Background: an optimization exercise with open tools, aiming at small area and a short achievable clock period. Do not read the settings as production practice.
At most, simulation tests tie the RTL to the original design; equivalence was not proved.
Not every run is shown, and edits may drop behaviour that the tests do not exercise.
No functional check of the RTL was part of runs 4 to 6.
The flow treats the clock pin as an ideal source. Dropping or thinning the clock tree relies on that and would not hold on a real chip.

### The metal 3 layer, run 1

Scale bar: 50 um.
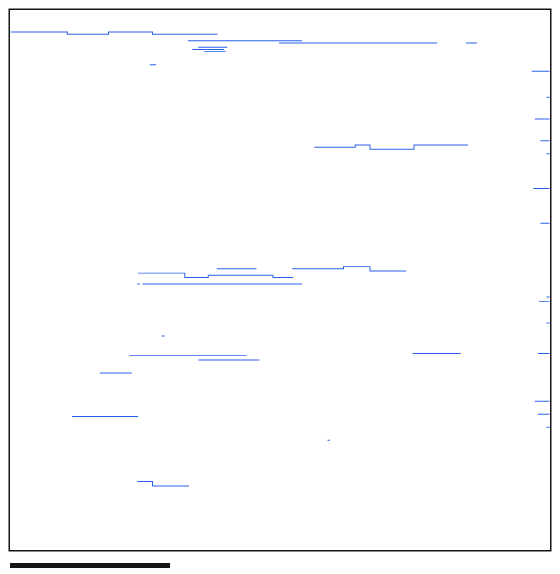
### Cell placement, run 1

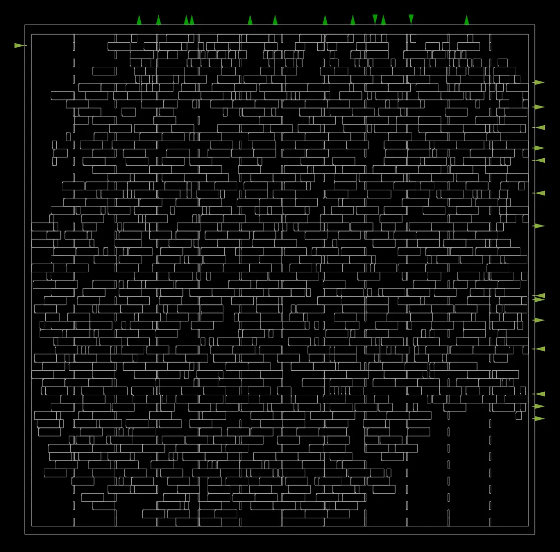
### Sizing map, run 1

Scale bar: 50 um.
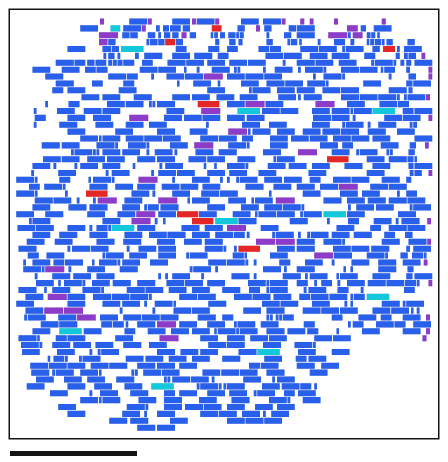
[flow/design.v]
`timescale 1ns/1ns
module ParallelFIR(input wire clk,
                   input wire signed [7:0] x,
                   output reg signed [17:0] y);
  reg [7:0] x1, x2, x3, x4, x5, x6, x7, x8, x9, x10, x11, x12, x13, x14, x15, x16, x17;
  reg p4_0_0, p4_1_0, p4_1_1, p4_2_0, p4_2_1, p4_3_0, p4_3_1, p4_4_0, p4_4_1, p4_5_0, p4_5_1, p4_6_0, p4_6_1, p4_7_0, p4_7_1, p4_8_0, p4_8_1, p4_9_0, p4_9_1, p4_10_0, p4_10_1, p4_11_0, p4_11_1, p4_12_0, p3_0_0, p3_0_1, p3_1_0, p3_1_1, p3_2_0, p3_2_1, p3_3_0, p3_3_1, p3_4_0, p3_4_1, p3_5_0, p3_5_1, p3_6_0, p3_6_1, p3_7_0, p3_7_1, p3_8_0, p3_8_1, p3_9_0, p3_9_1, p3_10_0, p3_10_1, p3_11_0, p3_11_1, p3_12_0, p3_12_1, p3_13_0, p3_13_1, p3_14_0, p3_14_1, p2_0_0, p2_0_1, p2_1_0, p2_1_1, p2_2_0, p2_2_1, p2_3_0, p2_3_1, p2_4_0, p2_4_1, p2_5_0, p2_5_1, p2_6_0, p2_6_1, p2_7_0, p2_7_1, p2_8_0, p2_8_1, p2_9_0, p2_9_1, p2_10_0, p2_10_1, p2_11_0, p2_11_1, p2_12_0, p2_12_1, p2_13_0, p2_13_1, p2_14_0, p2_14_1, p2_15_0, p2_15_1, p2_16_0, p1_0_0, p1_0_1, p1_1_0, p1_1_1, p1_2_0, p1_2_1, p1_3_0, p1_3_1, p1_4_0, p1_4_1, p1_5_0, p1_5_1, p1_6_0, p1_6_1, p1_7_0, p1_7_1, p1_8_0, p1_8_1, p1_9_0, p1_9_1, p1_10_0, p1_10_1, p1_11_0, p1_11_1, p1_12_0, p1_12_1, p1_13_0, p1_13_1, p1_14_0, p1_14_1, p1_15_0, p1_15_1, p1_16_0, p1_16_1;
  wire [7:0] xo = {~x[7], x[6:0]};
  wire s1, c1;
  FullAdd u1 (.a(x12[2]), .b(x12[1]), .c(x15[3]), .s(s1), .co(c1));
  wire s2, c2;
  FullAdd u2 (.a(x12[3]), .b(x12[2]), .c(x12[0]), .s(s2), .co(c2));
  wire s3, c3;
  FullAdd u3 (.a(x13[1]), .b(x14[3]), .c(x14[1]), .s(s3), .co(c3));
  wire s4, c4;
  FullAdd u4 (.a(x12[4]), .b(x12[3]), .c(x12[1]), .s(s4), .co(c4));
  wire s5, c5;
  FullAdd u5 (.a(x13[2]), .b(x14[4]), .c(x14[2]), .s(s5), .co(c5));
  wire s6 = x15[5] ^ x16[4];
  wire c6 = x15[5] & x16[4];
  wire s7, c7;
  FullAdd u7 (.a(x12[5]), .b(x12[4]), .c(x12[2]), .s(s7), .co(c7));
  wire s8, c8;
  FullAdd u8 (.a(x13[3]), .b(x14[5]), .c(x14[3]), .s(s8), .co(c8));
  wire n9 = ~x17[5];
  wire s10, c10;
  FullAdd u10 (.a(x15[6]), .b(x16[5]), .c(n9), .s(s10), .co(c10));
  wire s11, c11;
  FullAdd u11 (.a(x12[6]), .b(x12[5]), .c(x12[3]), .s(s11), .co(c11));
  wire s12, c12;
  FullAdd u12 (.a(x13[4]), .b(x14[6]), .c(x14[4]), .s(s12), .co(c12));
  wire n13 = ~x17[6];
  wire s14, c14;
  FullAdd u14 (.a(x15[7]), .b(x16[6]), .c(n13), .s(s14), .co(c14));
  wire s15, c15;
  FullAdd u15 (.a(x12[7]), .b(x12[6]), .c(x12[4]), .s(s15), .co(c15));
  wire s16, c16;
  FullAdd u16 (.a(x13[5]), .b(x14[7]), .c(x14[5]), .s(s16), .co(c16));
  wire n17 = ~x17[7];
  wire s18 = x16[7] ^ n17;
  wire c18 = x16[7] & n17;
  wire s19 = x12[7] ^ x12[5];
  wire c19 = x12[7] & x12[5];
  wire s20 = x12[0] ^ x15[1];
  wire c20 = x12[0] & x15[1];
  wire s21, c21;
  FullAdd u21 (.a(x12[1]), .b(x12[0]), .c(x15[2]), .s(s21), .co(c21));
  wire n22 = ~x14[1];
  wire s23 = n22 ^ x16[1];
  wire c23 = n22 & x16[1];
  wire s24, c24;
  FullAdd u24 (.a(x13[0]), .b(x14[2]), .c(x14[0]), .s(s24), .co(c24));
  wire n25 = ~x17[2];
  wire s26, c26;
  FullAdd u26 (.a(x16[2]), .b(n25), .c(s1), .s(s26), .co(c26));
  wire s27, c27;
  FullAdd u27 (.a(x15[4]), .b(x16[3]), .c(c1), .s(s27), .co(c27));
  wire n28 = ~s2;
  wire s29, c29;
  FullAdd u29 (.a(x17[3]), .b(n28), .c(s3), .s(s29), .co(c29));
  wire s30, c30;
  FullAdd u30 (.a(s6), .b(c2), .c(s4), .s(s30), .co(c30));
  wire s31, c31;
  FullAdd u31 (.a(x17[4]), .b(c3), .c(s5), .s(s31), .co(c31));
  wire s32, c32;
  FullAdd u32 (.a(c6), .b(c4), .c(s7), .s(s32), .co(c32));
  wire n33 = ~s10;
  wire s34, c34;
  FullAdd u34 (.a(c5), .b(s8), .c(n33), .s(s34), .co(c34));
  wire s35, c35;
  FullAdd u35 (.a(c7), .b(c10), .c(s11), .s(s35), .co(c35));
  wire n36 = ~s14;
  wire s37, c37;
  FullAdd u37 (.a(c8), .b(s12), .c(n36), .s(s37), .co(c37));
  wire s38, c38;
  FullAdd u38 (.a(s18), .b(c11), .c(c14), .s(s38), .co(c38));
  wire n39 = ~s15;
  wire s40, c40;
  FullAdd u40 (.a(c12), .b(n39), .c(s16), .s(s40), .co(c40));
  wire s41, c41;
  FullAdd u41 (.a(s19), .b(c18), .c(c15), .s(s41), .co(c41));
  wire s42, c42;
  FullAdd u42 (.a(x13[6]), .b(x14[6]), .c(c16), .s(s42), .co(c42));
  wire n43 = ~x12[6];
  wire s44, c44;
  FullAdd u44 (.a(n43), .b(x13[7]), .c(x14[7]), .s(s44), .co(c44));
  wire s45 = x16[0] ^ s20;
  wire c45 = x16[0] & s20;
  wire s46, c46;
  FullAdd u46 (.a(c20), .b(s23), .c(s21), .s(s46), .co(c46));
  wire s47, c47;
  FullAdd u47 (.a(c23), .b(c21), .c(s26), .s(s47), .co(c47));
  wire n48 = ~c24;
  wire s49, c49;
  FullAdd u49 (.a(n48), .b(c26), .c(s27), .s(s49), .co(c49));
  wire n50 = ~s31;
  wire s51, c51;
  FullAdd u51 (.a(c27), .b(s30), .c(n50), .s(s51), .co(c51));
  wire n52 = ~c31;
  wire s53, c53;
  FullAdd u53 (.a(c30), .b(n52), .c(s32), .s(s53), .co(c53));
  wire n54 = ~c34;
  wire s55, c55;
  FullAdd u55 (.a(c32), .b(s35), .c(n54), .s(s55), .co(c55));
  wire n56 = ~c37;
  wire s57, c57;
  FullAdd u57 (.a(c35), .b(s38), .c(n56), .s(s57), .co(c57));
  wire n58 = ~s42;
  wire s59, c59;
  FullAdd u59 (.a(c38), .b(s41), .c(n58), .s(s59), .co(c59));
  wire n60 = ~s44;
  wire s61, c61;
  FullAdd u61 (.a(c19), .b(n60), .c(c41), .s(s61), .co(c61));
  wire n62 = ~x14[0];
  wire n63 = ~x17[0];
  wire s64 = n62 ^ n63;
  wire c64 = n62 & n63;
  wire n65 = ~x17[1];
  wire s66, c66;
  FullAdd u66 (.a(n65), .b(c45), .c(s46), .s(s66), .co(c66));
  wire n67 = ~s24;
  wire s68, c68;
  FullAdd u68 (.a(n67), .b(c46), .c(s47), .s(s68), .co(c68));
  wire n69 = ~s29;
  wire s70, c70;
  FullAdd u70 (.a(n69), .b(c47), .c(s49), .s(s70), .co(c70));
  wire n71 = ~c29;
  wire s72, c72;
  FullAdd u72 (.a(n71), .b(c49), .c(s51), .s(s72), .co(c72));
  wire n73 = ~s34;
  wire s74, c74;
  FullAdd u74 (.a(n73), .b(c51), .c(s53), .s(s74), .co(c74));
  wire n75 = ~s37;
  wire s76, c76;
  FullAdd u76 (.a(n75), .b(c53), .c(s55), .s(s76), .co(c76));
  wire n77 = ~s40;
  wire s78, c78;
  FullAdd u78 (.a(n77), .b(c55), .c(s57), .s(s78), .co(c78));
  wire n79 = ~c40;
  wire s80, c80;
  FullAdd u80 (.a(n79), .b(s59), .c(c57), .s(s80), .co(c80));
  wire n81 = ~c42;
  wire s82, c82;
  FullAdd u82 (.a(n81), .b(s61), .c(c59), .s(s82), .co(c82));
  wire n83 = ~c44;
  wire s84, c84;
  FullAdd u84 (.a(x12[7]), .b(n83), .c(c61), .s(s84), .co(c84));
  wire s85 = p4_4_0 ^ p4_4_1;
  wire c85 = p4_4_0 & p4_4_1;
  wire s86, c86;
  FullAdd u86 (.a(p4_5_0), .b(p4_5_1), .c(x9[4]), .s(s86), .co(c86));
  wire s87, c87;
  FullAdd u87 (.a(x9[1]), .b(x9[0]), .c(x10[2]), .s(s87), .co(c87));
  wire s88, c88;
  FullAdd u88 (.a(p4_6_0), .b(p4_6_1), .c(x9[5]), .s(s88), .co(c88));
  wire s89, c89;
  FullAdd u89 (.a(x9[2]), .b(x9[1]), .c(x10[3]), .s(s89), .co(c89));
  wire s90, c90;
  FullAdd u90 (.a(x10[0]), .b(x11[6]), .c(x11[5]), .s(s90), .co(c90));
  wire s91, c91;
  FullAdd u91 (.a(p4_7_0), .b(p4_7_1), .c(x9[6]), .s(s91), .co(c91));
  wire s92, c92;
  FullAdd u92 (.a(x9[3]), .b(x9[2]), .c(x10[4]), .s(s92), .co(c92));
  wire s93, c93;
  FullAdd u93 (.a(x10[1]), .b(x11[7]), .c(x11[6]), .s(s93), .co(c93));
  wire s94 = x12[5] ^ x12[3];
  wire c94 = x12[5] & x12[3];
  wire s95, c95;
  FullAdd u95 (.a(p4_8_0), .b(p4_8_1), .c(x9[7]), .s(s95), .co(c95));
  wire s96, c96;
  FullAdd u96 (.a(x9[4]), .b(x9[3]), .c(x10[5]), .s(s96), .co(c96));
  wire s97, c97;
  FullAdd u97 (.a(x10[2]), .b(x11[7]), .c(x11[5]), .s(s97), .co(c97));
  wire s98 = x12[6] ^ x12[4];
  wire c98 = x12[6] & x12[4];
  wire s99, c99;
  FullAdd u99 (.a(p4_9_0), .b(p4_9_1), .c(x9[5]), .s(s99), .co(c99));
  wire s100, c100;
  FullAdd u100 (.a(x9[4]), .b(x10[6]), .c(x12[7]), .s(s100), .co(c100));
  wire n101 = ~x10[3];
  wire n102 = ~x11[6];
  wire s103 = n101 ^ n102;
  wire c103 = n101 & n102;
  wire s104, c104;
  FullAdd u104 (.a(p4_10_0), .b(p4_10_1), .c(x9[6]), .s(s104), .co(c104));
  wire s105 = x9[5] ^ x10[7];
  wire c105 = x9[5] & x10[7];
  wire s106, c106;
  FullAdd u106 (.a(p4_3_0), .b(p4_3_1), .c(x9[2]), .s(s106), .co(c106));
  wire s107, c107;
  FullAdd u107 (.a(x9[3]), .b(x9[0]), .c(x10[1]), .s(s107), .co(c107));
  wire s108, c108;
  FullAdd u108 (.a(x11[4]), .b(x11[3]), .c(x11[1]), .s(s108), .co(c108));
  wire s109, c109;
  FullAdd u109 (.a(x11[5]), .b(x11[4]), .c(x11[2]), .s(s109), .co(c109));
  wire s110, c110;
  FullAdd u110 (.a(x12[3]), .b(x12[1]), .c(c85), .s(s110), .co(c110));
  wire s111 = s86 ^ s87;
  wire c111 = s86 & s87;
  wire s112, c112;
  FullAdd u112 (.a(x12[4]), .b(x12[2]), .c(c86), .s(s112), .co(c112));
  wire s113, c113;
  FullAdd u113 (.a(c87), .b(s88), .c(s89), .s(s113), .co(c113));
  wire s114, c114;
  FullAdd u114 (.a(x11[3]), .b(x11[1]), .c(s90), .s(s114), .co(c114));
  wire s115, c115;
  FullAdd u115 (.a(s94), .b(c88), .c(c89), .s(s115), .co(c115));
  wire s116, c116;
  FullAdd u116 (.a(x11[4]), .b(x11[2]), .c(c90), .s(s116), .co(c116));
  wire n117 = ~s93;
  wire s118, c118;
  FullAdd u118 (.a(s91), .b(s92), .c(n117), .s(s118), .co(c118));
  wire s119, c119;
  FullAdd u119 (.a(c94), .b(s98), .c(c91), .s(s119), .co(c119));
  wire s120, c120;
  FullAdd u120 (.a(c92), .b(s95), .c(s96), .s(s120), .co(c120));
  wire s121, c121;
  FullAdd u121 (.a(x11[3]), .b(c93), .c(s97), .s(s121), .co(c121));
  wire s122, c122;
  FullAdd u122 (.a(x12[5]), .b(c98), .c(s103), .s(s122), .co(c122));
  wire s123, c123;
  FullAdd u123 (.a(c95), .b(c96), .c(s99), .s(s123), .co(c123));
  wire n124 = ~s100;
  wire s125, c125;
  FullAdd u125 (.a(x11[4]), .b(c97), .c(n124), .s(s125), .co(c125));
  wire s126, c126;
  FullAdd u126 (.a(x10[4]), .b(x11[7]), .c(x11[5]), .s(s126), .co(c126));
  wire s127, c127;
  FullAdd u127 (.a(x12[6]), .b(s105), .c(c103), .s(s127), .co(c127));
  wire s128, c128;
  FullAdd u128 (.a(c99), .b(c100), .c(s104), .s(s128), .co(c128));
  wire s129, c129;
  FullAdd u129 (.a(p4_11_0), .b(p4_11_1), .c(x9[7]), .s(s129), .co(c129));
  wire s130, c130;
  FullAdd u130 (.a(x9[6]), .b(x12[7]), .c(c105), .s(s130), .co(c130));
  wire n131 = ~c104;
  wire s132, c132;
  FullAdd u132 (.a(x10[5]), .b(x11[6]), .c(n131), .s(s132), .co(c132));
  wire s133 = p4_12_0 ^ x9[7];
  wire c133 = p4_12_0 & x9[7];
  wire s134 = p4_1_0 ^ p4_1_1;
  wire c134 = p4_1_0 & p4_1_1;
  wire s135, c135;
  FullAdd u135 (.a(p4_2_0), .b(p4_2_1), .c(x9[1]), .s(s135), .co(c135));
  wire n136 = ~x11[2];
  wire n137 = ~x11[1];
  wire s138 = n136 ^ n137;
  wire c138 = n136 & n137;
  wire s139, c139;
  FullAdd u139 (.a(x11[3]), .b(x11[2]), .c(x11[0]), .s(s139), .co(c139));
  wire s140, c140;
  FullAdd u140 (.a(x10[0]), .b(x12[1]), .c(s106), .s(s140), .co(c140));
  wire s141, c141;
  FullAdd u141 (.a(x12[2]), .b(x12[0]), .c(s85), .s(s141), .co(c141));
  wire n142 = ~s108;
  wire s143, c143;
  FullAdd u143 (.a(c106), .b(s107), .c(n142), .s(s143), .co(c143));
  wire s144, c144;
  FullAdd u144 (.a(x11[0]), .b(c108), .c(s109), .s(s144), .co(c144));
  wire s145, c145;
  FullAdd u145 (.a(c107), .b(s110), .c(s111), .s(s145), .co(c145));
  wire s146, c146;
  FullAdd u146 (.a(c110), .b(c111), .c(s112), .s(s146), .co(c146));
  wire n147 = ~s113;
  wire s148, c148;
  FullAdd u148 (.a(c109), .b(n147), .c(s114), .s(s148), .co(c148));
  wire s149, c149;
  FullAdd u149 (.a(c112), .b(c113), .c(s115), .s(s149), .co(c149));
  wire n150 = ~s118;
  wire s151, c151;
  FullAdd u151 (.a(c114), .b(s116), .c(n150), .s(s151), .co(c151));
  wire s152, c152;
  FullAdd u152 (.a(c115), .b(s119), .c(s120), .s(s152), .co(c152));
  wire n153 = ~c118;
  wire s154, c154;
  FullAdd u154 (.a(c116), .b(s121), .c(n153), .s(s154), .co(c154));
  wire s155, c155;
  FullAdd u155 (.a(s122), .b(c119), .c(c120), .s(s155), .co(c155));
  wire n156 = ~s123;
  wire s157, c157;
  FullAdd u157 (.a(c121), .b(n156), .c(s125), .s(s157), .co(c157));
  wire s158, c158;
  FullAdd u158 (.a(c122), .b(s127), .c(c123), .s(s158), .co(c158));
  wire n159 = ~s128;
  wire s160, c160;
  FullAdd u160 (.a(s126), .b(n159), .c(c125), .s(s160), .co(c160));
  wire s161, c161;
  FullAdd u161 (.a(s129), .b(c127), .c(s130), .s(s161), .co(c161));
  wire n162 = ~c128;
  wire s163, c163;
  FullAdd u163 (.a(c126), .b(n162), .c(s132), .s(s163), .co(c163));
  wire s164, c164;
  FullAdd u164 (.a(s133), .b(c129), .c(c130), .s(s164), .co(c164));
  wire s165, c165;
  FullAdd u165 (.a(x10[6]), .b(x11[7]), .c(c132), .s(s165), .co(c165));
  wire s166 = x9[0] ^ s134;
  wire c166 = x9[0] & s134;
  wire s167, c167;
  FullAdd u167 (.a(x12[0]), .b(c134), .c(s138), .s(s167), .co(c167));
  wire s168, c168;
  FullAdd u168 (.a(c138), .b(c135), .c(s140), .s(s168), .co(c168));
  wire s169, c169;
  FullAdd u169 (.a(s141), .b(c140), .c(s143), .s(s169), .co(c169));
  wire s170, c170;
  FullAdd u170 (.a(c141), .b(c143), .c(s145), .s(s170), .co(c170));
  wire n171 = ~c144;
  wire s172, c172;
  FullAdd u172 (.a(n171), .b(c145), .c(s146), .s(s172), .co(c172));
  wire n173 = ~c148;
  wire s174, c174;
  FullAdd u174 (.a(c146), .b(s149), .c(n173), .s(s174), .co(c174));
  wire n175 = ~c151;
  wire s176, c176;
  FullAdd u176 (.a(c149), .b(s152), .c(n175), .s(s176), .co(c176));
  wire n177 = ~c154;
  wire s178, c178;
  FullAdd u178 (.a(c152), .b(s155), .c(n177), .s(s178), .co(c178));
  wire n179 = ~c157;
  wire s180, c180;
  FullAdd u180 (.a(c155), .b(s158), .c(n179), .s(s180), .co(c180));
  wire n181 = ~c160;
  wire s182, c182;
  FullAdd u182 (.a(s161), .b(c158), .c(n181), .s(s182), .co(c182));
  wire n183 = ~c163;
  wire s184, c184;
  FullAdd u184 (.a(c161), .b(s164), .c(n183), .s(s184), .co(c184));
  wire n185 = ~x10[7];
  wire s186, c186;
  FullAdd u186 (.a(n185), .b(c133), .c(c164), .s(s186), .co(c186));
  wire n187 = ~x11[0];
  wire s188 = n137 ^ n187;
  wire c188 = n137 & n187;
  wire s189, c189;
  FullAdd u189 (.a(s135), .b(c166), .c(s167), .s(s189), .co(c189));
  wire n190 = ~s139;
  wire s191, c191;
  FullAdd u191 (.a(n190), .b(c167), .c(s168), .s(s191), .co(c191));
  wire n192 = ~c139;
  wire s193, c193;
  FullAdd u193 (.a(n192), .b(c168), .c(s169), .s(s193), .co(c193));
  wire n194 = ~s144;
  wire s195, c195;
  FullAdd u195 (.a(n194), .b(c169), .c(s170), .s(s195), .co(c195));
  wire n196 = ~s148;
  wire s197, c197;
  FullAdd u197 (.a(n196), .b(c170), .c(s172), .s(s197), .co(c197));
  wire n198 = ~s151;
  wire s199, c199;
  FullAdd u199 (.a(n198), .b(c172), .c(s174), .s(s199), .co(c199));
  wire n200 = ~s154;
  wire s201, c201;
  FullAdd u201 (.a(n200), .b(c174), .c(s176), .s(s201), .co(c201));
  wire n202 = ~s157;
  wire s203, c203;
  FullAdd u203 (.a(n202), .b(c176), .c(s178), .s(s203), .co(c203));
  wire n204 = ~s160;
  wire s205, c205;
  FullAdd u205 (.a(n204), .b(c178), .c(s180), .s(s205), .co(c205));
  wire n206 = ~s163;
  wire s207, c207;
  FullAdd u207 (.a(n206), .b(c180), .c(s182), .s(s207), .co(c207));
  wire n208 = ~s165;
  wire s209, c209;
  FullAdd u209 (.a(n208), .b(c182), .c(s184), .s(s209), .co(c209));
  wire n210 = ~c165;
  wire s211, c211;
  FullAdd u211 (.a(n210), .b(s186), .c(c184), .s(s211), .co(c211));
  wire s212 = 1'b1 ^ p3_4_0;
  wire c212 = 1'b1 & p3_4_0;
  wire s213 = 1'b1 ^ p3_5_0 ^ p3_5_1;
  wire c213 = (1'b1 & p3_5_0) | (1'b1 & p3_5_1) | (p3_5_0 & p3_5_1);
  wire s214, c214;
  FullAdd u214 (.a(x7[2]), .b(x8[4]), .c(x8[1]), .s(s214), .co(c214));
  wire s215 = 1'b1 ^ p3_6_0 ^ p3_6_1;
  wire c215 = (1'b1 & p3_6_0) | (1'b1 & p3_6_1) | (p3_6_0 & p3_6_1);
  wire s216, c216;
  FullAdd u216 (.a(x7[3]), .b(x8[5]), .c(x8[2]), .s(s216), .co(c216));
  wire s217, c217;
  FullAdd u217 (.a(x6[6]), .b(x6[5]), .c(x6[3]), .s(s217), .co(c217));
  wire s218, c218;
  FullAdd u218 (.a(p3_7_0), .b(p3_7_1), .c(x7[4]), .s(s218), .co(c218));
  wire s219, c219;
  FullAdd u219 (.a(x8[6]), .b(x8[3]), .c(x8[2]), .s(s219), .co(c219));
  wire s220, c220;
  FullAdd u220 (.a(x6[7]), .b(x6[6]), .c(x6[4]), .s(s220), .co(c220));
  wire n221 = ~x6[2];
  wire n222 = ~x7[1];
  wire s223 = n221 ^ n222;
  wire c223 = n221 & n222;
  wire s224, c224;
  FullAdd u224 (.a(p3_8_0), .b(p3_8_1), .c(x7[5]), .s(s224), .co(c224));
  wire s225, c225;
  FullAdd u225 (.a(x8[7]), .b(x8[4]), .c(x8[3]), .s(s225), .co(c225));
  wire s226, c226;
  FullAdd u226 (.a(x6[7]), .b(x6[5]), .c(x6[3]), .s(s226), .co(c226));
  wire s227 = 1'b1 ^ p3_9_0 ^ p3_9_1;
  wire c227 = (1'b1 & p3_9_0) | (1'b1 & p3_9_1) | (p3_9_0 & p3_9_1);
  wire s228, c228;
  FullAdd u228 (.a(x7[6]), .b(x8[5]), .c(x8[4]), .s(s228), .co(c228));
  wire s229, c229;
  FullAdd u229 (.a(p3_10_0), .b(p3_10_1), .c(x7[7]), .s(s229), .co(c229));
  wire s230 = 1'b1 ^ p3_1_0;
  wire c230 = 1'b1 & p3_1_0;
  wire s231 = 1'b1 ^ p3_2_0 ^ p3_2_1;
  wire c231 = (1'b1 & p3_2_0) | (1'b1 & p3_2_1) | (p3_2_0 & p3_2_1);
  wire s232 = 1'b1 ^ p3_3_0 ^ p3_3_1;
  wire c232 = (1'b1 & p3_3_0) | (1'b1 & p3_3_1) | (p3_3_0 & p3_3_1);
  wire s233, c233;
  FullAdd u233 (.a(x6[3]), .b(x6[2]), .c(x6[0]), .s(s233), .co(c233));
  wire s234, c234;
  FullAdd u234 (.a(p3_4_1), .b(x7[1]), .c(x8[3]), .s(s234), .co(c234));
  wire s235, c235;
  FullAdd u235 (.a(x6[4]), .b(x6[3]), .c(x6[1]), .s(s235), .co(c235));
  wire s236 = x8[0] ^ s212;
  wire c236 = x8[0] & s212;
  wire s237, c237;
  FullAdd u237 (.a(x6[5]), .b(x6[4]), .c(x6[2]), .s(s237), .co(c237));
  wire s238, c238;
  FullAdd u238 (.a(x8[0]), .b(c212), .c(s213), .s(s238), .co(c238));
  wire n239 = ~s214;
  wire s240, c240;
  FullAdd u240 (.a(x6[0]), .b(x9[5]), .c(n239), .s(s240), .co(c240));
  wire s241, c241;
  FullAdd u241 (.a(x6[1]), .b(x7[0]), .c(x9[6]), .s(s241), .co(c241));
  wire s242, c242;
  FullAdd u242 (.a(x8[1]), .b(c213), .c(c214), .s(s242), .co(c242));
  wire n243 = ~s217;
  wire s244, c244;
  FullAdd u244 (.a(s215), .b(s216), .c(n243), .s(s244), .co(c244));
  wire s245, c245;
  FullAdd u245 (.a(x9[0]), .b(s223), .c(c215), .s(s245), .co(c245));
  wire s246, c246;
  FullAdd u246 (.a(c216), .b(s218), .c(s219), .s(s246), .co(c246));
  wire s247, c247;
  FullAdd u247 (.a(x9[7]), .b(c217), .c(s220), .s(s247), .co(c247));
  wire s248, c248;
  FullAdd u248 (.a(x9[1]), .b(c223), .c(c218), .s(s248), .co(c248));
  wire s249, c249;
  FullAdd u249 (.a(c219), .b(s224), .c(s225), .s(s249), .co(c249));
  wire s250, c250;
  FullAdd u250 (.a(x7[2]), .b(c220), .c(s226), .s(s250), .co(c250));
  wire s251, c251;
  FullAdd u251 (.a(x6[6]), .b(x6[4]), .c(x7[3]), .s(s251), .co(c251));
  wire s252, c252;
  FullAdd u252 (.a(x9[2]), .b(c224), .c(c225), .s(s252), .co(c252));
  wire n253 = ~c226;
  wire s254, c254;
  FullAdd u254 (.a(n253), .b(s227), .c(s228), .s(s254), .co(c254));
  wire s255, c255;
  FullAdd u255 (.a(x8[6]), .b(x8[5]), .c(x9[3]), .s(s255), .co(c255));
  wire s256, c256;
  FullAdd u256 (.a(x6[7]), .b(x6[5]), .c(x7[4]), .s(s256), .co(c256));
  wire s257, c257;
  FullAdd u257 (.a(c227), .b(c228), .c(s229), .s(s257), .co(c257));
  wire s258 = 1'b1 ^ p3_11_0 ^ p3_11_1;
  wire c258 = (1'b1 & p3_11_0) | (1'b1 & p3_11_1) | (p3_11_0 & p3_11_1);
  wire s259, c259;
  FullAdd u259 (.a(x8[7]), .b(x8[6]), .c(x9[4]), .s(s259), .co(c259));
  wire n260 = ~c229;
  wire s261, c261;
  FullAdd u261 (.a(x6[6]), .b(x7[5]), .c(n260), .s(s261), .co(c261));
  wire s262 = 1'b1 ^ p3_12_0 ^ p3_12_1;
  wire c262 = (1'b1 & p3_12_0) | (1'b1 & p3_12_1) | (p3_12_0 & p3_12_1);
  wire n263 = ~x8[7];
  wire s264, c264;
  FullAdd u264 (.a(x6[7]), .b(x7[6]), .c(n263), .s(s264), .co(c264));
  wire s265 = 1'b1 ^ p3_0_0;
  wire c265 = 1'b1 & p3_0_0;
  wire s266, c266;
  FullAdd u266 (.a(x6[1]), .b(x6[0]), .c(x9[1]), .s(s266), .co(c266));
  wire s267 = p3_1_1 ^ x8[0];
  wire c267 = p3_1_1 & x8[0];
  wire s268, c268;
  FullAdd u268 (.a(x6[2]), .b(x6[1]), .c(x9[2]), .s(s268), .co(c268));
  wire s269, c269;
  FullAdd u269 (.a(x8[1]), .b(c230), .c(s231), .s(s269), .co(c269));
  wire s270, c270;
  FullAdd u270 (.a(x7[0]), .b(x8[2]), .c(c231), .s(s270), .co(c270));
  wire n271 = ~s232;
  wire s272, c272;
  FullAdd u272 (.a(x9[3]), .b(n271), .c(s233), .s(s272), .co(c272));
  wire s273, c273;
  FullAdd u273 (.a(x9[4]), .b(c233), .c(s235), .s(s273), .co(c273));
  wire s274, c274;
  FullAdd u274 (.a(c232), .b(s234), .c(s236), .s(s274), .co(c274));
  wire s275, c275;
  FullAdd u275 (.a(c234), .b(c236), .c(s238), .s(s275), .co(c275));
  wire s276, c276;
  FullAdd u276 (.a(c235), .b(s237), .c(s240), .s(s276), .co(c276));
  wire s277, c277;
  FullAdd u277 (.a(c237), .b(s241), .c(c240), .s(s277), .co(c277));
  wire s278, c278;
  FullAdd u278 (.a(c238), .b(s242), .c(s244), .s(s278), .co(c278));
  wire s279, c279;
  FullAdd u279 (.a(c242), .b(s245), .c(s246), .s(s279), .co(c279));
  wire n280 = ~c244;
  wire s281, c281;
  FullAdd u281 (.a(c241), .b(s247), .c(n280), .s(s281), .co(c281));
  wire s282, c282;
  FullAdd u282 (.a(c245), .b(c246), .c(s248), .s(s282), .co(c282));
  wire n283 = ~s249;
  wire s284, c284;
  FullAdd u284 (.a(c247), .b(n283), .c(s250), .s(s284), .co(c284));
  wire s285, c285;
  FullAdd u285 (.a(c248), .b(c249), .c(s252), .s(s285), .co(c285));
  wire n286 = ~s254;
  wire s287, c287;
  FullAdd u287 (.a(s251), .b(c250), .c(n286), .s(s287), .co(c287));
  wire s288, c288;
  FullAdd u288 (.a(s255), .b(c252), .c(c254), .s(s288), .co(c288));
  wire n289 = ~s257;
  wire s290, c290;
  FullAdd u290 (.a(c251), .b(s256), .c(n289), .s(s290), .co(c290));
  wire s291, c291;
  FullAdd u291 (.a(c255), .b(s258), .c(s259), .s(s291), .co(c291));
  wire n292 = ~c257;
  wire s293, c293;
  FullAdd u293 (.a(c256), .b(n292), .c(s261), .s(s293), .co(c293));
  wire s294, c294;
  FullAdd u294 (.a(x9[5]), .b(c258), .c(c259), .s(s294), .co(c294));
  wire n295 = ~s262;
  wire s296, c296;
  FullAdd u296 (.a(n295), .b(s264), .c(c261), .s(s296), .co(c296));
  wire s297, c297;
  FullAdd u297 (.a(p3_13_0), .b(p3_13_1), .c(x9[6]), .s(s297), .co(c297));
  wire n298 = ~c262;
  wire s299, c299;
  FullAdd u299 (.a(x7[7]), .b(n298), .c(c264), .s(s299), .co(c299));
  wire s300 = 1'b1 ^ p3_14_0 ^ p3_14_1;
  wire c300 = (1'b1 & p3_14_0) | (1'b1 & p3_14_1) | (p3_14_0 & p3_14_1);
  wire n301 = ~p3_0_1;
  wire n302 = ~x6[0];
  wire s303 = n301 ^ n302;
  wire c303 = n301 & n302;
  wire s304, c304;
  FullAdd u304 (.a(c265), .b(s267), .c(s230), .s(s304), .co(c304));
  wire n305 = ~c267;
  wire s306, c306;
  FullAdd u306 (.a(n305), .b(c266), .c(s268), .s(s306), .co(c306));
  wire n307 = ~c268;
  wire s308, c308;
  FullAdd u308 (.a(n307), .b(c269), .c(s270), .s(s308), .co(c308));
  wire n309 = ~c270;
  wire s310, c310;
  FullAdd u310 (.a(n309), .b(s273), .c(c272), .s(s310), .co(c310));
  wire n311 = ~c273;
  wire s312, c312;
  FullAdd u312 (.a(n311), .b(c274), .c(s275), .s(s312), .co(c312));
  wire n313 = ~c275;
  wire s314, c314;
  FullAdd u314 (.a(n313), .b(c276), .c(s277), .s(s314), .co(c314));
  wire n315 = ~c277;
  wire s316, c316;
  FullAdd u316 (.a(n315), .b(s279), .c(c278), .s(s316), .co(c316));
  wire n317 = ~c281;
  wire s318, c318;
  FullAdd u318 (.a(c279), .b(s282), .c(n317), .s(s318), .co(c318));
  wire n319 = ~c284;
  wire s320, c320;
  FullAdd u320 (.a(c282), .b(s285), .c(n319), .s(s320), .co(c320));
  wire n321 = ~c287;
  wire s322, c322;
  FullAdd u322 (.a(c285), .b(s288), .c(n321), .s(s322), .co(c322));
  wire n323 = ~c290;
  wire s324, c324;
  FullAdd u324 (.a(s291), .b(c288), .c(n323), .s(s324), .co(c324));
  wire n325 = ~c293;
  wire s326, c326;
  FullAdd u326 (.a(c291), .b(s294), .c(n325), .s(s326), .co(c326));
  wire n327 = ~s299;
  wire s328, c328;
  FullAdd u328 (.a(s297), .b(c294), .c(n327), .s(s328), .co(c328));
  wire s329, c329;
  FullAdd u329 (.a(x9[7]), .b(c297), .c(s300), .s(s329), .co(c329));
  wire s330 = s265 ^ s303;
  wire c330 = s265 & s303;
  wire n331 = ~s266;
  wire s332, c332;
  FullAdd u332 (.a(c303), .b(n331), .c(s304), .s(s332), .co(c332));
  wire n333 = ~s306;
  wire s334, c334;
  FullAdd u334 (.a(c304), .b(n333), .c(s269), .s(s334), .co(c334));
  wire n335 = ~s308;
  wire s336, c336;
  FullAdd u336 (.a(c306), .b(s272), .c(n335), .s(s336), .co(c336));
  wire n337 = ~s310;
  wire s338, c338;
  FullAdd u338 (.a(s274), .b(c308), .c(n337), .s(s338), .co(c338));
  wire n339 = ~s312;
  wire s340, c340;
  FullAdd u340 (.a(c310), .b(s276), .c(n339), .s(s340), .co(c340));
  wire n341 = ~s314;
  wire s342, c342;
  FullAdd u342 (.a(s278), .b(c312), .c(n341), .s(s342), .co(c342));
  wire n343 = ~s316;
  wire s344, c344;
  FullAdd u344 (.a(s281), .b(c314), .c(n343), .s(s344), .co(c344));
  wire n345 = ~s284;
  wire s346, c346;
  FullAdd u346 (.a(n345), .b(c316), .c(s318), .s(s346), .co(c346));
  wire n347 = ~s287;
  wire s348, c348;
  FullAdd u348 (.a(n347), .b(c318), .c(s320), .s(s348), .co(c348));
  wire n349 = ~s290;
  wire s350, c350;
  FullAdd u350 (.a(n349), .b(c320), .c(s322), .s(s350), .co(c350));
  wire n351 = ~s293;
  wire s352, c352;
  FullAdd u352 (.a(n351), .b(c322), .c(s324), .s(s352), .co(c352));
  wire n353 = ~s296;
  wire s354, c354;
  FullAdd u354 (.a(n353), .b(c324), .c(s326), .s(s354), .co(c354));
  wire n355 = ~c296;
  wire s356, c356;
  FullAdd u356 (.a(n355), .b(s328), .c(c326), .s(s356), .co(c356));
  wire n357 = ~c299;
  wire s358, c358;
  FullAdd u358 (.a(n357), .b(s329), .c(c328), .s(s358), .co(c358));
  wire s359 = 1'b1 ^ c300 ^ c329;
  wire c359 = (1'b1 & c300) | (1'b1 & c329) | (c300 & c329);
  wire s360 = p2_3_0 ^ x1[2];
  wire c360 = p2_3_0 & x1[2];
  wire s361, c361;
  FullAdd u361 (.a(p2_4_1), .b(x1[3]), .c(x2[4]), .s(s361), .co(c361));
  wire s362, c362;
  FullAdd u362 (.a(x5[3]), .b(x5[2]), .c(x5[0]), .s(s362), .co(c362));
  wire s363, c363;
  FullAdd u363 (.a(p2_5_0), .b(x1[4]), .c(x2[5]), .s(s363), .co(c363));
  wire s364, c364;
  FullAdd u364 (.a(x5[4]), .b(x5[3]), .c(x5[1]), .s(s364), .co(c364));
  wire s365 = x6[3] ^ x6[1];
  wire c365 = x6[3] & x6[1];
  wire s366, c366;
  FullAdd u366 (.a(p2_6_1), .b(x1[5]), .c(x2[6]), .s(s366), .co(c366));
  wire s367, c367;
  FullAdd u367 (.a(x5[5]), .b(x5[4]), .c(x5[2]), .s(s367), .co(c367));
  wire s368, c368;
  FullAdd u368 (.a(p2_6_0), .b(x3[5]), .c(x3[3]), .s(s368), .co(c368));
  wire s369, c369;
  FullAdd u369 (.a(p2_7_0), .b(x1[6]), .c(x2[7]), .s(s369), .co(c369));
  wire s370, c370;
  FullAdd u370 (.a(x5[6]), .b(x5[5]), .c(x5[3]), .s(s370), .co(c370));
  wire s371, c371;
  FullAdd u371 (.a(p2_7_1), .b(x3[6]), .c(x3[4]), .s(s371), .co(c371));
  wire s372, c372;
  FullAdd u372 (.a(p2_8_1), .b(x1[7]), .c(x5[7]), .s(s372), .co(c372));
  wire s373, c373;
  FullAdd u373 (.a(x5[6]), .b(x5[4]), .c(x6[6]), .s(s373), .co(c373));
  wire n374 = ~p2_8_0;
  wire n375 = ~x3[7];
  wire s376 = n374 ^ n375;
  wire c376 = n374 & n375;
  wire s377, c377;
  FullAdd u377 (.a(p2_9_0), .b(p2_9_1), .c(x5[7]), .s(s377), .co(c377));
  wire s378, c378;
  FullAdd u378 (.a(p2_2_0), .b(p2_2_1), .c(x1[1]), .s(s378), .co(c378));
  wire s379, c379;
  FullAdd u379 (.a(x2[3]), .b(x5[2]), .c(x5[1]), .s(s379), .co(c379));
  wire s380, c380;
  FullAdd u380 (.a(p2_3_1), .b(x3[2]), .c(x3[0]), .s(s380), .co(c380));
  wire s381, c381;
  FullAdd u381 (.a(p2_4_0), .b(x3[3]), .c(x3[1]), .s(s381), .co(c381));
  wire s382, c382;
  FullAdd u382 (.a(x6[2]), .b(x6[0]), .c(c360), .s(s382), .co(c382));
  wire s383 = s361 ^ s362;
  wire c383 = s361 & s362;
  wire s384, c384;
  FullAdd u384 (.a(p2_5_1), .b(x3[4]), .c(x3[2]), .s(s384), .co(c384));
  wire s385, c385;
  FullAdd u385 (.a(s365), .b(c361), .c(c362), .s(s385), .co(c385));
  wire n386 = ~x4[2];
  wire s387, c387;
  FullAdd u387 (.a(n386), .b(s363), .c(s364), .s(s387), .co(c387));
  wire s388, c388;
  FullAdd u388 (.a(x6[4]), .b(x6[2]), .c(c365), .s(s388), .co(c388));
  wire s389, c389;
  FullAdd u389 (.a(c363), .b(c364), .c(s366), .s(s389), .co(c389));
  wire n390 = ~s367;
  wire s391, c391;
  FullAdd u391 (.a(x4[3]), .b(n390), .c(s368), .s(s391), .co(c391));
  wire s392, c392;
  FullAdd u392 (.a(x6[5]), .b(x6[3]), .c(c366), .s(s392), .co(c392));
  wire s393, c393;
  FullAdd u393 (.a(c367), .b(s369), .c(s370), .s(s393), .co(c393));
  wire s394, c394;
  FullAdd u394 (.a(x4[4]), .b(c368), .c(s371), .s(s394), .co(c394));
  wire s395, c395;
  FullAdd u395 (.a(x6[4]), .b(s376), .c(c369), .s(s395), .co(c395));
  wire s396, c396;
  FullAdd u396 (.a(x3[5]), .b(x4[5]), .c(c371), .s(s396), .co(c396));
  wire s397, c397;
  FullAdd u397 (.a(c370), .b(s372), .c(s373), .s(s397), .co(c397));
  wire s398, c398;
  FullAdd u398 (.a(x5[5]), .b(x6[7]), .c(x6[5]), .s(s398), .co(c398));
  wire s399, c399;
  FullAdd u399 (.a(c376), .b(c372), .c(c373), .s(s399), .co(c399));
  wire n400 = ~s377;
  wire s401, c401;
  FullAdd u401 (.a(x3[6]), .b(x4[6]), .c(n400), .s(s401), .co(c401));
  wire s402, c402;
  FullAdd u402 (.a(p2_10_0), .b(p2_10_1), .c(x5[6]), .s(s402), .co(c402));
  wire n403 = ~x6[6];
  wire s404, c404;
  FullAdd u404 (.a(x3[7]), .b(x4[7]), .c(n403), .s(s404), .co(c404));
  wire s405, c405;
  FullAdd u405 (.a(p2_1_0), .b(p2_1_1), .c(x1[0]), .s(s405), .co(c405));
  wire s406, c406;
  FullAdd u406 (.a(x2[2]), .b(x5[1]), .c(x5[0]), .s(s406), .co(c406));
  wire s407 = x6[0] ^ s378;
  wire c407 = x6[0] & s378;
  wire s408, c408;
  FullAdd u408 (.a(x6[1]), .b(s360), .c(c378), .s(s408), .co(c408));
  wire n409 = ~s379;
  wire s410, c410;
  FullAdd u410 (.a(x4[0]), .b(n409), .c(s380), .s(s410), .co(c410));
  wire s411, c411;
  FullAdd u411 (.a(x4[1]), .b(c380), .c(s381), .s(s411), .co(c411));
  wire s412, c412;
  FullAdd u412 (.a(c379), .b(s382), .c(s383), .s(s412), .co(c412));
  wire s413, c413;
  FullAdd u413 (.a(c382), .b(c383), .c(s385), .s(s413), .co(c413));
  wire n414 = ~s387;
  wire s415, c415;
  FullAdd u415 (.a(c381), .b(s384), .c(n414), .s(s415), .co(c415));
  wire s416, c416;
  FullAdd u416 (.a(s388), .b(c385), .c(c387), .s(s416), .co(c416));
  wire n417 = ~s389;
  wire s418, c418;
  FullAdd u418 (.a(c384), .b(n417), .c(s391), .s(s418), .co(c418));
  wire s419, c419;
  FullAdd u419 (.a(c388), .b(c389), .c(s392), .s(s419), .co(c419));
  wire n420 = ~s393;
  wire s421, c421;
  FullAdd u421 (.a(n420), .b(s394), .c(c391), .s(s421), .co(c421));
  wire s422, c422;
  FullAdd u422 (.a(c392), .b(c393), .c(s395), .s(s422), .co(c422));
  wire n423 = ~s397;
  wire s424, c424;
  FullAdd u424 (.a(c394), .b(s396), .c(n423), .s(s424), .co(c424));
  wire s425, c425;
  FullAdd u425 (.a(s398), .b(c395), .c(c397), .s(s425), .co(c425));
  wire n426 = ~s399;
  wire s427, c427;
  FullAdd u427 (.a(c396), .b(n426), .c(s401), .s(s427), .co(c427));
  wire s428, c428;
  FullAdd u428 (.a(c398), .b(c377), .c(s402), .s(s428), .co(c428));
  wire n429 = ~c399;
  wire s430, c430;
  FullAdd u430 (.a(s404), .b(n429), .c(c401), .s(s430), .co(c430));
  wire s431, c431;
  FullAdd u431 (.a(p2_11_0), .b(p2_11_1), .c(x5[7]), .s(s431), .co(c431));
  wire n432 = ~c404;
  wire s433, c433;
  FullAdd u433 (.a(x6[7]), .b(c402), .c(n432), .s(s433), .co(c433));
  wire s434 = x2[1] ^ x5[0];
  wire c434 = x2[1] & x5[0];
  wire s435, c435;
  FullAdd u435 (.a(c405), .b(s406), .c(s407), .s(s435), .co(c435));
  wire s436, c436;
  FullAdd u436 (.a(c406), .b(c407), .c(s408), .s(s436), .co(c436));
  wire n437 = ~c408;
  wire s438, c438;
  FullAdd u438 (.a(n437), .b(s411), .c(c410), .s(s438), .co(c438));
  wire n439 = ~c411;
  wire s440, c440;
  FullAdd u440 (.a(n439), .b(c412), .c(s413), .s(s440), .co(c440));
  wire n441 = ~c415;
  wire s442, c442;
  FullAdd u442 (.a(c413), .b(s416), .c(n441), .s(s442), .co(c442));
  wire n443 = ~c418;
  wire s444, c444;
  FullAdd u444 (.a(c416), .b(s419), .c(n443), .s(s444), .co(c444));
  wire n445 = ~c421;
  wire s446, c446;
  FullAdd u446 (.a(c419), .b(s422), .c(n445), .s(s446), .co(c446));
  wire n447 = ~c424;
  wire s448, c448;
  FullAdd u448 (.a(c422), .b(s425), .c(n447), .s(s448), .co(c448));
  wire n449 = ~c427;
  wire s450, c450;
  FullAdd u450 (.a(s428), .b(c425), .c(n449), .s(s450), .co(c450));
  wire s451, c451;
  FullAdd u451 (.a(s431), .b(c428), .c(s433), .s(s451), .co(c451));
  wire s452, c452;
  FullAdd u452 (.a(p2_12_0), .b(p2_12_1), .c(c431), .s(s452), .co(c452));
  wire s453 = p2_0_0 ^ x2[0];
  wire c453 = p2_0_0 & x2[0];
  wire n454 = ~x3[0];
  wire s455, c455;
  FullAdd u455 (.a(n454), .b(s434), .c(s405), .s(s455), .co(c455));
  wire n456 = ~x3[1];
  wire s457, c457;
  FullAdd u457 (.a(n456), .b(c434), .c(s435), .s(s457), .co(c457));
  wire n458 = ~s410;
  wire s459, c459;
  FullAdd u459 (.a(n458), .b(c435), .c(s436), .s(s459), .co(c459));
  wire n460 = ~s438;
  wire s461, c461;
  FullAdd u461 (.a(s412), .b(c436), .c(n460), .s(s461), .co(c461));
  wire n462 = ~s440;
  wire s463, c463;
  FullAdd u463 (.a(c438), .b(s415), .c(n462), .s(s463), .co(c463));
  wire n464 = ~s418;
  wire s465, c465;
  FullAdd u465 (.a(n464), .b(c440), .c(s442), .s(s465), .co(c465));
  wire n466 = ~s421;
  wire s467, c467;
  FullAdd u467 (.a(n466), .b(c442), .c(s444), .s(s467), .co(c467));
  wire n468 = ~s424;
  wire s469, c469;
  FullAdd u469 (.a(n468), .b(c444), .c(s446), .s(s469), .co(c469));
  wire n470 = ~s427;
  wire s471, c471;
  FullAdd u471 (.a(n470), .b(c446), .c(s448), .s(s471), .co(c471));
  wire n472 = ~s430;
  wire s473, c473;
  FullAdd u473 (.a(n472), .b(c448), .c(s450), .s(s473), .co(c473));
  wire n474 = ~c430;
  wire s475, c475;
  FullAdd u475 (.a(n474), .b(s451), .c(c450), .s(s475), .co(c475));
  wire s476, c476;
  FullAdd u476 (.a(s452), .b(c433), .c(c451), .s(s476), .co(c476));
  wire s477, c477;
  FullAdd u477 (.a(p2_13_0), .b(p2_13_1), .c(c452), .s(s477), .co(c477));
  wire s478 = p2_14_0 ^ p2_14_1;
  wire c478 = p2_14_0 & p2_14_1;
  wire s479 = p2_15_0 ^ p2_15_1;
  wire c479 = p2_15_0 & p2_15_1;
  wire s480 = p1_1_0 ^ p1_1_1;
  wire c480 = p1_1_0 & p1_1_1;
  wire n481 = ~x1[1];
  wire s482, c482;
  FullAdd u482 (.a(p1_2_0), .b(p1_2_1), .c(n481), .s(s482), .co(c482));
  wire n483 = ~x1[2];
  wire s484, c484;
  FullAdd u484 (.a(p1_3_0), .b(p1_3_1), .c(n483), .s(s484), .co(c484));
  wire n485 = ~x1[3];
  wire s486, c486;
  FullAdd u486 (.a(p1_4_0), .b(p1_4_1), .c(n485), .s(s486), .co(c486));
  wire n487 = ~p1_5_0;
  wire s488, c488;
  FullAdd u488 (.a(n487), .b(p1_5_1), .c(x1[4]), .s(s488), .co(c488));
  wire n489 = ~p1_6_1;
  wire s490, c490;
  FullAdd u490 (.a(p1_6_0), .b(n489), .c(x1[5]), .s(s490), .co(c490));
  wire n491 = ~x1[6];
  wire s492, c492;
  FullAdd u492 (.a(p1_7_0), .b(p1_7_1), .c(n491), .s(s492), .co(c492));
  wire n493 = ~x1[7];
  wire s494, c494;
  FullAdd u494 (.a(p1_8_0), .b(p1_8_1), .c(n493), .s(s494), .co(c494));
  wire s495 = p1_9_0 ^ p1_9_1;
  wire c495 = p1_9_0 & p1_9_1;
  wire s496 = p1_10_0 ^ p1_10_1;
  wire c496 = p1_10_0 & p1_10_1;
  wire s497 = p1_11_0 ^ p1_11_1;
  wire c497 = p1_11_0 & p1_11_1;
  wire s498 = p1_12_0 ^ p1_12_1;
  wire c498 = p1_12_0 & p1_12_1;
  wire s499 = p1_13_0 ^ p1_13_1;
  wire c499 = p1_13_0 & p1_13_1;
  wire s500 = p1_14_0 ^ p1_14_1;
  wire c500 = p1_14_0 & p1_14_1;
  wire s501 = p1_15_0 ^ p1_15_1;
  wire c501 = p1_15_0 & p1_15_1;
  wire s502 = p1_16_0 ^ p1_16_1;
  wire c502 = p1_16_0 & p1_16_1;
  wire [17:0] r0 = {c502, c501, c500, c499, c498, c497, c496, c495, c494, c492, ~c490, ~c488, c486, c484, c482, c480, s480, p1_0_0};
  wire [17:0] r1 = {1'b1, s502, s501, s500, s499, s498, s497, s496, s495, s494, s492, ~s490, ~s488, s486, s484, s482, ~x1[0], ~p1_0_1};
  always @(posedge clk) begin
    x1 <= xo;
    x2 <= x1;
    x3 <= x2;
    x4 <= x3;
    x5 <= x4;
    x6 <= x5;
    x7 <= x6;
    x8 <= x7;
    x9 <= x8;
    x10 <= x9;
    x11 <= x10;
    x12 <= x11;
    x13 <= x12;
    x14 <= x13;
    x15 <= x14;
    x16 <= x15;
    x17 <= x16;
    p4_0_0 <= x15[0];
    p4_1_0 <= s64;
    p4_1_1 <= s45;
    p4_2_0 <= c64;
    p4_2_1 <= s66;
    p4_3_0 <= c66;
    p4_3_1 <= s68;
    p4_4_0 <= c68;
    p4_4_1 <= s70;
    p4_5_0 <= c70;
    p4_5_1 <= s72;
    p4_6_0 <= c72;
    p4_6_1 <= s74;
    p4_7_0 <= c74;
    p4_7_1 <= s76;
    p4_8_0 <= c76;
    p4_8_1 <= s78;
    p4_9_0 <= c78;
    p4_9_1 <= s80;
    p4_10_0 <= c80;
    p4_10_1 <= s82;
    p4_11_0 <= c82;
    p4_11_1 <= s84;
    p4_12_0 <= c84;
    p3_0_0 <= p4_0_0;
    p3_0_1 <= x11[0];
    p3_1_0 <= s188;
    p3_1_1 <= s166;
    p3_2_0 <= c188;
    p3_2_1 <= s189;
    p3_3_0 <= c189;
    p3_3_1 <= s191;
    p3_4_0 <= c191;
    p3_4_1 <= s193;
    p3_5_0 <= c193;
    p3_5_1 <= s195;
    p3_6_0 <= c195;
    p3_6_1 <= s197;
    p3_7_0 <= c197;
    p3_7_1 <= s199;
    p3_8_0 <= c199;
    p3_8_1 <= s201;
    p3_9_0 <= c201;
    p3_9_1 <= s203;
    p3_10_0 <= c203;
    p3_10_1 <= s205;
    p3_11_0 <= c205;
    p3_11_1 <= s207;
    p3_12_0 <= c207;
    p3_12_1 <= s209;
    p3_13_0 <= c209;
    p3_13_1 <= s211;
    p3_14_0 <= c211;
    p3_14_1 <= c186;
    p2_0_0 <= s330;
    p2_0_1 <= x9[0];
    p2_1_0 <= c330;
    p2_1_1 <= s332;
    p2_2_0 <= c332;
    p2_2_1 <= s334;
    p2_3_0 <= c334;
    p2_3_1 <= s336;
    p2_4_0 <= c336;
    p2_4_1 <= s338;
    p2_5_0 <= c338;
    p2_5_1 <= s340;
    p2_6_0 <= c340;
    p2_6_1 <= s342;
    p2_7_0 <= c342;
    p2_7_1 <= s344;
    p2_8_0 <= c344;
    p2_8_1 <= s346;
    p2_9_0 <= c346;
    p2_9_1 <= s348;
    p2_10_0 <= c348;
    p2_10_1 <= s350;
    p2_11_0 <= c350;
    p2_11_1 <= s352;
    p2_12_0 <= c352;
    p2_12_1 <= s354;
    p2_13_0 <= c354;
    p2_13_1 <= s356;
    p2_14_0 <= c356;
    p2_14_1 <= s358;
    p2_15_0 <= c358;
    p2_15_1 <= s359;
    p2_16_0 <= c359;
    p1_0_0 <= s453;
    p1_0_1 <= p2_0_1;
    p1_1_0 <= c453;
    p1_1_1 <= s455;
    p1_2_0 <= c455;
    p1_2_1 <= s457;
    p1_3_0 <= c457;
    p1_3_1 <= s459;
    p1_4_0 <= c459;
    p1_4_1 <= s461;
    p1_5_0 <= c461;
    p1_5_1 <= s463;
    p1_6_0 <= c463;
    p1_6_1 <= s465;
    p1_7_0 <= c465;
    p1_7_1 <= s467;
    p1_8_0 <= c467;
    p1_8_1 <= s469;
    p1_9_0 <= c469;
    p1_9_1 <= s471;
    p1_10_0 <= c471;
    p1_10_1 <= s473;
    p1_11_0 <= c473;
    p1_11_1 <= s475;
    p1_12_0 <= c475;
    p1_12_1 <= s476;
    p1_13_0 <= c476;
    p1_13_1 <= s477;
    p1_14_0 <= c477;
    p1_14_1 <= s478;
    p1_15_0 <= c478;
    p1_15_1 <= s479;
    p1_16_0 <= c479;
    p1_16_1 <= p2_16_0;
    y <= r0 + r1;
  end
endmodule
module FullAdd(input wire a, input wire b, input wire c,
               output wire s, output wire co);
  assign s = a ^ b ^ c;
  assign co = (a & b) | (a & c) | (b & c);
endmodule
[flow/flow/run.sh]
#!/bin/bash
# The standard layout with these changes to how it is made (the SDC and
# its clock period are unchanged):
#  - repair_timing keeps extra setup margin, so that it sizes the design for a
#    shorter achieved period;
#  - the clock tree uses larger sink clusters and no dummy loads, and after CTS
#    its branch level is removed (flatten_clock.tcl), so every register is
#    clocked through the root buffer and one leaf buffer;
#  - the port buffers are buf_2 cells.
# Each tool's full output is in the ORFS logs; make's output is in
# standard_cts.log and standard.log, the clock edit's in flatten_clock.log.
set -e
export SETUP_SLACK_MARGIN=7.95
export CTS_ARGS="-sink_clustering_enable -repair_clock_nets -dont_use_dummy_load -buf_list sky130_fd_sc_hd__clkbuf_16 -sink_clustering_size 30 -sink_clustering_max_diameter 200"
export BUFFER_PORTS_ARGS="-buffer_cell sky130_fd_sc_hd__buf_2"
bash standard.sh cts > standard_cts.log 2>&1
CTS_ODB=$PWD/orfs/results/$FLOW_PLATFORM/ParallelFIR/base/4_cts.odb openroad -no_init -exit flow/flatten_clock.tcl > flatten_clock.log 2>&1
bash standard.sh > standard.log 2>&1
[flow/flow/flatten_clock.tcl]
# Make the clock tree two levels deep: the leaf buffers that CTS hung below
# intermediate branch buffers are moved onto the root buffer's net, and the
# branch buffers removed.  Every register keeps the same number of buffers
# (root + leaf) between the clock port and its clock pin.
set odb_file $::env(CTS_ODB)
read_db $odb_file
set block [ord::get_db_block]
set clk [$block findNet clk]
set roots {}
foreach it [$clk getITerms] { lappend roots [$it getInst] }
if {[llength $roots] != 1} { puts "root count [llength $roots], nothing done"; exit 0 }
set root [lindex $roots 0]
set rootnet [[$root findITerm X] getNet]
puts "root [$root getName] ([[$root getMaster] getName]) net [$rootnet getName]"
set mids {}
foreach it [$rootnet getITerms] {
  set inst [$it getInst]
  if {$inst eq $root} continue
  set m [[$inst getMaster] getName]
  if {![string match "sky130_fd_sc_hd__clkbuf_*" $m]} { puts "non-buffer load [$inst getName] $m, nothing done"; exit 0 }
  lappend mids $inst
}
set moved 0
foreach mid $mids {
  set out [[$mid findITerm X] getNet]
  set loads {}
  foreach it [$out getITerms] {
    if {[$it getInst] ne $mid} { lappend loads $it }
  }
  # only flatten if every load below is itself a clock buffer (a leaf)
  set ok 1
  foreach it $loads {
    if {![string match "sky130_fd_sc_hd__clkbuf_*" [[[$it getInst] getMaster] getName]]} { set ok 0 }
  }
  if {!$ok} { puts "[$mid getName] drives registers, kept"; continue }
  foreach it $loads {
    $it disconnect
    $it connect $rootnet
    incr moved
  }
  puts "removed [$mid getName] ([llength $loads] leaves)"
  odb::dbInst_destroy $mid
  odb::dbNet_destroy $out
}
puts "moved $moved leaf buffers onto [$rootnet getName]"
write_db $odb_file
[flow/standard.sh]
#!/bin/bash
# synth_recipe.tcl (not shown) runs the flow's synth.tcl, then flattens the netlist and writes it again
# the make line also repeats each setting of config.mk as NAME=value (left out here)
make -C /OpenROAD-flow-scripts/flow DESIGN_CONFIG=/design/flow/config.mk WORK_HOME=/design/flow/orfs CLKGATE_MAP_FILE= SYNTH_SCRIPT=/design/flow/synth_recipe.tcl "${@:-finish}"
[flow/config.mk]
export PLATFORM = sky130hd
export DESIGN_NAME = ParallelFIR
export DESIGN_NICKNAME = ParallelFIR
export VERILOG_FILES = /design/flow/design.v
export SDC_FILE = /design/flow/constraint.sdc
export NUM_CORES = 4
export LEC_CHECK = 0
export CAP_MARGIN = 20
export CORE_MARGIN = 2
export CORE_UTILIZATION = 50
export SLEW_MARGIN = 20
export SYNTH_HIERARCHICAL = 1
export SYNTH_MINIMUM_KEEP_SIZE = 0
[flow/constraint.sdc]
create_clock -name core_clock -period 11.0 [get_ports {clk}]
set_input_delay 2.2000 -clock core_clock [delete_from_list [all_inputs] [get_ports {clk}]]
set_output_delay 2.2000 -clock core_clock [all_outputs]
set_load 0.01 [all_outputs]
==> results.rst, run 1 <==
.. list-table::
   :header-rows: 1

   * - Metric
     - Value
   * - Relative slew margins
     - a little under three fifths
   * - DP Wirelength
     - 17.6 mm
   * - Post-Synthesis Cells
     - 912
   * - Pins over their slew limit
     - 0
   * - Fraction of final layout cells sized beyond drive strength 1
     - ~8%
   * - Avg Vias per Cell
     - 4.69
   * - Element type at the critical path start
     - flop
   * - # port buffers
     - 26
   * - Synth cell types
     - 36
   * - Adder-cell share of the synthesized area
     - between 50% and 60%
   * - Part of the Yosys area used for sequential elements
     - 39.7%
   * - Post-Synthesis Net Count
     - 1293
   * - Gpl congestion
     - between 0.7 and 0.8
   * - Worst clock skew
     - 0.00797 ns
   * - Multiplexer share of the synthesized area
     - less than 1%
   * - Final antenna-violating net count
     - 0
   * - Basic-gate share of the synthesized area counting and, or, nand and nor cells
     - 1.11%
   * - Number of DRC violations after detailed-routing iteration 0
     - ~230
   * - Number of antenna violations at the first check in global routing
     - 0
   * - Aggregate negative setup slack
     - 0 ns
   * - Number of global-route vias before repair
     - approximately 7300
   * - Library cell with the highest instance count after synthesis
     - sky130_fd_sc_hd__fa_1
   * - HP Class
     - reg2reg
   * - Wire length of the first global-routing pass
     - around 38 mm
   * - Synth Cell Area
     - about 14000 um2
   * - Start-to-end type of the worst setup path
     - reg2out
   * - All-layer global routing usage
     - 17.7%
   * - Dominant combinational cell family by area after synthesis
     - adder cells
   * - Post-synth EDFFs
     - 0
   * - Max Cap Violations
     - 0
   * - # IOs
     - 27
   * - Fmax
     - 326 MHz
   * - Post-synthesis share of cell area spent on xor and xnor gates
     - less than 1%
   * - Maximum cell stage delay along the critical path
     - about 0.32 ns
   * - Maximum number of pins on one net before global-route repair
     - 31
   * - Async set or reset register ratio after synthesis
     - 0%
   * - Top-area cell type share of the netlist area
     - ~45%
   * - Via Count
     - roughly 6000
   * - Cell type contributing the most total cell area after synthesis
     - sky130_fd_sc_hd__fa_1
   * - Status
     - timing/DRC/antenna clean
   * - Critical-path cell list
     - buf_2
   * - Synth Area in Compound Gates
     - 2.19%
   * - Top post-synthesis cells by count
     - sky130_fd_sc_hd__fa_1 (305), sky130_fd_sc_hd__dfxtp_1 (270), sky130_fd_sc_hd__inv_1 (188)
   * - Die X
     - between 150 and 200 um
   * - Required @ worst endpoint
     - between 8 and 9 ns
   * - Final min period
     - ~3.1 ns
   * - Die Ht
     - about 170 um
   * - Starting density of the core
     - between 50% and 60%
   * - Final Routed Wirelength
     - between 20 and 25 mm
   * - Setup violators final
     - 0
   * - Hold Fails Final Rpt
     - 0
   * - Floorplan die area
     - ~29000 um2
   * - Dominant synthesized flop cell
     - sky130_fd_sc_hd__dfxtp_1
   * - Critical-path cell with the highest stage delay
     - sky130_fd_sc_hd__dfxtp_1
   * - Routed wire length per instance
     - 16.2 um
   * - Total of hold buffers inserted after clock tree synthesis
     - 0
   * - Top fanout value on the critical path
     - 1
   * - Launch point of the worst hold path
     - p2_16_0$_DFF_P_
   * - Yosys reg bits
     - 270
   * - Mean cell area of the mapped netlist
     - 14.9 um2
   * - Clk slew on worst S/H paths
     - around 0.11 ns
   * - Worst setup path startpoint
     - y[5]$_DFF_P_
   * - GRT overflow
     - 0
   * - Post CTS Setup Buffer Count
     - 0
   * - Layout Nets
     - 1331
   * - Biggest area contributors in the synthesized netlist
     - sky130_fd_sc_hd__fa_1 (45%), sky130_fd_sc_hd__dfxtp_1 (40%), sky130_fd_sc_hd__ha_1 (6.2%)
   * - Number of buffers and inverters on the critical path
     - 1
   * - Site row count
     - 60
   * - Clock insertion delay at the later pin of the skew report
     - ~0.43 ns
   * - Number of warning messages in the yosys log
     - 7
   * - Antenna diodes
     - 0
   * - Reg-to-reg startpoint
     - x7[3]$_DFF_P_
   * - Worst-Margin Slew
     - ~0.65 ns
   * - Final critical-path share of the clock period
     - between 20 and 30%
   * - Detailed-router iteration count before antenna repair
     - 4
   * - RSZ-0062 raised after global routing
     - yes
   * - Worst Setup End Kind
     - output port
   * - Arrival @ worst endpoint
     - slightly below 0.9 ns
   * - Critical path's top delay family
     - flip-flops
   * - DRC errors left
     - 0
   * - Sink Count
     - between 200 and 300
-- 'The metal 3 layer' (at the start) --
wire length on this layer: 538 um
longest straight run: 49.7 um
share of all routed wire: 2.6%

-- 'Cell placement' (at the start) --
CORE AREA: 26900 um2
tap cell count: 341
share of the core filled with cells: 53.9%
number of fillers in the final layout: 2251

-- 'Sizing map' (at the start) --
| color | size | cells | share |
|---|---|---|---|
| cyan | drive 6 and up | 11 | 1.2% |
| red | drive 3 to 4 | 9 | 0.95% |
| blue | drive 1 or less | 871 | 92% |
| purple | drive 2 | 57 | 6.0% |
cell area after layout: 14500 um2
growth of design area from synthesis to finish: 6.39%
number of ordinary and repair buffers in the finished layout: 26
final worst-path setup slack: 7.93 ns

## run 1: routing by layer
layer	vias up	routed length, um	GRT usage, %
met4	0	308	5.13
met1	3201	9400	23.9
met2	51	10600	29.7
li1	2782	-	-
met5	-	0	0
met3	13	538	3.34
## run 1: worst paths after layout
path | endpoint | slack (ns) | cells after the start
worst max register to register | p2_7_1$_DFF_P_ | 8.04 | 6
worst max-delay path | y[5] | 7.93 | 1
worst min-delay path | p1_16_1$_DFF_P_ | 0.34 | 0
worst min register to register | p1_16_1$_DFF_P_ | 0.34 | 0
## run 1: sequential cells by signal, indices dropped and copies added (netlist names), 8 cells and up
| name | flops |
|---|---|
| x17 | 8 |
| x15 | 8 |
| x3 | 8 |
| x16 | 8 |
| x12 | 8 |
| x1 | 8 |
| x8 | 8 |
| x13 | 8 |
| x5 | 8 |
| x2 | 8 |
| x6 | 8 |
| x9 | 8 |
| x14 | 8 |
| x10 | 8 |
| x4 | 8 |
| x11 | 8 |
| x7 | 8 |
| y | 18 |
## run 1: timing repair
action | CTS | global route
gates resized for setup | 15 | 26
endpoints found under the setup margin | 36 | 28
pin swaps | 0 | 0
cloned | 0 | 0
## run 1: Yosys stat by module (local to each module, per instance)
module | area (um2) | flops+latches | cells | times used
FullAdd | 20.0 | 0 | 1 | 304
ParallelFIR | 7540 | 270 | 608 | 1
## run 1: kinds of logic (layout without fill, tap and decap cells)
family / after synthesis / count (layout)
buffers and inverters: 188 / 224
muxes: 1 / 1
xor gates and xnor gates: 13 / 13
adders and majority gates: 372 / 372
DFF: 270 / 270
and+or+nand+nor: 25 / 25
AOI/OAI and AO/OA: 43 / 43
## run 1: cells in the final DEF, fill, tap and decap left out, drive strengths merged, types with 6 or more instances in the layout
master / n
buf: 26
xnor2: 9
clkbuf: 10
ha: 67
a21o: 8
nor2: 6
inv: 188
fa: 305
dfxtp: 270
a21oi: 12
## run 1: area by class of cell
type | instances | area, um2 | area share (%)
multi-input cells | 454 | 7520 | 51.8
repair buffers | 26 | 136 | 0.941
clock buffers | 10 | 250 | 1.73
well taps | 341 | 427 | 2.94
flip-flops and latches | 270 | 5460 | 37.7
inverters | 188 | 706 | 4.87
## run 1: per-stage QoR
| step | instances | worst slack (ns) | area (um2) | hold WS, ns |
|---|---|---|---|---|
| 2_1_floorplan | 912 | 8.06 | 13600 | 0.310 |
| 3_3_place_gp | 1279 | 7.88 | 14200 | 0.312 |
| 3_5_place_dp | 1279 | 7.83 | 14200 | 0.314 |
| 4_1_cts | 1291 | 7.84 | 14500 | 0.342 |
| 5_1_grt | 1289 | 7.87 | 14500 | 0.357 |
| 6_report | 1289 | 7.93 | 14500 | 0.339 |
==> run 2: changes to the inputs <==
--- a/flow/flow/run.sh
+++ b/flow/flow/run.sh
@@ -10,8 +10,8 @@
 # Each tool's full output is in the ORFS logs; make's output is in
 # standard_cts.log and standard.log, the clock edit's in flatten_clock.log.
 set -e
-export SETUP_SLACK_MARGIN=7.95
-export CTS_ARGS="-sink_clustering_enable -repair_clock_nets -dont_use_dummy_load -buf_list sky130_fd_sc_hd__clkbuf_16 -sink_clustering_size 30 -sink_clustering_max_diameter 200"
+export SETUP_SLACK_MARGIN=8.0
+export CTS_ARGS="-sink_clustering_enable -repair_clock_nets -dont_use_dummy_load -buf_list sky130_fd_sc_hd__clkbuf_16 -sink_clustering_size 24 -sink_clustering_max_diameter 200"
 export BUFFER_PORTS_ARGS="-buffer_cell sky130_fd_sc_hd__buf_2"
 bash standard.sh cts > standard_cts.log 2>&1
 CTS_ODB=$PWD/orfs/results/$FLOW_PLATFORM/ParallelFIR/base/4_cts.odb openroad -no_init -exit flow/flatten_clock.tcl > flatten_clock.log 2>&1
==> run 2 against run 1 <==
Net effect: final cell count rose by 0.85%; design area grew 1.3%; clock skew is 0.042 ns higher; via count up 0.74%; die area unchanged; critical endpoint unchanged; highest routed layer unchanged.
==> results.rst, run 2 <==
.. list-table::
   :header-rows: 1

   * - Metric
     - Value
   * - Status
     - timing/DRC/antenna clean
   * - Top post-synthesis cells by count
     - sky130_fd_sc_hd__fa_1 (305), sky130_fd_sc_hd__dfxtp_1 (270), sky130_fd_sc_hd__inv_1 (188)
   * - DRC errors left
     - 0 (unchanged)
   * - Dominant combinational cell family by area after synthesis
     - adder cells
   * - Starting density of the core
     - 50.7% (unchanged)
   * - Die Ht
     - 169 um (unchanged)
   * - Pins over their slew limit
     - 0 (unchanged)
   * - Critical-path cell with the highest stage delay
     - sky130_fd_sc_hd__dfxtp_1
   * - Clk slew on worst S/H paths
     - 0.09 ns (-0.02 ns)
   * - Start-to-end type of the worst setup path
     - reg2out
   * - R2R depth
     - 6 (unchanged)
   * - Post-synth EDFFs
     - 0 (unchanged)
   * - Number of antenna violations at the first check in global routing
     - 0 (unchanged)
   * - CORE AREA
     - 26900 um2 (unchanged)
   * - Final worst-path setup slack
     - 7.93 ns (-0.00761 ns)
   * - Critical-path cell list
     - buf_2
   * - Maximum number of pins on one net before global-route repair
     - 25 (-19%)
   * - Fraction of final layout cells sized beyond drive strength 1
     - 10.6% (+2.5 points)
   * - Most frequent cells in the layout
     - sky130_fd_sc_hd__fa_1 (302), sky130_fd_sc_hd__dfxtp_1 (227), sky130_fd_sc_hd__inv_1 (187)
   * - Number of buffers and inverters on the critical path
     - 1 (unchanged)
   * - Multiplexer share of the synthesized area
     - 0.0734% (unchanged)
   * - Synth cell types
     - 36 (unchanged)
   * - Max Cap Violations
     - 0 (unchanged)
   * - Worst Setup End Kind
     - output port
   * - Number of gates on the worst path with buffers counted
     - 1 (unchanged)
   * - Aggregate negative setup slack
     - 0 ns (unchanged)
   * - Floorplan die area
     - 28600 um2 (unchanged)
   * - Fmax
     - 325 MHz (-0.25%)
   * - Wire length of the first global-routing pass
     - 37.8 mm (+0.57%)
   * - Basic-gate share of the synthesized area counting and, or, nand and nor cells
     - 1.11% (unchanged)
   * - Hold Fails Final Rpt
     - 0 (unchanged)
   * - Maximum cell stage delay along the critical path
     - 0.31 ns (about the same)
   * - All-layer global routing usage
     - 17.9% (+0.18 points)
   * - HP Class
     - reg2reg
   * - Adder-cell share of the synthesized area
     - 51.0% (unchanged)
   * - Dominant synthesized flop cell
     - sky130_fd_sc_hd__dfxtp_1
   * - Relative slew margins
     - 55.1% (-1.2 points)
   * - Async set or reset register ratio after synthesis
     - 0% (unchanged)
   * - GRT overflow
     - 0 (unchanged)
   * - Mean cell area of the mapped netlist
     - 14.9 um2 (unchanged)
   * - Layout Nets
     - 1342 (+0.83%)
   * - Part of the Yosys area used for sequential elements
     - 39.7% (unchanged)
   * - Setup violators final
     - 0 (unchanged)
   * - Required @ worst endpoint
     - 8.80 ns (about the same)
   * - Post-Synthesis Cells
     - 912 (unchanged)
   * - Post-Synthesis Net Count
     - 1293 (unchanged)
   * - Library cell with the highest instance count after synthesis
     - sky130_fd_sc_hd__fa_1
   * - Yosys reg bits
     - 270 (unchanged)
   * - Worst clock skew
     - 0.0502 ns (+0.0422 ns)
   * - Gpl congestion
     - 0.764 (unchanged)
   * - Final min period
     - 3.07 ns (+0.00761 ns)
   * - Post-placement cell count
     - 1279 (unchanged)
   * - Leading cell type in the layout, fill and taps excluded
     - sky130_fd_sc_hd__fa_1
   * - Arrival @ worst endpoint
     - 0.87 ns (about the same)
   * - Worst-Margin Slew
     - 0.667 ns (+0.0176 ns)
   * - DP Wirelength
     - 17.6 mm (unchanged)
   * - Final-layout worst hold slack
     - 0.321 ns (-0.0184 ns)
   * - Worst Hold Depth
     - 0 (unchanged)
   * - Register ranked first by flip-flop count
     - y
   * - Detailed-router iteration count before antenna repair
     - 4 (unchanged)
   * - # port buffers
     - 26 (unchanged)
   * - Number of warning messages in the yosys log
     - 7 (unchanged)
   * - Post-place setup slack
     - 7.83 ns (unchanged)
-- run 2: cell counts after synthesis --
Identical to the previous run, type by type.
-- run 2: what timing repair did --
action / 4_1_cts / 5_1_grt
gates resized for setup: 19 / 47
setup buffers: 0 / 8
endpoints found under the setup margin: 43 / 38
hold buffers: 0 / 0
endpoints found under the hold margin: 0 / 0
pin swaps: 0 / 7
-- run 2: area by class of cell --
class	count	area, um2	share of cell area [%]
tap	341	427	2.91
timing repair buffer	34	196	1.34
clock buffer	13	325	2.22
sequential	270	5500	37.5
inverter	188	706	4.81
multi-input combinational	454	7530	51.3
-- run 2: worst paths after layout --
kind                   from  slack, ns              to
max reg2reg   x8[3]$_DFF_P_       8.04  p2_7_1$_DFF_P_
min          x13[6]$_DFF_P_       0.32  x14[6]$_DFF_P_
max            y[5]$_DFF_P_       7.93            y[5]
min reg2reg  x13[6]$_DFF_P_       0.32  x14[6]$_DFF_P_
-- run 2: metrics by stage --
stage               area, um2  util [%]
floorplan               13600         -
global placement        14200      52.8
detailed placement      14200      52.8
CTS                     14600      54.3
global route            14700      54.6
finish                  14700      54.6
-- run 2: per-module statistics from Yosys (local to each module, per instance) --
| module | flip-flops and latches | cells inside | copies in the design |
|---|---|---|---|
| ParallelFIR | 270 | 608 | 1 |
| FullAdd | 0 | 1 | 304 |
-- run 2: layer usage --
| layer | part of all wire, % | routed length [um] | global-route usage (%) | vias to the layer above |
|---|---|---|---|---|
| li1 | - | - | - | 2812 |
| met1 | 45 | 9390 | 24.0 | 3218 |
| met2 | 51 | 10800 | 29.8 | 43 |
| met3 | 2.6 | 546 | 3.46 | 19 |
| met4 | 1.6 | 344 | 5.69 | 0 |
| met5 | 0 | 0 | 0 | - |
-- run 2: kinds of logic (layout without fill, tap and decap cells) --
group / after synthesis / after routing
mux: 1 / 1
fa+ha+maj: 372 / 372
xor+xnor: 13 / 13
buf+inv: 188 / 235
flops: 270 / 270
compound gates: 43 / 43
simple gates: 25 / 25
-- run 2: worst register-to-register path, cell delays in order, from the launching register on --
cell and delay [ns]:
sky130_fd_sc_hd__dfxtp_4 0.37, sky130_fd_sc_hd__fa_1 0.56, sky130_fd_sc_hd__fa_1 0.45, sky130_fd_sc_hd__fa_2 0.59, sky130_fd_sc_hd__fa_1 0.40, sky130_fd_sc_hd__inv_1 0.07, sky130_fd_sc_hd__fa_1 0.41
### Cell placement, run 2

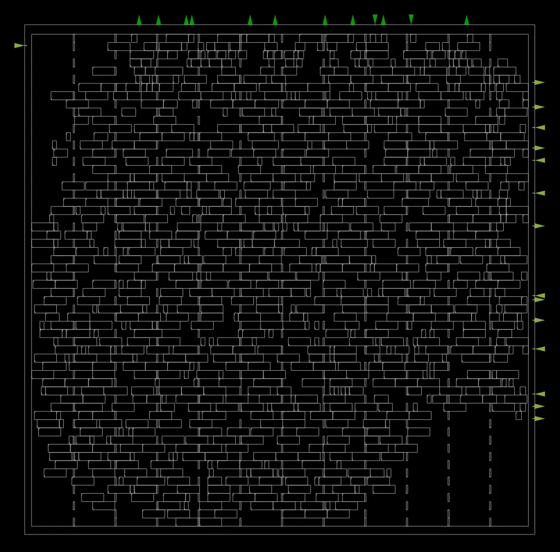
Final Non-Filler Cells: 1300
site row count: 60
number of fillers in the final layout: 2236

### The metal 3 layer, run 2

Scale bar: 50 um.
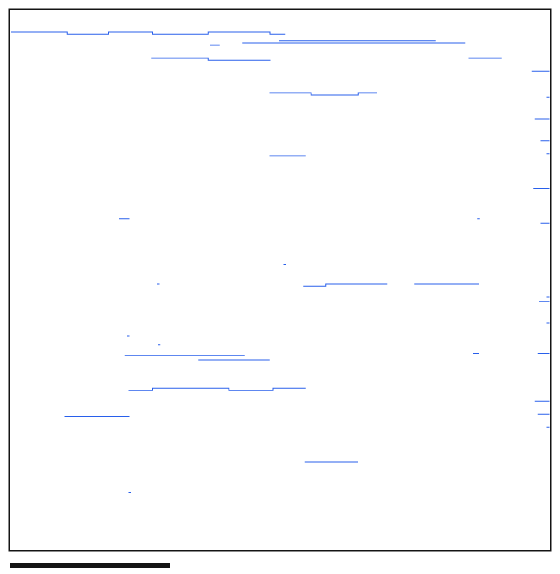
share of all routed wire: 2.6%
longest straight run: 69.5 um
nets with wire on the layer: 23
main direction: horizontal
wire length on this layer: 546 um
Final Routed Wirelength: 21.0 mm
global-route track usage on met3: 3.46%
Via Count: 6092

==> run 3: changes to the inputs <==
==> flow/flow/run.sh (replaced) <==
#!/bin/bash
# The standard layout with these changes to how it is made (the SDC and
# its clock period are unchanged):
#  - repair_timing keeps extra setup margin, so that it sizes the design for a
#    shorter achieved period;
#  - the clock tree uses larger sink clusters and no dummy loads, and after CTS
#    its branch level is removed and the root split in two (flatten_clock.tcl),
#    so every register is clocked through one root buffer and one leaf buffer;
#  - the port buffers are buf_2 cells.
# Each tool's full output is in the ORFS logs; make's output is in
# standard_cts.log and standard.log, the clock edit's in flatten_clock.log.
set -e
export SETUP_SLACK_MARGIN=7.95
export CTS_ARGS="-sink_clustering_enable -repair_clock_nets -dont_use_dummy_load -buf_list sky130_fd_sc_hd__clkbuf_16 -sink_clustering_size 30 -sink_clustering_max_diameter 200"
export BUFFER_PORTS_ARGS="-buffer_cell sky130_fd_sc_hd__buf_2"
bash standard.sh cts > standard_cts.log 2>&1
CLK_TWO_ROOTS=1 CTS_ODB=$PWD/orfs/results/$FLOW_PLATFORM/ParallelFIR/base/4_cts.odb openroad -no_init -exit flow/flatten_clock.tcl > flatten_clock.log 2>&1
bash standard.sh > standard.log 2>&1
--- a/flow/flow/flatten_clock.tcl
+++ b/flow/flow/flatten_clock.tcl
@@ -1,7 +1,9 @@
 # Make the clock tree two levels deep: the leaf buffers that CTS hung below
-# intermediate branch buffers are moved onto the root buffer's net, and the
-# branch buffers removed.  Every register keeps the same number of buffers
-# (root + leaf) between the clock port and its clock pin.
+# intermediate branch buffers are moved onto the root, and the branch buffers
+# removed; then the leaves are split between two root buffers (east and west
+# halves), each placed at the middle of its leaves.  Every register keeps the
+# same structure (one root buffer + one leaf buffer) between the clock port and
+# its clock pin.
 set odb_file $::env(CTS_ODB)
 read_db $odb_file
 set block [ord::get_db_block]
@@ -27,7 +29,6 @@
   foreach it [$out getITerms] {
     if {[$it getInst] ne $mid} { lappend loads $it }
   }
-  # only flatten if every load below is itself a clock buffer (a leaf)
   set ok 1
   foreach it $loads {
     if {![string match "sky130_fd_sc_hd__clkbuf_*" [[[$it getInst] getMaster] getName]]} { set ok 0 }
@@ -43,4 +44,45 @@
   odb::dbNet_destroy $out
 }
 puts "moved $moved leaf buffers onto [$rootnet getName]"
+
+if {[info exists ::env(CLK_TWO_ROOTS)] && $::env(CLK_TWO_ROOTS)} {
+  set leaves {}
+  foreach it [$rootnet getITerms] {
+    if {[$it getInst] ne $root} { lappend leaves $it }
+  }
+  if {[llength $leaves] >= 4} {
+    # split by x at the median
+    set xs {}
+    foreach it $leaves { lappend xs [list [lindex [[$it getInst] getLocation] 0] $it] }
+    set xs [lsort -integer -index 0 $xs]
+    set half [expr {[llength $xs] / 2}]
+    set west [lrange $xs 0 [expr {$half - 1}]]
+    set east [lrange $xs $half end]
+    set master [$root getMaster]
+    set root2 [odb::dbInst_create $block $master "clkbuf_0b_clk"]
+    set net2 [odb::dbNet_create $block "clknet_0b_clk"]
+    $net2 setSigType CLOCK
+    [$root2 findITerm A] connect $clk
+    [$root2 findITerm X] connect $net2
+    foreach e $east {
+      set it [lindex $e 1]
+      $it disconnect
+      $it connect $net2
+    }
+    # place each root at the centroid of its leaves
+    foreach pair [list [list $root $west] [list $root2 $east]] {
+      set inst [lindex $pair 0]
+      set sx 0; set sy 0; set n 0
+      foreach e [lindex $pair 1] {
+        set loc [[[lindex $e 1] getInst] getLocation]
+        incr sx [lindex $loc 0]; incr sy [lindex $loc 1]; incr n
+      }
+      $inst setLocation [expr {$sx / $n}] [expr {$sy / $n}]
+      $inst setPlacementStatus PLACED
+    }
+    puts "two roots: [llength $west] west, [llength $east] east leaves"
+    detailed_placement
+    check_placement
+  }
+}
 write_db $odb_file
==> run 3 against run 2 <==
Net effect: critical path depth did not move; synthesized cell count did not move; highest routed layer unchanged; worst setup slack improved by 0.079 ns; fmax up 2.6%; still clean on timing, DRC and antenna; critical path type unchanged; via count shrank 0.67%.
==> results.rst, run 3 <==
.. list-table::
   :header-rows: 1

   * - Metric
     - Value
   * - Number of antenna violations at the first check in global routing
     - 0 (unchanged)
   * - Synth Cell Area
     - ~14000 um2
   * - Final worst-path setup slack
     - 8.01 ns (+0.0792 ns)
   * - Number of DRC violations after detailed-routing iteration 0
     - roughly 240
   * - Clock insertion delay at the later pin of the skew report
     - 0.35 ns
   * - GRT overflow
     - 0 (unchanged)
   * - Gpl congestion
     - 0.764 (unchanged)
   * - Final critical-path share of the clock period
     - 27.2%
   * - Yosys reg bits
     - 270 (unchanged)
   * - Clk slew on worst S/H paths
     - 0.11 ns (+0.02 ns)
   * - Element type at the critical path start
     - flop
   * - Worst-Margin Slew
     - 0.648 ns (-0.0191 ns)
   * - Required @ worst endpoint
     - 8.80 ns (about the same)
   * - Post-Synthesis Cells
     - 912 (unchanged)
   * - Mean cell area of the mapped netlist
     - 14.9 um2 (unchanged)
   * - Top post-synthesis cells by count
     - sky130_fd_sc_hd__fa_1 (305), sky130_fd_sc_hd__dfxtp_1 (270), sky130_fd_sc_hd__inv_1 (188)
   * - CORE AREA
     - 26900 um2 (unchanged)
   * - Biggest area contributors in the synthesized netlist
     - sky130_fd_sc_hd__fa_1 (45%), sky130_fd_sc_hd__dfxtp_1 (40%), sky130_fd_sc_hd__ha_1 (6.2%)
   * - Aggregate negative setup slack
     - 0 ns (unchanged)
   * - Hold Fails Final Rpt
     - 0 (unchanged)
   * - Avg Vias per Cell
     - around 4.7
   * - Dominant synthesized flop cell
     - sky130_fd_sc_hd__dfxtp_1
   * - Leading cell type in the layout, fill and taps excluded
     - sky130_fd_sc_hd__fa_1
   * - Status
     - timing/DRC/antenna clean
   * - R2R depth
     - 6 (unchanged)
   * - Number of fillers in the final layout
     - 2252 (+0.72%)
   * - # IOs
     - 27
   * - Growth of design area from synthesis to finish
     - 6.49%
   * - Site row count
     - 60 (unchanged)
   * - Post-synth EDFFs
     - 0 (unchanged)
   * - Number of buffers and inverters on the critical path
     - 1 (unchanged)
   * - Top fanout value on the critical path
     - 1
   * - Fmax
     - 334 MHz (+2.6%)
   * - DP Wirelength
     - 17.6 mm (unchanged)
   * - Worst Hold Depth
     - 0 (unchanged)
   * - Max Cap Violations
     - 0 (unchanged)
   * - Sink Count
     - 270
   * - Fraction of final layout cells sized beyond drive strength 1
     - 8.01% (-2.6 points)
   * - Critical-path cell with the highest stage delay
     - sky130_fd_sc_hd__dfxtp_1
   * - Critical-path cell list
     - buf_2
   * - Layout Nets
     - 1332 (-0.75%)
   * - Critical path's top delay family
     - flip-flops
   * - Total of hold buffers inserted after clock tree synthesis
     - 0 (unchanged)
   * - Wire length of the first global-routing pass
     - 37.6 mm (-0.49%)
   * - Routed wire length per instance
     - 16.2 um
   * - Part of the Yosys area used for sequential elements
     - 39.7% (unchanged)
   * - Start-to-end type of the worst setup path
     - reg2out
   * - Starting density of the core
     - 50.7% (unchanged)
   * - HP Class
     - reg2reg
   * - DRC errors left
     - 0 (unchanged)
   * - Floorplan die area
     - 28600 um2 (unchanged)
   * - Arrival @ worst endpoint
     - 0.79 ns (-0.08 ns)
   * - Number of global-route vias before repair
     - around 7300
   * - Die Ht
     - 169 um (unchanged)
   * - Post-Synthesis Net Count
     - 1293 (unchanged)
   * - Die X
     - 169 um
   * - Register ranked first by flip-flop count
     - y
   * - Worst Setup End Kind
     - output port
   * - Async set or reset register ratio after synthesis
     - 0% (unchanged)
   * - Detailed-router iteration count before antenna repair
     - 4 (unchanged)
   * - Number of gates on the worst path with buffers counted
     - 1 (unchanged)
   * - Post-place setup slack
     - 7.83 ns (unchanged)
   * - Antenna diodes
     - 0
   * - RSZ-0062 raised after global routing
     - yes
   * - # port buffers
     - 26 (unchanged)
   * - Final-layout worst hold slack
     - 0.339 ns (+0.0183 ns)
   * - Via Count
     - 6051 (-0.67%)
   * - Worst clock skew
     - 0.0185 ns (-0.0317 ns)
   * - Final antenna-violating net count
     - 0
   * - Pins over their slew limit
     - 0 (unchanged)
   * - Maximum number of pins on one net before global-route repair
     - 31 (+24%)
   * - Number of warning messages in the yosys log
     - 7 (unchanged)
   * - Relative slew margins
     - 56.3% (+1.3 points)
   * - Maximum cell stage delay along the critical path
     - 0.32 ns (about the same)
   * - Synth cell types
     - 36 (unchanged)
   * - Library cell with the highest instance count after synthesis
     - sky130_fd_sc_hd__fa_1
   * - Cell type contributing the most total cell area after synthesis
     - sky130_fd_sc_hd__fa_1
   * - All-layer global routing usage
     - 17.5% (-0.45 points)
   * - Most frequent cells in the layout
     - sky130_fd_sc_hd__fa_1 (305), sky130_fd_sc_hd__dfxtp_1 (238), sky130_fd_sc_hd__inv_1 (188)
   * - Final Routed Wirelength
     - 20.9 mm (-0.81%)
   * - Final min period
     - 2.99 ns (-0.0792 ns)
   * - Setup violators final
     - 0 (unchanged)
   * - Top-area cell type share of the netlist area
     - roughly 45%
   * - Max FFs per register
     - 18
## run 3: routing by layer
metal	up-vias	global-route usage (%)	wire, um
met1	3214	24.0	9520
met3	13	2.38	452
li1	2788	-	-
met5	-	0	0
met2	36	29.8	10600
met4	0	4.31	320
## run 3: Yosys stat by module, one instance, submodules excluded
module       area [um2]  times used  cells
ParallelFIR        7540           1    608
FullAdd            20.0         304      1
## run 3: cell families (layout without fill, tap and decap cells)
| family | Yosys count | count (layout) | share of synthesized area [%] |
|---|---|---|---|
| fa+ha+maj | 372 | 372 | 51.0 |
| buf+inv | 188 | 225 | 5.18 |
| flops | 270 | 270 | 39.7 |
| simple gates | 25 | 25 | 1.11 |
| compound gates | 43 | 43 | 2.19 |
| xor+xnor | 13 | 13 | 0.835 |
| mux | 1 | 1 | 0.0735 |
## run 3: final cells by class
class / count / area [um2] / area share [%]
Buffer: 1 / 25.0 / 0.172
Clock buffer: 10 / 250 / 1.72
Inverter: 188 / 706 / 4.86
Tap cell: 341 / 427 / 2.94
Timing Repair Buffer: 26 / 130 / 0.897
Multi-Input combinational cell: 454 / 7520 / 51.8
Sequential cell: 270 / 5460 / 37.6
## run 3: repair_timing
| action | 4_1_cts | 5_1_grt |
|---|---|---|
| setup endpoints to repair | 36 | 10 |
| cloned | 0 | 0 |
| setup buffers | 0 | 0 |
| resized for setup | 15 | 22 |
| pin swaps | 0 | 0 |
## run 3: final timing paths
check / slack [ns] / end / from
worst max-delay path: 8.01 / y[5] / y[5]$_DFF_P_
worst min-delay path: 0.34 / p1_16_1$_DFF_P_ / p2_16_0$_DFF_P_
worst max register to register: 8.04 / p2_7_1$_DFF_P_ / x7[3]$_DFF_P_
worst min register to register: 0.34 / p1_16_1$_DFF_P_ / p2_16_0$_DFF_P_
## run 3: per-stage QoR
step                      cells  area, um2
after floorplan             912      13600
after global placement     1279      14200
after detailed placement   1279      14200
after CTS                  1291      14500
after global routing       1290      14500
final                      1290      14500
### Cell placement, run 3

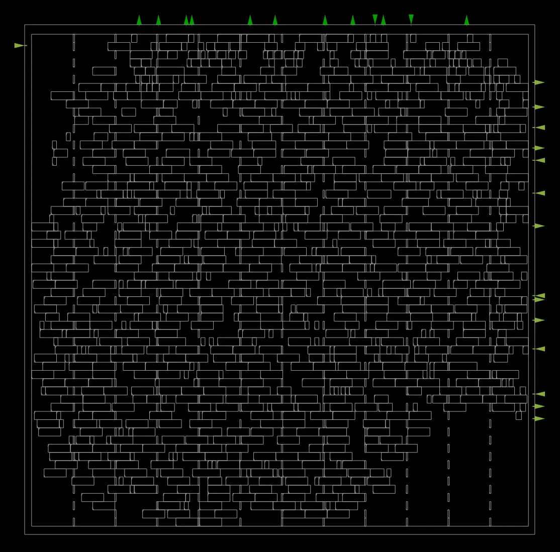
num sequential: 270
share of the core filled with cells: 54.0%
Final Non-Filler Cells: 1290
share of cell area taken by flip-flops and latches: 37.6%

### The metal 3 layer, run 3

Scale bar: 50 um.
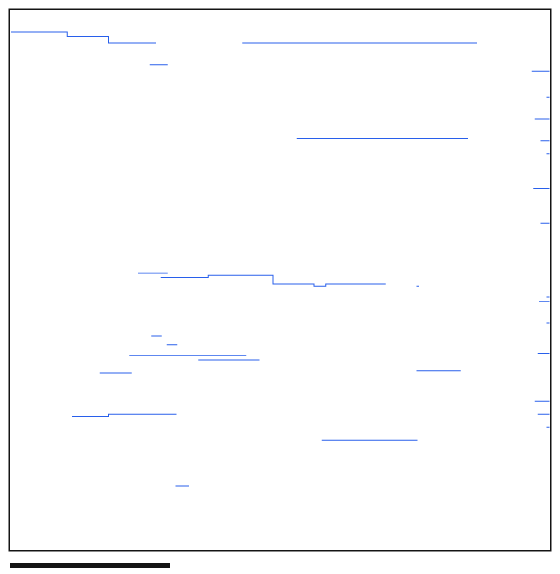
main direction: horizontal
wire length on this layer: 453 um

==> run 4: changes to the inputs <==
--- a/flow/design.v
+++ b/flow/design.v
@@ -866,6 +866,51 @@
   wire c502 = p1_16_0 & p1_16_1;
   wire [17:0] r0 = {c502, c501, c500, c499, c498, c497, c496, c495, c494, c492, ~c490, ~c488, c486, c484, c482, c480, s480, p1_0_0};
   wire [17:0] r1 = {1'b1, s502, s501, s500, s499, s498, s497, s496, s495, s494, s492, ~s490, ~s488, s486, s484, s482, ~x1[0], ~p1_0_1};
+  wire [17:0] gp = r0 & r1;
+  wire [17:0] pp = r0 ^ r1;
+  wire g503 = gp[1] | (pp[1] & gp[0]);
+  wire g504 = gp[3] | (pp[3] & gp[2]);
+  wire q504 = pp[3] & pp[2];
+  wire g505 = gp[5] | (pp[5] & gp[4]);
+  wire q505 = pp[5] & pp[4];
+  wire g506 = gp[7] | (pp[7] & gp[6]);
+  wire q506 = pp[7] & pp[6];
+  wire g507 = gp[9] | (pp[9] & gp[8]);
+  wire q507 = pp[9] & pp[8];
+  wire g508 = gp[11] | (pp[11] & gp[10]);
+  wire q508 = pp[11] & pp[10];
+  wire g509 = gp[13] | (pp[13] & gp[12]);
+  wire q509 = pp[13] & pp[12];
+  wire g510 = gp[15] | (pp[15] & gp[14]);
+  wire q510 = pp[15] & pp[14];
+  wire g511 = gp[17] | (pp[17] & gp[16]);
+  wire q511 = pp[17] & pp[16];
+  wire g512 = g504 | (q504 & g503);
+  wire g513 = g506 | (q506 & g505);
+  wire q513 = q506 & q505;
+  wire g514 = g508 | (q508 & g507);
+  wire q514 = q508 & q507;
+  wire g515 = g510 | (q510 & g509);
+  wire q515 = q510 & q509;
+  wire g516 = g513 | (q513 & g512);
+  wire g517 = g515 | (q515 & g514);
+  wire q517 = q515 & q514;
+  wire g518 = g517 | (q517 & g516);
+  wire g519 = g514 | (q514 & g516);
+  wire g520 = g505 | (q505 & g512);
+  wire g521 = g507 | (q507 & g516);
+  wire g522 = g509 | (q509 & g519);
+  wire g523 = g511 | (q511 & g518);
+  wire g524 = gp[2] | (pp[2] & g503);
+  wire g525 = gp[4] | (pp[4] & g512);
+  wire g526 = gp[6] | (pp[6] & g520);
+  wire g527 = gp[8] | (pp[8] & g516);
+  wire g528 = gp[10] | (pp[10] & g521);
+  wire g529 = gp[12] | (pp[12] & g519);
+  wire g530 = gp[14] | (pp[14] & g522);
+  wire g531 = gp[16] | (pp[16] & g518);
+  wire [17:0] cy = {g531, g518, g530, g522, g529, g519, g528, g521, g527, g516, g526, g520, g525, g512, g524, g503, gp[0], 1'b0};
+  wire [17:0] sum = pp ^ cy;
   always @(posedge clk) begin
     x1 <= xo;
     x2 <= x1;
@@ -1005,7 +1050,7 @@
     p1_15_1 <= s479;
     p1_16_0 <= c479;
     p1_16_1 <= p2_16_0;
-    y <= r0 + r1;
+    y <= sum;
   end
 endmodule
 module FullAdd(input wire a, input wire b, input wire c,
==> run 4 against run 3 <==
Net effect: still clean on timing, DRC and antenna; worst hold slack hardly changed; first-iteration DRC count is 21% lower; routed wire length is 3.3% lower; worst setup slack better by 0.0018 ns; final cell count is 2.0% lower.
==> results.rst, run 4 <==
.. list-table::
   :header-rows: 1

   * - Metric
     - Value
   * - Hold Fails Final Rpt
     - 0 (unchanged)
   * - Site row count
     - 60 (unchanged)
   * - Status
     - timing/DRC/antenna clean
   * - Post-Synthesis Cells
     - 884 (-3.1%)
   * - Post-Synthesis Net Count
     - 1271 (-1.7%)
   * - Antenna diodes
     - 0 (unchanged)
   * - Worst clock skew
     - 0.0280 ns (+0.00944 ns)
   * - Growth of design area from synthesis to finish
     - 6.89%
   * - Starting density of the core
     - 50.5% (-0.23 points)
   * - Number of buffers and inverters on the critical path
     - 1 (unchanged)
   * - Register ranked first by flip-flop count
     - y
   * - Gpl congestion
     - 0.765 (about the same)
   * - HP Class
     - reg2reg
   * - Required @ worst endpoint
     - 8.80 ns (about the same)
   * - Number of global-route vias before repair
     - 7236 (-0.37%)
   * - All-layer global routing usage
     - 16.9% (-0.59 points)
   * - Maximum number of pins on one net before global-route repair
     - 31 (unchanged)
   * - Leading cell type in the layout, fill and taps excluded
     - sky130_fd_sc_hd__fa_1
   * - Sink Count
     - 270 (unchanged)
   * - Final min period
     - 2.99 ns (-0.00185 ns)
   * - Avg Vias per Cell
     - 4.62 (-1.5%)
   * - Number of warning messages in the yosys log
     - 7 (unchanged)
   * - Total of hold buffers inserted after clock tree synthesis
     - 0 (unchanged)
   * - Fraction of final layout cells sized beyond drive strength 1
     - 8.56% (+0.55 points)
   * - Number of antenna violations at the first check in global routing
     - 0 (unchanged)
   * - Die Ht
     - 168 um (-0.49%)
   * - Most frequent cells in the layout
     - sky130_fd_sc_hd__fa_1 (312), sky130_fd_sc_hd__dfxtp_1 (233), sky130_fd_sc_hd__inv_1 (199)
   * - Critical-path cell with the highest stage delay
     - sky130_fd_sc_hd__dfxtp_1
   * - Library cell with the highest instance count after synthesis
     - sky130_fd_sc_hd__fa_1
   * - Part of the Yosys area used for sequential elements
     - 40.1% (+0.40 points)
   * - # IOs
     - 27 (unchanged)
   * - Mean cell area of the mapped netlist
     - 15.3 um2 (+2.1%)
   * - Clock insertion delay at the later pin of the skew report
     - 0.36 ns (about the same)
   * - Start-to-end type of the worst setup path
     - reg2out
   * - Slack of the worst reg-to-reg path
     - 8.03 ns (about the same)
   * - RSZ-0062 raised after global routing
     - yes
   * - Final-layout worst hold slack
     - 0.339 ns (-0.0000300 ns)
   * - Final antenna-violating net count
     - 0 (unchanged)
   * - Max FFs per register
     - 18 (unchanged)
   * - # port buffers
     - 26 (unchanged)
   * - GRT overflow
     - 0 (unchanged)
   * - Critical path's top delay family
     - flip-flops
   * - Relative slew margins
     - 67.9% (+12 points)
   * - Final critical-path share of the clock period
     - 27.2% (about the same)
   * - Floorplan die area
     - 28300 um2 (-0.99%)
   * - Async set or reset register ratio after synthesis
     - 0% (unchanged)
   * - Top post-synthesis cells by count
     - sky130_fd_sc_hd__fa_1 (313), sky130_fd_sc_hd__dfxtp_1 (270), sky130_fd_sc_hd__inv_1 (199)
   * - Post-placement cell count
     - 1251 (-2.2%)
   * - Final Non-Filler Cells
     - 1264 (-2.0%)
   * - DP Wirelength
     - 16.9 mm (-3.8%)
   * - Routed wire length per instance
     - 16.0 um (-1.3%)
   * - Setup violators final
     - 0 (unchanged)
   * - Dominant synthesized flop cell
     - sky130_fd_sc_hd__dfxtp_1
   * - Synth cell types
     - 22 (-39%)
   * - Arrival @ worst endpoint
     - 0.79 ns (about the same)
   * - Clk slew on worst S/H paths
     - 0.11 ns (about the same)
   * - Cell type contributing the most total cell area after synthesis
     - sky130_fd_sc_hd__fa_1
   * - Layout Nets
     - 1312 (-1.5%)
   * - Post-synth EDFFs
     - 0 (unchanged)
   * - Die X
     - 168 um (-0.49%)
   * - Pins over their slew limit
     - 0 (unchanged)
   * - Biggest area contributors in the synthesized netlist
     - sky130_fd_sc_hd__fa_1 (46%), sky130_fd_sc_hd__dfxtp_1 (40%), sky130_fd_sc_hd__ha_1 (6.0%)
   * - Top-area cell type share of the netlist area
     - 46.4% (+1.6 points)
   * - Yosys reg bits
     - 270 (unchanged)
   * - Fmax
     - 334 MHz (about the same)
   * - Max Cap Violations
     - 0 (unchanged)
   * - Wire length of the first global-routing pass
     - 36.6 mm (-2.7%)
   * - Aggregate negative setup slack
     - 0 ns (unchanged)
   * - Maximum cell stage delay along the critical path
     - 0.32 ns (about the same)
   * - Detailed-router iteration count before antenna repair
     - 4 (unchanged)
   * - DRC errors left
     - 0 (unchanged)
   * - Critical-path cell list
     - buf_2
   * - Number of DRC violations after detailed-routing iteration 0
     - 188 (-21%)
   * - Element type at the critical path start
     - flop
   * - Worst Setup End Kind
     - output port
   * - Worst-Margin Slew
     - 0.481 ns (-0.167 ns)
   * - Top fanout value on the critical path
     - 1 (unchanged)
   * - Synth Cell Area
     - 13500 um2 (-1.0%)
[run 4: cell types whose count changed in the layout (fill, tap and decap cells not counted), moves of 3 or more]
cell	before	now
sky130_fd_sc_hd__inv_1	188	199
sky130_fd_sc_hd__a21oi_1	12	4
sky130_fd_sc_hd__fa_1	305	312
sky130_fd_sc_hd__a21o_1	8	3
sky130_fd_sc_hd__dfxtp_1	238	233
sky130_fd_sc_hd__dfxtp_4	5	9
sky130_fd_sc_hd__o21ai_1	4	0
sky130_fd_sc_hd__xnor2_1	9	5
sky130_fd_sc_hd__a211oi_1	4	1
sky130_fd_sc_hd__nor2_1	6	3
[run 4: what timing repair did]
item                                    in CTS  in global routing
endpoints found under the hold margin        0                  0
gates cloned                                 0                  0
buffers inserted                             1                  1
resized for setup                           14                 34
pin swaps                                    1                  4
endpoints found under the setup margin      39                 22
[run 4: path summary, 6_finish.rpt]
check / from / to / cells after the start
setup / recovery: y[11]$_DFF_P_ / y[11] / 1
hold / removal: p2_16_0$_DFF_P_ / p1_16_1$_DFF_P_ / 0
setup reg to reg: x9[3]$_DFF_P_ / p3_8_1$_DFF_P_ / 5
hold reg to reg: p2_16_0$_DFF_P_ / p1_16_1$_DFF_P_ / 0
[run 4: per-module statistics from Yosys (local to each module, per instance)]
module       flip-flops and latches  copies in the design
ParallelFIR                     270                     1
FullAdd                           0                   304
[run 4: final cells by class]
cell class,instances,area (um2)
fillers,2244,12300
multi-input cells,415,7350
flip-flops and latches,270,5470
inverters,199,747
well taps,341,427
clock buffers,10,250
repair buffers,28,145
plain buffers,1,25.0
[run 4: metal layers]
layer | routed length, um | share of wire (%) | vias to the layer above | global-route usage (%)
li1 | - | - | 2651 | -
met1 | 8580 | 43 | 3130 | 21.7
met2 | 10900 | 54 | 45 | 30.5
met3 | 404 | 2.0 | 17 | 2.23
met4 | 280 | 1.4 | 0 | 3.97
met5 | 0 | 0 | - | 0
[run 4: through the flow]
step                setup slack (ns)  util (%)  area (um2)
floorplan                       8.06         -       13500
global placement                7.85      52.6       14000
detailed placement              7.78      52.6       14000
CTS                             7.84      53.8       14400
global route                    7.91      54.0       14400
finish                          8.01      54.0       14400
[run 4: logic make-up after synthesis]
| logic type | synth area share, % |
|---|---|
| compound gates | 1.17 |
| xor+xnor | 0.519 |
| flops | 40.1 |
| buf+inv | 5.54 |
| simple gates | 0.232 |
| fa+ha+maj | 52.5 |
[run 4: worst reg2reg max path: cells and delay by family, from the launching register on]
| family | cells | cell delay [ns] |
|---|---|---|
| adders and majority gates | 5 | 2.43 |
| DFF | 1 | 0.42 |
### Placement by cell class, run 4

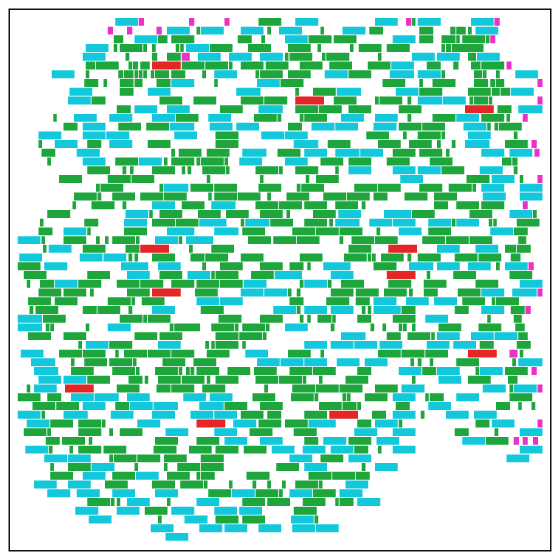
| color | class | cells |
|---|---|---|
| green | all other logic | 614 |
| magenta | other buffers and delay cells | 28 |
| cyan | flops | 270 |
| red | cells driving clock nets | 11 |
CORE AREA: 26700 um2
share of cell area taken by flip-flops and latches: 38.0%

### Signal wires on met1, run 4

Supply wires on this layer in gray.
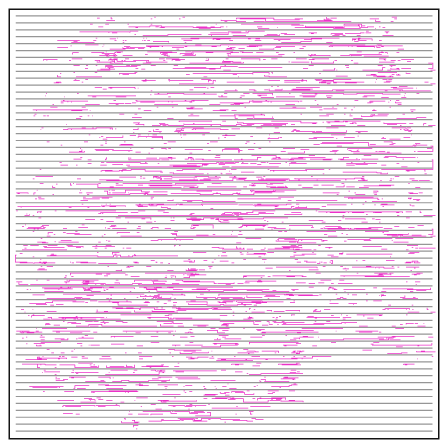
main direction: horizontal
share of all routed wire: 43%
nets with wire on the layer: 1216
wire length on this layer: 8580 um
longest straight run: 58.4 um
met1 track demand over resource in global routing: 21.7%
Via Count: 5843
Final Routed Wirelength: 20.2 mm

==> run 5: changes to the inputs <==
--- a/flow/design.v
+++ b/flow/design.v
@@ -885,31 +885,43 @@
   wire q510 = pp[15] & pp[14];
   wire g511 = gp[17] | (pp[17] & gp[16]);
   wire q511 = pp[17] & pp[16];
-  wire g512 = g504 | (q504 & g503);
-  wire g513 = g506 | (q506 & g505);
-  wire q513 = q506 & q505;
-  wire g514 = g508 | (q508 & g507);
-  wire q514 = q508 & q507;
-  wire g515 = g510 | (q510 & g509);
-  wire q515 = q510 & q509;
-  wire g516 = g513 | (q513 & g512);
-  wire g517 = g515 | (q515 & g514);
-  wire q517 = q515 & q514;
-  wire g518 = g517 | (q517 & g516);
-  wire g519 = g514 | (q514 & g516);
-  wire g520 = g505 | (q505 & g512);
-  wire g521 = g507 | (q507 & g516);
-  wire g522 = g509 | (q509 & g519);
-  wire g523 = g511 | (q511 & g518);
-  wire g524 = gp[2] | (pp[2] & g503);
-  wire g525 = gp[4] | (pp[4] & g512);
-  wire g526 = gp[6] | (pp[6] & g520);
-  wire g527 = gp[8] | (pp[8] & g516);
-  wire g528 = gp[10] | (pp[10] & g521);
-  wire g529 = gp[12] | (pp[12] & g519);
-  wire g530 = gp[14] | (pp[14] & g522);
-  wire g531 = gp[16] | (pp[16] & g518);
-  wire [17:0] cy = {g531, g518, g530, g522, g529, g519, g528, g521, g527, g516, g526, g520, g525, g512, g524, g503, gp[0], 1'b0};
+  wire g512 = gp[2] | (pp[2] & g503);
+  wire g513 = g504 | (q504 & g503);
+  wire g514 = gp[6] | (pp[6] & g505);
+  wire q514 = pp[6] & q505;
+  wire g515 = g506 | (q506 & g505);
+  wire q515 = q506 & q505;
+  wire g516 = gp[10] | (pp[10] & g507);
+  wire q516 = pp[10] & q507;
+  wire g517 = g508 | (q508 & g507);
+  wire q517 = q508 & q507;
+  wire g518 = gp[14] | (pp[14] & g509);
+  wire q518 = pp[14] & q509;
+  wire g519 = g510 | (q510 & g509);
+  wire q519 = q510 & q509;
+  wire g520 = gp[4] | (pp[4] & g513);
+  wire g521 = g505 | (q505 & g513);
+  wire g522 = g514 | (q514 & g513);
+  wire g523 = g515 | (q515 & g513);
+  wire g524 = gp[12] | (pp[12] & g517);
+  wire q524 = pp[12] & q517;
+  wire g525 = g509 | (q509 & g517);
+  wire q525 = q509 & q517;
+  wire g526 = g518 | (q518 & g517);
+  wire q526 = q518 & q517;
+  wire g527 = g519 | (q519 & g517);
+  wire q527 = q519 & q517;
+  wire g528 = gp[8] | (pp[8] & g523);
+  wire g529 = g507 | (q507 & g523);
+  wire g530 = g516 | (q516 & g523);
+  wire g531 = g517 | (q517 & g523);
+  wire g532 = g524 | (q524 & g523);
+  wire g533 = g525 | (q525 & g523);
+  wire g534 = g526 | (q526 & g523);
+  wire g535 = g527 | (q527 & g523);
+  wire g536 = gp[16] | (pp[16] & g535);
+  wire g537 = g511 | (q511 & g535);
+  wire [17:0] cy = {g536, g535, g534, g533, g532, g531, g530, g529, g528, g523, g522, g521, g520, g513, g512, g503, gp[0], 1'b0};
   wire [17:0] sum = pp ^ cy;
   always @(posedge clk) begin
     x1 <= xo;
==> run 5 against run 4 <==
Net effect: routed wire length fell by 1.1%; core utilization hardly changed; area after synthesis about the same; critical path type unchanged; register-to-register slack about the same.
==> results.rst, run 5 <==
.. list-table::
   :header-rows: 1

   * - Metric
     - Value
   * - Status
     - timing/DRC/antenna clean
   * - Top post-synthesis cells by count
     - sky130_fd_sc_hd__fa_1 (309), sky130_fd_sc_hd__dfxtp_1 (270), sky130_fd_sc_hd__inv_1 (190)
   * - GRT overflow
     - 0 (unchanged)
   * - Worst Setup End Kind
     - output port
   * - Growth of design area from synthesis to finish
     - 6.83% (about the same)
   * - Most frequent cells in the layout
     - sky130_fd_sc_hd__fa_1 (309), sky130_fd_sc_hd__dfxtp_1 (235), sky130_fd_sc_hd__inv_1 (190)
   * - Maximum number of pins on one net before global-route repair
     - 31 (unchanged)
   * - Fmax
     - 333 MHz (-0.32%)
   * - Critical-path cell with the highest stage delay
     - sky130_fd_sc_hd__dfxtp_2
   * - Cell area after layout
     - 14400 um2 (about the same)
   * - Required @ worst endpoint
     - 8.80 ns (about the same)
   * - Number of warning messages in the yosys log
     - 7 (unchanged)
   * - Post-Synthesis Net Count
     - 1273 (+0.16%)
   * - Sink Count
     - 270 (unchanged)
   * - Post-Synthesis Cells
     - 890 (+0.68%)
   * - Routed wire length per instance
     - 15.7 um (-1.4%)
   * - Total of hold buffers inserted after clock tree synthesis
     - 0 (unchanged)
   * - Final worst-path setup slack
     - 8.00 ns (-0.00973 ns)
   * - Yosys reg bits
     - 270 (unchanged)
   * - Fraction of final layout cells sized beyond drive strength 1
     - 8.63% (+0.071 points)
   * - Mean cell area of the mapped netlist
     - 15.2 um2 (-0.68%)
   * - RSZ-0062 raised after global routing
     - yes
   * - Critical-path cell list
     - buf_2
   * - HP Class
     - reg2reg
   * - Final min period
     - 3.00 ns (+0.00973 ns)
   * - Final antenna-violating net count
     - 0 (unchanged)
   * - Biggest area contributors in the synthesized netlist
     - sky130_fd_sc_hd__fa_1 (46%), sky130_fd_sc_hd__dfxtp_1 (40%), sky130_fd_sc_hd__ha_1 (6.0%)
   * - Detailed-router iteration count before antenna repair
     - 4 (unchanged)
   * - Slack of the worst reg-to-reg path
     - 8.02 ns (about the same)
   * - Start-to-end type of the worst setup path
     - reg2out
   * - Max Cap Violations
     - 0 (unchanged)
   * - Leading cell type in the layout, fill and taps excluded
     - sky130_fd_sc_hd__fa_1
   * - All-layer global routing usage
     - 16.9% (+0.075 points)
   * - Clock insertion delay at the later pin of the skew report
     - 0.35 ns (about the same)
   * - Final critical-path share of the clock period
     - 27.3% (+0.088 points)
   * - Site row count
     - 60 (unchanged)
   * - Wire length of the first global-routing pass
     - 36.9 mm (+0.77%)
   * - Library cell with the highest instance count after synthesis
     - sky130_fd_sc_hd__fa_1
   * - Relative slew margins
     - 53.2% (-15 points)
   * - Post-place setup slack
     - 7.71 ns (-0.0645 ns)
   * - Cell type contributing the most total cell area after synthesis
     - sky130_fd_sc_hd__fa_1
   * - # port buffers
     - 26 (unchanged)
   * - Die X
     - 168 um (about the same)
   * - Post CTS Setup Buffer Count
     - 0 (-1)
   * - Die Ht
     - 168 um (about the same)
   * - Number of buffers and inverters on the critical path
     - 1 (unchanged)
   * - Arrival @ worst endpoint
     - 0.80 ns (about the same)
   * - DRC errors left
     - 0 (unchanged)
   * - # IOs
     - 27 (unchanged)
   * - CORE AREA
     - 26700 um2 (unchanged)
   * - Gpl congestion
     - 0.783 (+2.5%)
   * - Synth cell types
     - 29 (+32%)
   * - Element type at the critical path start
     - flop
   * - Synth Cell Area
     - 13500 um2 (about the same)
   * - Aggregate negative setup slack
     - 0 ns (unchanged)
   * - Setup violators final
     - 0 (unchanged)
   * - Number of DRC violations after detailed-routing iteration 0
     - 145 (-23%)
   * - Antenna diodes
     - 0 (unchanged)
   * - DP Wirelength
     - 16.5 mm (-2.7%)
   * - Hold Fails Final Rpt
     - 0 (unchanged)
   * - Starting density of the core
     - 50.5% (about the same)
   * - Layout Nets
     - 1312 (unchanged)
   * - Via Count
     - 5913 (+1.2%)
   * - Final-layout worst hold slack
     - 0.341 ns (+0.00156 ns)
   * - Max FFs per register
     - 18 (unchanged)
   * - Pins over their slew limit
     - 0 (unchanged)
   * - Async set or reset register ratio after synthesis
     - 0% (unchanged)
   * - Post-placement cell count
     - 1257 (+0.48%)
   * - Clk slew on worst S/H paths
     - 0.11 ns (about the same)
   * - Post-synth EDFFs
     - 0 (unchanged)
   * - Top fanout value on the critical path
     - 1 (unchanged)
   * - Maximum cell stage delay along the critical path
     - 0.33 ns (about the same)
   * - Worst clock skew
     - 0.0222 ns (-0.00577 ns)
   * - Post-place instance area
     - 14000 um2 (about the same)
   * - Critical path's top delay family
     - flip-flops
   * - Dominant synthesized flop cell
     - sky130_fd_sc_hd__dfxtp_1
   * - Number of antenna violations at the first check in global routing
     - 0 (unchanged)
   * - Part of the Yosys area used for sequential elements
     - 40.1% (about the same)
   * - Number of global-route vias before repair
     - 7322 (+1.2%)
   * - Avg Vias per Cell
     - 4.66 (+0.88%)
   * - Final Routed Wirelength
     - 20.0 mm (-1.1%)
## run 5: worst paths after layout
path	endpoint	depth (start not counted)	from
max	y[3]	1	y[3]$_DFF_P_
max reg2reg	p3_8_1$_DFF_P_	5	x9[7]$_DFF_P_
min reg2reg	x16[0]$_DFF_P_	0	x15[0]$_DFF_P_
min	x16[0]$_DFF_P_	0	x15[0]$_DFF_P_
## run 5: worst register-to-register path: cells and delay by family, from the launching register on
family,cells,cell delay (ns)
adders and majority gates,5,2.37
DFF,1,0.49
## run 5: layout make-up
cell class                      count  area, um2  area share, %
Multi-Input combinational cell    430       7390           51.3
Sequential cell                   270       5470           37.9
Inverter                          190        713           4.95
Tap cell                          341        427           2.96
Clock buffer                       10        250           1.74
Timing Repair Buffer               26        136          0.946
Buffer                              1       25.0          0.174
## run 5: kinds of logic after synthesis
logic type | share of synthesized area [%]
mux | 0.148
xor+xnor | 0.584
buf+inv | 5.29
fa+ha+maj | 51.9
flops | 40.1
compound gates | 1.10
simple gates | 0.918
## run 5: stage by stage
step	utilization (%)
4_1_cts	53.8
5_1_grt	53.9
3_5_place_dp	52.6
2_1_floorplan	-
6_report	53.9
3_3_place_gp	52.6
## run 5: layer usage
metal | up-vias | share of wire (%) | global-route usage (%)
li1 | 2692 | - | -
met1 | 3161 | 44 | 22.6
met2 | 41 | 52 | 29.5
met3 | 19 | 2.7 | 2.54
met4 | 0 | 1.8 | 4.20
met5 | - | 0 | 0
## run 5: per-module statistics from Yosys (local to each module, per instance)
module | cells | flip-flops and latches | copies in the design | area (um2)
FullAdd | 1 | 0 | 304 | 20.0
ParallelFIR | 586 | 270 | 1 | 7400
## run 5: what timing repair did
item	4_1_cts	5_1_grt
resized for setup	17	31
endpoints found under the setup margin	38	17
pin swaps	0	1
### Signal wires on met1, run 5

Supply wires on this layer in gray.
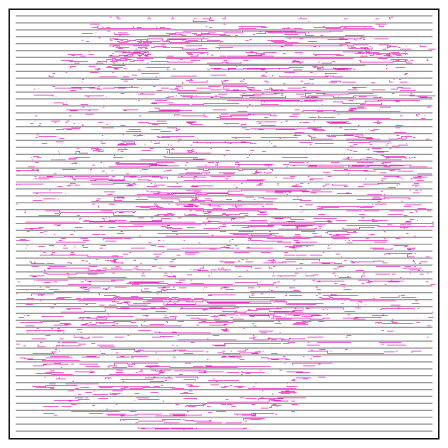
wire length on this layer: 8720 um
share of all routed wire: 44%
main direction: horizontal
longest straight run: 73.6 um
nets with wire on the layer: 1215

### Cell placement, run 5

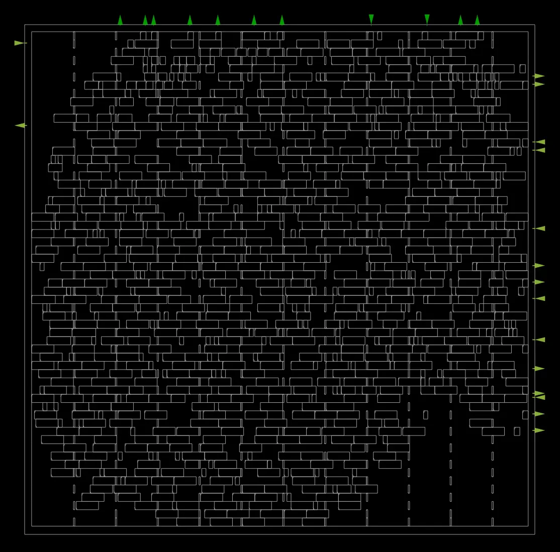
Final Non-Filler Cells: 1268
number of fillers in the final layout: 2250
share of cell area taken by flip-flops and latches: 37.9%

==> run 6: a larger rewrite; changed files in full <==
==> flow/design.v <==
`timescale 1ns/1ns
module ParallelFIR(input wire clk,
                   input wire signed [7:0] x,
                   output reg signed [17:0] y);
  reg [7:0] x1, x2, x3, x4, x5, x6, x7, x8, x9, x10, x11, x12, x13, x14, x15, x16, x17;
  reg p4_0_0, p4_1_0, p4_1_1, p4_2_0, p4_2_1, p4_3_0, p4_3_1, p4_4_0, p4_4_1, p4_5_0, p4_5_1, p4_6_0, p4_6_1, p4_7_0, p4_7_1, p4_8_0, p4_8_1, p4_9_0, p4_9_1, p4_10_0, p4_10_1, p4_11_0, p4_11_1, p4_12_0, p3_0_0, p3_0_1, p3_1_0, p3_1_1, p3_2_0, p3_2_1, p3_3_0, p3_3_1, p3_4_0, p3_4_1, p3_5_0, p3_5_1, p3_6_0, p3_6_1, p3_7_0, p3_7_1, p3_8_0, p3_8_1, p3_9_0, p3_9_1, p3_10_0, p3_10_1, p3_11_0, p3_11_1, p3_12_0, p3_12_1, p3_13_0, p3_13_1, p3_14_0, p3_14_1, p2_0_0, p2_0_1, p2_1_0, p2_1_1, p2_2_0, p2_2_1, p2_3_0, p2_3_1, p2_4_0, p2_4_1, p2_5_0, p2_5_1, p2_6_0, p2_6_1, p2_7_0, p2_7_1, p2_8_0, p2_8_1, p2_9_0, p2_9_1, p2_10_0, p2_10_1, p2_11_0, p2_11_1, p2_12_0, p2_12_1, p2_13_0, p2_13_1, p2_14_0, p2_14_1, p2_15_0, p2_15_1, p2_16_0, p1_0_0, p1_0_1, p1_1_0, p1_1_1, p1_2_0, p1_2_1, p1_3_0, p1_3_1, p1_4_0, p1_4_1, p1_5_0, p1_5_1, p1_6_0, p1_6_1, p1_7_0, p1_7_1, p1_8_0, p1_8_1, p1_9_0, p1_9_1, p1_10_0, p1_10_1, p1_11_0, p1_11_1, p1_12_0, p1_12_1, p1_13_0, p1_13_1, p1_14_0, p1_14_1, p1_15_0, p1_15_1, p1_16_0, p1_16_1;
  wire [7:0] xo = {~x[7], x[6:0]};
  wire s1, c1;
  FullAdd u1 (.a(x12[2]), .b(x12[1]), .c(x13[0]), .s(s1), .co(c1));
  wire s2, c2;
  FullAdd u2 (.a(x12[3]), .b(x12[2]), .c(x12[0]), .s(s2), .co(c2));
  wire s3, c3;
  FullAdd u3 (.a(x13[1]), .b(x14[3]), .c(x14[1]), .s(s3), .co(c3));
  wire s4, c4;
  FullAdd u4 (.a(x12[4]), .b(x12[3]), .c(x12[1]), .s(s4), .co(c4));
  wire s5, c5;
  FullAdd u5 (.a(x13[2]), .b(x14[4]), .c(x14[2]), .s(s5), .co(c5));
  wire s6 = x15[5] ^ x16[4];
  wire c6 = x15[5] & x16[4];
  wire s7, c7;
  FullAdd u7 (.a(x12[5]), .b(x12[4]), .c(x12[2]), .s(s7), .co(c7));
  wire s8, c8;
  FullAdd u8 (.a(x13[3]), .b(x14[5]), .c(x14[3]), .s(s8), .co(c8));
  wire s9, c9;
  FullAdd u9 (.a(x15[6]), .b(x16[5]), .c(x17[5]), .s(s9), .co(c9));
  wire s10, c10;
  FullAdd u10 (.a(x12[6]), .b(x12[5]), .c(x12[3]), .s(s10), .co(c10));
  wire s11, c11;
  FullAdd u11 (.a(x13[4]), .b(x14[6]), .c(x14[4]), .s(s11), .co(c11));
  wire s12, c12;
  FullAdd u12 (.a(x15[7]), .b(x16[6]), .c(x17[6]), .s(s12), .co(c12));
  wire s13, c13;
  FullAdd u13 (.a(x12[7]), .b(x12[6]), .c(x12[4]), .s(s13), .co(c13));
  wire s14, c14;
  FullAdd u14 (.a(x13[5]), .b(x14[7]), .c(x14[5]), .s(s14), .co(c14));
  wire s15 = x16[7] ^ x17[7];
  wire c15 = x16[7] & x17[7];
  wire s16 = x12[7] ^ x12[5];
  wire c16 = x12[7] & x12[5];
  wire s17 = x12[0] ^ x14[0];
  wire c17 = x12[0] & x14[0];
  wire s18, c18;
  FullAdd u18 (.a(x12[1]), .b(x12[0]), .c(x14[1]), .s(s18), .co(c18));
  wire s19 = x15[2] ^ x16[1];
  wire c19 = x15[2] & x16[1];
  wire s20, c20;
  FullAdd u20 (.a(x14[2]), .b(x14[0]), .c(x15[3]), .s(s20), .co(c20));
  wire s21, c21;
  FullAdd u21 (.a(x16[2]), .b(x17[2]), .c(s1), .s(s21), .co(c21));
  wire s22, c22;
  FullAdd u22 (.a(x15[4]), .b(x16[3]), .c(x17[3]), .s(s22), .co(c22));
  wire s23, c23;
  FullAdd u23 (.a(c1), .b(s2), .c(s3), .s(s23), .co(c23));
  wire s24, c24;
  FullAdd u24 (.a(x17[4]), .b(s6), .c(c2), .s(s24), .co(c24));
  wire s25, c25;
  FullAdd u25 (.a(c3), .b(s4), .c(s5), .s(s25), .co(c25));
  wire s26, c26;
  FullAdd u26 (.a(c6), .b(c4), .c(c5), .s(s26), .co(c26));
  wire s27, c27;
  FullAdd u27 (.a(s7), .b(s8), .c(s9), .s(s27), .co(c27));
  wire s28, c28;
  FullAdd u28 (.a(c7), .b(c8), .c(c9), .s(s28), .co(c28));
  wire s29, c29;
  FullAdd u29 (.a(s10), .b(s11), .c(s12), .s(s29), .co(c29));
  wire s30, c30;
  FullAdd u30 (.a(s15), .b(c10), .c(c11), .s(s30), .co(c30));
  wire s31, c31;
  FullAdd u31 (.a(c12), .b(s13), .c(s14), .s(s31), .co(c31));
  wire s32, c32;
  FullAdd u32 (.a(x13[6]), .b(x14[6]), .c(c15), .s(s32), .co(c32));
  wire s33, c33;
  FullAdd u33 (.a(s16), .b(c13), .c(c14), .s(s33), .co(c33));
  wire s34, c34;
  FullAdd u34 (.a(x12[6]), .b(x13[7]), .c(x14[7]), .s(s34), .co(c34));
  wire s35 = x15[1] ^ x16[0];
  wire c35 = x15[1] & x16[0];
  wire s36, c36;
  FullAdd u36 (.a(x17[1]), .b(c17), .c(s19), .s(s36), .co(c36));
  wire s37, c37;
  FullAdd u37 (.a(c19), .b(c18), .c(s20), .s(s37), .co(c37));
  wire s38, c38;
  FullAdd u38 (.a(c20), .b(s22), .c(c21), .s(s38), .co(c38));
  wire s39, c39;
  FullAdd u39 (.a(c22), .b(c23), .c(s24), .s(s39), .co(c39));
  wire s40, c40;
  FullAdd u40 (.a(c24), .b(c25), .c(s26), .s(s40), .co(c40));
  wire s41, c41;
  FullAdd u41 (.a(c26), .b(c27), .c(s28), .s(s41), .co(c41));
  wire s42, c42;
  FullAdd u42 (.a(c28), .b(c29), .c(s30), .s(s42), .co(c42));
  wire s43, c43;
  FullAdd u43 (.a(s32), .b(c30), .c(c31), .s(s43), .co(c43));
  wire s44, c44;
  FullAdd u44 (.a(c16), .b(s34), .c(c32), .s(s44), .co(c44));
  wire s45 = x17[0] ^ s35;
  wire c45 = x17[0] & s35;
  wire s46, c46;
  FullAdd u46 (.a(c35), .b(s18), .c(s36), .s(s46), .co(c46));
  wire s47, c47;
  FullAdd u47 (.a(c36), .b(s37), .c(s21), .s(s47), .co(c47));
  wire s48, c48;
  FullAdd u48 (.a(c37), .b(s23), .c(s38), .s(s48), .co(c48));
  wire s49, c49;
  FullAdd u49 (.a(s25), .b(c38), .c(s39), .s(s49), .co(c49));
  wire s50, c50;
  FullAdd u50 (.a(s27), .b(c39), .c(s40), .s(s50), .co(c50));
  wire s51, c51;
  FullAdd u51 (.a(s29), .b(c40), .c(s41), .s(s51), .co(c51));
  wire s52, c52;
  FullAdd u52 (.a(s31), .b(c41), .c(s42), .s(s52), .co(c52));
  wire s53, c53;
  FullAdd u53 (.a(s33), .b(c42), .c(s43), .s(s53), .co(c53));
  wire s54, c54;
  FullAdd u54 (.a(c33), .b(s44), .c(c43), .s(s54), .co(c54));
  wire s55, c55;
  FullAdd u55 (.a(x12[7]), .b(c34), .c(c44), .s(s55), .co(c55));
  wire s56 = p4_4_0 ^ p4_4_1;
  wire c56 = p4_4_0 & p4_4_1;
  wire s57, c57;
  FullAdd u57 (.a(p4_5_0), .b(p4_5_1), .c(x9[4]), .s(s57), .co(c57));
  wire s58, c58;
  FullAdd u58 (.a(x9[1]), .b(x9[0]), .c(x10[2]), .s(s58), .co(c58));
  wire s59, c59;
  FullAdd u59 (.a(p4_6_0), .b(p4_6_1), .c(x9[5]), .s(s59), .co(c59));
  wire s60, c60;
  FullAdd u60 (.a(x9[2]), .b(x9[1]), .c(x10[3]), .s(s60), .co(c60));
  wire s61, c61;
  FullAdd u61 (.a(x11[6]), .b(x11[5]), .c(x11[3]), .s(s61), .co(c61));
  wire s62, c62;
  FullAdd u62 (.a(p4_7_0), .b(p4_7_1), .c(x9[6]), .s(s62), .co(c62));
  wire s63, c63;
  FullAdd u63 (.a(x9[3]), .b(x9[2]), .c(x10[4]), .s(s63), .co(c63));
  wire s64, c64;
  FullAdd u64 (.a(x11[7]), .b(x11[6]), .c(x11[4]), .s(s64), .co(c64));
  wire s65 = x11[2] ^ x12[5];
  wire c65 = x11[2] & x12[5];
  wire s66, c66;
  FullAdd u66 (.a(p4_8_0), .b(p4_8_1), .c(x9[7]), .s(s66), .co(c66));
  wire s67, c67;
  FullAdd u67 (.a(x9[4]), .b(x9[3]), .c(x10[5]), .s(s67), .co(c67));
  wire s68, c68;
  FullAdd u68 (.a(x11[7]), .b(x11[5]), .c(x11[3]), .s(s68), .co(c68));
  wire s69 = x12[6] ^ x12[4];
  wire c69 = x12[6] & x12[4];
  wire s70, c70;
  FullAdd u70 (.a(p4_9_0), .b(p4_9_1), .c(x9[5]), .s(s70), .co(c70));
  wire s71, c71;
  FullAdd u71 (.a(x9[4]), .b(x10[6]), .c(x11[6]), .s(s71), .co(c71));
  wire s72 = x11[4] ^ x12[7];
  wire c72 = x11[4] & x12[7];
  wire s73, c73;
  FullAdd u73 (.a(p4_10_0), .b(p4_10_1), .c(x9[6]), .s(s73), .co(c73));
  wire s74 = x9[5] ^ x10[7];
  wire c74 = x9[5] & x10[7];
  wire s75, c75;
  FullAdd u75 (.a(p4_3_0), .b(p4_3_1), .c(x9[2]), .s(s75), .co(c75));
  wire s76, c76;
  FullAdd u76 (.a(x9[3]), .b(x9[0]), .c(x10[1]), .s(s76), .co(c76));
  wire s77, c77;
  FullAdd u77 (.a(x11[4]), .b(x11[3]), .c(x11[1]), .s(s77), .co(c77));
  wire s78, c78;
  FullAdd u78 (.a(x11[5]), .b(x11[4]), .c(x11[2]), .s(s78), .co(c78));
  wire s79, c79;
  FullAdd u79 (.a(x11[0]), .b(x12[3]), .c(x12[1]), .s(s79), .co(c79));
  wire s80 = c56 ^ s57;
  wire c80 = c56 & s57;
  wire s81, c81;
  FullAdd u81 (.a(x11[1]), .b(x12[4]), .c(x12[2]), .s(s81), .co(c81));
  wire s82, c82;
  FullAdd u82 (.a(c57), .b(c58), .c(s59), .s(s82), .co(c82));
  wire n83 = ~x10[0];
  wire s84, c84;
  FullAdd u84 (.a(n83), .b(s60), .c(s61), .s(s84), .co(c84));
  wire s85, c85;
  FullAdd u85 (.a(x12[3]), .b(s65), .c(c59), .s(s85), .co(c85));
  wire s86, c86;
  FullAdd u86 (.a(c60), .b(c61), .c(s62), .s(s86), .co(c86));
  wire n87 = ~x10[1];
  wire s88, c88;
  FullAdd u88 (.a(n87), .b(s63), .c(s64), .s(s88), .co(c88));
  wire s89, c89;
  FullAdd u89 (.a(c65), .b(s69), .c(c62), .s(s89), .co(c89));
  wire s90, c90;
  FullAdd u90 (.a(c63), .b(c64), .c(s66), .s(s90), .co(c90));
  wire n91 = ~x10[2];
  wire s92, c92;
  FullAdd u92 (.a(n91), .b(s67), .c(s68), .s(s92), .co(c92));
  wire s93, c93;
  FullAdd u93 (.a(x12[5]), .b(c69), .c(s72), .s(s93), .co(c93));
  wire s94, c94;
  FullAdd u94 (.a(c66), .b(c67), .c(c68), .s(s94), .co(c94));
  wire n95 = ~x10[3];
  wire s96, c96;
  FullAdd u96 (.a(n95), .b(s70), .c(s71), .s(s96), .co(c96));
  wire s97, c97;
  FullAdd u97 (.a(x11[7]), .b(x11[5]), .c(x12[6]), .s(s97), .co(c97));
  wire s98, c98;
  FullAdd u98 (.a(c72), .b(s74), .c(c70), .s(s98), .co(c98));
  wire n99 = ~x10[4];
  wire s100, c100;
  FullAdd u100 (.a(n99), .b(c71), .c(s73), .s(s100), .co(c100));
  wire s101, c101;
  FullAdd u101 (.a(p4_11_0), .b(p4_11_1), .c(x9[7]), .s(s101), .co(c101));
  wire s102, c102;
  FullAdd u102 (.a(x9[6]), .b(x11[6]), .c(x12[7]), .s(s102), .co(c102));
  wire n103 = ~x10[5];
  wire s104, c104;
  FullAdd u104 (.a(n103), .b(c74), .c(c73), .s(s104), .co(c104));
  wire s105 = p4_12_0 ^ x9[7];
  wire c105 = p4_12_0 & x9[7];
  wire s106 = p4_1_0 ^ p4_1_1;
  wire c106 = p4_1_0 & p4_1_1;
  wire s107, c107;
  FullAdd u107 (.a(p4_2_0), .b(p4_2_1), .c(x9[1]), .s(s107), .co(c107));
  wire s108 = x11[2] ^ x11[1];
  wire c108 = x11[2] & x11[1];
  wire s109, c109;
  FullAdd u109 (.a(x10[0]), .b(x11[3]), .c(x11[2]), .s(s109), .co(c109));
  wire s110, c110;
  FullAdd u110 (.a(x11[0]), .b(x12[1]), .c(s75), .s(s110), .co(c110));
  wire s111, c111;
  FullAdd u111 (.a(x12[2]), .b(x12[0]), .c(s56), .s(s111), .co(c111));
  wire s112, c112;
  FullAdd u112 (.a(c75), .b(s76), .c(s77), .s(s112), .co(c112));
  wire s113, c113;
  FullAdd u113 (.a(c76), .b(c77), .c(s78), .s(s113), .co(c113));
  wire s114, c114;
  FullAdd u114 (.a(s79), .b(s58), .c(s80), .s(s114), .co(c114));
  wire s115, c115;
  FullAdd u115 (.a(c78), .b(c79), .c(s81), .s(s115), .co(c115));
  wire s116, c116;
  FullAdd u116 (.a(c80), .b(s82), .c(s84), .s(s116), .co(c116));
  wire s117, c117;
  FullAdd u117 (.a(c81), .b(c82), .c(c84), .s(s117), .co(c117));
  wire s118, c118;
  FullAdd u118 (.a(s85), .b(s86), .c(s88), .s(s118), .co(c118));
  wire s119, c119;
  FullAdd u119 (.a(c85), .b(c86), .c(c88), .s(s119), .co(c119));
  wire s120, c120;
  FullAdd u120 (.a(s89), .b(s90), .c(s92), .s(s120), .co(c120));
  wire s121, c121;
  FullAdd u121 (.a(s93), .b(c89), .c(c90), .s(s121), .co(c121));
  wire s122, c122;
  FullAdd u122 (.a(c92), .b(s94), .c(s96), .s(s122), .co(c122));
  wire s123, c123;
  FullAdd u123 (.a(s97), .b(c93), .c(c94), .s(s123), .co(c123));
  wire s124, c124;
  FullAdd u124 (.a(c96), .b(s98), .c(s100), .s(s124), .co(c124));
  wire s125, c125;
  FullAdd u125 (.a(c97), .b(s101), .c(s102), .s(s125), .co(c125));
  wire s126, c126;
  FullAdd u126 (.a(c98), .b(c100), .c(s104), .s(s126), .co(c126));
  wire s127, c127;
  FullAdd u127 (.a(x11[7]), .b(s105), .c(c101), .s(s127), .co(c127));
  wire n128 = ~x10[6];
  wire s129, c129;
  FullAdd u129 (.a(n128), .b(c102), .c(c104), .s(s129), .co(c129));
  wire s130 = x9[0] ^ x11[1];
  wire c130 = x9[0] & x11[1];
  wire s131, c131;
  FullAdd u131 (.a(x12[0]), .b(c106), .c(s108), .s(s131), .co(c131));
  wire s132, c132;
  FullAdd u132 (.a(c108), .b(c107), .c(s109), .s(s132), .co(c132));
  wire s133, c133;
  FullAdd u133 (.a(c109), .b(s111), .c(c110), .s(s133), .co(c133));
  wire s134, c134;
  FullAdd u134 (.a(c111), .b(c112), .c(s113), .s(s134), .co(c134));
  wire s135, c135;
  FullAdd u135 (.a(c113), .b(s115), .c(c114), .s(s135), .co(c135));
  wire s136, c136;
  FullAdd u136 (.a(c115), .b(c116), .c(s117), .s(s136), .co(c136));
  wire s137, c137;
  FullAdd u137 (.a(c117), .b(c118), .c(s119), .s(s137), .co(c137));
  wire s138, c138;
  FullAdd u138 (.a(c119), .b(c120), .c(s121), .s(s138), .co(c138));
  wire s139, c139;
  FullAdd u139 (.a(c121), .b(s123), .c(c122), .s(s139), .co(c139));
  wire s140, c140;
  FullAdd u140 (.a(s125), .b(c123), .c(c124), .s(s140), .co(c140));
  wire s141, c141;
  FullAdd u141 (.a(c125), .b(s127), .c(c126), .s(s141), .co(c141));
  wire s142, c142;
  FullAdd u142 (.a(c105), .b(c127), .c(c129), .s(s142), .co(c142));
  wire s143 = x11[0] ^ s130;
  wire c143 = x11[0] & s130;
  wire s144, c144;
  FullAdd u144 (.a(c130), .b(s107), .c(s131), .s(s144), .co(c144));
  wire s145, c145;
  FullAdd u145 (.a(c131), .b(s132), .c(s110), .s(s145), .co(c145));
  wire s146, c146;
  FullAdd u146 (.a(c132), .b(s112), .c(s133), .s(s146), .co(c146));
  wire s147, c147;
  FullAdd u147 (.a(s114), .b(c133), .c(s134), .s(s147), .co(c147));
  wire s148, c148;
  FullAdd u148 (.a(c134), .b(s116), .c(s135), .s(s148), .co(c148));
  wire s149, c149;
  FullAdd u149 (.a(s118), .b(c135), .c(s136), .s(s149), .co(c149));
  wire s150, c150;
  FullAdd u150 (.a(s120), .b(c136), .c(s137), .s(s150), .co(c150));
  wire s151, c151;
  FullAdd u151 (.a(s122), .b(c137), .c(s138), .s(s151), .co(c151));
  wire s152, c152;
  FullAdd u152 (.a(s124), .b(c138), .c(s139), .s(s152), .co(c152));
  wire s153, c153;
  FullAdd u153 (.a(s126), .b(c139), .c(s140), .s(s153), .co(c153));
  wire s154, c154;
  FullAdd u154 (.a(s129), .b(c140), .c(s141), .s(s154), .co(c154));
  wire n155 = ~x10[7];
  wire s156, c156;
  FullAdd u156 (.a(n155), .b(c141), .c(s142), .s(s156), .co(c156));
  wire s157 = 1'b1 ^ p3_4_0;
  wire c157 = 1'b1 & p3_4_0;
  wire s158 = 1'b1 ^ p3_5_0 ^ p3_5_1;
  wire c158 = (1'b1 & p3_5_0) | (1'b1 & p3_5_1) | (p3_5_0 & p3_5_1);
  wire s159, c159;
  FullAdd u159 (.a(x6[5]), .b(x6[4]), .c(x6[2]), .s(s159), .co(c159));
  wire s160 = 1'b1 ^ p3_6_0 ^ p3_6_1;
  wire c160 = (1'b1 & p3_6_0) | (1'b1 & p3_6_1) | (p3_6_0 & p3_6_1);
  wire s161, c161;
  FullAdd u161 (.a(x7[3]), .b(x8[5]), .c(x8[2]), .s(s161), .co(c161));
  wire s162, c162;
  FullAdd u162 (.a(x6[6]), .b(x6[5]), .c(x6[3]), .s(s162), .co(c162));
  wire s163, c163;
  FullAdd u163 (.a(p3_7_0), .b(p3_7_1), .c(x7[4]), .s(s163), .co(c163));
  wire s164, c164;
  FullAdd u164 (.a(x8[6]), .b(x8[3]), .c(x8[2]), .s(s164), .co(c164));
  wire s165, c165;
  FullAdd u165 (.a(x6[7]), .b(x6[6]), .c(x6[4]), .s(s165), .co(c165));
  wire n166 = ~x6[2];
  wire n167 = ~x7[1];
  wire s168 = n166 ^ n167;
  wire c168 = n166 & n167;
  wire s169, c169;
  FullAdd u169 (.a(p3_8_0), .b(p3_8_1), .c(x7[5]), .s(s169), .co(c169));
  wire s170, c170;
  FullAdd u170 (.a(x8[7]), .b(x8[4]), .c(x8[3]), .s(s170), .co(c170));
  wire s171, c171;
  FullAdd u171 (.a(x6[7]), .b(x6[5]), .c(x6[3]), .s(s171), .co(c171));
  wire s172 = 1'b1 ^ p3_9_0 ^ p3_9_1;
  wire c172 = (1'b1 & p3_9_0) | (1'b1 & p3_9_1) | (p3_9_0 & p3_9_1);
  wire s173, c173;
  FullAdd u173 (.a(x7[6]), .b(x8[5]), .c(x8[4]), .s(s173), .co(c173));
  wire s174, c174;
  FullAdd u174 (.a(p3_10_0), .b(p3_10_1), .c(x7[7]), .s(s174), .co(c174));
  wire s175 = 1'b1 ^ p3_1_0;
  wire c175 = 1'b1 & p3_1_0;
  wire s176 = 1'b1 ^ p3_2_0 ^ p3_2_1;
  wire c176 = (1'b1 & p3_2_0) | (1'b1 & p3_2_1) | (p3_2_0 & p3_2_1);
  wire s177 = 1'b1 ^ p3_3_0 ^ p3_3_1;
  wire c177 = (1'b1 & p3_3_0) | (1'b1 & p3_3_1) | (p3_3_0 & p3_3_1);
  wire s178, c178;
  FullAdd u178 (.a(x6[3]), .b(x6[2]), .c(x6[0]), .s(s178), .co(c178));
  wire s179, c179;
  FullAdd u179 (.a(p3_4_1), .b(x7[1]), .c(x8[3]), .s(s179), .co(c179));
  wire s180, c180;
  FullAdd u180 (.a(x6[4]), .b(x6[3]), .c(x6[1]), .s(s180), .co(c180));
  wire s181 = x8[0] ^ s157;
  wire c181 = x8[0] & s157;
  wire s182, c182;
  FullAdd u182 (.a(x7[2]), .b(x8[4]), .c(x8[1]), .s(s182), .co(c182));
  wire s183, c183;
  FullAdd u183 (.a(x8[0]), .b(c157), .c(s158), .s(s183), .co(c183));
  wire s184, c184;
  FullAdd u184 (.a(x6[0]), .b(x9[5]), .c(s159), .s(s184), .co(c184));
  wire s185, c185;
  FullAdd u185 (.a(x6[1]), .b(x7[0]), .c(x9[6]), .s(s185), .co(c185));
  wire s186, c186;
  FullAdd u186 (.a(x8[1]), .b(c158), .c(s160), .s(s186), .co(c186));
  wire n187 = ~s161;
  wire s188, c188;
  FullAdd u188 (.a(c159), .b(n187), .c(s162), .s(s188), .co(c188));
  wire s189, c189;
  FullAdd u189 (.a(x9[0]), .b(s168), .c(c160), .s(s189), .co(c189));
  wire s190, c190;
  FullAdd u190 (.a(c161), .b(s163), .c(s164), .s(s190), .co(c190));
  wire s191, c191;
  FullAdd u191 (.a(x9[7]), .b(c162), .c(s165), .s(s191), .co(c191));
  wire s192, c192;
  FullAdd u192 (.a(x9[1]), .b(c168), .c(c163), .s(s192), .co(c192));
  wire s193, c193;
  FullAdd u193 (.a(c164), .b(s169), .c(s170), .s(s193), .co(c193));
  wire s194, c194;
  FullAdd u194 (.a(x7[2]), .b(c165), .c(s171), .s(s194), .co(c194));
  wire s195, c195;
  FullAdd u195 (.a(x9[2]), .b(c169), .c(c170), .s(s195), .co(c195));
  wire s196, c196;
  FullAdd u196 (.a(x6[6]), .b(x6[4]), .c(x7[3]), .s(s196), .co(c196));
  wire n197 = ~c171;
  wire s198, c198;
  FullAdd u198 (.a(n197), .b(s172), .c(s173), .s(s198), .co(c198));
  wire s199, c199;
  FullAdd u199 (.a(x8[6]), .b(x8[5]), .c(x9[3]), .s(s199), .co(c199));
  wire s200, c200;
  FullAdd u200 (.a(c172), .b(c173), .c(s174), .s(s200), .co(c200));
  wire s201, c201;
  FullAdd u201 (.a(x6[7]), .b(x6[5]), .c(x7[4]), .s(s201), .co(c201));
  wire s202 = 1'b1 ^ p3_11_0 ^ p3_11_1;
  wire c202 = (1'b1 & p3_11_0) | (1'b1 & p3_11_1) | (p3_11_0 & p3_11_1);
  wire s203, c203;
  FullAdd u203 (.a(x8[7]), .b(x8[6]), .c(x9[4]), .s(s203), .co(c203));
  wire n204 = ~c174;
  wire s205, c205;
  FullAdd u205 (.a(x6[6]), .b(x7[5]), .c(n204), .s(s205), .co(c205));
  wire s206 = 1'b1 ^ p3_12_0 ^ p3_12_1;
  wire c206 = (1'b1 & p3_12_0) | (1'b1 & p3_12_1) | (p3_12_0 & p3_12_1);
  wire n207 = ~x8[7];
  wire s208, c208;
  FullAdd u208 (.a(x6[7]), .b(x7[6]), .c(n207), .s(s208), .co(c208));
  wire s209 = 1'b1 ^ p3_0_0;
  wire c209 = 1'b1 & p3_0_0;
  wire s210, c210;
  FullAdd u210 (.a(p3_1_1), .b(x8[0]), .c(s175), .s(s210), .co(c210));
  wire n211 = ~x6[1];
  wire n212 = ~x6[0];
  wire s213 = n211 ^ n212;
  wire c213 = n211 & n212;
  wire s214, c214;
  FullAdd u214 (.a(x8[1]), .b(c175), .c(s176), .s(s214), .co(c214));
  wire s215, c215;
  FullAdd u215 (.a(x6[2]), .b(x6[1]), .c(x9[2]), .s(s215), .co(c215));
  wire s216, c216;
  FullAdd u216 (.a(x7[0]), .b(x8[2]), .c(c176), .s(s216), .co(c216));
  wire n217 = ~s177;
  wire s218, c218;
  FullAdd u218 (.a(x9[3]), .b(n217), .c(s178), .s(s218), .co(c218));
  wire s219, c219;
  FullAdd u219 (.a(c177), .b(s179), .c(s181), .s(s219), .co(c219));
  wire s220, c220;
  FullAdd u220 (.a(x9[4]), .b(c178), .c(s180), .s(s220), .co(c220));
  wire s221, c221;
  FullAdd u221 (.a(c179), .b(s182), .c(c181), .s(s221), .co(c221));
  wire n222 = ~s183;
  wire s223, c223;
  FullAdd u223 (.a(c180), .b(n222), .c(s184), .s(s223), .co(c223));
  wire s224, c224;
  FullAdd u224 (.a(c182), .b(c183), .c(s186), .s(s224), .co(c224));
  wire s225, c225;
  FullAdd u225 (.a(s185), .b(c184), .c(s188), .s(s225), .co(c225));
  wire s226, c226;
  FullAdd u226 (.a(c186), .b(s189), .c(s190), .s(s226), .co(c226));
  wire s227, c227;
  FullAdd u227 (.a(c185), .b(s191), .c(c188), .s(s227), .co(c227));
  wire s228, c228;
  FullAdd u228 (.a(c189), .b(c190), .c(s192), .s(s228), .co(c228));
  wire n229 = ~s193;
  wire s230, c230;
  FullAdd u230 (.a(c191), .b(n229), .c(s194), .s(s230), .co(c230));
  wire s231, c231;
  FullAdd u231 (.a(c192), .b(c193), .c(s195), .s(s231), .co(c231));
  wire n232 = ~s198;
  wire s233, c233;
  FullAdd u233 (.a(s196), .b(c194), .c(n232), .s(s233), .co(c233));
  wire s234, c234;
  FullAdd u234 (.a(s199), .b(c195), .c(c198), .s(s234), .co(c234));
  wire n235 = ~s200;
  wire s236, c236;
  FullAdd u236 (.a(c196), .b(s201), .c(n235), .s(s236), .co(c236));
  wire s237, c237;
  FullAdd u237 (.a(c199), .b(s202), .c(s203), .s(s237), .co(c237));
  wire n238 = ~c200;
  wire s239, c239;
  FullAdd u239 (.a(c201), .b(n238), .c(s205), .s(s239), .co(c239));
  wire s240, c240;
  FullAdd u240 (.a(x9[5]), .b(c202), .c(c203), .s(s240), .co(c240));
  wire n241 = ~s206;
  wire s242, c242;
  FullAdd u242 (.a(n241), .b(s208), .c(c205), .s(s242), .co(c242));
  wire s243, c243;
  FullAdd u243 (.a(p3_13_0), .b(p3_13_1), .c(x9[6]), .s(s243), .co(c243));
  wire n244 = ~c206;
  wire s245, c245;
  FullAdd u245 (.a(x7[7]), .b(n244), .c(c208), .s(s245), .co(c245));
  wire s246 = 1'b1 ^ p3_14_0 ^ p3_14_1;
  wire c246 = (1'b1 & p3_14_0) | (1'b1 & p3_14_1) | (p3_14_0 & p3_14_1);
  wire s247 = p3_0_1 ^ s209;
  wire c247 = p3_0_1 & s209;
  wire s248, c248;
  FullAdd u248 (.a(c209), .b(s213), .c(s210), .s(s248), .co(c248));
  wire s249, c249;
  FullAdd u249 (.a(c213), .b(c210), .c(s214), .s(s249), .co(c249));
  wire n250 = ~c215;
  wire s251, c251;
  FullAdd u251 (.a(n250), .b(c214), .c(s216), .s(s251), .co(c251));
  wire n252 = ~c216;
  wire s253, c253;
  FullAdd u253 (.a(n252), .b(s220), .c(c218), .s(s253), .co(c253));
  wire n254 = ~c220;
  wire s255, c255;
  FullAdd u255 (.a(n254), .b(c219), .c(s221), .s(s255), .co(c255));
  wire n256 = ~c223;
  wire s257, c257;
  FullAdd u257 (.a(c221), .b(n256), .c(s224), .s(s257), .co(c257));
  wire n258 = ~c225;
  wire s259, c259;
  FullAdd u259 (.a(c224), .b(s226), .c(n258), .s(s259), .co(c259));
  wire n260 = ~c227;
  wire s261, c261;
  FullAdd u261 (.a(c226), .b(n260), .c(s228), .s(s261), .co(c261));
  wire n262 = ~c230;
  wire s263, c263;
  FullAdd u263 (.a(c228), .b(s231), .c(n262), .s(s263), .co(c263));
  wire n264 = ~c233;
  wire s265, c265;
  FullAdd u265 (.a(c231), .b(s234), .c(n264), .s(s265), .co(c265));
  wire n266 = ~c236;
  wire s267, c267;
  FullAdd u267 (.a(s237), .b(c234), .c(n266), .s(s267), .co(c267));
  wire n268 = ~c239;
  wire s269, c269;
  FullAdd u269 (.a(c237), .b(s240), .c(n268), .s(s269), .co(c269));
  wire n270 = ~s245;
  wire s271, c271;
  FullAdd u271 (.a(s243), .b(c240), .c(n270), .s(s271), .co(c271));
  wire s272, c272;
  FullAdd u272 (.a(x9[7]), .b(c243), .c(s246), .s(s272), .co(c272));
  wire n273 = ~x9[0];
  wire s274 = n212 ^ n273;
  wire c274 = n212 & n273;
  wire n275 = ~x9[1];
  wire s276, c276;
  FullAdd u276 (.a(n275), .b(c247), .c(s248), .s(s276), .co(c276));
  wire n277 = ~s215;
  wire s278, c278;
  FullAdd u278 (.a(n277), .b(c248), .c(s249), .s(s278), .co(c278));
  wire n279 = ~s218;
  wire s280, c280;
  FullAdd u280 (.a(n279), .b(c249), .c(s251), .s(s280), .co(c280));
  wire n281 = ~s253;
  wire s282, c282;
  FullAdd u282 (.a(s219), .b(c251), .c(n281), .s(s282), .co(c282));
  wire n283 = ~s255;
  wire s284, c284;
  FullAdd u284 (.a(c253), .b(s223), .c(n283), .s(s284), .co(c284));
  wire n285 = ~s225;
  wire s286, c286;
  FullAdd u286 (.a(c255), .b(n285), .c(s257), .s(s286), .co(c286));
  wire n287 = ~s227;
  wire s288, c288;
  FullAdd u288 (.a(n287), .b(c257), .c(s259), .s(s288), .co(c288));
  wire n289 = ~s230;
  wire s290, c290;
  FullAdd u290 (.a(n289), .b(c259), .c(s261), .s(s290), .co(c290));
  wire n291 = ~s233;
  wire s292, c292;
  FullAdd u292 (.a(n291), .b(c261), .c(s263), .s(s292), .co(c292));
  wire n293 = ~s236;
  wire s294, c294;
  FullAdd u294 (.a(n293), .b(c263), .c(s265), .s(s294), .co(c294));
  wire n295 = ~s239;
  wire s296, c296;
  FullAdd u296 (.a(n295), .b(c265), .c(s267), .s(s296), .co(c296));
  wire n297 = ~s242;
  wire s298, c298;
  FullAdd u298 (.a(n297), .b(c267), .c(s269), .s(s298), .co(c298));
  wire n299 = ~c242;
  wire s300, c300;
  FullAdd u300 (.a(n299), .b(s271), .c(c269), .s(s300), .co(c300));
  wire n301 = ~c245;
  wire s302, c302;
  FullAdd u302 (.a(n301), .b(s272), .c(c271), .s(s302), .co(c302));
  wire s303 = 1'b1 ^ c246 ^ c272;
  wire c303 = (1'b1 & c246) | (1'b1 & c272) | (c246 & c272);
  wire s304 = p2_3_0 ^ p2_3_1;
  wire c304 = p2_3_0 & p2_3_1;
  wire s305, c305;
  FullAdd u305 (.a(p2_4_0), .b(p2_4_1), .c(x1[3]), .s(s305), .co(c305));
  wire s306, c306;
  FullAdd u306 (.a(x2[4]), .b(x3[3]), .c(x3[1]), .s(s306), .co(c306));
  wire s307, c307;
  FullAdd u307 (.a(p2_5_0), .b(x1[4]), .c(x2[5]), .s(s307), .co(c307));
  wire s308, c308;
  FullAdd u308 (.a(x3[4]), .b(x3[2]), .c(x4[2]), .s(s308), .co(c308));
  wire s309 = x5[4] ^ x5[3];
  wire c309 = x5[4] & x5[3];
  wire s310, c310;
  FullAdd u310 (.a(p2_6_1), .b(x1[5]), .c(x2[6]), .s(s310), .co(c310));
  wire s311, c311;
  FullAdd u311 (.a(x3[5]), .b(x3[3]), .c(x4[3]), .s(s311), .co(c311));
  wire s312, c312;
  FullAdd u312 (.a(x5[5]), .b(x5[4]), .c(x5[2]), .s(s312), .co(c312));
  wire s313, c313;
  FullAdd u313 (.a(p2_7_0), .b(p2_7_1), .c(x1[6]), .s(s313), .co(c313));
  wire s314, c314;
  FullAdd u314 (.a(x2[7]), .b(x3[6]), .c(x3[4]), .s(s314), .co(c314));
  wire s315, c315;
  FullAdd u315 (.a(x4[4]), .b(x5[6]), .c(x5[5]), .s(s315), .co(c315));
  wire s316, c316;
  FullAdd u316 (.a(p2_8_0), .b(p2_8_1), .c(x1[7]), .s(s316), .co(c316));
  wire s317, c317;
  FullAdd u317 (.a(x3[7]), .b(x3[5]), .c(x4[5]), .s(s317), .co(c317));
  wire s318 = x5[7] ^ x5[6];
  wire c318 = x5[7] & x5[6];
  wire s319, c319;
  FullAdd u319 (.a(p2_9_0), .b(p2_9_1), .c(x3[6]), .s(s319), .co(c319));
  wire s320, c320;
  FullAdd u320 (.a(p2_2_0), .b(p2_2_1), .c(x1[1]), .s(s320), .co(c320));
  wire s321, c321;
  FullAdd u321 (.a(x1[2]), .b(x2[3]), .c(x3[2]), .s(s321), .co(c321));
  wire s322, c322;
  FullAdd u322 (.a(x3[0]), .b(x4[0]), .c(x5[2]), .s(s322), .co(c322));
  wire s323, c323;
  FullAdd u323 (.a(x4[1]), .b(x5[3]), .c(x5[2]), .s(s323), .co(c323));
  wire s324, c324;
  FullAdd u324 (.a(x5[0]), .b(x6[2]), .c(x6[0]), .s(s324), .co(c324));
  wire s325 = c304 ^ s305;
  wire c325 = c304 & s305;
  wire s326, c326;
  FullAdd u326 (.a(x5[1]), .b(x6[3]), .c(x6[1]), .s(s326), .co(c326));
  wire s327, c327;
  FullAdd u327 (.a(s309), .b(c305), .c(c306), .s(s327), .co(c327));
  wire n328 = ~p2_5_1;
  wire s329, c329;
  FullAdd u329 (.a(n328), .b(s307), .c(s308), .s(s329), .co(c329));
  wire s330, c330;
  FullAdd u330 (.a(x6[4]), .b(x6[2]), .c(c309), .s(s330), .co(c330));
  wire s331, c331;
  FullAdd u331 (.a(c307), .b(c308), .c(s310), .s(s331), .co(c331));
  wire n332 = ~p2_6_0;
  wire s333, c333;
  FullAdd u333 (.a(n332), .b(s311), .c(s312), .s(s333), .co(c333));
  wire s334, c334;
  FullAdd u334 (.a(x5[3]), .b(x6[5]), .c(x6[3]), .s(s334), .co(c334));
  wire s335, c335;
  FullAdd u335 (.a(c310), .b(c311), .c(c312), .s(s335), .co(c335));
  wire s336, c336;
  FullAdd u336 (.a(s313), .b(s314), .c(s315), .s(s336), .co(c336));
  wire s337, c337;
  FullAdd u337 (.a(x5[4]), .b(x6[6]), .c(x6[4]), .s(s337), .co(c337));
  wire s338, c338;
  FullAdd u338 (.a(s318), .b(c313), .c(c314), .s(s338), .co(c338));
  wire s339, c339;
  FullAdd u339 (.a(c315), .b(s316), .c(s317), .s(s339), .co(c339));
  wire s340, c340;
  FullAdd u340 (.a(x4[6]), .b(x5[7]), .c(x5[5]), .s(s340), .co(c340));
  wire s341, c341;
  FullAdd u341 (.a(x6[7]), .b(x6[5]), .c(c318), .s(s341), .co(c341));
  wire s342, c342;
  FullAdd u342 (.a(c316), .b(c317), .c(s319), .s(s342), .co(c342));
  wire s343, c343;
  FullAdd u343 (.a(p2_10_0), .b(p2_10_1), .c(x3[7]), .s(s343), .co(c343));
  wire s344, c344;
  FullAdd u344 (.a(x4[7]), .b(x5[6]), .c(x6[6]), .s(s344), .co(c344));
  wire s345, c345;
  FullAdd u345 (.a(p2_1_0), .b(p2_1_1), .c(x1[0]), .s(s345), .co(c345));
  wire s346, c346;
  FullAdd u346 (.a(x2[2]), .b(x3[1]), .c(x5[1]), .s(s346), .co(c346));
  wire s347 = x5[0] ^ x6[0];
  wire c347 = x5[0] & x6[0];
  wire s348, c348;
  FullAdd u348 (.a(x5[1]), .b(x6[1]), .c(s304), .s(s348), .co(c348));
  wire s349, c349;
  FullAdd u349 (.a(c320), .b(s321), .c(s322), .s(s349), .co(c349));
  wire s350, c350;
  FullAdd u350 (.a(c321), .b(c322), .c(s323), .s(s350), .co(c350));
  wire s351, c351;
  FullAdd u351 (.a(s324), .b(s306), .c(s325), .s(s351), .co(c351));
  wire s352, c352;
  FullAdd u352 (.a(c323), .b(c324), .c(s326), .s(s352), .co(c352));
  wire s353, c353;
  FullAdd u353 (.a(c325), .b(s327), .c(s329), .s(s353), .co(c353));
  wire s354, c354;
  FullAdd u354 (.a(c326), .b(s330), .c(c327), .s(s354), .co(c354));
  wire s355, c355;
  FullAdd u355 (.a(c329), .b(s331), .c(s333), .s(s355), .co(c355));
  wire s356, c356;
  FullAdd u356 (.a(s334), .b(c330), .c(c331), .s(s356), .co(c356));
  wire s357, c357;
  FullAdd u357 (.a(c333), .b(s335), .c(s336), .s(s357), .co(c357));
  wire s358, c358;
  FullAdd u358 (.a(c334), .b(s337), .c(c335), .s(s358), .co(c358));
  wire s359, c359;
  FullAdd u359 (.a(c336), .b(s338), .c(s339), .s(s359), .co(c359));
  wire s360, c360;
  FullAdd u360 (.a(c337), .b(s340), .c(s341), .s(s360), .co(c360));
  wire s361, c361;
  FullAdd u361 (.a(c338), .b(c339), .c(s342), .s(s361), .co(c361));
  wire s362, c362;
  FullAdd u362 (.a(c340), .b(c319), .c(s343), .s(s362), .co(c362));
  wire s363, c363;
  FullAdd u363 (.a(s344), .b(c341), .c(c342), .s(s363), .co(c363));
  wire s364, c364;
  FullAdd u364 (.a(p2_11_0), .b(p2_11_1), .c(x5[7]), .s(s364), .co(c364));
  wire s365, c365;
  FullAdd u365 (.a(x6[7]), .b(c343), .c(c344), .s(s365), .co(c365));
  wire s366 = x2[1] ^ x3[0];
  wire c366 = x2[1] & x3[0];
  wire s367, c367;
  FullAdd u367 (.a(s347), .b(c345), .c(s346), .s(s367), .co(c367));
  wire s368, c368;
  FullAdd u368 (.a(c347), .b(c346), .c(s348), .s(s368), .co(c368));
  wire s369, c369;
  FullAdd u369 (.a(c348), .b(c349), .c(s350), .s(s369), .co(c369));
  wire s370, c370;
  FullAdd u370 (.a(c350), .b(s352), .c(c351), .s(s370), .co(c370));
  wire s371, c371;
  FullAdd u371 (.a(c352), .b(s354), .c(c353), .s(s371), .co(c371));
  wire s372, c372;
  FullAdd u372 (.a(c354), .b(c355), .c(s356), .s(s372), .co(c372));
  wire s373, c373;
  FullAdd u373 (.a(c356), .b(s358), .c(c357), .s(s373), .co(c373));
  wire s374, c374;
  FullAdd u374 (.a(s360), .b(c358), .c(c359), .s(s374), .co(c374));
  wire s375, c375;
  FullAdd u375 (.a(s362), .b(c360), .c(c361), .s(s375), .co(c375));
  wire s376, c376;
  FullAdd u376 (.a(s364), .b(c362), .c(s365), .s(s376), .co(c376));
  wire s377, c377;
  FullAdd u377 (.a(p2_12_0), .b(p2_12_1), .c(c364), .s(s377), .co(c377));
  wire s378 = p2_0_0 ^ p2_0_1;
  wire c378 = p2_0_0 & p2_0_1;
  wire s379, c379;
  FullAdd u379 (.a(x5[0]), .b(s366), .c(s345), .s(s379), .co(c379));
  wire s380, c380;
  FullAdd u380 (.a(c366), .b(s320), .c(s367), .s(s380), .co(c380));
  wire s381, c381;
  FullAdd u381 (.a(c367), .b(s349), .c(s368), .s(s381), .co(c381));
  wire s382, c382;
  FullAdd u382 (.a(c368), .b(s351), .c(s369), .s(s382), .co(c382));
  wire s383, c383;
  FullAdd u383 (.a(c369), .b(s353), .c(s370), .s(s383), .co(c383));
  wire s384, c384;
  FullAdd u384 (.a(s355), .b(c370), .c(s371), .s(s384), .co(c384));
  wire s385, c385;
  FullAdd u385 (.a(s357), .b(c371), .c(s372), .s(s385), .co(c385));
  wire s386, c386;
  FullAdd u386 (.a(s359), .b(c372), .c(s373), .s(s386), .co(c386));
  wire s387, c387;
  FullAdd u387 (.a(s361), .b(c373), .c(s374), .s(s387), .co(c387));
  wire s388, c388;
  FullAdd u388 (.a(s363), .b(c374), .c(s375), .s(s388), .co(c388));
  wire s389, c389;
  FullAdd u389 (.a(c363), .b(s376), .c(c375), .s(s389), .co(c389));
  wire s390, c390;
  FullAdd u390 (.a(c365), .b(s377), .c(c376), .s(s390), .co(c390));
  wire s391, c391;
  FullAdd u391 (.a(p2_13_0), .b(p2_13_1), .c(c377), .s(s391), .co(c391));
  wire s392 = p2_14_0 ^ p2_14_1;
  wire c392 = p2_14_0 & p2_14_1;
  wire s393 = p2_15_0 ^ p2_15_1;
  wire c393 = p2_15_0 & p2_15_1;
  wire s394 = p1_1_0 ^ p1_1_1;
  wire c394 = p1_1_0 & p1_1_1;
  wire n395 = ~x1[1];
  wire s396, c396;
  FullAdd u396 (.a(p1_2_0), .b(p1_2_1), .c(n395), .s(s396), .co(c396));
  wire n397 = ~x1[2];
  wire s398, c398;
  FullAdd u398 (.a(p1_3_0), .b(p1_3_1), .c(n397), .s(s398), .co(c398));
  wire n399 = ~x1[3];
  wire s400, c400;
  FullAdd u400 (.a(p1_4_0), .b(p1_4_1), .c(n399), .s(s400), .co(c400));
  wire n401 = ~x1[4];
  wire s402, c402;
  FullAdd u402 (.a(p1_5_0), .b(p1_5_1), .c(n401), .s(s402), .co(c402));
  wire n403 = ~x1[5];
  wire s404, c404;
  FullAdd u404 (.a(p1_6_0), .b(p1_6_1), .c(n403), .s(s404), .co(c404));
  wire n405 = ~x1[6];
  wire s406, c406;
  FullAdd u406 (.a(p1_7_0), .b(p1_7_1), .c(n405), .s(s406), .co(c406));
  wire n407 = ~x1[7];
  wire s408, c408;
  FullAdd u408 (.a(p1_8_0), .b(p1_8_1), .c(n407), .s(s408), .co(c408));
  wire s409 = p1_9_0 ^ p1_9_1;
  wire c409 = p1_9_0 & p1_9_1;
  wire s410 = p1_10_0 ^ p1_10_1;
  wire c410 = p1_10_0 & p1_10_1;
  wire s411 = p1_11_0 ^ p1_11_1;
  wire c411 = p1_11_0 & p1_11_1;
  wire s412 = p1_12_0 ^ p1_12_1;
  wire c412 = p1_12_0 & p1_12_1;
  wire s413 = p1_13_0 ^ p1_13_1;
  wire c413 = p1_13_0 & p1_13_1;
  wire s414 = p1_14_0 ^ p1_14_1;
  wire c414 = p1_14_0 & p1_14_1;
  wire s415 = p1_15_0 ^ p1_15_1;
  wire c415 = p1_15_0 & p1_15_1;
  wire s416 = p1_16_0 ^ p1_16_1;
  wire c416 = p1_16_0 & p1_16_1;
  wire [17:0] r0 = {c416, c415, c414, c413, c412, c411, c410, c409, c408, c406, c404, c402, c400, c398, c396, c394, s394, p1_0_0};
  wire [17:0] r1 = {1'b1, s416, s415, s414, s413, s412, s411, s410, s409, s408, s406, s404, s402, s400, s398, s396, ~x1[0], p1_0_1};
  wire [17:0] gp = r0 & r1;
  wire [17:0] pp = r0 ^ r1;
  wire g417 = gp[1] | (pp[1] & gp[0]);
  wire g418 = gp[3] | (pp[3] & gp[2]);
  wire q418 = pp[3] & pp[2];
  wire g419 = gp[5] | (pp[5] & gp[4]);
  wire q419 = pp[5] & pp[4];
  wire g420 = gp[7] | (pp[7] & gp[6]);
  wire q420 = pp[7] & pp[6];
  wire g421 = gp[9] | (pp[9] & gp[8]);
  wire q421 = pp[9] & pp[8];
  wire g422 = gp[11] | (pp[11] & gp[10]);
  wire q422 = pp[11] & pp[10];
  wire g423 = gp[13] | (pp[13] & gp[12]);
  wire q423 = pp[13] & pp[12];
  wire g424 = gp[15] | (pp[15] & gp[14]);
  wire q424 = pp[15] & pp[14];
  wire g425 = gp[17] | (pp[17] & gp[16]);
  wire q425 = pp[17] & pp[16];
  wire g426 = gp[2] | (pp[2] & g417);
  wire g427 = g418 | (q418 & g417);
  wire g428 = gp[6] | (pp[6] & g419);
  wire q428 = pp[6] & q419;
  wire g429 = g420 | (q420 & g419);
  wire q429 = q420 & q419;
  wire g430 = gp[10] | (pp[10] & g421);
  wire q430 = pp[10] & q421;
  wire g431 = g422 | (q422 & g421);
  wire q431 = q422 & q421;
  wire g432 = gp[14] | (pp[14] & g423);
  wire q432 = pp[14] & q423;
  wire g433 = g424 | (q424 & g423);
  wire q433 = q424 & q423;
  wire g434 = gp[4] | (pp[4] & g427);
  wire g435 = g419 | (q419 & g427);
  wire g436 = g428 | (q428 & g427);
  wire g437 = g429 | (q429 & g427);
  wire g438 = gp[12] | (pp[12] & g431);
  wire q438 = pp[12] & q431;
  wire g439 = g423 | (q423 & g431);
  wire q439 = q423 & q431;
  wire g440 = g432 | (q432 & g431);
  wire q440 = q432 & q431;
  wire g441 = g433 | (q433 & g431);
  wire q441 = q433 & q431;
  wire g442 = gp[8] | (pp[8] & g437);
  wire g443 = g421 | (q421 & g437);
  wire g444 = g430 | (q430 & g437);
  wire g445 = g431 | (q431 & g437);
  wire g446 = g438 | (q438 & g437);
  wire g447 = g439 | (q439 & g437);
  wire g448 = g440 | (q440 & g437);
  wire g449 = g441 | (q441 & g437);
  wire g450 = gp[16] | (pp[16] & g449);
  wire g451 = g425 | (q425 & g449);
  wire [17:0] cy = {g450, g449, g448, g447, g446, g445, g444, g443, g442, g437, g436, g435, g434, g427, g426, g417, gp[0], 1'b0};
  wire [17:0] sum = pp ^ cy;
  always @(posedge clk) begin
    x1 <= xo;
    x2 <= x1;
    x3 <= ~x2;
    x4 <= x3;
    x5 <= ~x4;
    x6 <= x5;
    x7 <= x6;
    x8 <= x7;
    x9 <= x8;
    x10 <= x9;
    x11 <= ~x10;
    x12 <= ~x11;
    x13 <= ~x12;
    x14 <= x13;
    x15 <= ~x14;
    x16 <= x15;
    x17 <= ~x16;
    p4_0_0 <= x15[0];
    p4_1_0 <= s45;
    p4_1_1 <= s17;
    p4_2_0 <= c45;
    p4_2_1 <= s46;
    p4_3_0 <= c46;
    p4_3_1 <= s47;
    p4_4_0 <= c47;
    p4_4_1 <= s48;
    p4_5_0 <= c48;
    p4_5_1 <= s49;
    p4_6_0 <= c49;
    p4_6_1 <= s50;
    p4_7_0 <= c50;
    p4_7_1 <= s51;
    p4_8_0 <= c51;
    p4_8_1 <= s52;
    p4_9_0 <= c52;
    p4_9_1 <= s53;
    p4_10_0 <= c53;
    p4_10_1 <= s54;
    p4_11_0 <= c54;
    p4_11_1 <= s55;
    p4_12_0 <= c55;
    p3_0_0 <= p4_0_0;
    p3_0_1 <= x11[0];
    p3_1_0 <= s143;
    p3_1_1 <= s106;
    p3_2_0 <= c143;
    p3_2_1 <= s144;
    p3_3_0 <= c144;
    p3_3_1 <= s145;
    p3_4_0 <= c145;
    p3_4_1 <= s146;
    p3_5_0 <= c146;
    p3_5_1 <= s147;
    p3_6_0 <= c147;
    p3_6_1 <= s148;
    p3_7_0 <= c148;
    p3_7_1 <= s149;
    p3_8_0 <= c149;
    p3_8_1 <= s150;
    p3_9_0 <= c150;
    p3_9_1 <= s151;
    p3_10_0 <= c151;
    p3_10_1 <= s152;
    p3_11_0 <= c152;
    p3_11_1 <= s153;
    p3_12_0 <= c153;
    p3_12_1 <= s154;
    p3_13_0 <= c154;
    p3_13_1 <= s156;
    p3_14_0 <= c156;
    p3_14_1 <= c142;
    p2_0_0 <= s274;
    p2_0_1 <= s247;
    p2_1_0 <= c274;
    p2_1_1 <= s276;
    p2_2_0 <= c276;
    p2_2_1 <= s278;
    p2_3_0 <= c278;
    p2_3_1 <= s280;
    p2_4_0 <= c280;
    p2_4_1 <= s282;
    p2_5_0 <= c282;
    p2_5_1 <= s284;
    p2_6_0 <= c284;
    p2_6_1 <= s286;
    p2_7_0 <= c286;
    p2_7_1 <= s288;
    p2_8_0 <= c288;
    p2_8_1 <= s290;
    p2_9_0 <= c290;
    p2_9_1 <= s292;
    p2_10_0 <= c292;
    p2_10_1 <= s294;
    p2_11_0 <= c294;
    p2_11_1 <= s296;
    p2_12_0 <= c296;
    p2_12_1 <= s298;
    p2_13_0 <= c298;
    p2_13_1 <= s300;
    p2_14_0 <= c300;
    p2_14_1 <= s302;
    p2_15_0 <= c302;
    p2_15_1 <= s303;
    p2_16_0 <= c303;
    p1_0_0 <= s378;
    p1_0_1 <= x2[0];
    p1_1_0 <= c378;
    p1_1_1 <= s379;
    p1_2_0 <= c379;
    p1_2_1 <= s380;
    p1_3_0 <= c380;
    p1_3_1 <= s381;
    p1_4_0 <= c381;
    p1_4_1 <= s382;
    p1_5_0 <= c382;
    p1_5_1 <= s383;
    p1_6_0 <= c383;
    p1_6_1 <= s384;
    p1_7_0 <= c384;
    p1_7_1 <= s385;
    p1_8_0 <= c385;
    p1_8_1 <= s386;
    p1_9_0 <= c386;
    p1_9_1 <= s387;
    p1_10_0 <= c387;
    p1_10_1 <= s388;
    p1_11_0 <= c388;
    p1_11_1 <= s389;
    p1_12_0 <= c389;
    p1_12_1 <= s390;
    p1_13_0 <= c390;
    p1_13_1 <= s391;
    p1_14_0 <= c391;
    p1_14_1 <= s392;
    p1_15_0 <= c392;
    p1_15_1 <= s393;
    p1_16_0 <= c393;
    p1_16_1 <= p2_16_0;
    y <= sum;
  end
endmodule
module FullAdd(input wire a, input wire b, input wire c,
               output wire s, output wire co);
  assign s = a ^ b ^ c;
  assign co = (a & b) | (a & c) | (b & c);
endmodule
==> run 6 against run 5 <==
Net effect: largest cell class unchanged; design area is 0.40% lower; first-iteration DRC count up 21%; still clean on timing, DRC and antenna; register-to-register slack hardly changed; core utilization is 0.85 points higher; worst hold slack got worse by 0.048 ns; area after synthesis down 0.52%; routed wire length increased by 3.3%; sequential share of layout area increased by 0.53 points; fmax about the same.
==> results.rst, run 6 <==
.. list-table::
   :header-rows: 1

   * - Metric
     - Value
   * - Number of buffers and inverters on the critical path
     - 1 (unchanged)
   * - Total of hold buffers inserted after clock tree synthesis
     - 0 (unchanged)
   * - HP Class
     - reg2reg
   * - Final critical-path share of the clock period
     - 27.3% (about the same)
   * - Leading cell type in the layout, fill and taps excluded
     - sky130_fd_sc_hd__fa_1
   * - DP Wirelength
     - 17.1 mm (+4.1%)
   * - Synth cell types
     - 27 (-6.9%)
   * - Dominant synthesized flop cell
     - sky130_fd_sc_hd__dfxtp_1
   * - Hold Fails Final Rpt
     - 0 (unchanged)
   * - DRC errors left
     - 0 (unchanged)
   * - Relative slew margins
     - 53.2% (about the same)
   * - Part of the Yosys area used for sequential elements
     - 40.9% (+0.81 points)
   * - Routed wire length per instance
     - 16.8 um (+6.8%)
   * - Yosys reg bits
     - 274 (+1.5%)
   * - Detailed-router iteration count before antenna repair
     - 4 (unchanged)
   * - Worst-Margin Slew
     - 0.698 ns
   * - Number of antenna violations at the first check in global routing
     - 0 (unchanged)
   * - Top-area cell type share of the netlist area
     - 46.1%
   * - Async set or reset register ratio after synthesis
     - 0% (unchanged)
   * - Gpl congestion
     - 0.759 (-3.1%)
   * - Synth Cell Area
     - 13400 um2 (-0.52%)
   * - Number of warning messages in the yosys log
     - 7 (unchanged)
   * - Critical path's top delay family
     - flip-flops
   * - Aggregate negative setup slack
     - 0 ns (unchanged)
   * - Clk slew on worst S/H paths
     - 0.11 ns (about the same)
   * - RSZ-0062 raised after global routing
     - yes
   * - Post-Synthesis Net Count
     - 1235 (-3.0%)
   * - Maximum number of pins on one net before global-route repair
     - 31 (unchanged)
   * - Pins over their slew limit
     - 0 (unchanged)
   * - Site row count
     - 59 (-1.7%)
   * - Wire length of the first global-routing pass
     - 37.5 mm (+1.8%)
   * - Starting density of the core
     - 51.2% (+0.73 points)
   * - Top post-synthesis cells by count
     - sky130_fd_sc_hd__fa_1 (309), sky130_fd_sc_hd__dfxtp_1 (274), sky130_fd_sc_hd__inv_1 (149)
   * - Post-Synthesis Cells
     - 852 (-4.3%)
   * - Cell type contributing the most total cell area after synthesis
     - sky130_fd_sc_hd__fa_1
   * - Critical-path cell with the highest stage delay
     - sky130_fd_sc_hd__dfxtp_2
   * - Most frequent cells in the layout
     - sky130_fd_sc_hd__fa_1 (309), sky130_fd_sc_hd__dfxtp_1 (246), sky130_fd_sc_hd__inv_1 (149)
   * - GRT overflow
     - 0 (unchanged)
   * - Final min period
     - 3.00 ns (+0.00245 ns)
   * - Growth of design area from synthesis to finish
     - 6.96%
   * - All-layer global routing usage
     - 17.3% (+0.33 points)
   * - Avg Vias per Cell
     - 4.74 (+1.7%)
   * - Clock insertion delay at the later pin of the skew report
     - 0.35 ns (about the same)
   * - Final antenna-violating net count
     - 0 (unchanged)
   * - Worst Setup End Kind
     - output port
   * - Die X
     - 168 um (-0.25%)
   * - # port buffers
     - 26 (unchanged)
   * - Worst clock skew
     - 0.0646 ns (+0.0424 ns)
   * - Status
     - timing/DRC/antenna clean
   * - Start-to-end type of the worst setup path
     - reg2out
   * - Max FFs per register
     - 18 (unchanged)
   * - Number of global-route vias before repair
     - 7293 (-0.40%)
   * - Maximum cell stage delay along the critical path
     - 0.33 ns (about the same)
   * - Element type at the critical path start
     - flop
   * - Top fanout value on the critical path
     - 1 (unchanged)
   * - Floorplan die area
     - 28200 um2
   * - Biggest area contributors in the synthesized netlist
     - sky130_fd_sc_hd__fa_1 (46%), sky130_fd_sc_hd__dfxtp_1 (41%), sky130_fd_sc_hd__ha_1 (6.1%)
   * - Register ranked first by flip-flop count
     - y
   * - Post-synth EDFFs
     - 0 (unchanged)
   * - Arrival @ worst endpoint
     - 0.80 ns (about the same)
   * - Fmax
     - 333 MHz (about the same)
   * - Post-place instance area
     - 14000 um2 (-0.55%)
   * - Fraction of final layout cells sized beyond drive strength 1
     - 8.41% (-0.22 points)
   * - Mean cell area of the mapped netlist
     - 15.8 um2 (+3.9%)
   * - Critical-path cell list
     - buf_2
   * - Max Cap Violations
     - 0 (unchanged)
   * - Layout Nets
     - 1277 (-2.7%)
   * - CORE AREA
     - 26200 um2 (-1.9%)
   * - Library cell with the highest instance count after synthesis
     - sky130_fd_sc_hd__fa_1
   * - # IOs
     - 27 (unchanged)
   * - Cell area after layout
     - 14400 um2 (-0.40%)
   * - Required @ worst endpoint
     - 8.80 ns (about the same)
   * - Final Routed Wirelength
     - 20.6 mm (+3.3%)
   * - Post-placement cell count
     - 1213 (-3.5%)
   * - Setup violators final
     - 0 (unchanged)
   * - Antenna diodes
     - 0 (unchanged)
   * - Die Ht
     - 168 um (-0.25%)
   * - Number of DRC violations after detailed-routing iteration 0
     - 176 (+21%)
   * - Sink Count
     - 274 (+1.5%)
==> run 6: changes by cell type in the layout (fill, tap and decap cells not counted), moves of 2 or more <==
cell / change
sky130_fd_sc_hd__buf_4: +2
sky130_fd_sc_hd__dfxtp_1: +11
sky130_fd_sc_hd__dfxtp_4: -7
sky130_fd_sc_hd__inv_1: -41
sky130_fd_sc_hd__nand2_1: -2
sky130_fd_sc_hd__nor3_1: +2
==> run 6: cell type report <==
class                   instances  area [um2]
multi-input cells             429        7400
repair buffers                 28         158
inverters                     149         559
plain buffers                   1        25.0
clock buffers                  11         275
flip-flops and latches        274        5520
well taps                     335         419
fillers                      2125       11900
==> run 6: worst paths after layout <==
kind              cells after the start        endpoint  slack [ns]      startpoint
setup / recovery                      1           y[15]        8.00   y[15]$_DFF_P_
hold / removal                        0  x14[6]$_DFF_P_        0.29  x13[6]$_DFF_P_
setup reg to reg                      5  p3_9_1$_DFF_P_        8.03   x9[7]$_DFF_P_
hold reg to reg                       0  x14[6]$_DFF_P_        0.29  x13[6]$_DFF_P_
==> run 6: routing by layer <==
layer | vias up | wire length (um) | track usage [%]
li1 | 2621 | - | -
met1 | 3145 | 9260 | 23.5
met2 | 37 | 10600 | 29.9
met3 | 14 | 412 | 2.42
met4 | 0 | 312 | 3.97
met5 | - | 0 | 0
==> run 6: what timing repair did <==
action / 4_1_cts / 5_1_grt
pin swaps: 0 / 2
gates cloned: 0 / 0
resized for setup: 17 / 18
endpoints found under the setup margin: 38 / 13
buffers inserted: 0 / 2
==> run 6: kinds of logic after synthesis <==
kind of cell / synth area share (%)
AND/OR/NAND/NOR: 0.914
multiplexers: 0.0746
flip-flops: 40.9
AO/OA/AOI/OAI: 1.22
XOR/XNOR: 0.587
adder cells (fa/ha/maj): 52.2
buffers and inverters: 4.17
==> run 6: modules after synthesis, one instance, submodules excluded <==
| module | flops+latches | area, um2 | cells inside |
|---|---|---|---|
| FullAdd | 0 | 20.0 | 1 |
| ParallelFIR | 274 | 7330 | 548 |
==> run 6: metrics by stage <==
| stage | util (%) | hold slack [ns] | setup WS [ns] |
|---|---|---|---|
| 2_1_floorplan | - | 0.310 | 8.08 |
| 3_3_place_gp | 53.3 | 0.315 | 7.75 |
| 3_5_place_dp | 53.3 | 0.314 | 7.69 |
| 4_1_cts | 54.7 | 0.294 | 7.83 |
| 5_1_grt | 54.8 | 0.303 | 7.92 |
| 6_report | 54.8 | 0.292 | 8.00 |
### The metal 3 layer, run 6

Scale bar: 50 um.
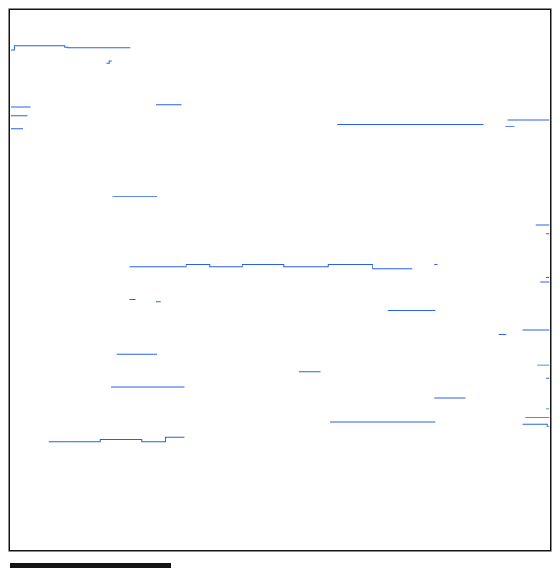
wire length on this layer: 413 um
main direction: horizontal
global-route track usage on met3: 2.42%
Via Count: 5817

### Cell placement, run 6

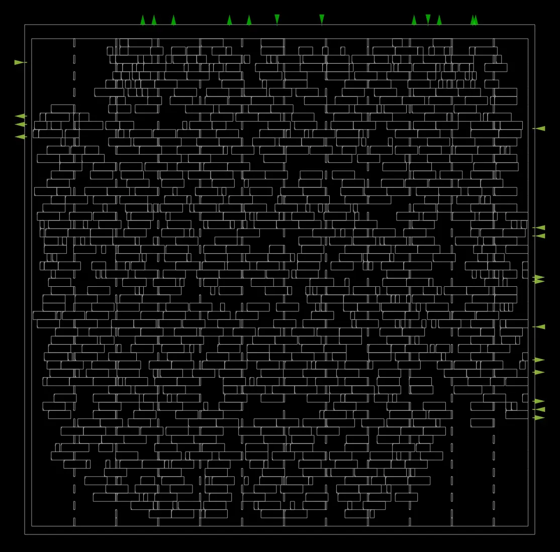
num sequential: 274
Final Non-Filler Cells: 1227
share of cell area taken by flip-flops and latches: 38.5%

==> run 7: changes to the inputs <==
--- a/flow/design.v
+++ b/flow/design.v
@@ -799,43 +799,31 @@
   wire q424 = pp[15] & pp[14];
   wire g425 = gp[17] | (pp[17] & gp[16]);
   wire q425 = pp[17] & pp[16];
-  wire g426 = gp[2] | (pp[2] & g417);
-  wire g427 = g418 | (q418 & g417);
-  wire g428 = gp[6] | (pp[6] & g419);
-  wire q428 = pp[6] & q419;
-  wire g429 = g420 | (q420 & g419);
-  wire q429 = q420 & q419;
-  wire g430 = gp[10] | (pp[10] & g421);
-  wire q430 = pp[10] & q421;
-  wire g431 = g422 | (q422 & g421);
-  wire q431 = q422 & q421;
-  wire g432 = gp[14] | (pp[14] & g423);
-  wire q432 = pp[14] & q423;
-  wire g433 = g424 | (q424 & g423);
-  wire q433 = q424 & q423;
-  wire g434 = gp[4] | (pp[4] & g427);
-  wire g435 = g419 | (q419 & g427);
-  wire g436 = g428 | (q428 & g427);
-  wire g437 = g429 | (q429 & g427);
-  wire g438 = gp[12] | (pp[12] & g431);
-  wire q438 = pp[12] & q431;
-  wire g439 = g423 | (q423 & g431);
-  wire q439 = q423 & q431;
-  wire g440 = g432 | (q432 & g431);
-  wire q440 = q432 & q431;
-  wire g441 = g433 | (q433 & g431);
-  wire q441 = q433 & q431;
-  wire g442 = gp[8] | (pp[8] & g437);
-  wire g443 = g421 | (q421 & g437);
-  wire g444 = g430 | (q430 & g437);
-  wire g445 = g431 | (q431 & g437);
-  wire g446 = g438 | (q438 & g437);
-  wire g447 = g439 | (q439 & g437);
-  wire g448 = g440 | (q440 & g437);
-  wire g449 = g441 | (q441 & g437);
-  wire g450 = gp[16] | (pp[16] & g449);
-  wire g451 = g425 | (q425 & g449);
-  wire [17:0] cy = {g450, g449, g448, g447, g446, g445, g444, g443, g442, g437, g436, g435, g434, g427, g426, g417, gp[0], 1'b0};
+  wire g426 = g418 | (q418 & g417);
+  wire g427 = g420 | (q420 & g419);
+  wire q427 = q420 & q419;
+  wire g428 = g422 | (q422 & g421);
+  wire q428 = q422 & q421;
+  wire g429 = g424 | (q424 & g423);
+  wire q429 = q424 & q423;
+  wire g430 = g427 | (q427 & g426);
+  wire g431 = g429 | (q429 & g428);
+  wire q431 = q429 & q428;
+  wire g432 = g431 | (q431 & g430);
+  wire g433 = g428 | (q428 & g430);
+  wire g434 = g419 | (q419 & g426);
+  wire g435 = g421 | (q421 & g430);
+  wire g436 = g423 | (q423 & g433);
+  wire g437 = g425 | (q425 & g432);
+  wire g438 = gp[2] | (pp[2] & g417);
+  wire g439 = gp[4] | (pp[4] & g426);
+  wire g440 = gp[6] | (pp[6] & g434);
+  wire g441 = gp[8] | (pp[8] & g430);
+  wire g442 = gp[10] | (pp[10] & g435);
+  wire g443 = gp[12] | (pp[12] & g433);
+  wire g444 = gp[14] | (pp[14] & g436);
+  wire g445 = gp[16] | (pp[16] & g432);
+  wire [17:0] cy = {g445, g432, g444, g436, g443, g433, g442, g435, g441, g430, g440, g434, g439, g426, g438, g417, gp[0], 1'b0};
   wire [17:0] sum = pp ^ cy;
   always @(posedge clk) begin
     x1 <= xo;
==> run 7 against run 6 <==
Net effect: fmax up 0.22%; clock skew is 0.0012 ns higher; worst hold slack improved by 0.053 ns; die area about the same.
==> results.rst, run 7 <==
.. list-table::
   :header-rows: 1

   * - Metric
     - Value
   * - Status
     - timing/DRC/antenna clean
   * - Worst-Margin Slew
     - 0.507 ns (-0.191 ns)
   * - Starting density of the core
     - 51.2% (about the same)
   * - Aggregate negative setup slack
     - 0 ns (unchanged)
   * - Worst Setup End Kind
     - output port
   * - Clock insertion delay at the later pin of the skew report
     - 0.35 ns (about the same)
   * - Mean cell area of the mapped netlist
     - 15.8 um2 (+0.39%)
   * - Final worst-path setup slack
     - 8.00 ns (+0.00647 ns)
   * - Reg-to-reg startpoint
     - x9[3]$_DFF_P_
   * - Number of global-route vias before repair
     - 7336 (+0.59%)
   * - Antenna diodes
     - 0 (unchanged)
   * - Maximum cell stage delay along the critical path
     - 0.32 ns (about the same)
   * - Required @ worst endpoint
     - 8.80 ns (about the same)
   * - Layout Nets
     - 1277 (unchanged)
   * - Part of the Yosys area used for sequential elements
     - 40.9% (about the same)
   * - R2R depth
     - 5 (unchanged)
   * - Register ranked first by flip-flop count
     - y
   * - Reg2Reg Capture Point
     - p3_9_1$_DFF_P_
   * - Final min period
     - 3.00 ns (-0.00647 ns)
   * - Top fanout value on the critical path
     - 1 (unchanged)
   * - Critical path's top delay family
     - flip-flops
   * - Post-Synthesis Net Count
     - 1236 (+0.081%)
   * - Number of antenna violations at the first check in global routing
     - 0 (unchanged)
   * - # IOs
     - 27 (unchanged)
   * - Synth Cell Area
     - 13400 um2 (about the same)
   * - Hold Fails Final Rpt
     - 0 (unchanged)
   * - Fmax
     - 334 MHz (+0.22%)
   * - Element type at the critical path start
     - flop
   * - Number of buffers and inverters on the critical path
     - 1 (unchanged)
   * - Dominant synthesized flop cell
     - sky130_fd_sc_hd__dfxtp_1
   * - Fraction of final layout cells sized beyond drive strength 1
     - 7.43% (-0.98 points)
   * - Number of gates on the worst path with buffers counted
     - 1 (unchanged)
   * - Sink Count
     - 274 (unchanged)
   * - Cell type contributing the most total cell area after synthesis
     - sky130_fd_sc_hd__fa_1
   * - # port buffers
     - 26 (unchanged)
   * - Leading cell type in the layout, fill and taps excluded
     - sky130_fd_sc_hd__fa_1
   * - Maximum number of pins on one net before global-route repair
     - 31 (unchanged)
   * - Detailed-router iteration count before antenna repair
     - 4 (unchanged)
   * - Cell area after layout
     - 14300 um2 (-0.13%)
   * - Synth cell types
     - 22 (-19%)
   * - Top post-synthesis cells by count
     - sky130_fd_sc_hd__fa_1 (313), sky130_fd_sc_hd__dfxtp_1 (274), sky130_fd_sc_hd__inv_1 (160)
   * - Critical-path cell list
     - buf_2
   * - Floorplan die area
     - 28200 um2 (about the same)
   * - Library cell with the highest instance count after synthesis
     - sky130_fd_sc_hd__fa_1
   * - RSZ-0062 raised after global routing
     - no
   * - Post-Synthesis Cells
     - 849 (-0.35%)
   * - All-layer global routing usage
     - 17.5% (+0.26 points)
   * - Max FFs per register
     - 18 (unchanged)
   * - Die Ht
     - 168 um (about the same)
   * - Routed wire length per instance
     - 16.7 um (-0.88%)
   * - Worst setup path startpoint
     - y[11]$_DFF_P_
   * - Die X
     - 168 um (about the same)
   * - Yosys reg bits
     - 274 (unchanged)
   * - Number of fillers in the final layout
     - 2165 (+1.9%)
   * - Async set or reset register ratio after synthesis
     - 0% (unchanged)
   * - Post-place setup slack
     - 7.87 ns (+0.182 ns)
   * - Number of warning messages in the yosys log
     - 7 (unchanged)
   * - HP Class
     - reg2reg
   * - Gpl congestion
     - 0.803 (+5.7%)
   * - Final antenna-violating net count
     - 0 (unchanged)
   * - Relative slew margins
     - 66.1% (+13 points)
   * - Max Cap Violations
     - 0 (unchanged)
   * - Timing endpoint of the critical path
     - y[11]
   * - Most frequent cells in the layout
     - sky130_fd_sc_hd__fa_1 (313), sky130_fd_sc_hd__dfxtp_1 (250), sky130_fd_sc_hd__inv_1 (160)
   * - Setup violators final
     - 0 (unchanged)
   * - Pins over their slew limit
     - 0 (unchanged)
   * - Post-place instance area
     - 14000 um2 (about the same)
   * - Start-to-end type of the worst setup path
     - reg2out
   * - DP Wirelength
     - 17.2 mm (+0.35%)
   * - Wire length of the first global-routing pass
     - 38.2 mm (+1.9%)
   * - Clk slew on worst S/H paths
     - 0.11 ns (about the same)
   * - Number of DRC violations after detailed-routing iteration 0
     - 155 (-12%)
   * - Growth of design area from synthesis to finish
     - 6.78%
   * - GRT overflow
     - 0 (unchanged)
   * - Avg Vias per Cell
     - 4.68 (-1.3%)
   * - DRC errors left
     - 0 (unchanged)
   * - Top-area cell type share of the netlist area
     - 46.7% (+0.58 points)
   * - Post-synth EDFFs
     - 0 (unchanged)
   * - Worst clock skew
     - 0.0658 ns (+0.00119 ns)
   * - Final critical-path share of the clock period
     - 27.3% (-0.059 points)
   * - Arrival @ worst endpoint
     - 0.80 ns (about the same)
   * - Critical-path cell with the highest stage delay
     - sky130_fd_sc_hd__dfxtp_1
   * - Biggest area contributors in the synthesized netlist
     - sky130_fd_sc_hd__fa_1 (47%), sky130_fd_sc_hd__dfxtp_1 (41%), sky130_fd_sc_hd__ha_1 (6.1%)
   * - Total of hold buffers inserted after clock tree synthesis
     - 0 (unchanged)
   * - Slack of the worst reg-to-reg path
     - 8.06 ns (+0.03 ns)
==> run 7: Yosys stat by module (local to each module, per instance) <==
module	area [um2]	flops+latches	cells inside
ParallelFIR	7340	274	545
FullAdd	20.0	0	1
==> run 7: metrics by stage <==
stage                     std cells  hold slack [ns]
after floorplan                 849            0.310
after global placement         1210            0.315
after detailed placement       1210            0.322
after CTS                      1224            0.353
after global routing           1223            0.359
final                          1223            0.345
==> run 7: layout make-up <==
type	instances	area, um2	share of cell area (%)
multi-input combinational	415	7360	51.3
inverter	160	601	4.19
sequential	274	5520	38.5
tap	335	419	2.92
timing repair buffer	27	138	0.960
buffer	1	25.0	0.175
clock buffer	11	275	1.92
==> run 7: timing repair <==
item | 4_1_cts | 5_1_grt
setup endpoints to repair | 33 | 14
setup buffers | 1 | 0
pin swaps | 1 | 2
endpoints found under the hold margin | 0 | 0
resized for setup | 12 | 15
==> run 7: worst min path at each step <==
stage | cells past startpoint | slack (ns) | start | endpoint
final | 0 | 0.35 | x15[0]$_DFF_P_ | x16[0]$_DFF_P_
after global routing | 0 | 0.36 | x15[0]$_DFF_P_ | x16[0]$_DFF_P_
after CTS | 0 | 0.35 | x15[0]$_DFF_P_ | x16[0]$_DFF_P_
after detailed placement | 0 | 0.32 | x15[0]$_DFF_P_ | x16[0]$_DFF_P_
after global placement | 0 | 0.32 | x15[0]$_DFF_P_ | x16[0]$_DFF_P_
after floorplan | 0 | 0.31 | p2_16_0$_DFF_P_ | p1_16_1$_DFF_P_
==> run 7: kinds of logic (layout without fill, tap and decap cells) <==
kind of cell | after synthesis | after routing | synth area share (%)
AOI/OAI and AO/OA | 21 | 21 | 1.17
xor gates and xnor gates | 8 | 8 | 0.522
adders and majority gates | 378 | 378 | 52.7
buffers and inverters | 160 | 199 | 4.47
DFF | 274 | 274 | 40.9
and+or+nand+nor | 8 | 8 | 0.233
==> run 7: per-layer routing <==
layer  share of wire (%)  GRT usage [%]
met2                  51           29.3
met1                  45           24.7
met4                 1.5           4.12
met3                 2.2           2.37
met5                   0              0
### Cell placement, run 7

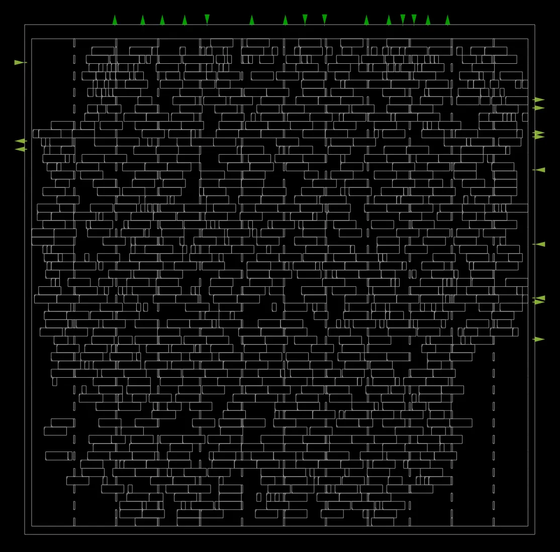
site row count: 59
tap cell count: 335
share of the core filled with cells: 54.7%
Final Non-Filler Cells: 1223
CORE AREA: 26200 um2

### Signal wires on met1, run 7

Supply wires on this layer in gray.
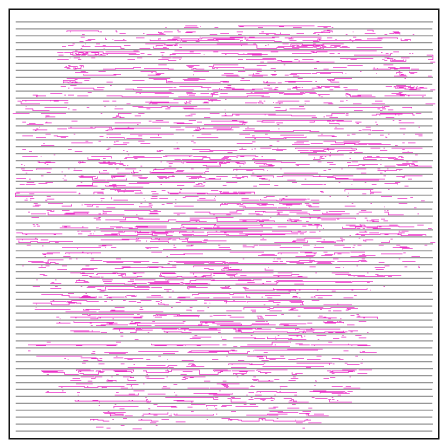
share of all routed wire: 45%
longest straight run: 79.1 um
main direction: horizontal
wire length on this layer: 9170 um
Final Routed Wirelength: 20.4 mm
met1 track demand over resource in global routing: 24.7%
Via Count: 5723

==> run 8: changes to the inputs <==
==> flow/flow/run.sh (replaced) <==
#!/bin/bash
# The standard layout with these changes to how it is made (the SDC and
# its clock period are unchanged):
#  - repair_timing keeps extra setup margin, so that it sizes the design for a
#    shorter achieved period;
#  - the clock tree uses larger sink clusters and no dummy loads, and after CTS
#    its branch level is removed and the root split in four (flatten_clock.tcl),
#    so every register is clocked through one root buffer and one leaf buffer;
#  - the port buffers are buf_2 cells.
# Each tool's full output is in the ORFS logs; make's output is in
# standard_cts.log and standard.log, the clock edit's in flatten_clock.log.
set -e
export SETUP_SLACK_MARGIN=8.05
export CTS_ARGS="-sink_clustering_enable -repair_clock_nets -dont_use_dummy_load -buf_list sky130_fd_sc_hd__clkbuf_16 -sink_clustering_size 30 -sink_clustering_max_diameter 200"
export BUFFER_PORTS_ARGS="-buffer_cell sky130_fd_sc_hd__buf_2"
bash standard.sh cts > standard_cts.log 2>&1
CLK_ROOTS=4 CTS_ODB=$PWD/orfs/results/$FLOW_PLATFORM/ParallelFIR/base/4_cts.odb openroad -no_init -exit flow/flatten_clock.tcl > flatten_clock.log 2>&1
bash standard.sh > standard.log 2>&1
==> flow/flow/flatten_clock.tcl (replaced) <==
# Make the clock tree two levels deep: the leaf buffers that CTS hung below
# intermediate branch buffers are moved onto the root, and the branch buffers
# removed; then the leaves are split between CLK_ROOTS root buffers (2: west and
# east halves, 4: quarters), each placed at the middle of its leaves.  Every register keeps the
# same structure (one root buffer + one leaf buffer) between the clock port and
# its clock pin.
set odb_file $::env(CTS_ODB)
read_db $odb_file
set block [ord::get_db_block]
set clk [$block findNet clk]
set roots {}
foreach it [$clk getITerms] { lappend roots [$it getInst] }
if {[llength $roots] != 1} { puts "root count [llength $roots], nothing done"; exit 0 }
set root [lindex $roots 0]
set rootnet [[$root findITerm X] getNet]
puts "root [$root getName] ([[$root getMaster] getName]) net [$rootnet getName]"
set mids {}
foreach it [$rootnet getITerms] {
  set inst [$it getInst]
  if {$inst eq $root} continue
  set m [[$inst getMaster] getName]
  if {![string match "sky130_fd_sc_hd__clkbuf_*" $m]} { puts "non-buffer load [$inst getName] $m, nothing done"; exit 0 }
  lappend mids $inst
}
set moved 0
foreach mid $mids {
  set out [[$mid findITerm X] getNet]
  set loads {}
  foreach it [$out getITerms] {
    if {[$it getInst] ne $mid} { lappend loads $it }
  }
  set ok 1
  foreach it $loads {
    if {![string match "sky130_fd_sc_hd__clkbuf_*" [[[$it getInst] getMaster] getName]]} { set ok 0 }
  }
  if {!$ok} { puts "[$mid getName] drives registers, kept"; continue }
  foreach it $loads {
    $it disconnect
    $it connect $rootnet
    incr moved
  }
  puts "removed [$mid getName] ([llength $loads] leaves)"
  odb::dbInst_destroy $mid
  odb::dbNet_destroy $out
}
puts "moved $moved leaf buffers onto [$rootnet getName]"

set nroots 1
if {[info exists ::env(CLK_ROOTS)]} { set nroots $::env(CLK_ROOTS) }
if {$nroots > 1} {
  set leaves {}
  foreach it [$rootnet getITerms] {
    if {[$it getInst] ne $root} { lappend leaves $it }
  }
  if {[llength $leaves] >= 2 * $nroots} {
    # split the leaves into nroots groups of neighbours: by x, then each
    # half by y when there are four
    set xs {}
    foreach it $leaves { lappend xs [list [lindex [[$it getInst] getLocation] 0] [lindex [[$it getInst] getLocation] 1] $it] }
    set xs [lsort -integer -index 0 $xs]
    set half [expr {[llength $xs] / 2}]
    set groups [list [lrange $xs 0 [expr {$half - 1}]] [lrange $xs $half end]]
    if {$nroots == 4} {
      set g4 {}
      foreach g $groups {
        set g [lsort -integer -index 1 $g]
        set h [expr {[llength $g] / 2}]
        lappend g4 [lrange $g 0 [expr {$h - 1}]] [lrange $g $h end]
      }
      set groups $g4
    }
    set master [$root getMaster]
    set k 0
    foreach g $groups {
      if {$k == 0} {
        set inst $root
      } else {
        set inst [odb::dbInst_create $block $master "clkbuf_0_${k}_clk"]
        set net [odb::dbNet_create $block "clknet_0_${k}_clk"]
        $net setSigType CLOCK
        [$inst findITerm A] connect $clk
        [$inst findITerm X] connect $net
        foreach e $g {
          set it [lindex $e 2]
          $it disconnect
          $it connect $net
        }
      }
      set sx 0; set sy 0; set n 0
      foreach e $g { incr sx [lindex $e 0]; incr sy [lindex $e 1]; incr n }
      $inst setLocation [expr {$sx / $n}] [expr {$sy / $n}]
      $inst setPlacementStatus PLACED
      incr k
    }
    puts "$nroots roots: [join [lmap g $groups {llength $g}] { }] leaves"
    detailed_placement
    check_placement
  }
}
write_db $odb_file
==> run 8 against run 7 <==
Net effect: still clean; global-route usage up 0.062 points; critical path depth unchanged; fmax up 1.2%; design area up 2.0%; area after synthesis unchanged; non-clock buffer count up 18.
==> results.rst, run 8 <==
.. list-table::
   :header-rows: 1

   * - Metric
     - Value
   * - Status
     - timing/DRC/antenna clean
   * - Wire length of the first global-routing pass
     - 38.4 mm (+0.49%)
   * - GRT overflow
     - 0 (unchanged)
   * - Final critical-path share of the clock period
     - 26.9% (-0.32 points)
   * - Register ranked first by flip-flop count
     - y
   * - Yosys reg bits
     - 274 (unchanged)
   * - CORE AREA
     - 26200 um2 (unchanged)
   * - Maximum cell stage delay along the critical path
     - 0.32 ns (about the same)
   * - Leading cell type in the layout, fill and taps excluded
     - sky130_fd_sc_hd__fa_1
   * - Top-area cell type share of the netlist area
     - 46.7% (unchanged)
   * - Mean cell area of the mapped netlist
     - 15.8 um2 (unchanged)
   * - Dominant synthesized flop cell
     - sky130_fd_sc_hd__dfxtp_1
   * - Element type at the critical path start
     - flop
   * - Growth of design area from synthesis to finish
     - 8.86%
   * - Number of buffers and inverters on the critical path
     - 1 (unchanged)
   * - Antenna diodes
     - 0 (unchanged)
   * - Arrival @ worst endpoint
     - 0.76 ns (-0.04 ns)
   * - Biggest area contributors in the synthesized netlist
     - sky130_fd_sc_hd__fa_1 (47%), sky130_fd_sc_hd__dfxtp_1 (41%), sky130_fd_sc_hd__ha_1 (6.1%)
   * - # port buffers
     - 26 (unchanged)
   * - Cell type contributing the most total cell area after synthesis
     - sky130_fd_sc_hd__fa_1
   * - Max Cap Violations
     - 0 (unchanged)
   * - Most frequent cells in the layout
     - sky130_fd_sc_hd__fa_1 (309), sky130_fd_sc_hd__dfxtp_1 (226), sky130_fd_sc_hd__inv_1 (160)
   * - Number of global-route vias before repair
     - 7392 (+0.76%)
   * - Layout Nets
     - 1295 (+1.4%)
   * - Die X
     - 168 um (unchanged)
   * - RSZ-0062 raised after global routing
     - yes
   * - DP Wirelength
     - 17.2 mm (unchanged)
   * - Part of the Yosys area used for sequential elements
     - 40.9% (unchanged)
   * - Final min period
     - 2.96 ns (-0.0354 ns)
   * - Fraction of final layout cells sized beyond drive strength 1
     - 12.6% (+5.2 points)
   * - Sink Count
     - 274 (unchanged)
   * - Gpl congestion
     - 0.803 (unchanged)
   * - HP Class
     - reg2reg
   * - Synth cell types
     - 22 (unchanged)
   * - Critical path's top delay family
     - flip-flops
   * - Detailed-router iteration count before antenna repair
     - 4 (unchanged)
   * - Async set or reset register ratio after synthesis
     - 0% (unchanged)
   * - All-layer global routing usage
     - 17.6% (+0.062 points)
   * - Total area of sequential cells
     - 5580 um2 (+1.1%)
   * - # IOs
     - 27 (unchanged)
   * - Die Ht
     - 168 um (unchanged)
   * - Pins over their slew limit
     - 0 (unchanged)
   * - Final-layout worst hold slack
     - 0.345 ns (-0.0000150 ns)
   * - Starting density of the core
     - 51.2% (unchanged)
   * - Aggregate negative setup slack
     - 0 ns (unchanged)
   * - Top fanout value on the critical path
     - 1 (unchanged)
   * - Relative slew margins
     - 67.3% (+1.1 points)
   * - Maximum number of pins on one net before global-route repair
     - 31 (unchanged)
   * - Number of antenna violations at the first check in global routing
     - 0 (unchanged)
   * - Fmax
     - 338 MHz (+1.2%)
   * - Worst-Margin Slew
     - 0.490 ns (-0.0168 ns)
   * - DRC errors left
     - 0 (unchanged)
   * - Clock insertion delay at the later pin of the skew report
     - 0.32 ns (-0.03 ns)
   * - Hold Fails Final Rpt
     - 0 (unchanged)
   * - Critical-path cell with the highest stage delay
     - sky130_fd_sc_hd__dfxtp_1
   * - Routed wire length per instance
     - 16.6 um (-0.39%)
   * - Avg Vias per Cell
     - 4.69 (+0.13%)
   * - Area of the multi-input gates
     - 7390 um2 (+0.39%)
   * - Critical-path cell list
     - buf_2
   * - Via Count
     - 5815 (+1.6%)
   * - Synth Cell Area
     - 13400 um2 (unchanged)
   * - Post-Synthesis Net Count
     - 1236 (unchanged)
   * - Floorplan die area
     - 28200 um2 (unchanged)
   * - Top post-synthesis cells by count
     - sky130_fd_sc_hd__fa_1 (313), sky130_fd_sc_hd__dfxtp_1 (274), sky130_fd_sc_hd__inv_1 (160)
   * - Site row count
     - 59 (unchanged)
   * - Clk slew on worst S/H paths
     - 0.11 ns (about the same)
   * - Start-to-end type of the worst setup path
     - reg2out
   * - Final antenna-violating net count
     - 0 (unchanged)
   * - Number of DRC violations after detailed-routing iteration 0
     - 147 (-5.2%)
   * - Worst Setup End Kind
     - output port
   * - Number of warning messages in the yosys log
     - 7 (unchanged)
   * - Share of the core filled with cells
     - 55.8% (+1.1 points)
   * - Post-synth EDFFs
     - 0 (unchanged)
   * - Max FFs per register
     - 18 (unchanged)
   * - Required @ worst endpoint
     - 8.80 ns (about the same)
   * - Setup violators final
     - 0 (unchanged)
   * - Post-Synthesis Cells
     - 849 (unchanged)
   * - Final Routed Wirelength
     - 20.6 mm (+1.1%)
   * - Library cell with the highest instance count after synthesis
     - sky130_fd_sc_hd__fa_1
==> run 8: cell counts after synthesis <==
No cell type changed its count.
==> run 8: modules after synthesis (local to each module, per instance) <==
| module | cells inside | copies in the design | flops+latches | cell area [um2] |
|---|---|---|---|---|
| FullAdd | 1 | 304 | 0 | 20.0 |
| ParallelFIR | 545 | 1 | 274 | 7340 |
==> run 8: kinds of logic (layout without fill, tap and decap cells) <==
kind of cell               Yosys count  after routing  share of synthesized area (%)
AOI/OAI and AO/OA                   21             21                           1.17
xor gates and xnor gates             8              8                          0.522
adders and majority gates          378            378                           52.7
buffers and inverters              160            217                           4.47
DFF                                274            274                           40.9
and+or+nand+nor                      8              8                          0.233
==> run 8: metal layers <==
metal	global-route usage (%)	wire length, um	share of wire [%]
met4	4.42	340	1.7
met1	24.7	9280	45
met2	29.4	10500	51
met3	2.40	429	2.1
met5	0	0	0
==> run 8: final timing paths <==
kind	from	end	slack, ns	cells past startpoint
worst max-delay path	y[11]$_DFF_P_	y[11]	8.04	1
worst min-delay path	x15[0]$_DFF_P_	x16[0]$_DFF_P_	0.35	0
worst max register to register	x8[6]$_DFF_P_	p2_7_1$_DFF_P_	8.08	5
worst min register to register	x15[0]$_DFF_P_	x16[0]$_DFF_P_	0.35	0
==> run 8: layout make-up <==
cell class | instances | share of cell area, %
flip-flops and latches | 274 | 38.2
well taps | 335 | 2.87
multi-input cells | 415 | 50.5
plain buffers | 3 | 0.514
clock buffers | 11 | 1.88
repair buffers | 43 | 1.89
inverters | 160 | 4.11
==> run 8: through the flow <==
| stage | area [um2] | instances | worst slack (ns) |
|---|---|---|---|
| 6_report | 14600 | 1241 | 8.04 |
| 5_1_grt | 14600 | 1241 | 8.00 |
| 4_1_cts | 14400 | 1225 | 7.83 |
| 3_5_place_dp | 14000 | 1210 | 7.87 |
| 3_3_place_gp | 14000 | 1210 | 7.94 |
| 2_1_floorplan | 13400 | 849 | 8.08 |
==> run 8: what timing repair did <==
action	4_1_cts	5_1_grt
setup buffers	2	15
hold buffers	0	0
pin swaps	5	2
resized for setup	28	45
endpoints found under the setup margin	44	42
### Placement by cell class, run 8

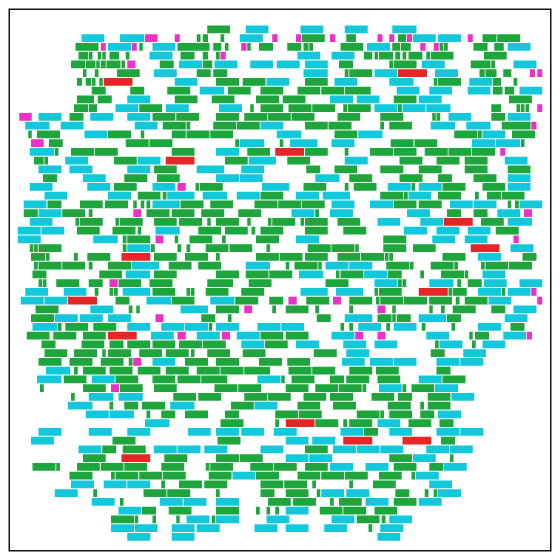
| color | class | cells |
|---|---|---|
| magenta | other buffers and delay cells | 43 |
| red | cells driving clock nets | 14 |
| cyan | flops | 274 |
| green | all other logic | 575 |

### Cell placement, run 8

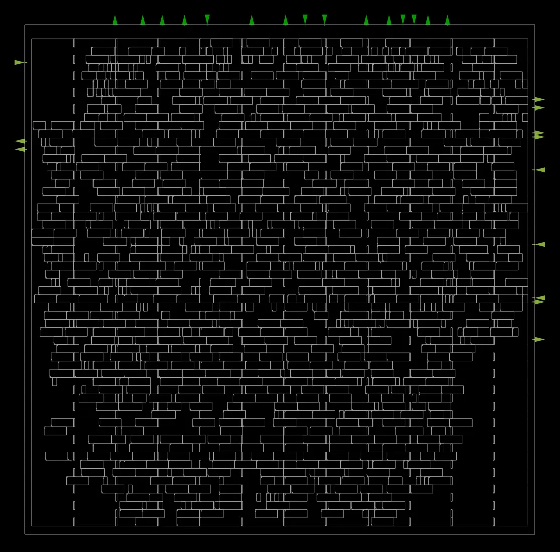
number of fillers in the final layout: 2141
Final Non-Filler Cells: 1241

==> run 9: changes to the inputs <==
--- a/flow/flow/run.sh
+++ b/flow/flow/run.sh
@@ -10,7 +10,7 @@
 # Each tool's full output is in the ORFS logs; make's output is in
 # standard_cts.log and standard.log, the clock edit's in flatten_clock.log.
 set -e
-export SETUP_SLACK_MARGIN=8.05
+export SETUP_SLACK_MARGIN=7.95
 export CTS_ARGS="-sink_clustering_enable -repair_clock_nets -dont_use_dummy_load -buf_list sky130_fd_sc_hd__clkbuf_16 -sink_clustering_size 30 -sink_clustering_max_diameter 200"
 export BUFFER_PORTS_ARGS="-buffer_cell sky130_fd_sc_hd__buf_2"
 bash standard.sh cts > standard_cts.log 2>&1
==> run 9 against run 8 <==
Net effect: flip-flop and latch count stayed put; non-clock buffer count shrank 16; design area shrank 1.6%; largest cell class unchanged; first-iteration DRC count down 2.0%; critical endpoint unchanged; final cell count down 1.3%.
==> results.rst, run 9 <==
.. list-table::
   :header-rows: 1

   * - Metric
     - Value
   * - Status
     - timing/DRC/antenna clean
   * - Reg-to-reg startpoint
     - x9[2]$_DFF_P_
   * - Routed wire length per instance
     - 16.7 um (+0.71%)
   * - Number of buffers and inverters on the critical path
     - 1 (unchanged)
   * - Required @ worst endpoint
     - 8.80 ns (about the same)
   * - Fmax
     - 337 MHz (about the same)
   * - Final critical-path share of the clock period
     - 26.9% (about the same)
   * - Maximum cell stage delay along the critical path
     - 0.32 ns (about the same)
   * - Gpl congestion
     - 0.803 (unchanged)
   * - Most frequent cells in the layout
     - sky130_fd_sc_hd__fa_1 (313), sky130_fd_sc_hd__dfxtp_1 (250), sky130_fd_sc_hd__inv_1 (160)
   * - Final antenna-violating net count
     - 0 (unchanged)
   * - Library cell with the highest instance count after synthesis
     - sky130_fd_sc_hd__fa_1
   * - DRC errors left
     - 0 (unchanged)
   * - Number of gates on the worst path with buffers counted
     - 1 (unchanged)
   * - Element type at the critical path start
     - flop
   * - Synth Area in Compound Gates
     - 1.17% (unchanged)
   * - Hold Fails Final Rpt
     - 0 (unchanged)
   * - Number of warning messages in the yosys log
     - 7 (unchanged)
   * - Site row count
     - 59 (unchanged)
   * - Final-layout worst hold slack
     - 0.346 ns (+0.0000230 ns)
   * - # port buffers
     - 26 (unchanged)
   * - Layer with the highest usage
     - met2
   * - Relative slew margins
     - 66.4% (-0.82 points)
   * - Post-Synthesis Net Count
     - 1236 (unchanged)
   * - Multiplexer share of the synthesized area
     - 0% (unchanged)
   * - All-layer global routing usage
     - 17.5% (-0.047 points)
   * - Fraction of final layout cells sized beyond drive strength 1
     - 7.64% (-4.9 points)
   * - Timing endpoint of the critical path
     - y[11]
   * - Critical-path cell with the highest stage delay
     - sky130_fd_sc_hd__dfxtp_1
   * - Post-synth EDFFs
     - 0 (unchanged)
   * - Met2 routing resource usage after global routing
     - 29.2% (-0.20 points)
   * - Die X
     - 168 um (unchanged)
   * - GRT overflow
     - 0 (unchanged)
   * - R2R depth
     - 5 (unchanged)
   * - Wire length of the first global-routing pass
     - 38.3 mm (-0.23%)
   * - Synth cell types
     - 22 (unchanged)
   * - Critical path's top delay family
     - flip-flops
   * - Start-to-end type of the worst setup path
     - reg2out
   * - Arrival @ worst endpoint
     - 0.76 ns (about the same)
   * - Dominant synthesized flop cell
     - sky130_fd_sc_hd__dfxtp_1
   * - Worst setup path startpoint
     - y[11]$_DFF_P_
   * - Launch point of the worst hold path
     - x15[0]$_DFF_P_
   * - Yosys reg bits
     - 274 (unchanged)
   * - Post-Synthesis Cells
     - 849 (unchanged)
   * - Clk slew on worst S/H paths
     - 0.11 ns (about the same)
   * - Async set or reset register ratio after synthesis
     - 0% (unchanged)
   * - Leading cell type in the layout, fill and taps excluded
     - sky130_fd_sc_hd__fa_1
   * - Top-area cell type share of the netlist area
     - 46.7% (unchanged)
   * - Setup violators final
     - 0 (unchanged)
   * - DP Wirelength
     - 17.2 mm (unchanged)
   * - Maximum number of pins on one net before global-route repair
     - 31 (unchanged)
   * - Pins over their slew limit
     - 0 (unchanged)
   * - Adder-cell share of the synthesized area
     - 52.7% (unchanged)
   * - Number of fillers in the final layout
     - 2160 (+0.89%)
   * - Number of antenna violations at the first check in global routing
     - 0 (unchanged)
   * - Aggregate negative setup slack
     - 0 ns (unchanged)
   * - Number of global-route vias before repair
     - 7361 (-0.42%)
   * - Max FFs per register
     - 18 (unchanged)
   * - Floorplan die area
     - 28200 um2 (unchanged)
   * - Global-route track usage on met3
     - 2.40% (unchanged)
   * - Max Cap Violations
     - 0 (unchanged)
   * - Final min period
     - 2.96 ns (+0.00112 ns)
   * - Top fanout value on the critical path
     - 1 (unchanged)
   * - HP Class
     - reg2reg
   * - Die Ht
     - 168 um (unchanged)
   * - Cell type contributing the most total cell area after synthesis
     - sky130_fd_sc_hd__fa_1
   * - Starting density of the core
     - 51.2% (unchanged)
   * - Critical-path cell list
     - buf_2
   * - Post-synthesis share of cell area spent on xor and xnor gates
     - 0.522% (unchanged)
   * - Worst clock skew
     - just over 0.08 ns
   * - Part of the Yosys area used for sequential elements
     - 40.9% (unchanged)
   * - Layout Nets
     - 1279 (-1.2%)
   * - Slack of the worst reg-to-reg path
     - 8.06 ns (-0.02 ns)
   * - Top post-synthesis cells by count
     - sky130_fd_sc_hd__fa_1 (313), sky130_fd_sc_hd__dfxtp_1 (274), sky130_fd_sc_hd__inv_1 (160)
   * - Basic-gate share of the synthesized area counting and, or, nand and nor cells
     - 0.233% (unchanged)
   * - Antenna diodes
     - 0 (unchanged)
   * - # IOs
     - 27 (unchanged)
   * - Growth of design area from synthesis to finish
     - 7.17%
   * - Worst Setup End Kind
     - output port
   * - Detailed-router iteration count before antenna repair
     - 4 (unchanged)
   * - Number of DRC violations after detailed-routing iteration 0
     - 144 (-2.0%)
   * - RSZ-0062 raised after global routing
     - no
   * - Register ranked first by flip-flop count
     - y
   * - Biggest area contributors in the synthesized netlist
     - sky130_fd_sc_hd__fa_1 (47%), sky130_fd_sc_hd__dfxtp_1 (41%), sky130_fd_sc_hd__ha_1 (6.1%)
   * - Clock insertion delay at the later pin of the skew report
     - 0.32 ns (about the same)
   * - CORE AREA
     - 26200 um2 (unchanged)
   * - Worst-Margin Slew
     - 0.503 ns (+0.0123 ns)
   * - Reg2Reg Capture Point
     - p3_8_1$_DFF_P_
   * - Sink Count
     - 274 (unchanged)
   * - Dominant combinational cell family by area after synthesis
     - adder cells
   * - Mean cell area of the mapped netlist
     - 15.8 um2 (unchanged)
   * - Synth Cell Area
     - 13400 um2 (unchanged)
   * - Avg Vias per Cell
     - 4.69 (+0.12%)
run 9: cell counts after synthesis:
No cell type changed its count.
run 9: stage by stage:
stage               instances  instance area, um2  setup slack (ns)
floorplan                 849               13400              8.08
global placement         1210               14000              7.94
detailed placement       1210               14000              7.87
CTS                      1224               14300              7.83
global route             1225               14400              7.95
finish                   1225               14400              8.04
run 9: worst min-delay path by stage:
stage / end / slack, ns / cells past startpoint
after detailed placement: x16[0]$_DFF_P_ / 0.32 / 0
final: x16[0]$_DFF_P_ / 0.35 / 0
after global placement: x16[0]$_DFF_P_ / 0.32 / 0
after CTS: x16[0]$_DFF_P_ / 0.35 / 0
after global routing: x16[0]$_DFF_P_ / 0.36 / 0
after floorplan: p1_16_1$_DFF_P_ / 0.31 / 0
run 9: timing repair:
action / in CTS / in global routing
setup buffers: 1 / 0
pin swaps: 1 / 2
cloned: 0 / 0
resized for setup: 12 / 16
hold buffers: 0 / 0
setup endpoints to repair: 33 / 14
run 9: cells by family (layout without fill, tap and decap cells):
family,count (synthesis),in the layout
DFF,274,274
buffers and inverters,160,201
and+or+nand+nor,8,8
adders and majority gates,378,378
AOI/OAI and AO/OA,21,21
xor gates and xnor gates,8,8
run 9: final cells by class:
cell class | count | area, um2 | share of cell area [%]
tap | 335 | 419 | 2.91
multi-input combinational | 415 | 7360 | 51.1
clock buffer | 11 | 275 | 1.91
inverter | 160 | 601 | 4.17
sequential | 274 | 5520 | 38.4
buffer | 3 | 75.1 | 0.522
timing repair buffer | 27 | 138 | 0.957
run 9: per-layer routing:
metal | vias up | routed length (um)
met3 | 19 | 450
met1 | 3098 | 9190
li1 | 2587 | -
met2 | 43 | 10500
met5 | - | 0
met4 | 0 | 338
run 9: Yosys stat by module (local to each module, per instance):
module	cells	times used	flops+latches
ParallelFIR	545	1	274
FullAdd	1	304	0
### Placement by cell class, run 9

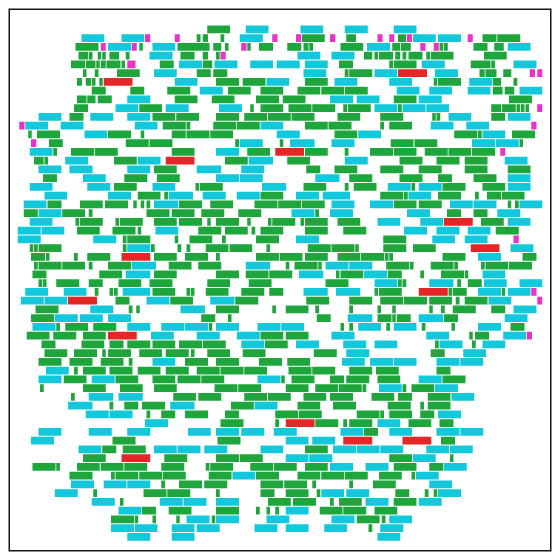
| color | class | cells |
|---|---|---|
| green | all other logic | 575 |
| magenta | other buffers and delay cells | 27 |
| red | cells driving clock nets | 14 |
| cyan | flops | 274 |
share of cell area taken by flip-flops and latches: 38.4%
share of the core filled with cells: 54.9%

### Signal wires on met1, run 9

Supply wires on this layer in gray.
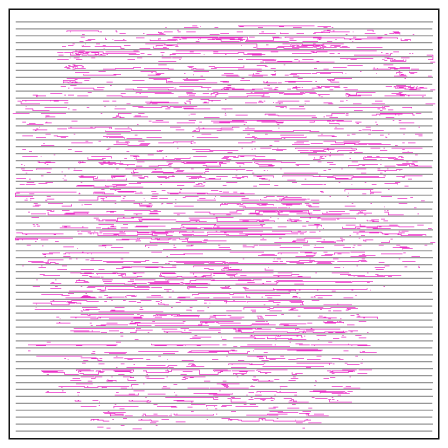
main direction: horizontal
share of all routed wire: 45%
wire length on this layer: 9190 um
nets with wire on the layer: 1192
longest straight run: 78.7 um
Final Routed Wirelength: 20.5 mm
Via Count: 5747
met1 track demand over resource in global routing: 24.8%

--- run 10: outline of the changes from run 9 ---
flow/design.v: 974 -> 849 lines; modules unchanged: 1
  ParallelFIR: edited, 968 -> 843 lines
--- a/flow/flow/run.sh
+++ b/flow/flow/run.sh
@@ -12,5 +12,5 @@
 set -e
 export SETUP_SLACK_MARGIN=7.95
-export CTS_ARGS="-sink_clustering_enable -repair_clock_nets -dont_use_dummy_load -buf_list sky130_fd_sc_hd__clkbuf_16 -sink_clustering_size 30 -sink_clustering_max_diameter 200"
+export CTS_ARGS="-sink_clustering_enable -repair_clock_nets -dont_use_dummy_load -buf_list {sky130_fd_sc_hd__clkbuf_8 sky130_fd_sc_hd__clkbuf_16} -sink_clustering_size 16 -sink_clustering_max_diameter 120"
 export BUFFER_PORTS_ARGS="-buffer_cell sky130_fd_sc_hd__buf_2"
 bash standard.sh cts > standard_cts.log 2>&1
==> run 10 against run 9 <==
Net effect: flip-flop and latch count up 4; register-to-register slack got worse by 0.03 ns; first-iteration DRC count is 90% higher; fmax shrank 0.16%; non-clock buffer count stayed put; still clean on timing, DRC and antenna; area after synthesis shrank 4.0%; final cell count rose by 4.2%; largest cell class unchanged; worst hold slack got worse by 0.014 ns; design area decreased by 2.5%.
==> results.rst, run 10 <==
.. list-table::
   :header-rows: 1

   * - Metric
     - Value
   * - Status
     - timing/DRC/antenna clean
   * - Cell type with the highest occurrence count on the critical path
     - sky130_fd_sc_hd__fa_1
   * - Critical-path cell with the highest stage delay
     - sky130_fd_sc_hd__fa_1
   * - # port buffers
     - 26 (unchanged)
   * - Setup violators final
     - 0 (unchanged)
   * - Required @ worst endpoint
     - 11.18 ns (+2.38 ns)
   * - Dominant synthesized flop cell
     - sky130_fd_sc_hd__dfxtp_1
   * - Top fanout value on the critical path
     - 1 (unchanged)
   * - Gpl congestion
     - 0.799 (-0.42%)
   * - Final Routed Wirelength
     - 21.8 mm (+6.6%)
   * - Antenna diodes
     - 0 (unchanged)
   * - Yosys reg bits
     - 278 (+1.5%)
   * - Start-to-end type of the worst setup path
     - reg2reg
   * - Clk slew on worst S/H paths
     - 0.08 ns (-0.03 ns)
   * - Sink Count
     - 278 (+1.5%)
   * - Floorplan die area
     - 27100 um2 (-3.9%)
   * - Max Cap Violations
     - 0 (unchanged)
   * - Max FFs per register
     - 18 (unchanged)
   * - Growth of design area from synthesis to finish
     - 8.91%
   * - Top post-synthesis cells by count
     - sky130_fd_sc_hd__dfxtp_1 (278), sky130_fd_sc_hd__fa_1 (245), sky130_fd_sc_hd__inv_1 (180)
   * - Worst clock skew
     - 0.0442 ns (-0.0384 ns)
   * - Final min period
     - 2.97 ns (+0.00461 ns)
   * - Library cell with the highest instance count after synthesis
     - sky130_fd_sc_hd__dfxtp_1
   * - Avg Vias per Cell
     - 4.67 (-0.48%)
   * - Most frequent cells in the layout
     - sky130_fd_sc_hd__dfxtp_1 (260), sky130_fd_sc_hd__fa_1 (245), sky130_fd_sc_hd__inv_1 (180)
   * - Post-synth EDFFs
     - 0 (unchanged)
   * - Number of DRC violations after detailed-routing iteration 0
     - 274 (+90%)
   * - HP Class
     - reg2reg
   * - Number of warning messages in the yosys log
     - 7 (unchanged)
   * - Arrival @ worst endpoint
     - 3.15 ns (+2.39 ns)
   * - Synth cell types
     - 33 (+50%)
   * - Starting density of the core
     - 51.0% (-0.20 points)
   * - Critical-path cell list
     - fa_1, fa_1, fa_1, fa_1, inv_1, fa_1
   * - Maximum cell stage delay along the critical path
     - 0.54 ns (+0.22 ns)
   * - Worst Setup End Kind
     - flop
   * - Maximum number of pins on one net before global-route repair
     - 17 (-45%)
   * - Mean cell area of the mapped netlist
     - 14.3 um2 (-9.3%)
   * - Biggest area contributors in the synthesized netlist
     - sky130_fd_sc_hd__dfxtp_1 (43%), sky130_fd_sc_hd__fa_1 (38%), sky130_fd_sc_hd__ha_1 (7.8%)
   * - # IOs
     - 27 (unchanged)
   * - Fmax
     - 337 MHz (-0.16%)
   * - Number of global-route vias before repair
     - 6849 (-7.0%)
   * - Routed wire length per instance
     - 17.1 um (+2.2%)
   * - Element type at the critical path start
     - flop
   * - Post-placement cell count
     - 1254 (+3.6%)
   * - Fraction of final layout cells sized beyond drive strength 1
     - 7.39% (-0.25 points)
   * - Async set or reset register ratio after synthesis
     - 0% (unchanged)
   * - Final critical-path share of the clock period
     - 27.0% (+0.042 points)
   * - DP Wirelength
     - 18.1 mm (+5.1%)
   * - Leading cell type in the layout, fill and taps excluded
     - sky130_fd_sc_hd__dfxtp_1
   * - Via Count
     - 5962 (+3.7%)
   * - Die Ht
     - 165 um (-2.0%)
   * - Register ranked first by flip-flop count
     - y
   * - Post-Synthesis Net Count
     - 1232 (-0.32%)
   * - Part of the Yosys area used for sequential elements
     - 43.2% (+2.3 points)
   * - RSZ-0062 raised after global routing
     - yes
   * - Hold Fails Final Rpt
     - 0 (unchanged)
   * - Aggregate negative setup slack
     - 0 ns (unchanged)
   * - Pins over their slew limit
     - 0 (unchanged)
   * - All-layer global routing usage
     - 18.3% (+0.79 points)
   * - DRC errors left
     - 0 (unchanged)
   * - Layout Nets
     - 1283 (+0.31%)
   * - Detailed-router iteration count before antenna repair
     - 4 (unchanged)
   * - Site row count
     - 58 (-1.7%)
   * - Cell type contributing the most total cell area after synthesis
     - sky130_fd_sc_hd__dfxtp_1
   * - Clock insertion delay at the later pin of the skew report
     - 0.32 ns (about the same)
   * - Post-Synthesis Cells
     - 898 (+5.8%)
   * - Wire length of the first global-routing pass
     - 36.2 mm (-5.5%)
   * - Die X
     - 165 um (-2.0%)
   * - Top-area cell type share of the netlist area
     - 43.2% (-3.5 points)
   * - Worst-Margin Slew
     - 0.408 ns (-0.0948 ns)
   * - GRT overflow
     - 0 (unchanged)
   * - Relative slew margins
     - 72.5% (+6.0 points)
   * - Synth Cell Area
     - 12900 um2 (-4.0%)
   * - Number of antenna violations at the first check in global routing
     - 0 (unchanged)
   * - Final antenna-violating net count
     - 0 (unchanged)
[run 10: layout make-up]
type / count / area [um2]
fill: 2098 / 11200
inverter: 180 / 676
clock buffer: 19 / 475
buffer: 3 / 75.1
timing repair buffer: 27 / 163
multi-input combinational: 440 / 6640
sequential: 278 / 5590
tap: 330 / 413
[run 10: what timing repair did]
item / 4_1_cts / 5_1_grt
buffers inserted: 1 / 0
gates cloned: 0 / 0
pin swaps: 1 / 0
endpoints found under the hold margin: 0 / 0
gates resized for setup: 9 / 14
endpoints found under the setup margin: 20 / 9
hold buffers: 0 / 0
[run 10: path summary, 6_finish.rpt]
path	start	end	slack (ns)	cells past startpoint
worst max-delay path	p2_8_0$_DFF_P_	p1_8_1$_DFF_P_	8.03	6
worst max register to register	p2_8_0$_DFF_P_	p1_8_1$_DFF_P_	8.03	6
worst min-delay path	x7[7]$_DFF_P_	x8[7]$_DFF_P_	0.33	0
worst min register to register	x7[7]$_DFF_P_	x8[7]$_DFF_P_	0.33	0
[run 10: per-module statistics from Yosys, one instance, submodules excluded]
module | flip-flops and latches | times used | cells inside
ParallelFIR | 278 | 1 | 665
FullAdd | 0 | 233 | 1
[run 10: layer usage]
metal	part of all wire (%)	track usage (%)	routed length, um	vias to the layer above
li1	-	-	-	2814
met4	2.1	5.26	465	0
met2	49	30.2	10700	68
met1	46	25.1	9950	3050
met5	0	0	0	-
met3	3.1	3.34	677	30
[run 10: logic make-up after synthesis]
| group | share of synthesized area, % |
|---|---|
| AO/OA/AOI/OAI | 2.15 |
| XOR/XNOR | 1.77 |
| adder cells (fa/ha/maj) | 45.8 |
| buffers and inverters | 5.24 |
| flip-flops | 43.2 |
| AND/OR/NAND/NOR | 1.82 |
[run 10: metrics by stage]
stage               worst slack, ns  util [%]  hold slack [ns]  cell area [um2]
global route                   7.93      55.6            0.342            14000
CTS                            7.82      55.4            0.334            14000
detailed placement             7.93      53.2            0.314            13400
global placement               7.94      53.2            0.314            13400
floorplan                      8.16         -            0.310            12900
finish                         8.03      55.6            0.331            14000
[run 10: critical path, delay by kind of cell, from the launching register on]
kind	cells	cell delay [ns]
buf+inv	1	0.05
flops	1	0.35
fa+ha+maj	5	2.44
### Cell placement, run 10

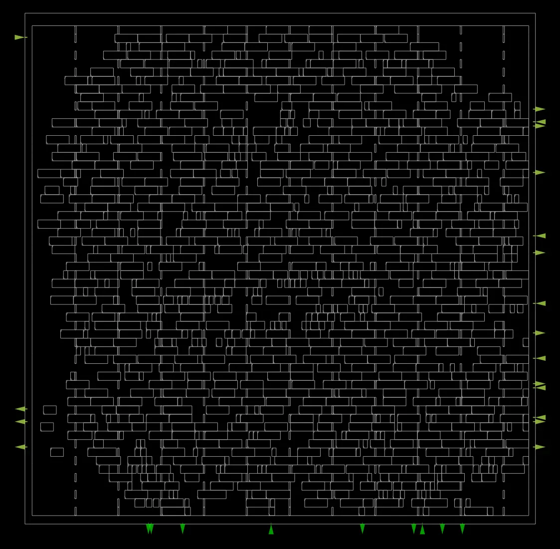
Final Non-Filler Cells: 1277
share of cell area taken by flip-flops and latches: 39.8%
num sequential: 278
CORE AREA: 25300 um2
tap cell count: 330

### Sizing map, run 10

Scale bar: 50 um.
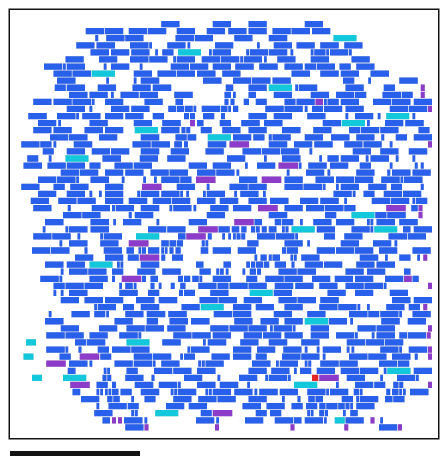
| color | size | cells | share |
|---|---|---|---|
| red | drive 3 to 4 | 1 | 0.11% |
| blue | drive 1 or less | 877 | 93% |
| cyan | drive 6 and up | 26 | 2.7% |
| purple | drive 2 | 43 | 4.5% |

==> run 11: changes to the inputs <==
--- a/flow/flow/run.sh
+++ b/flow/flow/run.sh
@@ -11,7 +11,7 @@
 # standard_cts.log and standard.log, the clock edit's in flatten_clock.log.
 set -e
 export SETUP_SLACK_MARGIN=7.95
-export CTS_ARGS="-sink_clustering_enable -repair_clock_nets -dont_use_dummy_load -buf_list {sky130_fd_sc_hd__clkbuf_8 sky130_fd_sc_hd__clkbuf_16} -sink_clustering_size 16 -sink_clustering_max_diameter 120"
+export CTS_ARGS="-sink_clustering_enable -repair_clock_nets -dont_use_dummy_load -buf_list sky130_fd_sc_hd__clkbuf_16 -sink_clustering_size 30 -sink_clustering_max_diameter 200"
 export BUFFER_PORTS_ARGS="-buffer_cell sky130_fd_sc_hd__buf_2"
 bash standard.sh cts > standard_cts.log 2>&1
 CLK_ROOTS=4 CTS_ODB=$PWD/orfs/results/$FLOW_PLATFORM/ParallelFIR/base/4_cts.odb openroad -no_init -exit flow/flatten_clock.tcl > flatten_clock.log 2>&1
==> run 11 against run 10 <==
Net effect: still clean; synthesized cell count unchanged; non-clock buffer count unchanged; die area unchanged; area after synthesis unchanged.
==> results.rst, run 11 <==
.. list-table::
   :header-rows: 1

   * - Metric
     - Value
   * - Status
     - timing/DRC/antenna clean
   * - Max FFs per register
     - 18 (unchanged)
   * - # port buffers
     - 26 (unchanged)
   * - Synth Cell Area
     - 12900 um2 (unchanged)
   * - Worst Setup End Kind
     - flop
   * - Detailed-router iteration count before antenna repair
     - 4 (unchanged)
   * - Cell type contributing the most total cell area after synthesis
     - sky130_fd_sc_hd__dfxtp_1
   * - Post-synth EDFFs
     - 0 (unchanged)
   * - Aggregate negative setup slack
     - 0 ns (unchanged)
   * - Routed wire length per instance
     - 17.0 um (-0.80%)
   * - Hold Fails Final Rpt
     - 0 (unchanged)
   * - Post-place instance area
     - 13400 um2 (unchanged)
   * - Cell area after layout
     - 13800 um2 (-1.4%)
   * - Floorplan die area
     - 27100 um2 (unchanged)
   * - Die Ht
     - 165 um (unchanged)
   * - Worst Hold Depth
     - 0 (unchanged)
   * - Relative slew margins
     - 71.0% (-1.4 points)
   * - Final critical-path share of the clock period
     - 26.9% (-0.080 points)
   * - GRT overflow
     - 0 (unchanged)
   * - Total area of sequential cells
     - 5600 um2 (+0.18%)
   * - Maximum number of pins on one net before global-route repair
     - 31 (+14)
   * - Met2 routing resource usage after global routing
     - 30.2% (-0.057 points)
   * - Reg-to-reg startpoint
     - x6[2]$_DFF_P_
   * - Library cell with the highest instance count after synthesis
     - sky130_fd_sc_hd__dfxtp_1
   * - Sink Count
     - 278 (unchanged)
   * - Setup violators final
     - 0 (unchanged)
   * - All-layer global routing usage
     - 17.9% (-0.42 points)
   * - Pins over their slew limit
     - 0 (unchanged)
   * - Arrival @ worst endpoint
     - 3.15 ns (about the same)
   * - Most frequent cells in the layout
     - sky130_fd_sc_hd__dfxtp_1 (256), sky130_fd_sc_hd__fa_1 (245), sky130_fd_sc_hd__inv_1 (180)
   * - Start-to-end type of the worst setup path
     - reg2reg
   * - Top-area cell type share of the netlist area
     - 43.2% (unchanged)
   * - Leading cell type in the layout, fill and taps excluded
     - sky130_fd_sc_hd__dfxtp_1
   * - Dominant synthesized flop cell
     - sky130_fd_sc_hd__dfxtp_1
   * - CORE AREA
     - 25300 um2 (unchanged)
   * - Post-Synthesis Cells
     - 898 (unchanged)
   * - # IOs
     - 27 (unchanged)
   * - Part of the Yosys area used for sequential elements
     - 43.2% (unchanged)
   * - Top fanout value on the critical path
     - 3 (+2)
   * - Clk slew on worst S/H paths
     - 0.11 ns (+0.03 ns)
   * - Max Cap Violations
     - 0 (unchanged)
   * - Final min period
     - 2.96 ns (-0.00884 ns)
   * - DP Wirelength
     - 18.1 mm (unchanged)
   * - Worst clock skew
     - 0.0834 ns (+0.0392 ns)
   * - Starting density of the core
     - 51.0% (unchanged)
   * - Antenna diodes
     - 0 (unchanged)
   * - Required @ worst endpoint
     - 11.19 ns (about the same)
   * - Element type at the critical path start
     - flop
   * - Number of DRC violations after detailed-routing iteration 0
     - 303 (+11%)
   * - Async set or reset register ratio after synthesis
     - 0% (unchanged)
   * - Number of global-route vias before repair
     - 6766 (-1.2%)
   * - RSZ-0062 raised after global routing
     - yes
   * - DRC errors left
     - 0 (unchanged)
   * - Register ranked first by flip-flop count
     - y
   * - Total of hold buffers inserted after clock tree synthesis
     - 0 (unchanged)
   * - Top post-synthesis cells by count
     - sky130_fd_sc_hd__dfxtp_1 (278), sky130_fd_sc_hd__fa_1 (245), sky130_fd_sc_hd__inv_1 (180)
-- run 11: cell counts after synthesis --
No cell type changed its count.
-- run 11: worst max-delay path, cell delays in order (launching register included) --
cell,delay (ns)
sky130_fd_sc_hd__dfxtp_1,0.47
sky130_fd_sc_hd__fa_1,0.46
sky130_fd_sc_hd__inv_1,0.09
sky130_fd_sc_hd__fa_1,0.44
sky130_fd_sc_hd__fa_1,0.40
sky130_fd_sc_hd__fa_1,0.51
sky130_fd_sc_hd__inv_1,0.05
sky130_fd_sc_hd__fa_1,0.42
-- run 11: area by class of cell --
type | count | share of cell area (%)
timing repair buffer | 27 | 1.17
sequential | 278 | 40.4
inverter | 180 | 4.88
buffer | 3 | 0.542
tap | 330 | 2.98
clock buffer | 11 | 1.99
multi-input combinational | 440 | 48.0
-- run 11: kinds of logic (layout without fill, tap and decap cells) --
logic type | count (synthesis) | in the layout | synth area share, %
fa+ha+maj | 325 | 325 | 45.8
flops | 278 | 278 | 43.2
buf+inv | 180 | 221 | 5.24
simple gates | 48 | 48 | 1.82
compound gates | 41 | 41 | 2.15
xor+xnor | 26 | 26 | 1.77
-- run 11: repair_timing --
action,in CTS,in global routing
gates cloned,0,0
setup endpoints to repair,20,11
pin swaps,1,0
buffers inserted,1,0
resized for setup,9,20
-- run 11: worst paths after layout --
check	to	slack, ns
worst max-delay path	p1_7_1$_DFF_P_	8.04
worst max register to register	p1_7_1$_DFF_P_	8.04
worst min register to register	p1_16_1$_DFF_P_	0.30
worst min-delay path	p1_16_1$_DFF_P_	0.30
-- run 11: per-stage QoR --
stage	hold WS [ns]	util, %	cells	setup WS (ns)
finish	0.300	54.8	1269	8.04
floorplan	0.310	-	898	8.16
global route	0.304	54.8	1269	7.93
detailed placement	0.314	53.2	1254	7.93
global placement	0.314	53.2	1254	7.94
CTS	0.308	54.6	1268	7.82
-- run 11: modules after synthesis, one instance, submodules excluded --
module / copies in the design / flops+latches / cell area (um2)
ParallelFIR: 1 / 278 / 8220
FullAdd: 233 / 0 / 20.0
-- run 11: routing by layer --
metal / up-vias / wire [um]
li1: 2790 / -
met1: 3030 / 9910
met2: 57 / 10700
met3: 21 / 484
met4: 0 / 367
met5: - / 0
### The metal 3 layer, run 11

Scale bar: 50 um.
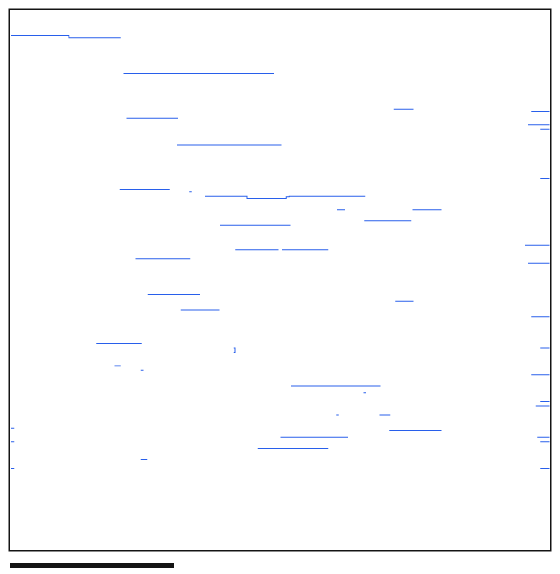
nets with wire on the layer: 32
share of all routed wire: 2.3%
Via Count: 5898
Final Routed Wirelength: 21.5 mm
global-route track usage on met3: 2.21%

### Cell placement, run 11

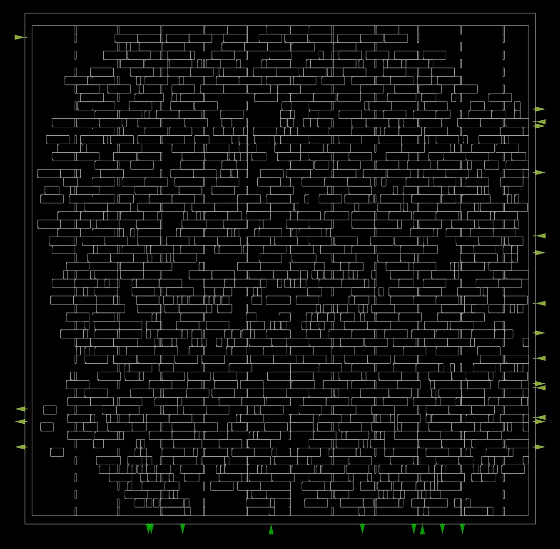
share of cell area taken by flip-flops and latches: 40.4%
Final Non-Filler Cells: 1269
number of fillers in the final layout: 2116
share of the core filled with cells: 54.8%
site row count: 58

==> run 12: changes to the inputs <==
--- a/flow/flow/run.sh
+++ b/flow/flow/run.sh
@@ -10,7 +10,7 @@
 # Each tool's full output is in the ORFS logs; make's output is in
 # standard_cts.log and standard.log, the clock edit's in flatten_clock.log.
 set -e
-export SETUP_SLACK_MARGIN=7.95
+export SETUP_SLACK_MARGIN=8.0
 export CTS_ARGS="-sink_clustering_enable -repair_clock_nets -dont_use_dummy_load -buf_list sky130_fd_sc_hd__clkbuf_16 -sink_clustering_size 30 -sink_clustering_max_diameter 200"
 export BUFFER_PORTS_ARGS="-buffer_cell sky130_fd_sc_hd__buf_2"
 bash standard.sh cts > standard_cts.log 2>&1
==> run 12 against run 11 <==
Net effect: still clean; first-iteration DRC count decreased by 4.0%; routed wire length increased by 0.16%; core utilization up 0.25 points; highest routed layer unchanged.
==> results.rst, run 12 <==
.. list-table::
   :header-rows: 1

   * - Metric
     - Value
   * - DRC errors left
     - 0 (unchanged)
   * - Arrival @ worst endpoint
     - 0.76 ns (-2.39 ns)
   * - Required @ worst endpoint
     - 8.80 ns (-2.39 ns)
   * - Post-Synthesis Net Count
     - between 1000 and 1500
   * - Most frequent cells in the layout
     - sky130_fd_sc_hd__dfxtp_1 (244), sky130_fd_sc_hd__fa_1 (241), sky130_fd_sc_hd__inv_1 (179)
   * - Worst Setup End Kind
     - output port
   * - Element type at the critical path start
     - flop
   * - Top-area cell type share of the netlist area
     - 43.2% (unchanged)
   * - Starting density of the core
     - 51.0% (unchanged)
   * - Growth of design area from synthesis to finish
     - 7.92%
   * - Start-to-end type of the worst setup path
     - reg2out
   * - Number of antenna violations at the first check in global routing
     - 0
   * - Site row count
     - 58 (unchanged)
   * - Leading cell type in the layout, fill and taps excluded
     - sky130_fd_sc_hd__dfxtp_1
   * - Number of global-route vias before repair
     - 6766 (unchanged)
   * - All-layer global routing usage
     - 17.9% (unchanged)
   * - Fmax
     - about 340 MHz
   * - Total area of sequential cells
     - 5620 um2 (+0.36%)
   * - Post-synth EDFFs
     - 0 (unchanged)
   * - Routed wire length per instance
     - 16.9 um (about the same)
   * - Wire length of the first global-routing pass
     - 35.8 mm
   * - Gpl congestion
     - between 0.7 and 0.8
   * - Floorplan die area
     - 27100 um2 (unchanged)
   * - Pins over their slew limit
     - 0 (unchanged)
   * - Layout Nets
     - 1278
   * - Final critical-path share of the clock period
     - 26.9% (about the same)
   * - Biggest area contributors in the synthesized netlist
     - sky130_fd_sc_hd__dfxtp_1 (43%), sky130_fd_sc_hd__fa_1 (38%), sky130_fd_sc_hd__ha_1 (7.8%)
   * - Synth Cell Area
     - 12900 um2 (unchanged)
   * - Critical-path cell list
     - buf_6
   * - Relative slew margins
     - 71.3% (+0.32 points)
   * - Die Ht
     - 165 um (unchanged)
   * - Launch point of the worst hold path
     - p2_15_0$_DFF_P_
   * - CORE AREA
     - 25300 um2 (unchanged)
   * - Cell type contributing the most total cell area after synthesis
     - sky130_fd_sc_hd__dfxtp_1
   * - Total of hold buffers inserted after clock tree synthesis
     - 0 (unchanged)
   * - Maximum cell stage delay along the critical path
     - 0.34 ns (-0.17 ns)
   * - Number of fillers in the final layout
     - 2104 (-0.57%)
   * - Detailed-router iteration count before antenna repair
     - 4 (unchanged)
   * - # IOs
     - 27 (unchanged)
   * - Library cell with the highest instance count after synthesis
     - sky130_fd_sc_hd__dfxtp_1
   * - Die X
     - approximately 160 um
   * - Critical path's top delay family
     - flip-flops
   * - RSZ-0062 raised after global routing
     - yes
   * - Number of DRC violations after detailed-routing iteration 0
     - 291 (-4.0%)
   * - Clk slew on worst S/H paths
     - 0.11 ns (about the same)
   * - Maximum number of pins on one net before global-route repair
     - 31 (unchanged)
   * - Aggregate negative setup slack
     - 0 ns (unchanged)
   * - Clock insertion delay at the later pin of the skew report
     - around 0.33 ns
   * - Top fanout value on the critical path
     - 1 (-2)
   * - Final antenna-violating net count
     - 0
   * - Dominant synthesized flop cell
     - sky130_fd_sc_hd__dfxtp_1
   * - Setup violators final
     - 0 (unchanged)
   * - Yosys reg bits
     - between 200 and 300
   * - Async set or reset register ratio after synthesis
     - 0% (unchanged)
   * - Worst setup path startpoint
     - y[16]$_DFF_P_
   * - Mean cell area of the mapped netlist
     - between 10 and 15 um2
   * - Number of buffers and inverters on the critical path
     - 1 (-1)
   * - DP Wirelength
     - 18.1 mm (unchanged)
   * - Max FFs per register
     - 18 (unchanged)
   * - Reg-to-reg startpoint
     - pa7[8]$_DFF_P_
   * - Max Cap Violations
     - 0 (unchanged)
   * - HP Class
     - reg2reg
   * - Hold Fails Final Rpt
     - 0 (unchanged)
   * - Top post-synthesis cells by count
     - sky130_fd_sc_hd__dfxtp_1 (278), sky130_fd_sc_hd__fa_1 (245), sky130_fd_sc_hd__inv_1 (180)
   * - Final-layout worst hold slack
     - 0.300 ns (unchanged)
   * - Part of the Yosys area used for sequential elements
     - 43.2% (unchanged)
   * - GRT overflow
     - 0 (unchanged)
   * - Final min period
     - 2.96 ns (-0.00234 ns)
   * - Worst clock skew
     - 0.0838 ns (+0.000479 ns)
   * - Critical-path cell with the highest stage delay
     - sky130_fd_sc_hd__dfxtp_2
   * - Synth cell types
     - 33
   * - Status
     - timing/DRC/antenna clean
   * - Antenna diodes
     - 0 (unchanged)
   * - Avg Vias per Cell
     - around 4.6
   * - # port buffers
     - 26 (unchanged)
   * - Sink Count
     - 278 (unchanged)
   * - Register ranked first by flip-flop count
     - y
   * - Area of the multi-input gates
     - between 6000 and 7000 um2
   * - Worst-Margin Slew
     - 0.424 ns
   * - Number of warning messages in the yosys log
     - 7
   * - Post-Synthesis Cells
     - 898 (unchanged)
   * - Fraction of final layout cells sized beyond drive strength 1
     - 9.24%
==> run 12: area by class of cell <==
cell class,instances,share of cell area [%]
buffer,3,0.540
clock buffer,11,1.98
inverter,180,4.86
multi-input combinational,440,47.9
sequential,278,40.4
tap,330,2.97
timing repair buffer,30,1.38
==> run 12: cell families after synthesis <==
family,after synthesis,synth area share [%]
adder cells (fa/ha/maj),325,45.8
XOR/XNOR,26,1.77
AND/OR/NAND/NOR,48,1.82
AO/OA/AOI/OAI,41,2.15
buffers and inverters,180,5.24
flip-flops,278,43.2
==> run 12: path summary, 6_finish.rpt <==
kind / to / slack (ns) / depth (start not counted)
setup reg to reg: p2_11_0$_DFF_P_ / 8.06 / 8
setup / recovery: y[16] / 8.04 / 1
hold / removal: p1_16_1$_DFF_P_ / 0.30 / 0
hold reg to reg: p1_16_1$_DFF_P_ / 0.30 / 0
==> run 12: stage by stage <==
stage	instances	util, %	setup WS [ns]	cell area [um2]
2_1_floorplan	898	-	8.16	12900
3_5_place_dp	1254	53.2	7.93	13400
4_1_cts	1268	54.6	7.82	13800
3_3_place_gp	1254	53.2	7.94	13400
6_report	1272	55.1	8.04	13900
5_1_grt	1272	55.1	7.96	13900
==> run 12: Yosys stat by module, one instance, submodules excluded <==
module | cell area [um2] | times used | flip-flops and latches | cells
ParallelFIR | 8220 | 1 | 278 | 665
FullAdd | 20.0 | 233 | 0 | 1
==> run 12: metal layers <==
layer | vias to the layer above | share of wire, % | global-route usage, %
met1 | 3037 | 46 | 24.9
met3 | 20 | 2.1 | 2.21
met5 | - | 0 | 0
li1 | 2793 | - | -
met2 | 53 | 50 | 30.2
met4 | 0 | 1.7 | 4.58
==> run 12: timing repair <==
action,CTS,global route
pin swaps,1,2
setup buffers,1,3
gates resized for setup,14,36
setup endpoints to repair,26,21
### Placement by cell class, run 12

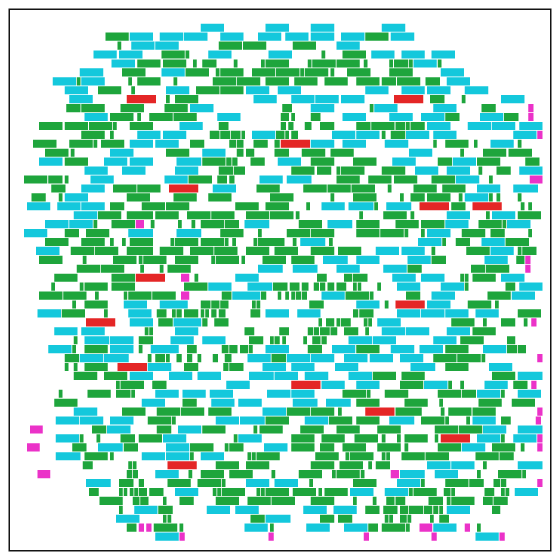
| color | class | cells |
|---|---|---|
| magenta | other buffers and delay cells | 30 |
| green | all other logic | 620 |
| red | cells driving clock nets | 14 |
| cyan | flops | 278 |
share of the core filled with cells: 55.1%
cell area after layout: 13900 um2
share of cell area taken by flip-flops and latches: 40.4%

### The metal 3 layer, run 12

Scale bar: 50 um.
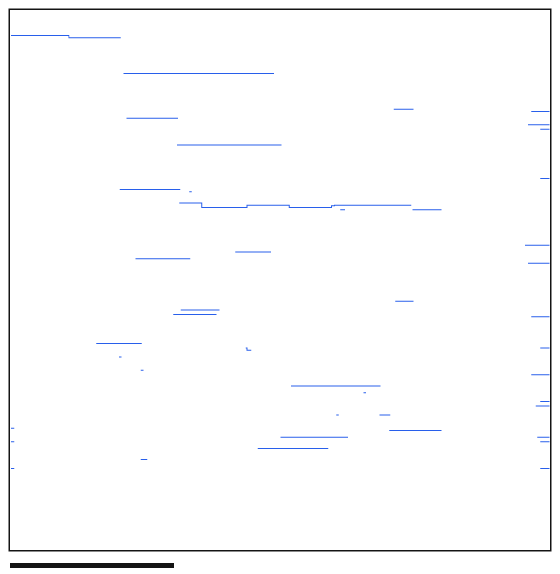
longest straight run: 45.5 um
wire length on this layer: 456 um
main direction: horizontal
Via Count: 5903
Final Routed Wirelength: 21.5 mm

==> run 13: changes to the inputs <==
--- a/flow/config.mk
+++ b/flow/config.mk
@@ -7,7 +7,8 @@
 export LEC_CHECK = 0
 export CAP_MARGIN = 20
 export CORE_MARGIN = 2
-export CORE_UTILIZATION = 50
+export CORE_UTILIZATION = 60
+export PLACE_DENSITY = 0.75
 export SLEW_MARGIN = 20
 export SYNTH_HIERARCHICAL = 1
 export SYNTH_MINIMUM_KEEP_SIZE = 0
==> run 13 against run 12 <==
Net effect: still clean on timing, DRC and antenna; design area is 0.58% lower; worst setup slack better by 0.0069 ns; global-route usage rose by 3.4 points; via count grew 2.0%; area after synthesis unchanged; routed wire length barely moved; non-clock buffer count unchanged; die area down 16%; critical path depth unchanged; critical path type unchanged.
==> results.rst, run 13 <==
.. list-table::
   :header-rows: 1

   * - Metric
     - Value
   * - Status
     - timing/DRC/antenna clean
   * - Sink of the worst hold path
     - x17[0]$_DFF_P_
   * - Layout Nets
     - 1278 (unchanged)
   * - Top post-synthesis cells by count
     - sky130_fd_sc_hd__dfxtp_1 (278), sky130_fd_sc_hd__fa_1 (245), sky130_fd_sc_hd__inv_1 (180)
   * - Critical path's top delay family
     - flip-flops
   * - Post-Synthesis Net Count
     - 1232 (unchanged)
   * - Dominant synthesized flop cell
     - sky130_fd_sc_hd__dfxtp_1
   * - Final min period
     - 2.95 ns (-0.00689 ns)
   * - Clk slew on worst S/H paths
     - 0.10 ns (about the same)
   * - Avg Vias per Cell
     - 4.95 (+6.6%)
   * - Worst-Margin Slew
     - 0.375 ns (-0.0495 ns)
   * - R2R depth
     - 7 (-1)
   * - Critical-path cell with the highest stage delay
     - sky130_fd_sc_hd__dfxtp_2
   * - Fmax
     - 339 MHz (+0.23%)
   * - Floorplan die area
     - 22700 um2 (-16%)
   * - Number of warning messages in the yosys log
     - 7 (unchanged)
   * - Gpl congestion
     - 0.857 (+7.2%)
   * - Part of the Yosys area used for sequential elements
     - 43.2% (unchanged)
   * - Slack of the worst reg-to-reg path
     - 8.06 ns (about the same)
   * - Max FFs per register
     - 18 (unchanged)
   * - Number of gates on the worst path with buffers counted
     - 1 (unchanged)
   * - Number of antenna violations at the first check in global routing
     - 0 (unchanged)
   * - Wire length of the first global-routing pass
     - 35.7 mm (-0.29%)
   * - GRT overflow
     - 0 (unchanged)
   * - Critical-path cell list
     - buf_6
   * - Final Routed Wirelength
     - 21.5 mm (about the same)
   * - Top fanout value on the critical path
     - 1 (unchanged)
   * - DP Wirelength
     - 17.9 mm (-1.1%)
   * - Clock insertion delay at the later pin of the skew report
     - 0.31 ns (-0.02 ns)
   * - Fraction of final layout cells sized beyond drive strength 1
     - 9.02% (-0.21 points)
   * - Detailed-router iteration count before antenna repair
     - 4 (unchanged)
   * - Max Cap Violations
     - 0 (unchanged)
   * - Die X
     - 151 um (-8.5%)
   * - Setup violators final
     - 0 (unchanged)
   * - Synth cell types
     - 33 (unchanged)
   * - Number of buffers and inverters on the critical path
     - 1 (unchanged)
   * - All-layer global routing usage
     - 21.3% (+3.4 points)
   * - Post-synth EDFFs
     - 0 (unchanged)
   * - Final antenna-violating net count
     - 0 (unchanged)
   * - Total of hold buffers inserted after clock tree synthesis
     - 0 (unchanged)
   * - Number of DRC violations after detailed-routing iteration 0
     - 223 (-23%)
   * - Worst Hold Depth
     - 0 (unchanged)
   * - RSZ-0062 raised after global routing
     - yes
   * - Maximum cell stage delay along the critical path
     - 0.34 ns (about the same)
   * - HP Class
     - reg2reg
   * - Arrival @ worst endpoint
     - 0.75 ns (about the same)
   * - Post-Synthesis Cells
     - 898 (unchanged)
   * - Start-to-end type of the worst setup path
     - reg2out
   * - Reg-to-reg startpoint
     - x2[6]$_DFF_P_
   * - Top-area cell type share of the netlist area
     - 43.2% (unchanged)
   * - Synth Cell Area
     - 12900 um2 (unchanged)
   * - Required @ worst endpoint
     - 8.80 ns (about the same)
   * - Worst clock skew
     - 0.0712 ns (-0.0127 ns)
   * - Aggregate negative setup slack
     - 0 ns (unchanged)
   * - Relative slew margins
     - 74.7% (+3.3 points)
   * - Register ranked first by flip-flop count
     - y
   * - Final-layout worst hold slack
     - 0.338 ns (+0.0383 ns)
   * - Leading cell type in the layout, fill and taps excluded
     - sky130_fd_sc_hd__dfxtp_1
   * - Starting density of the core
     - 61.3% (+10 points)
   * - Biggest area contributors in the synthesized netlist
     - sky130_fd_sc_hd__dfxtp_1 (43%), sky130_fd_sc_hd__fa_1 (38%), sky130_fd_sc_hd__ha_1 (7.8%)
   * - Sink Count
     - 278 (unchanged)
   * - Yosys reg bits
     - 278 (unchanged)
   * - # port buffers
     - 26 (unchanged)
   * - Mean cell area of the mapped netlist
     - 14.3 um2 (unchanged)
   * - Hold Fails Final Rpt
     - 0 (unchanged)
   * - Pins over their slew limit
     - 0 (unchanged)
   * - Launch point of the worst hold path
     - x16[0]$_DFF_P_
   * - Antenna diodes
     - 0 (unchanged)
   * - Routed wire length per instance
     - 17.7 um (+4.5%)
   * - Most frequent cells in the layout
     - sky130_fd_sc_hd__dfxtp_1 (246), sky130_fd_sc_hd__fa_1 (242), sky130_fd_sc_hd__inv_1 (179)
   * - Final critical-path share of the clock period
     - 26.8% (-0.063 points)
   * - DRC errors left
     - 0 (unchanged)
   * - Library cell with the highest instance count after synthesis
     - sky130_fd_sc_hd__dfxtp_1
   * - Cell type contributing the most total cell area after synthesis
     - sky130_fd_sc_hd__dfxtp_1
   * - Worst Setup End Kind
     - output port
   * - Maximum number of pins on one net before global-route repair
     - 31 (unchanged)
   * - # IOs
     - 27 (unchanged)
   * - Number of global-route vias before repair
     - 6978 (+3.1%)
   * - Die Ht
     - 151 um (-8.5%)
   * - Reg2Reg Capture Point
     - p1_7_1$_DFF_P_
   * - Element type at the critical path start
     - flop
   * - Via Count
     - 6021 (+2.0%)
   * - Async set or reset register ratio after synthesis
     - 0% (unchanged)
[run 13: Yosys stat by module, one instance, submodules excluded]
| module | flops+latches | copies in the design | area (um2) |
|---|---|---|---|
| ParallelFIR | 278 | 1 | 8220 |
| FullAdd | 0 | 233 | 20.0 |
[run 13: how the worst max path moves through the flow]
stage | startpoint | slack (ns) | endpoint
CTS | y[16]$_DFF_P_ | 7.84 | y[16]
finish | y[16]$_DFF_P_ | 8.05 | y[16]
global route | x2[6]$_DFF_P_ | 7.97 | p1_7_1$_DFF_P_
detailed placement | x1[1]$_DFF_P_ | 7.98 | y[17]$_DFF_P_
floorplan | x6[6]$_DFF_P_ | 8.16 | p1_8_1$_DFF_P_
global placement | pa9[7]$_DFF_P_ | 7.99 | p2_8_1$_DFF_P_
[run 13: layout make-up]
| type | count | area (um2) |
|---|---|---|
| inverters | 180 | 676 |
| repair buffers | 30 | 173 |
| fillers | 1454 | 7200 |
| flip-flops and latches | 278 | 5620 |
| well taps | 275 | 344 |
| clock buffers | 11 | 275 |
| plain buffers | 3 | 75.1 |
| multi-input cells | 440 | 6660 |
[run 13: kinds of logic after synthesis]
group / synth area share [%]
AO/OA/AOI/OAI: 2.15
XOR/XNOR: 1.77
adder cells (fa/ha/maj): 45.8
buffers and inverters: 5.24
flip-flops: 43.2
AND/OR/NAND/NOR: 1.82
[run 13: through the flow]
step	util [%]	setup WS (ns)	area, um2	std cells
2_1_floorplan	-	8.16	12900	898
3_3_place_gp	63.5	7.99	13400	1199
3_5_place_dp	63.5	7.98	13400	1199
4_1_cts	65.2	7.84	13700	1213
5_1_grt	65.8	7.97	13800	1217
6_report	65.8	8.05	13800	1217
[run 13: what timing repair did]
| action | 4_1_cts | 5_1_grt |
|---|---|---|
| cloned | 0 | 0 |
| pin swaps | 1 | 3 |
| gates resized for setup | 10 | 37 |
| setup buffers | 1 | 3 |
| endpoints found under the setup margin | 25 | 19 |
[run 13: worst register-to-register path, cell delays in order, from the launching register on]
cell and delay, ns:
sky130_fd_sc_hd__dfxtp_2 0.37, sky130_fd_sc_hd__fa_1 0.55, sky130_fd_sc_hd__inv_1 0.06, sky130_fd_sc_hd__fa_1 0.41, sky130_fd_sc_hd__fa_1 0.48, sky130_fd_sc_hd__fa_1 0.50, sky130_fd_sc_hd__inv_1 0.05, sky130_fd_sc_hd__fa_1 0.41
[run 13: per-layer routing]
layer  vias up  wire (um)  track usage (%)
met4         0        418             5.85
li1       2789          -                -
met1      3116       8900             27.9
met2        92      11400             37.2
met5         -          0                0
met3        24        782             3.39
### Sizing map, run 13

Scale bar: 50 um.
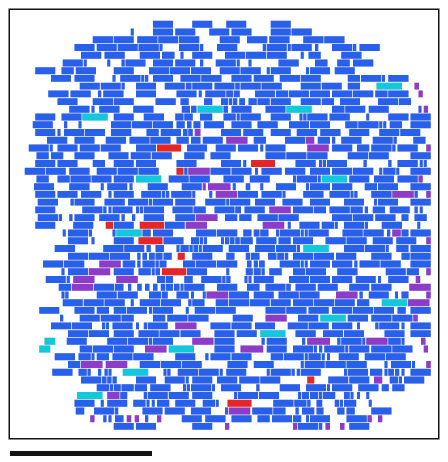
| color | size | cells | share |
|---|---|---|---|
| red | drive 3 to 4 | 10 | 1.1% |
| cyan | drive 6 and up | 16 | 1.7% |
| purple | drive 2 | 59 | 6.3% |
| blue | drive 1 or less | 857 | 91% |
growth of design area from synthesis to finish: 7.29%
number of ordinary and repair buffers in the finished layout: 33
final worst-path setup slack: 8.05 ns
cell area after layout: 13800 um2

### Cell placement, run 13

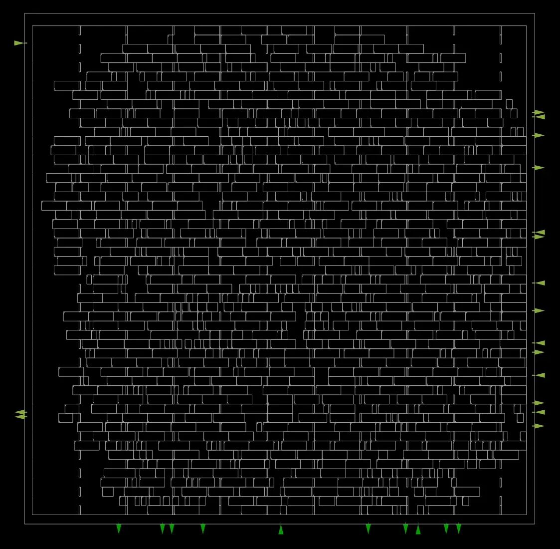
site row count: 53
CORE AREA: 21000 um2


## Gallery

Signal wires on met1.
Supply wires on this layer in gray.
shot_01.png
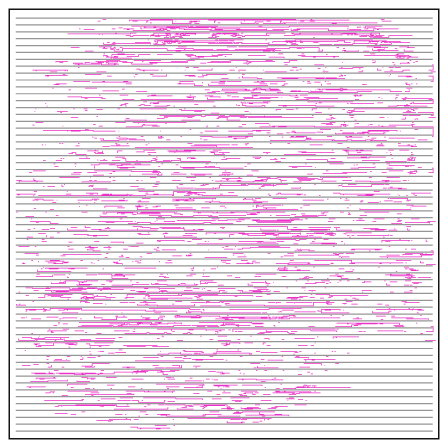
shot_02.png
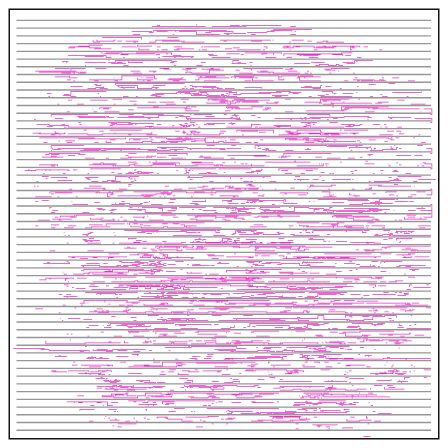
shot_03.png
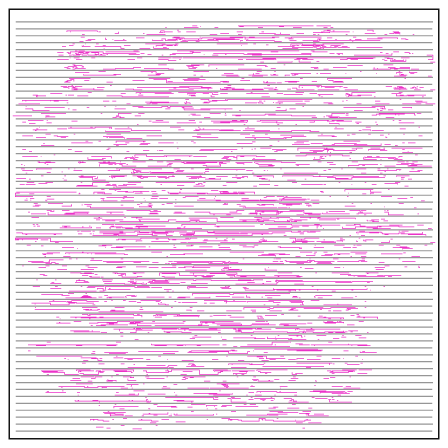
| from | picture |
|---|---|
| run 2 | shot_01.png |
| run 13 | shot_02.png |
| run 8 | shot_03.png |

Key to shot_01.png:
wire length on this layer: 9390 um
nets with wire on the layer: 1235
share of all routed wire: 45%

==> port drivers added, routing unchanged <==
Ports are ideal in the flow. The routed layouts listed here were re-timed in OpenROAD.
Step 1, drivers: a clkbuf_16 drives clk and a buf_2 each remaining input, both assumed.
Step 2 times the ports against the registers' clock, not the clock port: input delays grow and output delays shrink by t, the midpoint of the rising clock arrivals with the driver on.
a / b / c = no drivers / after step 1 / after step 2; a / b = the first two.
run	shift t [ns]	setup slack, ns	worst hold slack (ns)	slew at the worst register clock pin (ns)	worst slew at a driven data input, ns
run 1	0.469	7.934 / 7.887 / 8.044	0.339 / 0.339 / 0.339	0.11 / 0.11	0.03
run 2	0.470	7.927 / 7.876 / 8.043	0.321 / 0.321 / 0.321	0.10 / 0.10	0.03
run 3	0.411	8.006 / 7.939 / 8.043	0.339 / 0.339 / 0.339	0.11 / 0.11	0.03
run 4	0.406	8.008 / 7.945 / 8.027	0.339 / 0.339 / 0.339	0.12 / 0.12	0.03
run 5	0.404	7.998 / 7.936 / 8.024	0.341 / 0.341 / 0.341	0.12 / 0.12	0.03
run 6	0.386	7.996 / 7.928 / 8.034	0.292 / 0.292 / 0.292	0.11 / 0.11	0.03
run 7	0.386	8.002 / 7.938 / 8.062	0.345 / 0.345 / 0.345	0.12 / 0.12	0.03
run 8	0.381	8.037 / 7.940 / 8.075	0.345 / 0.345 / 0.345	0.12 / 0.12	0.03
run 9	0.381	8.036 / 7.939 / 8.056	0.346 / 0.346 / 0.346	0.12 / 0.12	0.03
run 10	0.401	8.032 / 7.956 / 8.032	0.331 / 0.331 / 0.331	0.08 / 0.08	0.03
run 11	0.383	8.041 / 7.947 / 8.041	0.300 / 0.300 / 0.300	0.12 / 0.12	0.03
run 12	0.384	8.043 / 7.946 / 8.062	0.300 / 0.300 / 0.300	0.12 / 0.12	0.03
run 13	0.377	8.050 / 7.956 / 8.063	0.338 / 0.338 / 0.338	0.11 / 0.11	0.03
After both steps setup and hold are still met in every run listed.
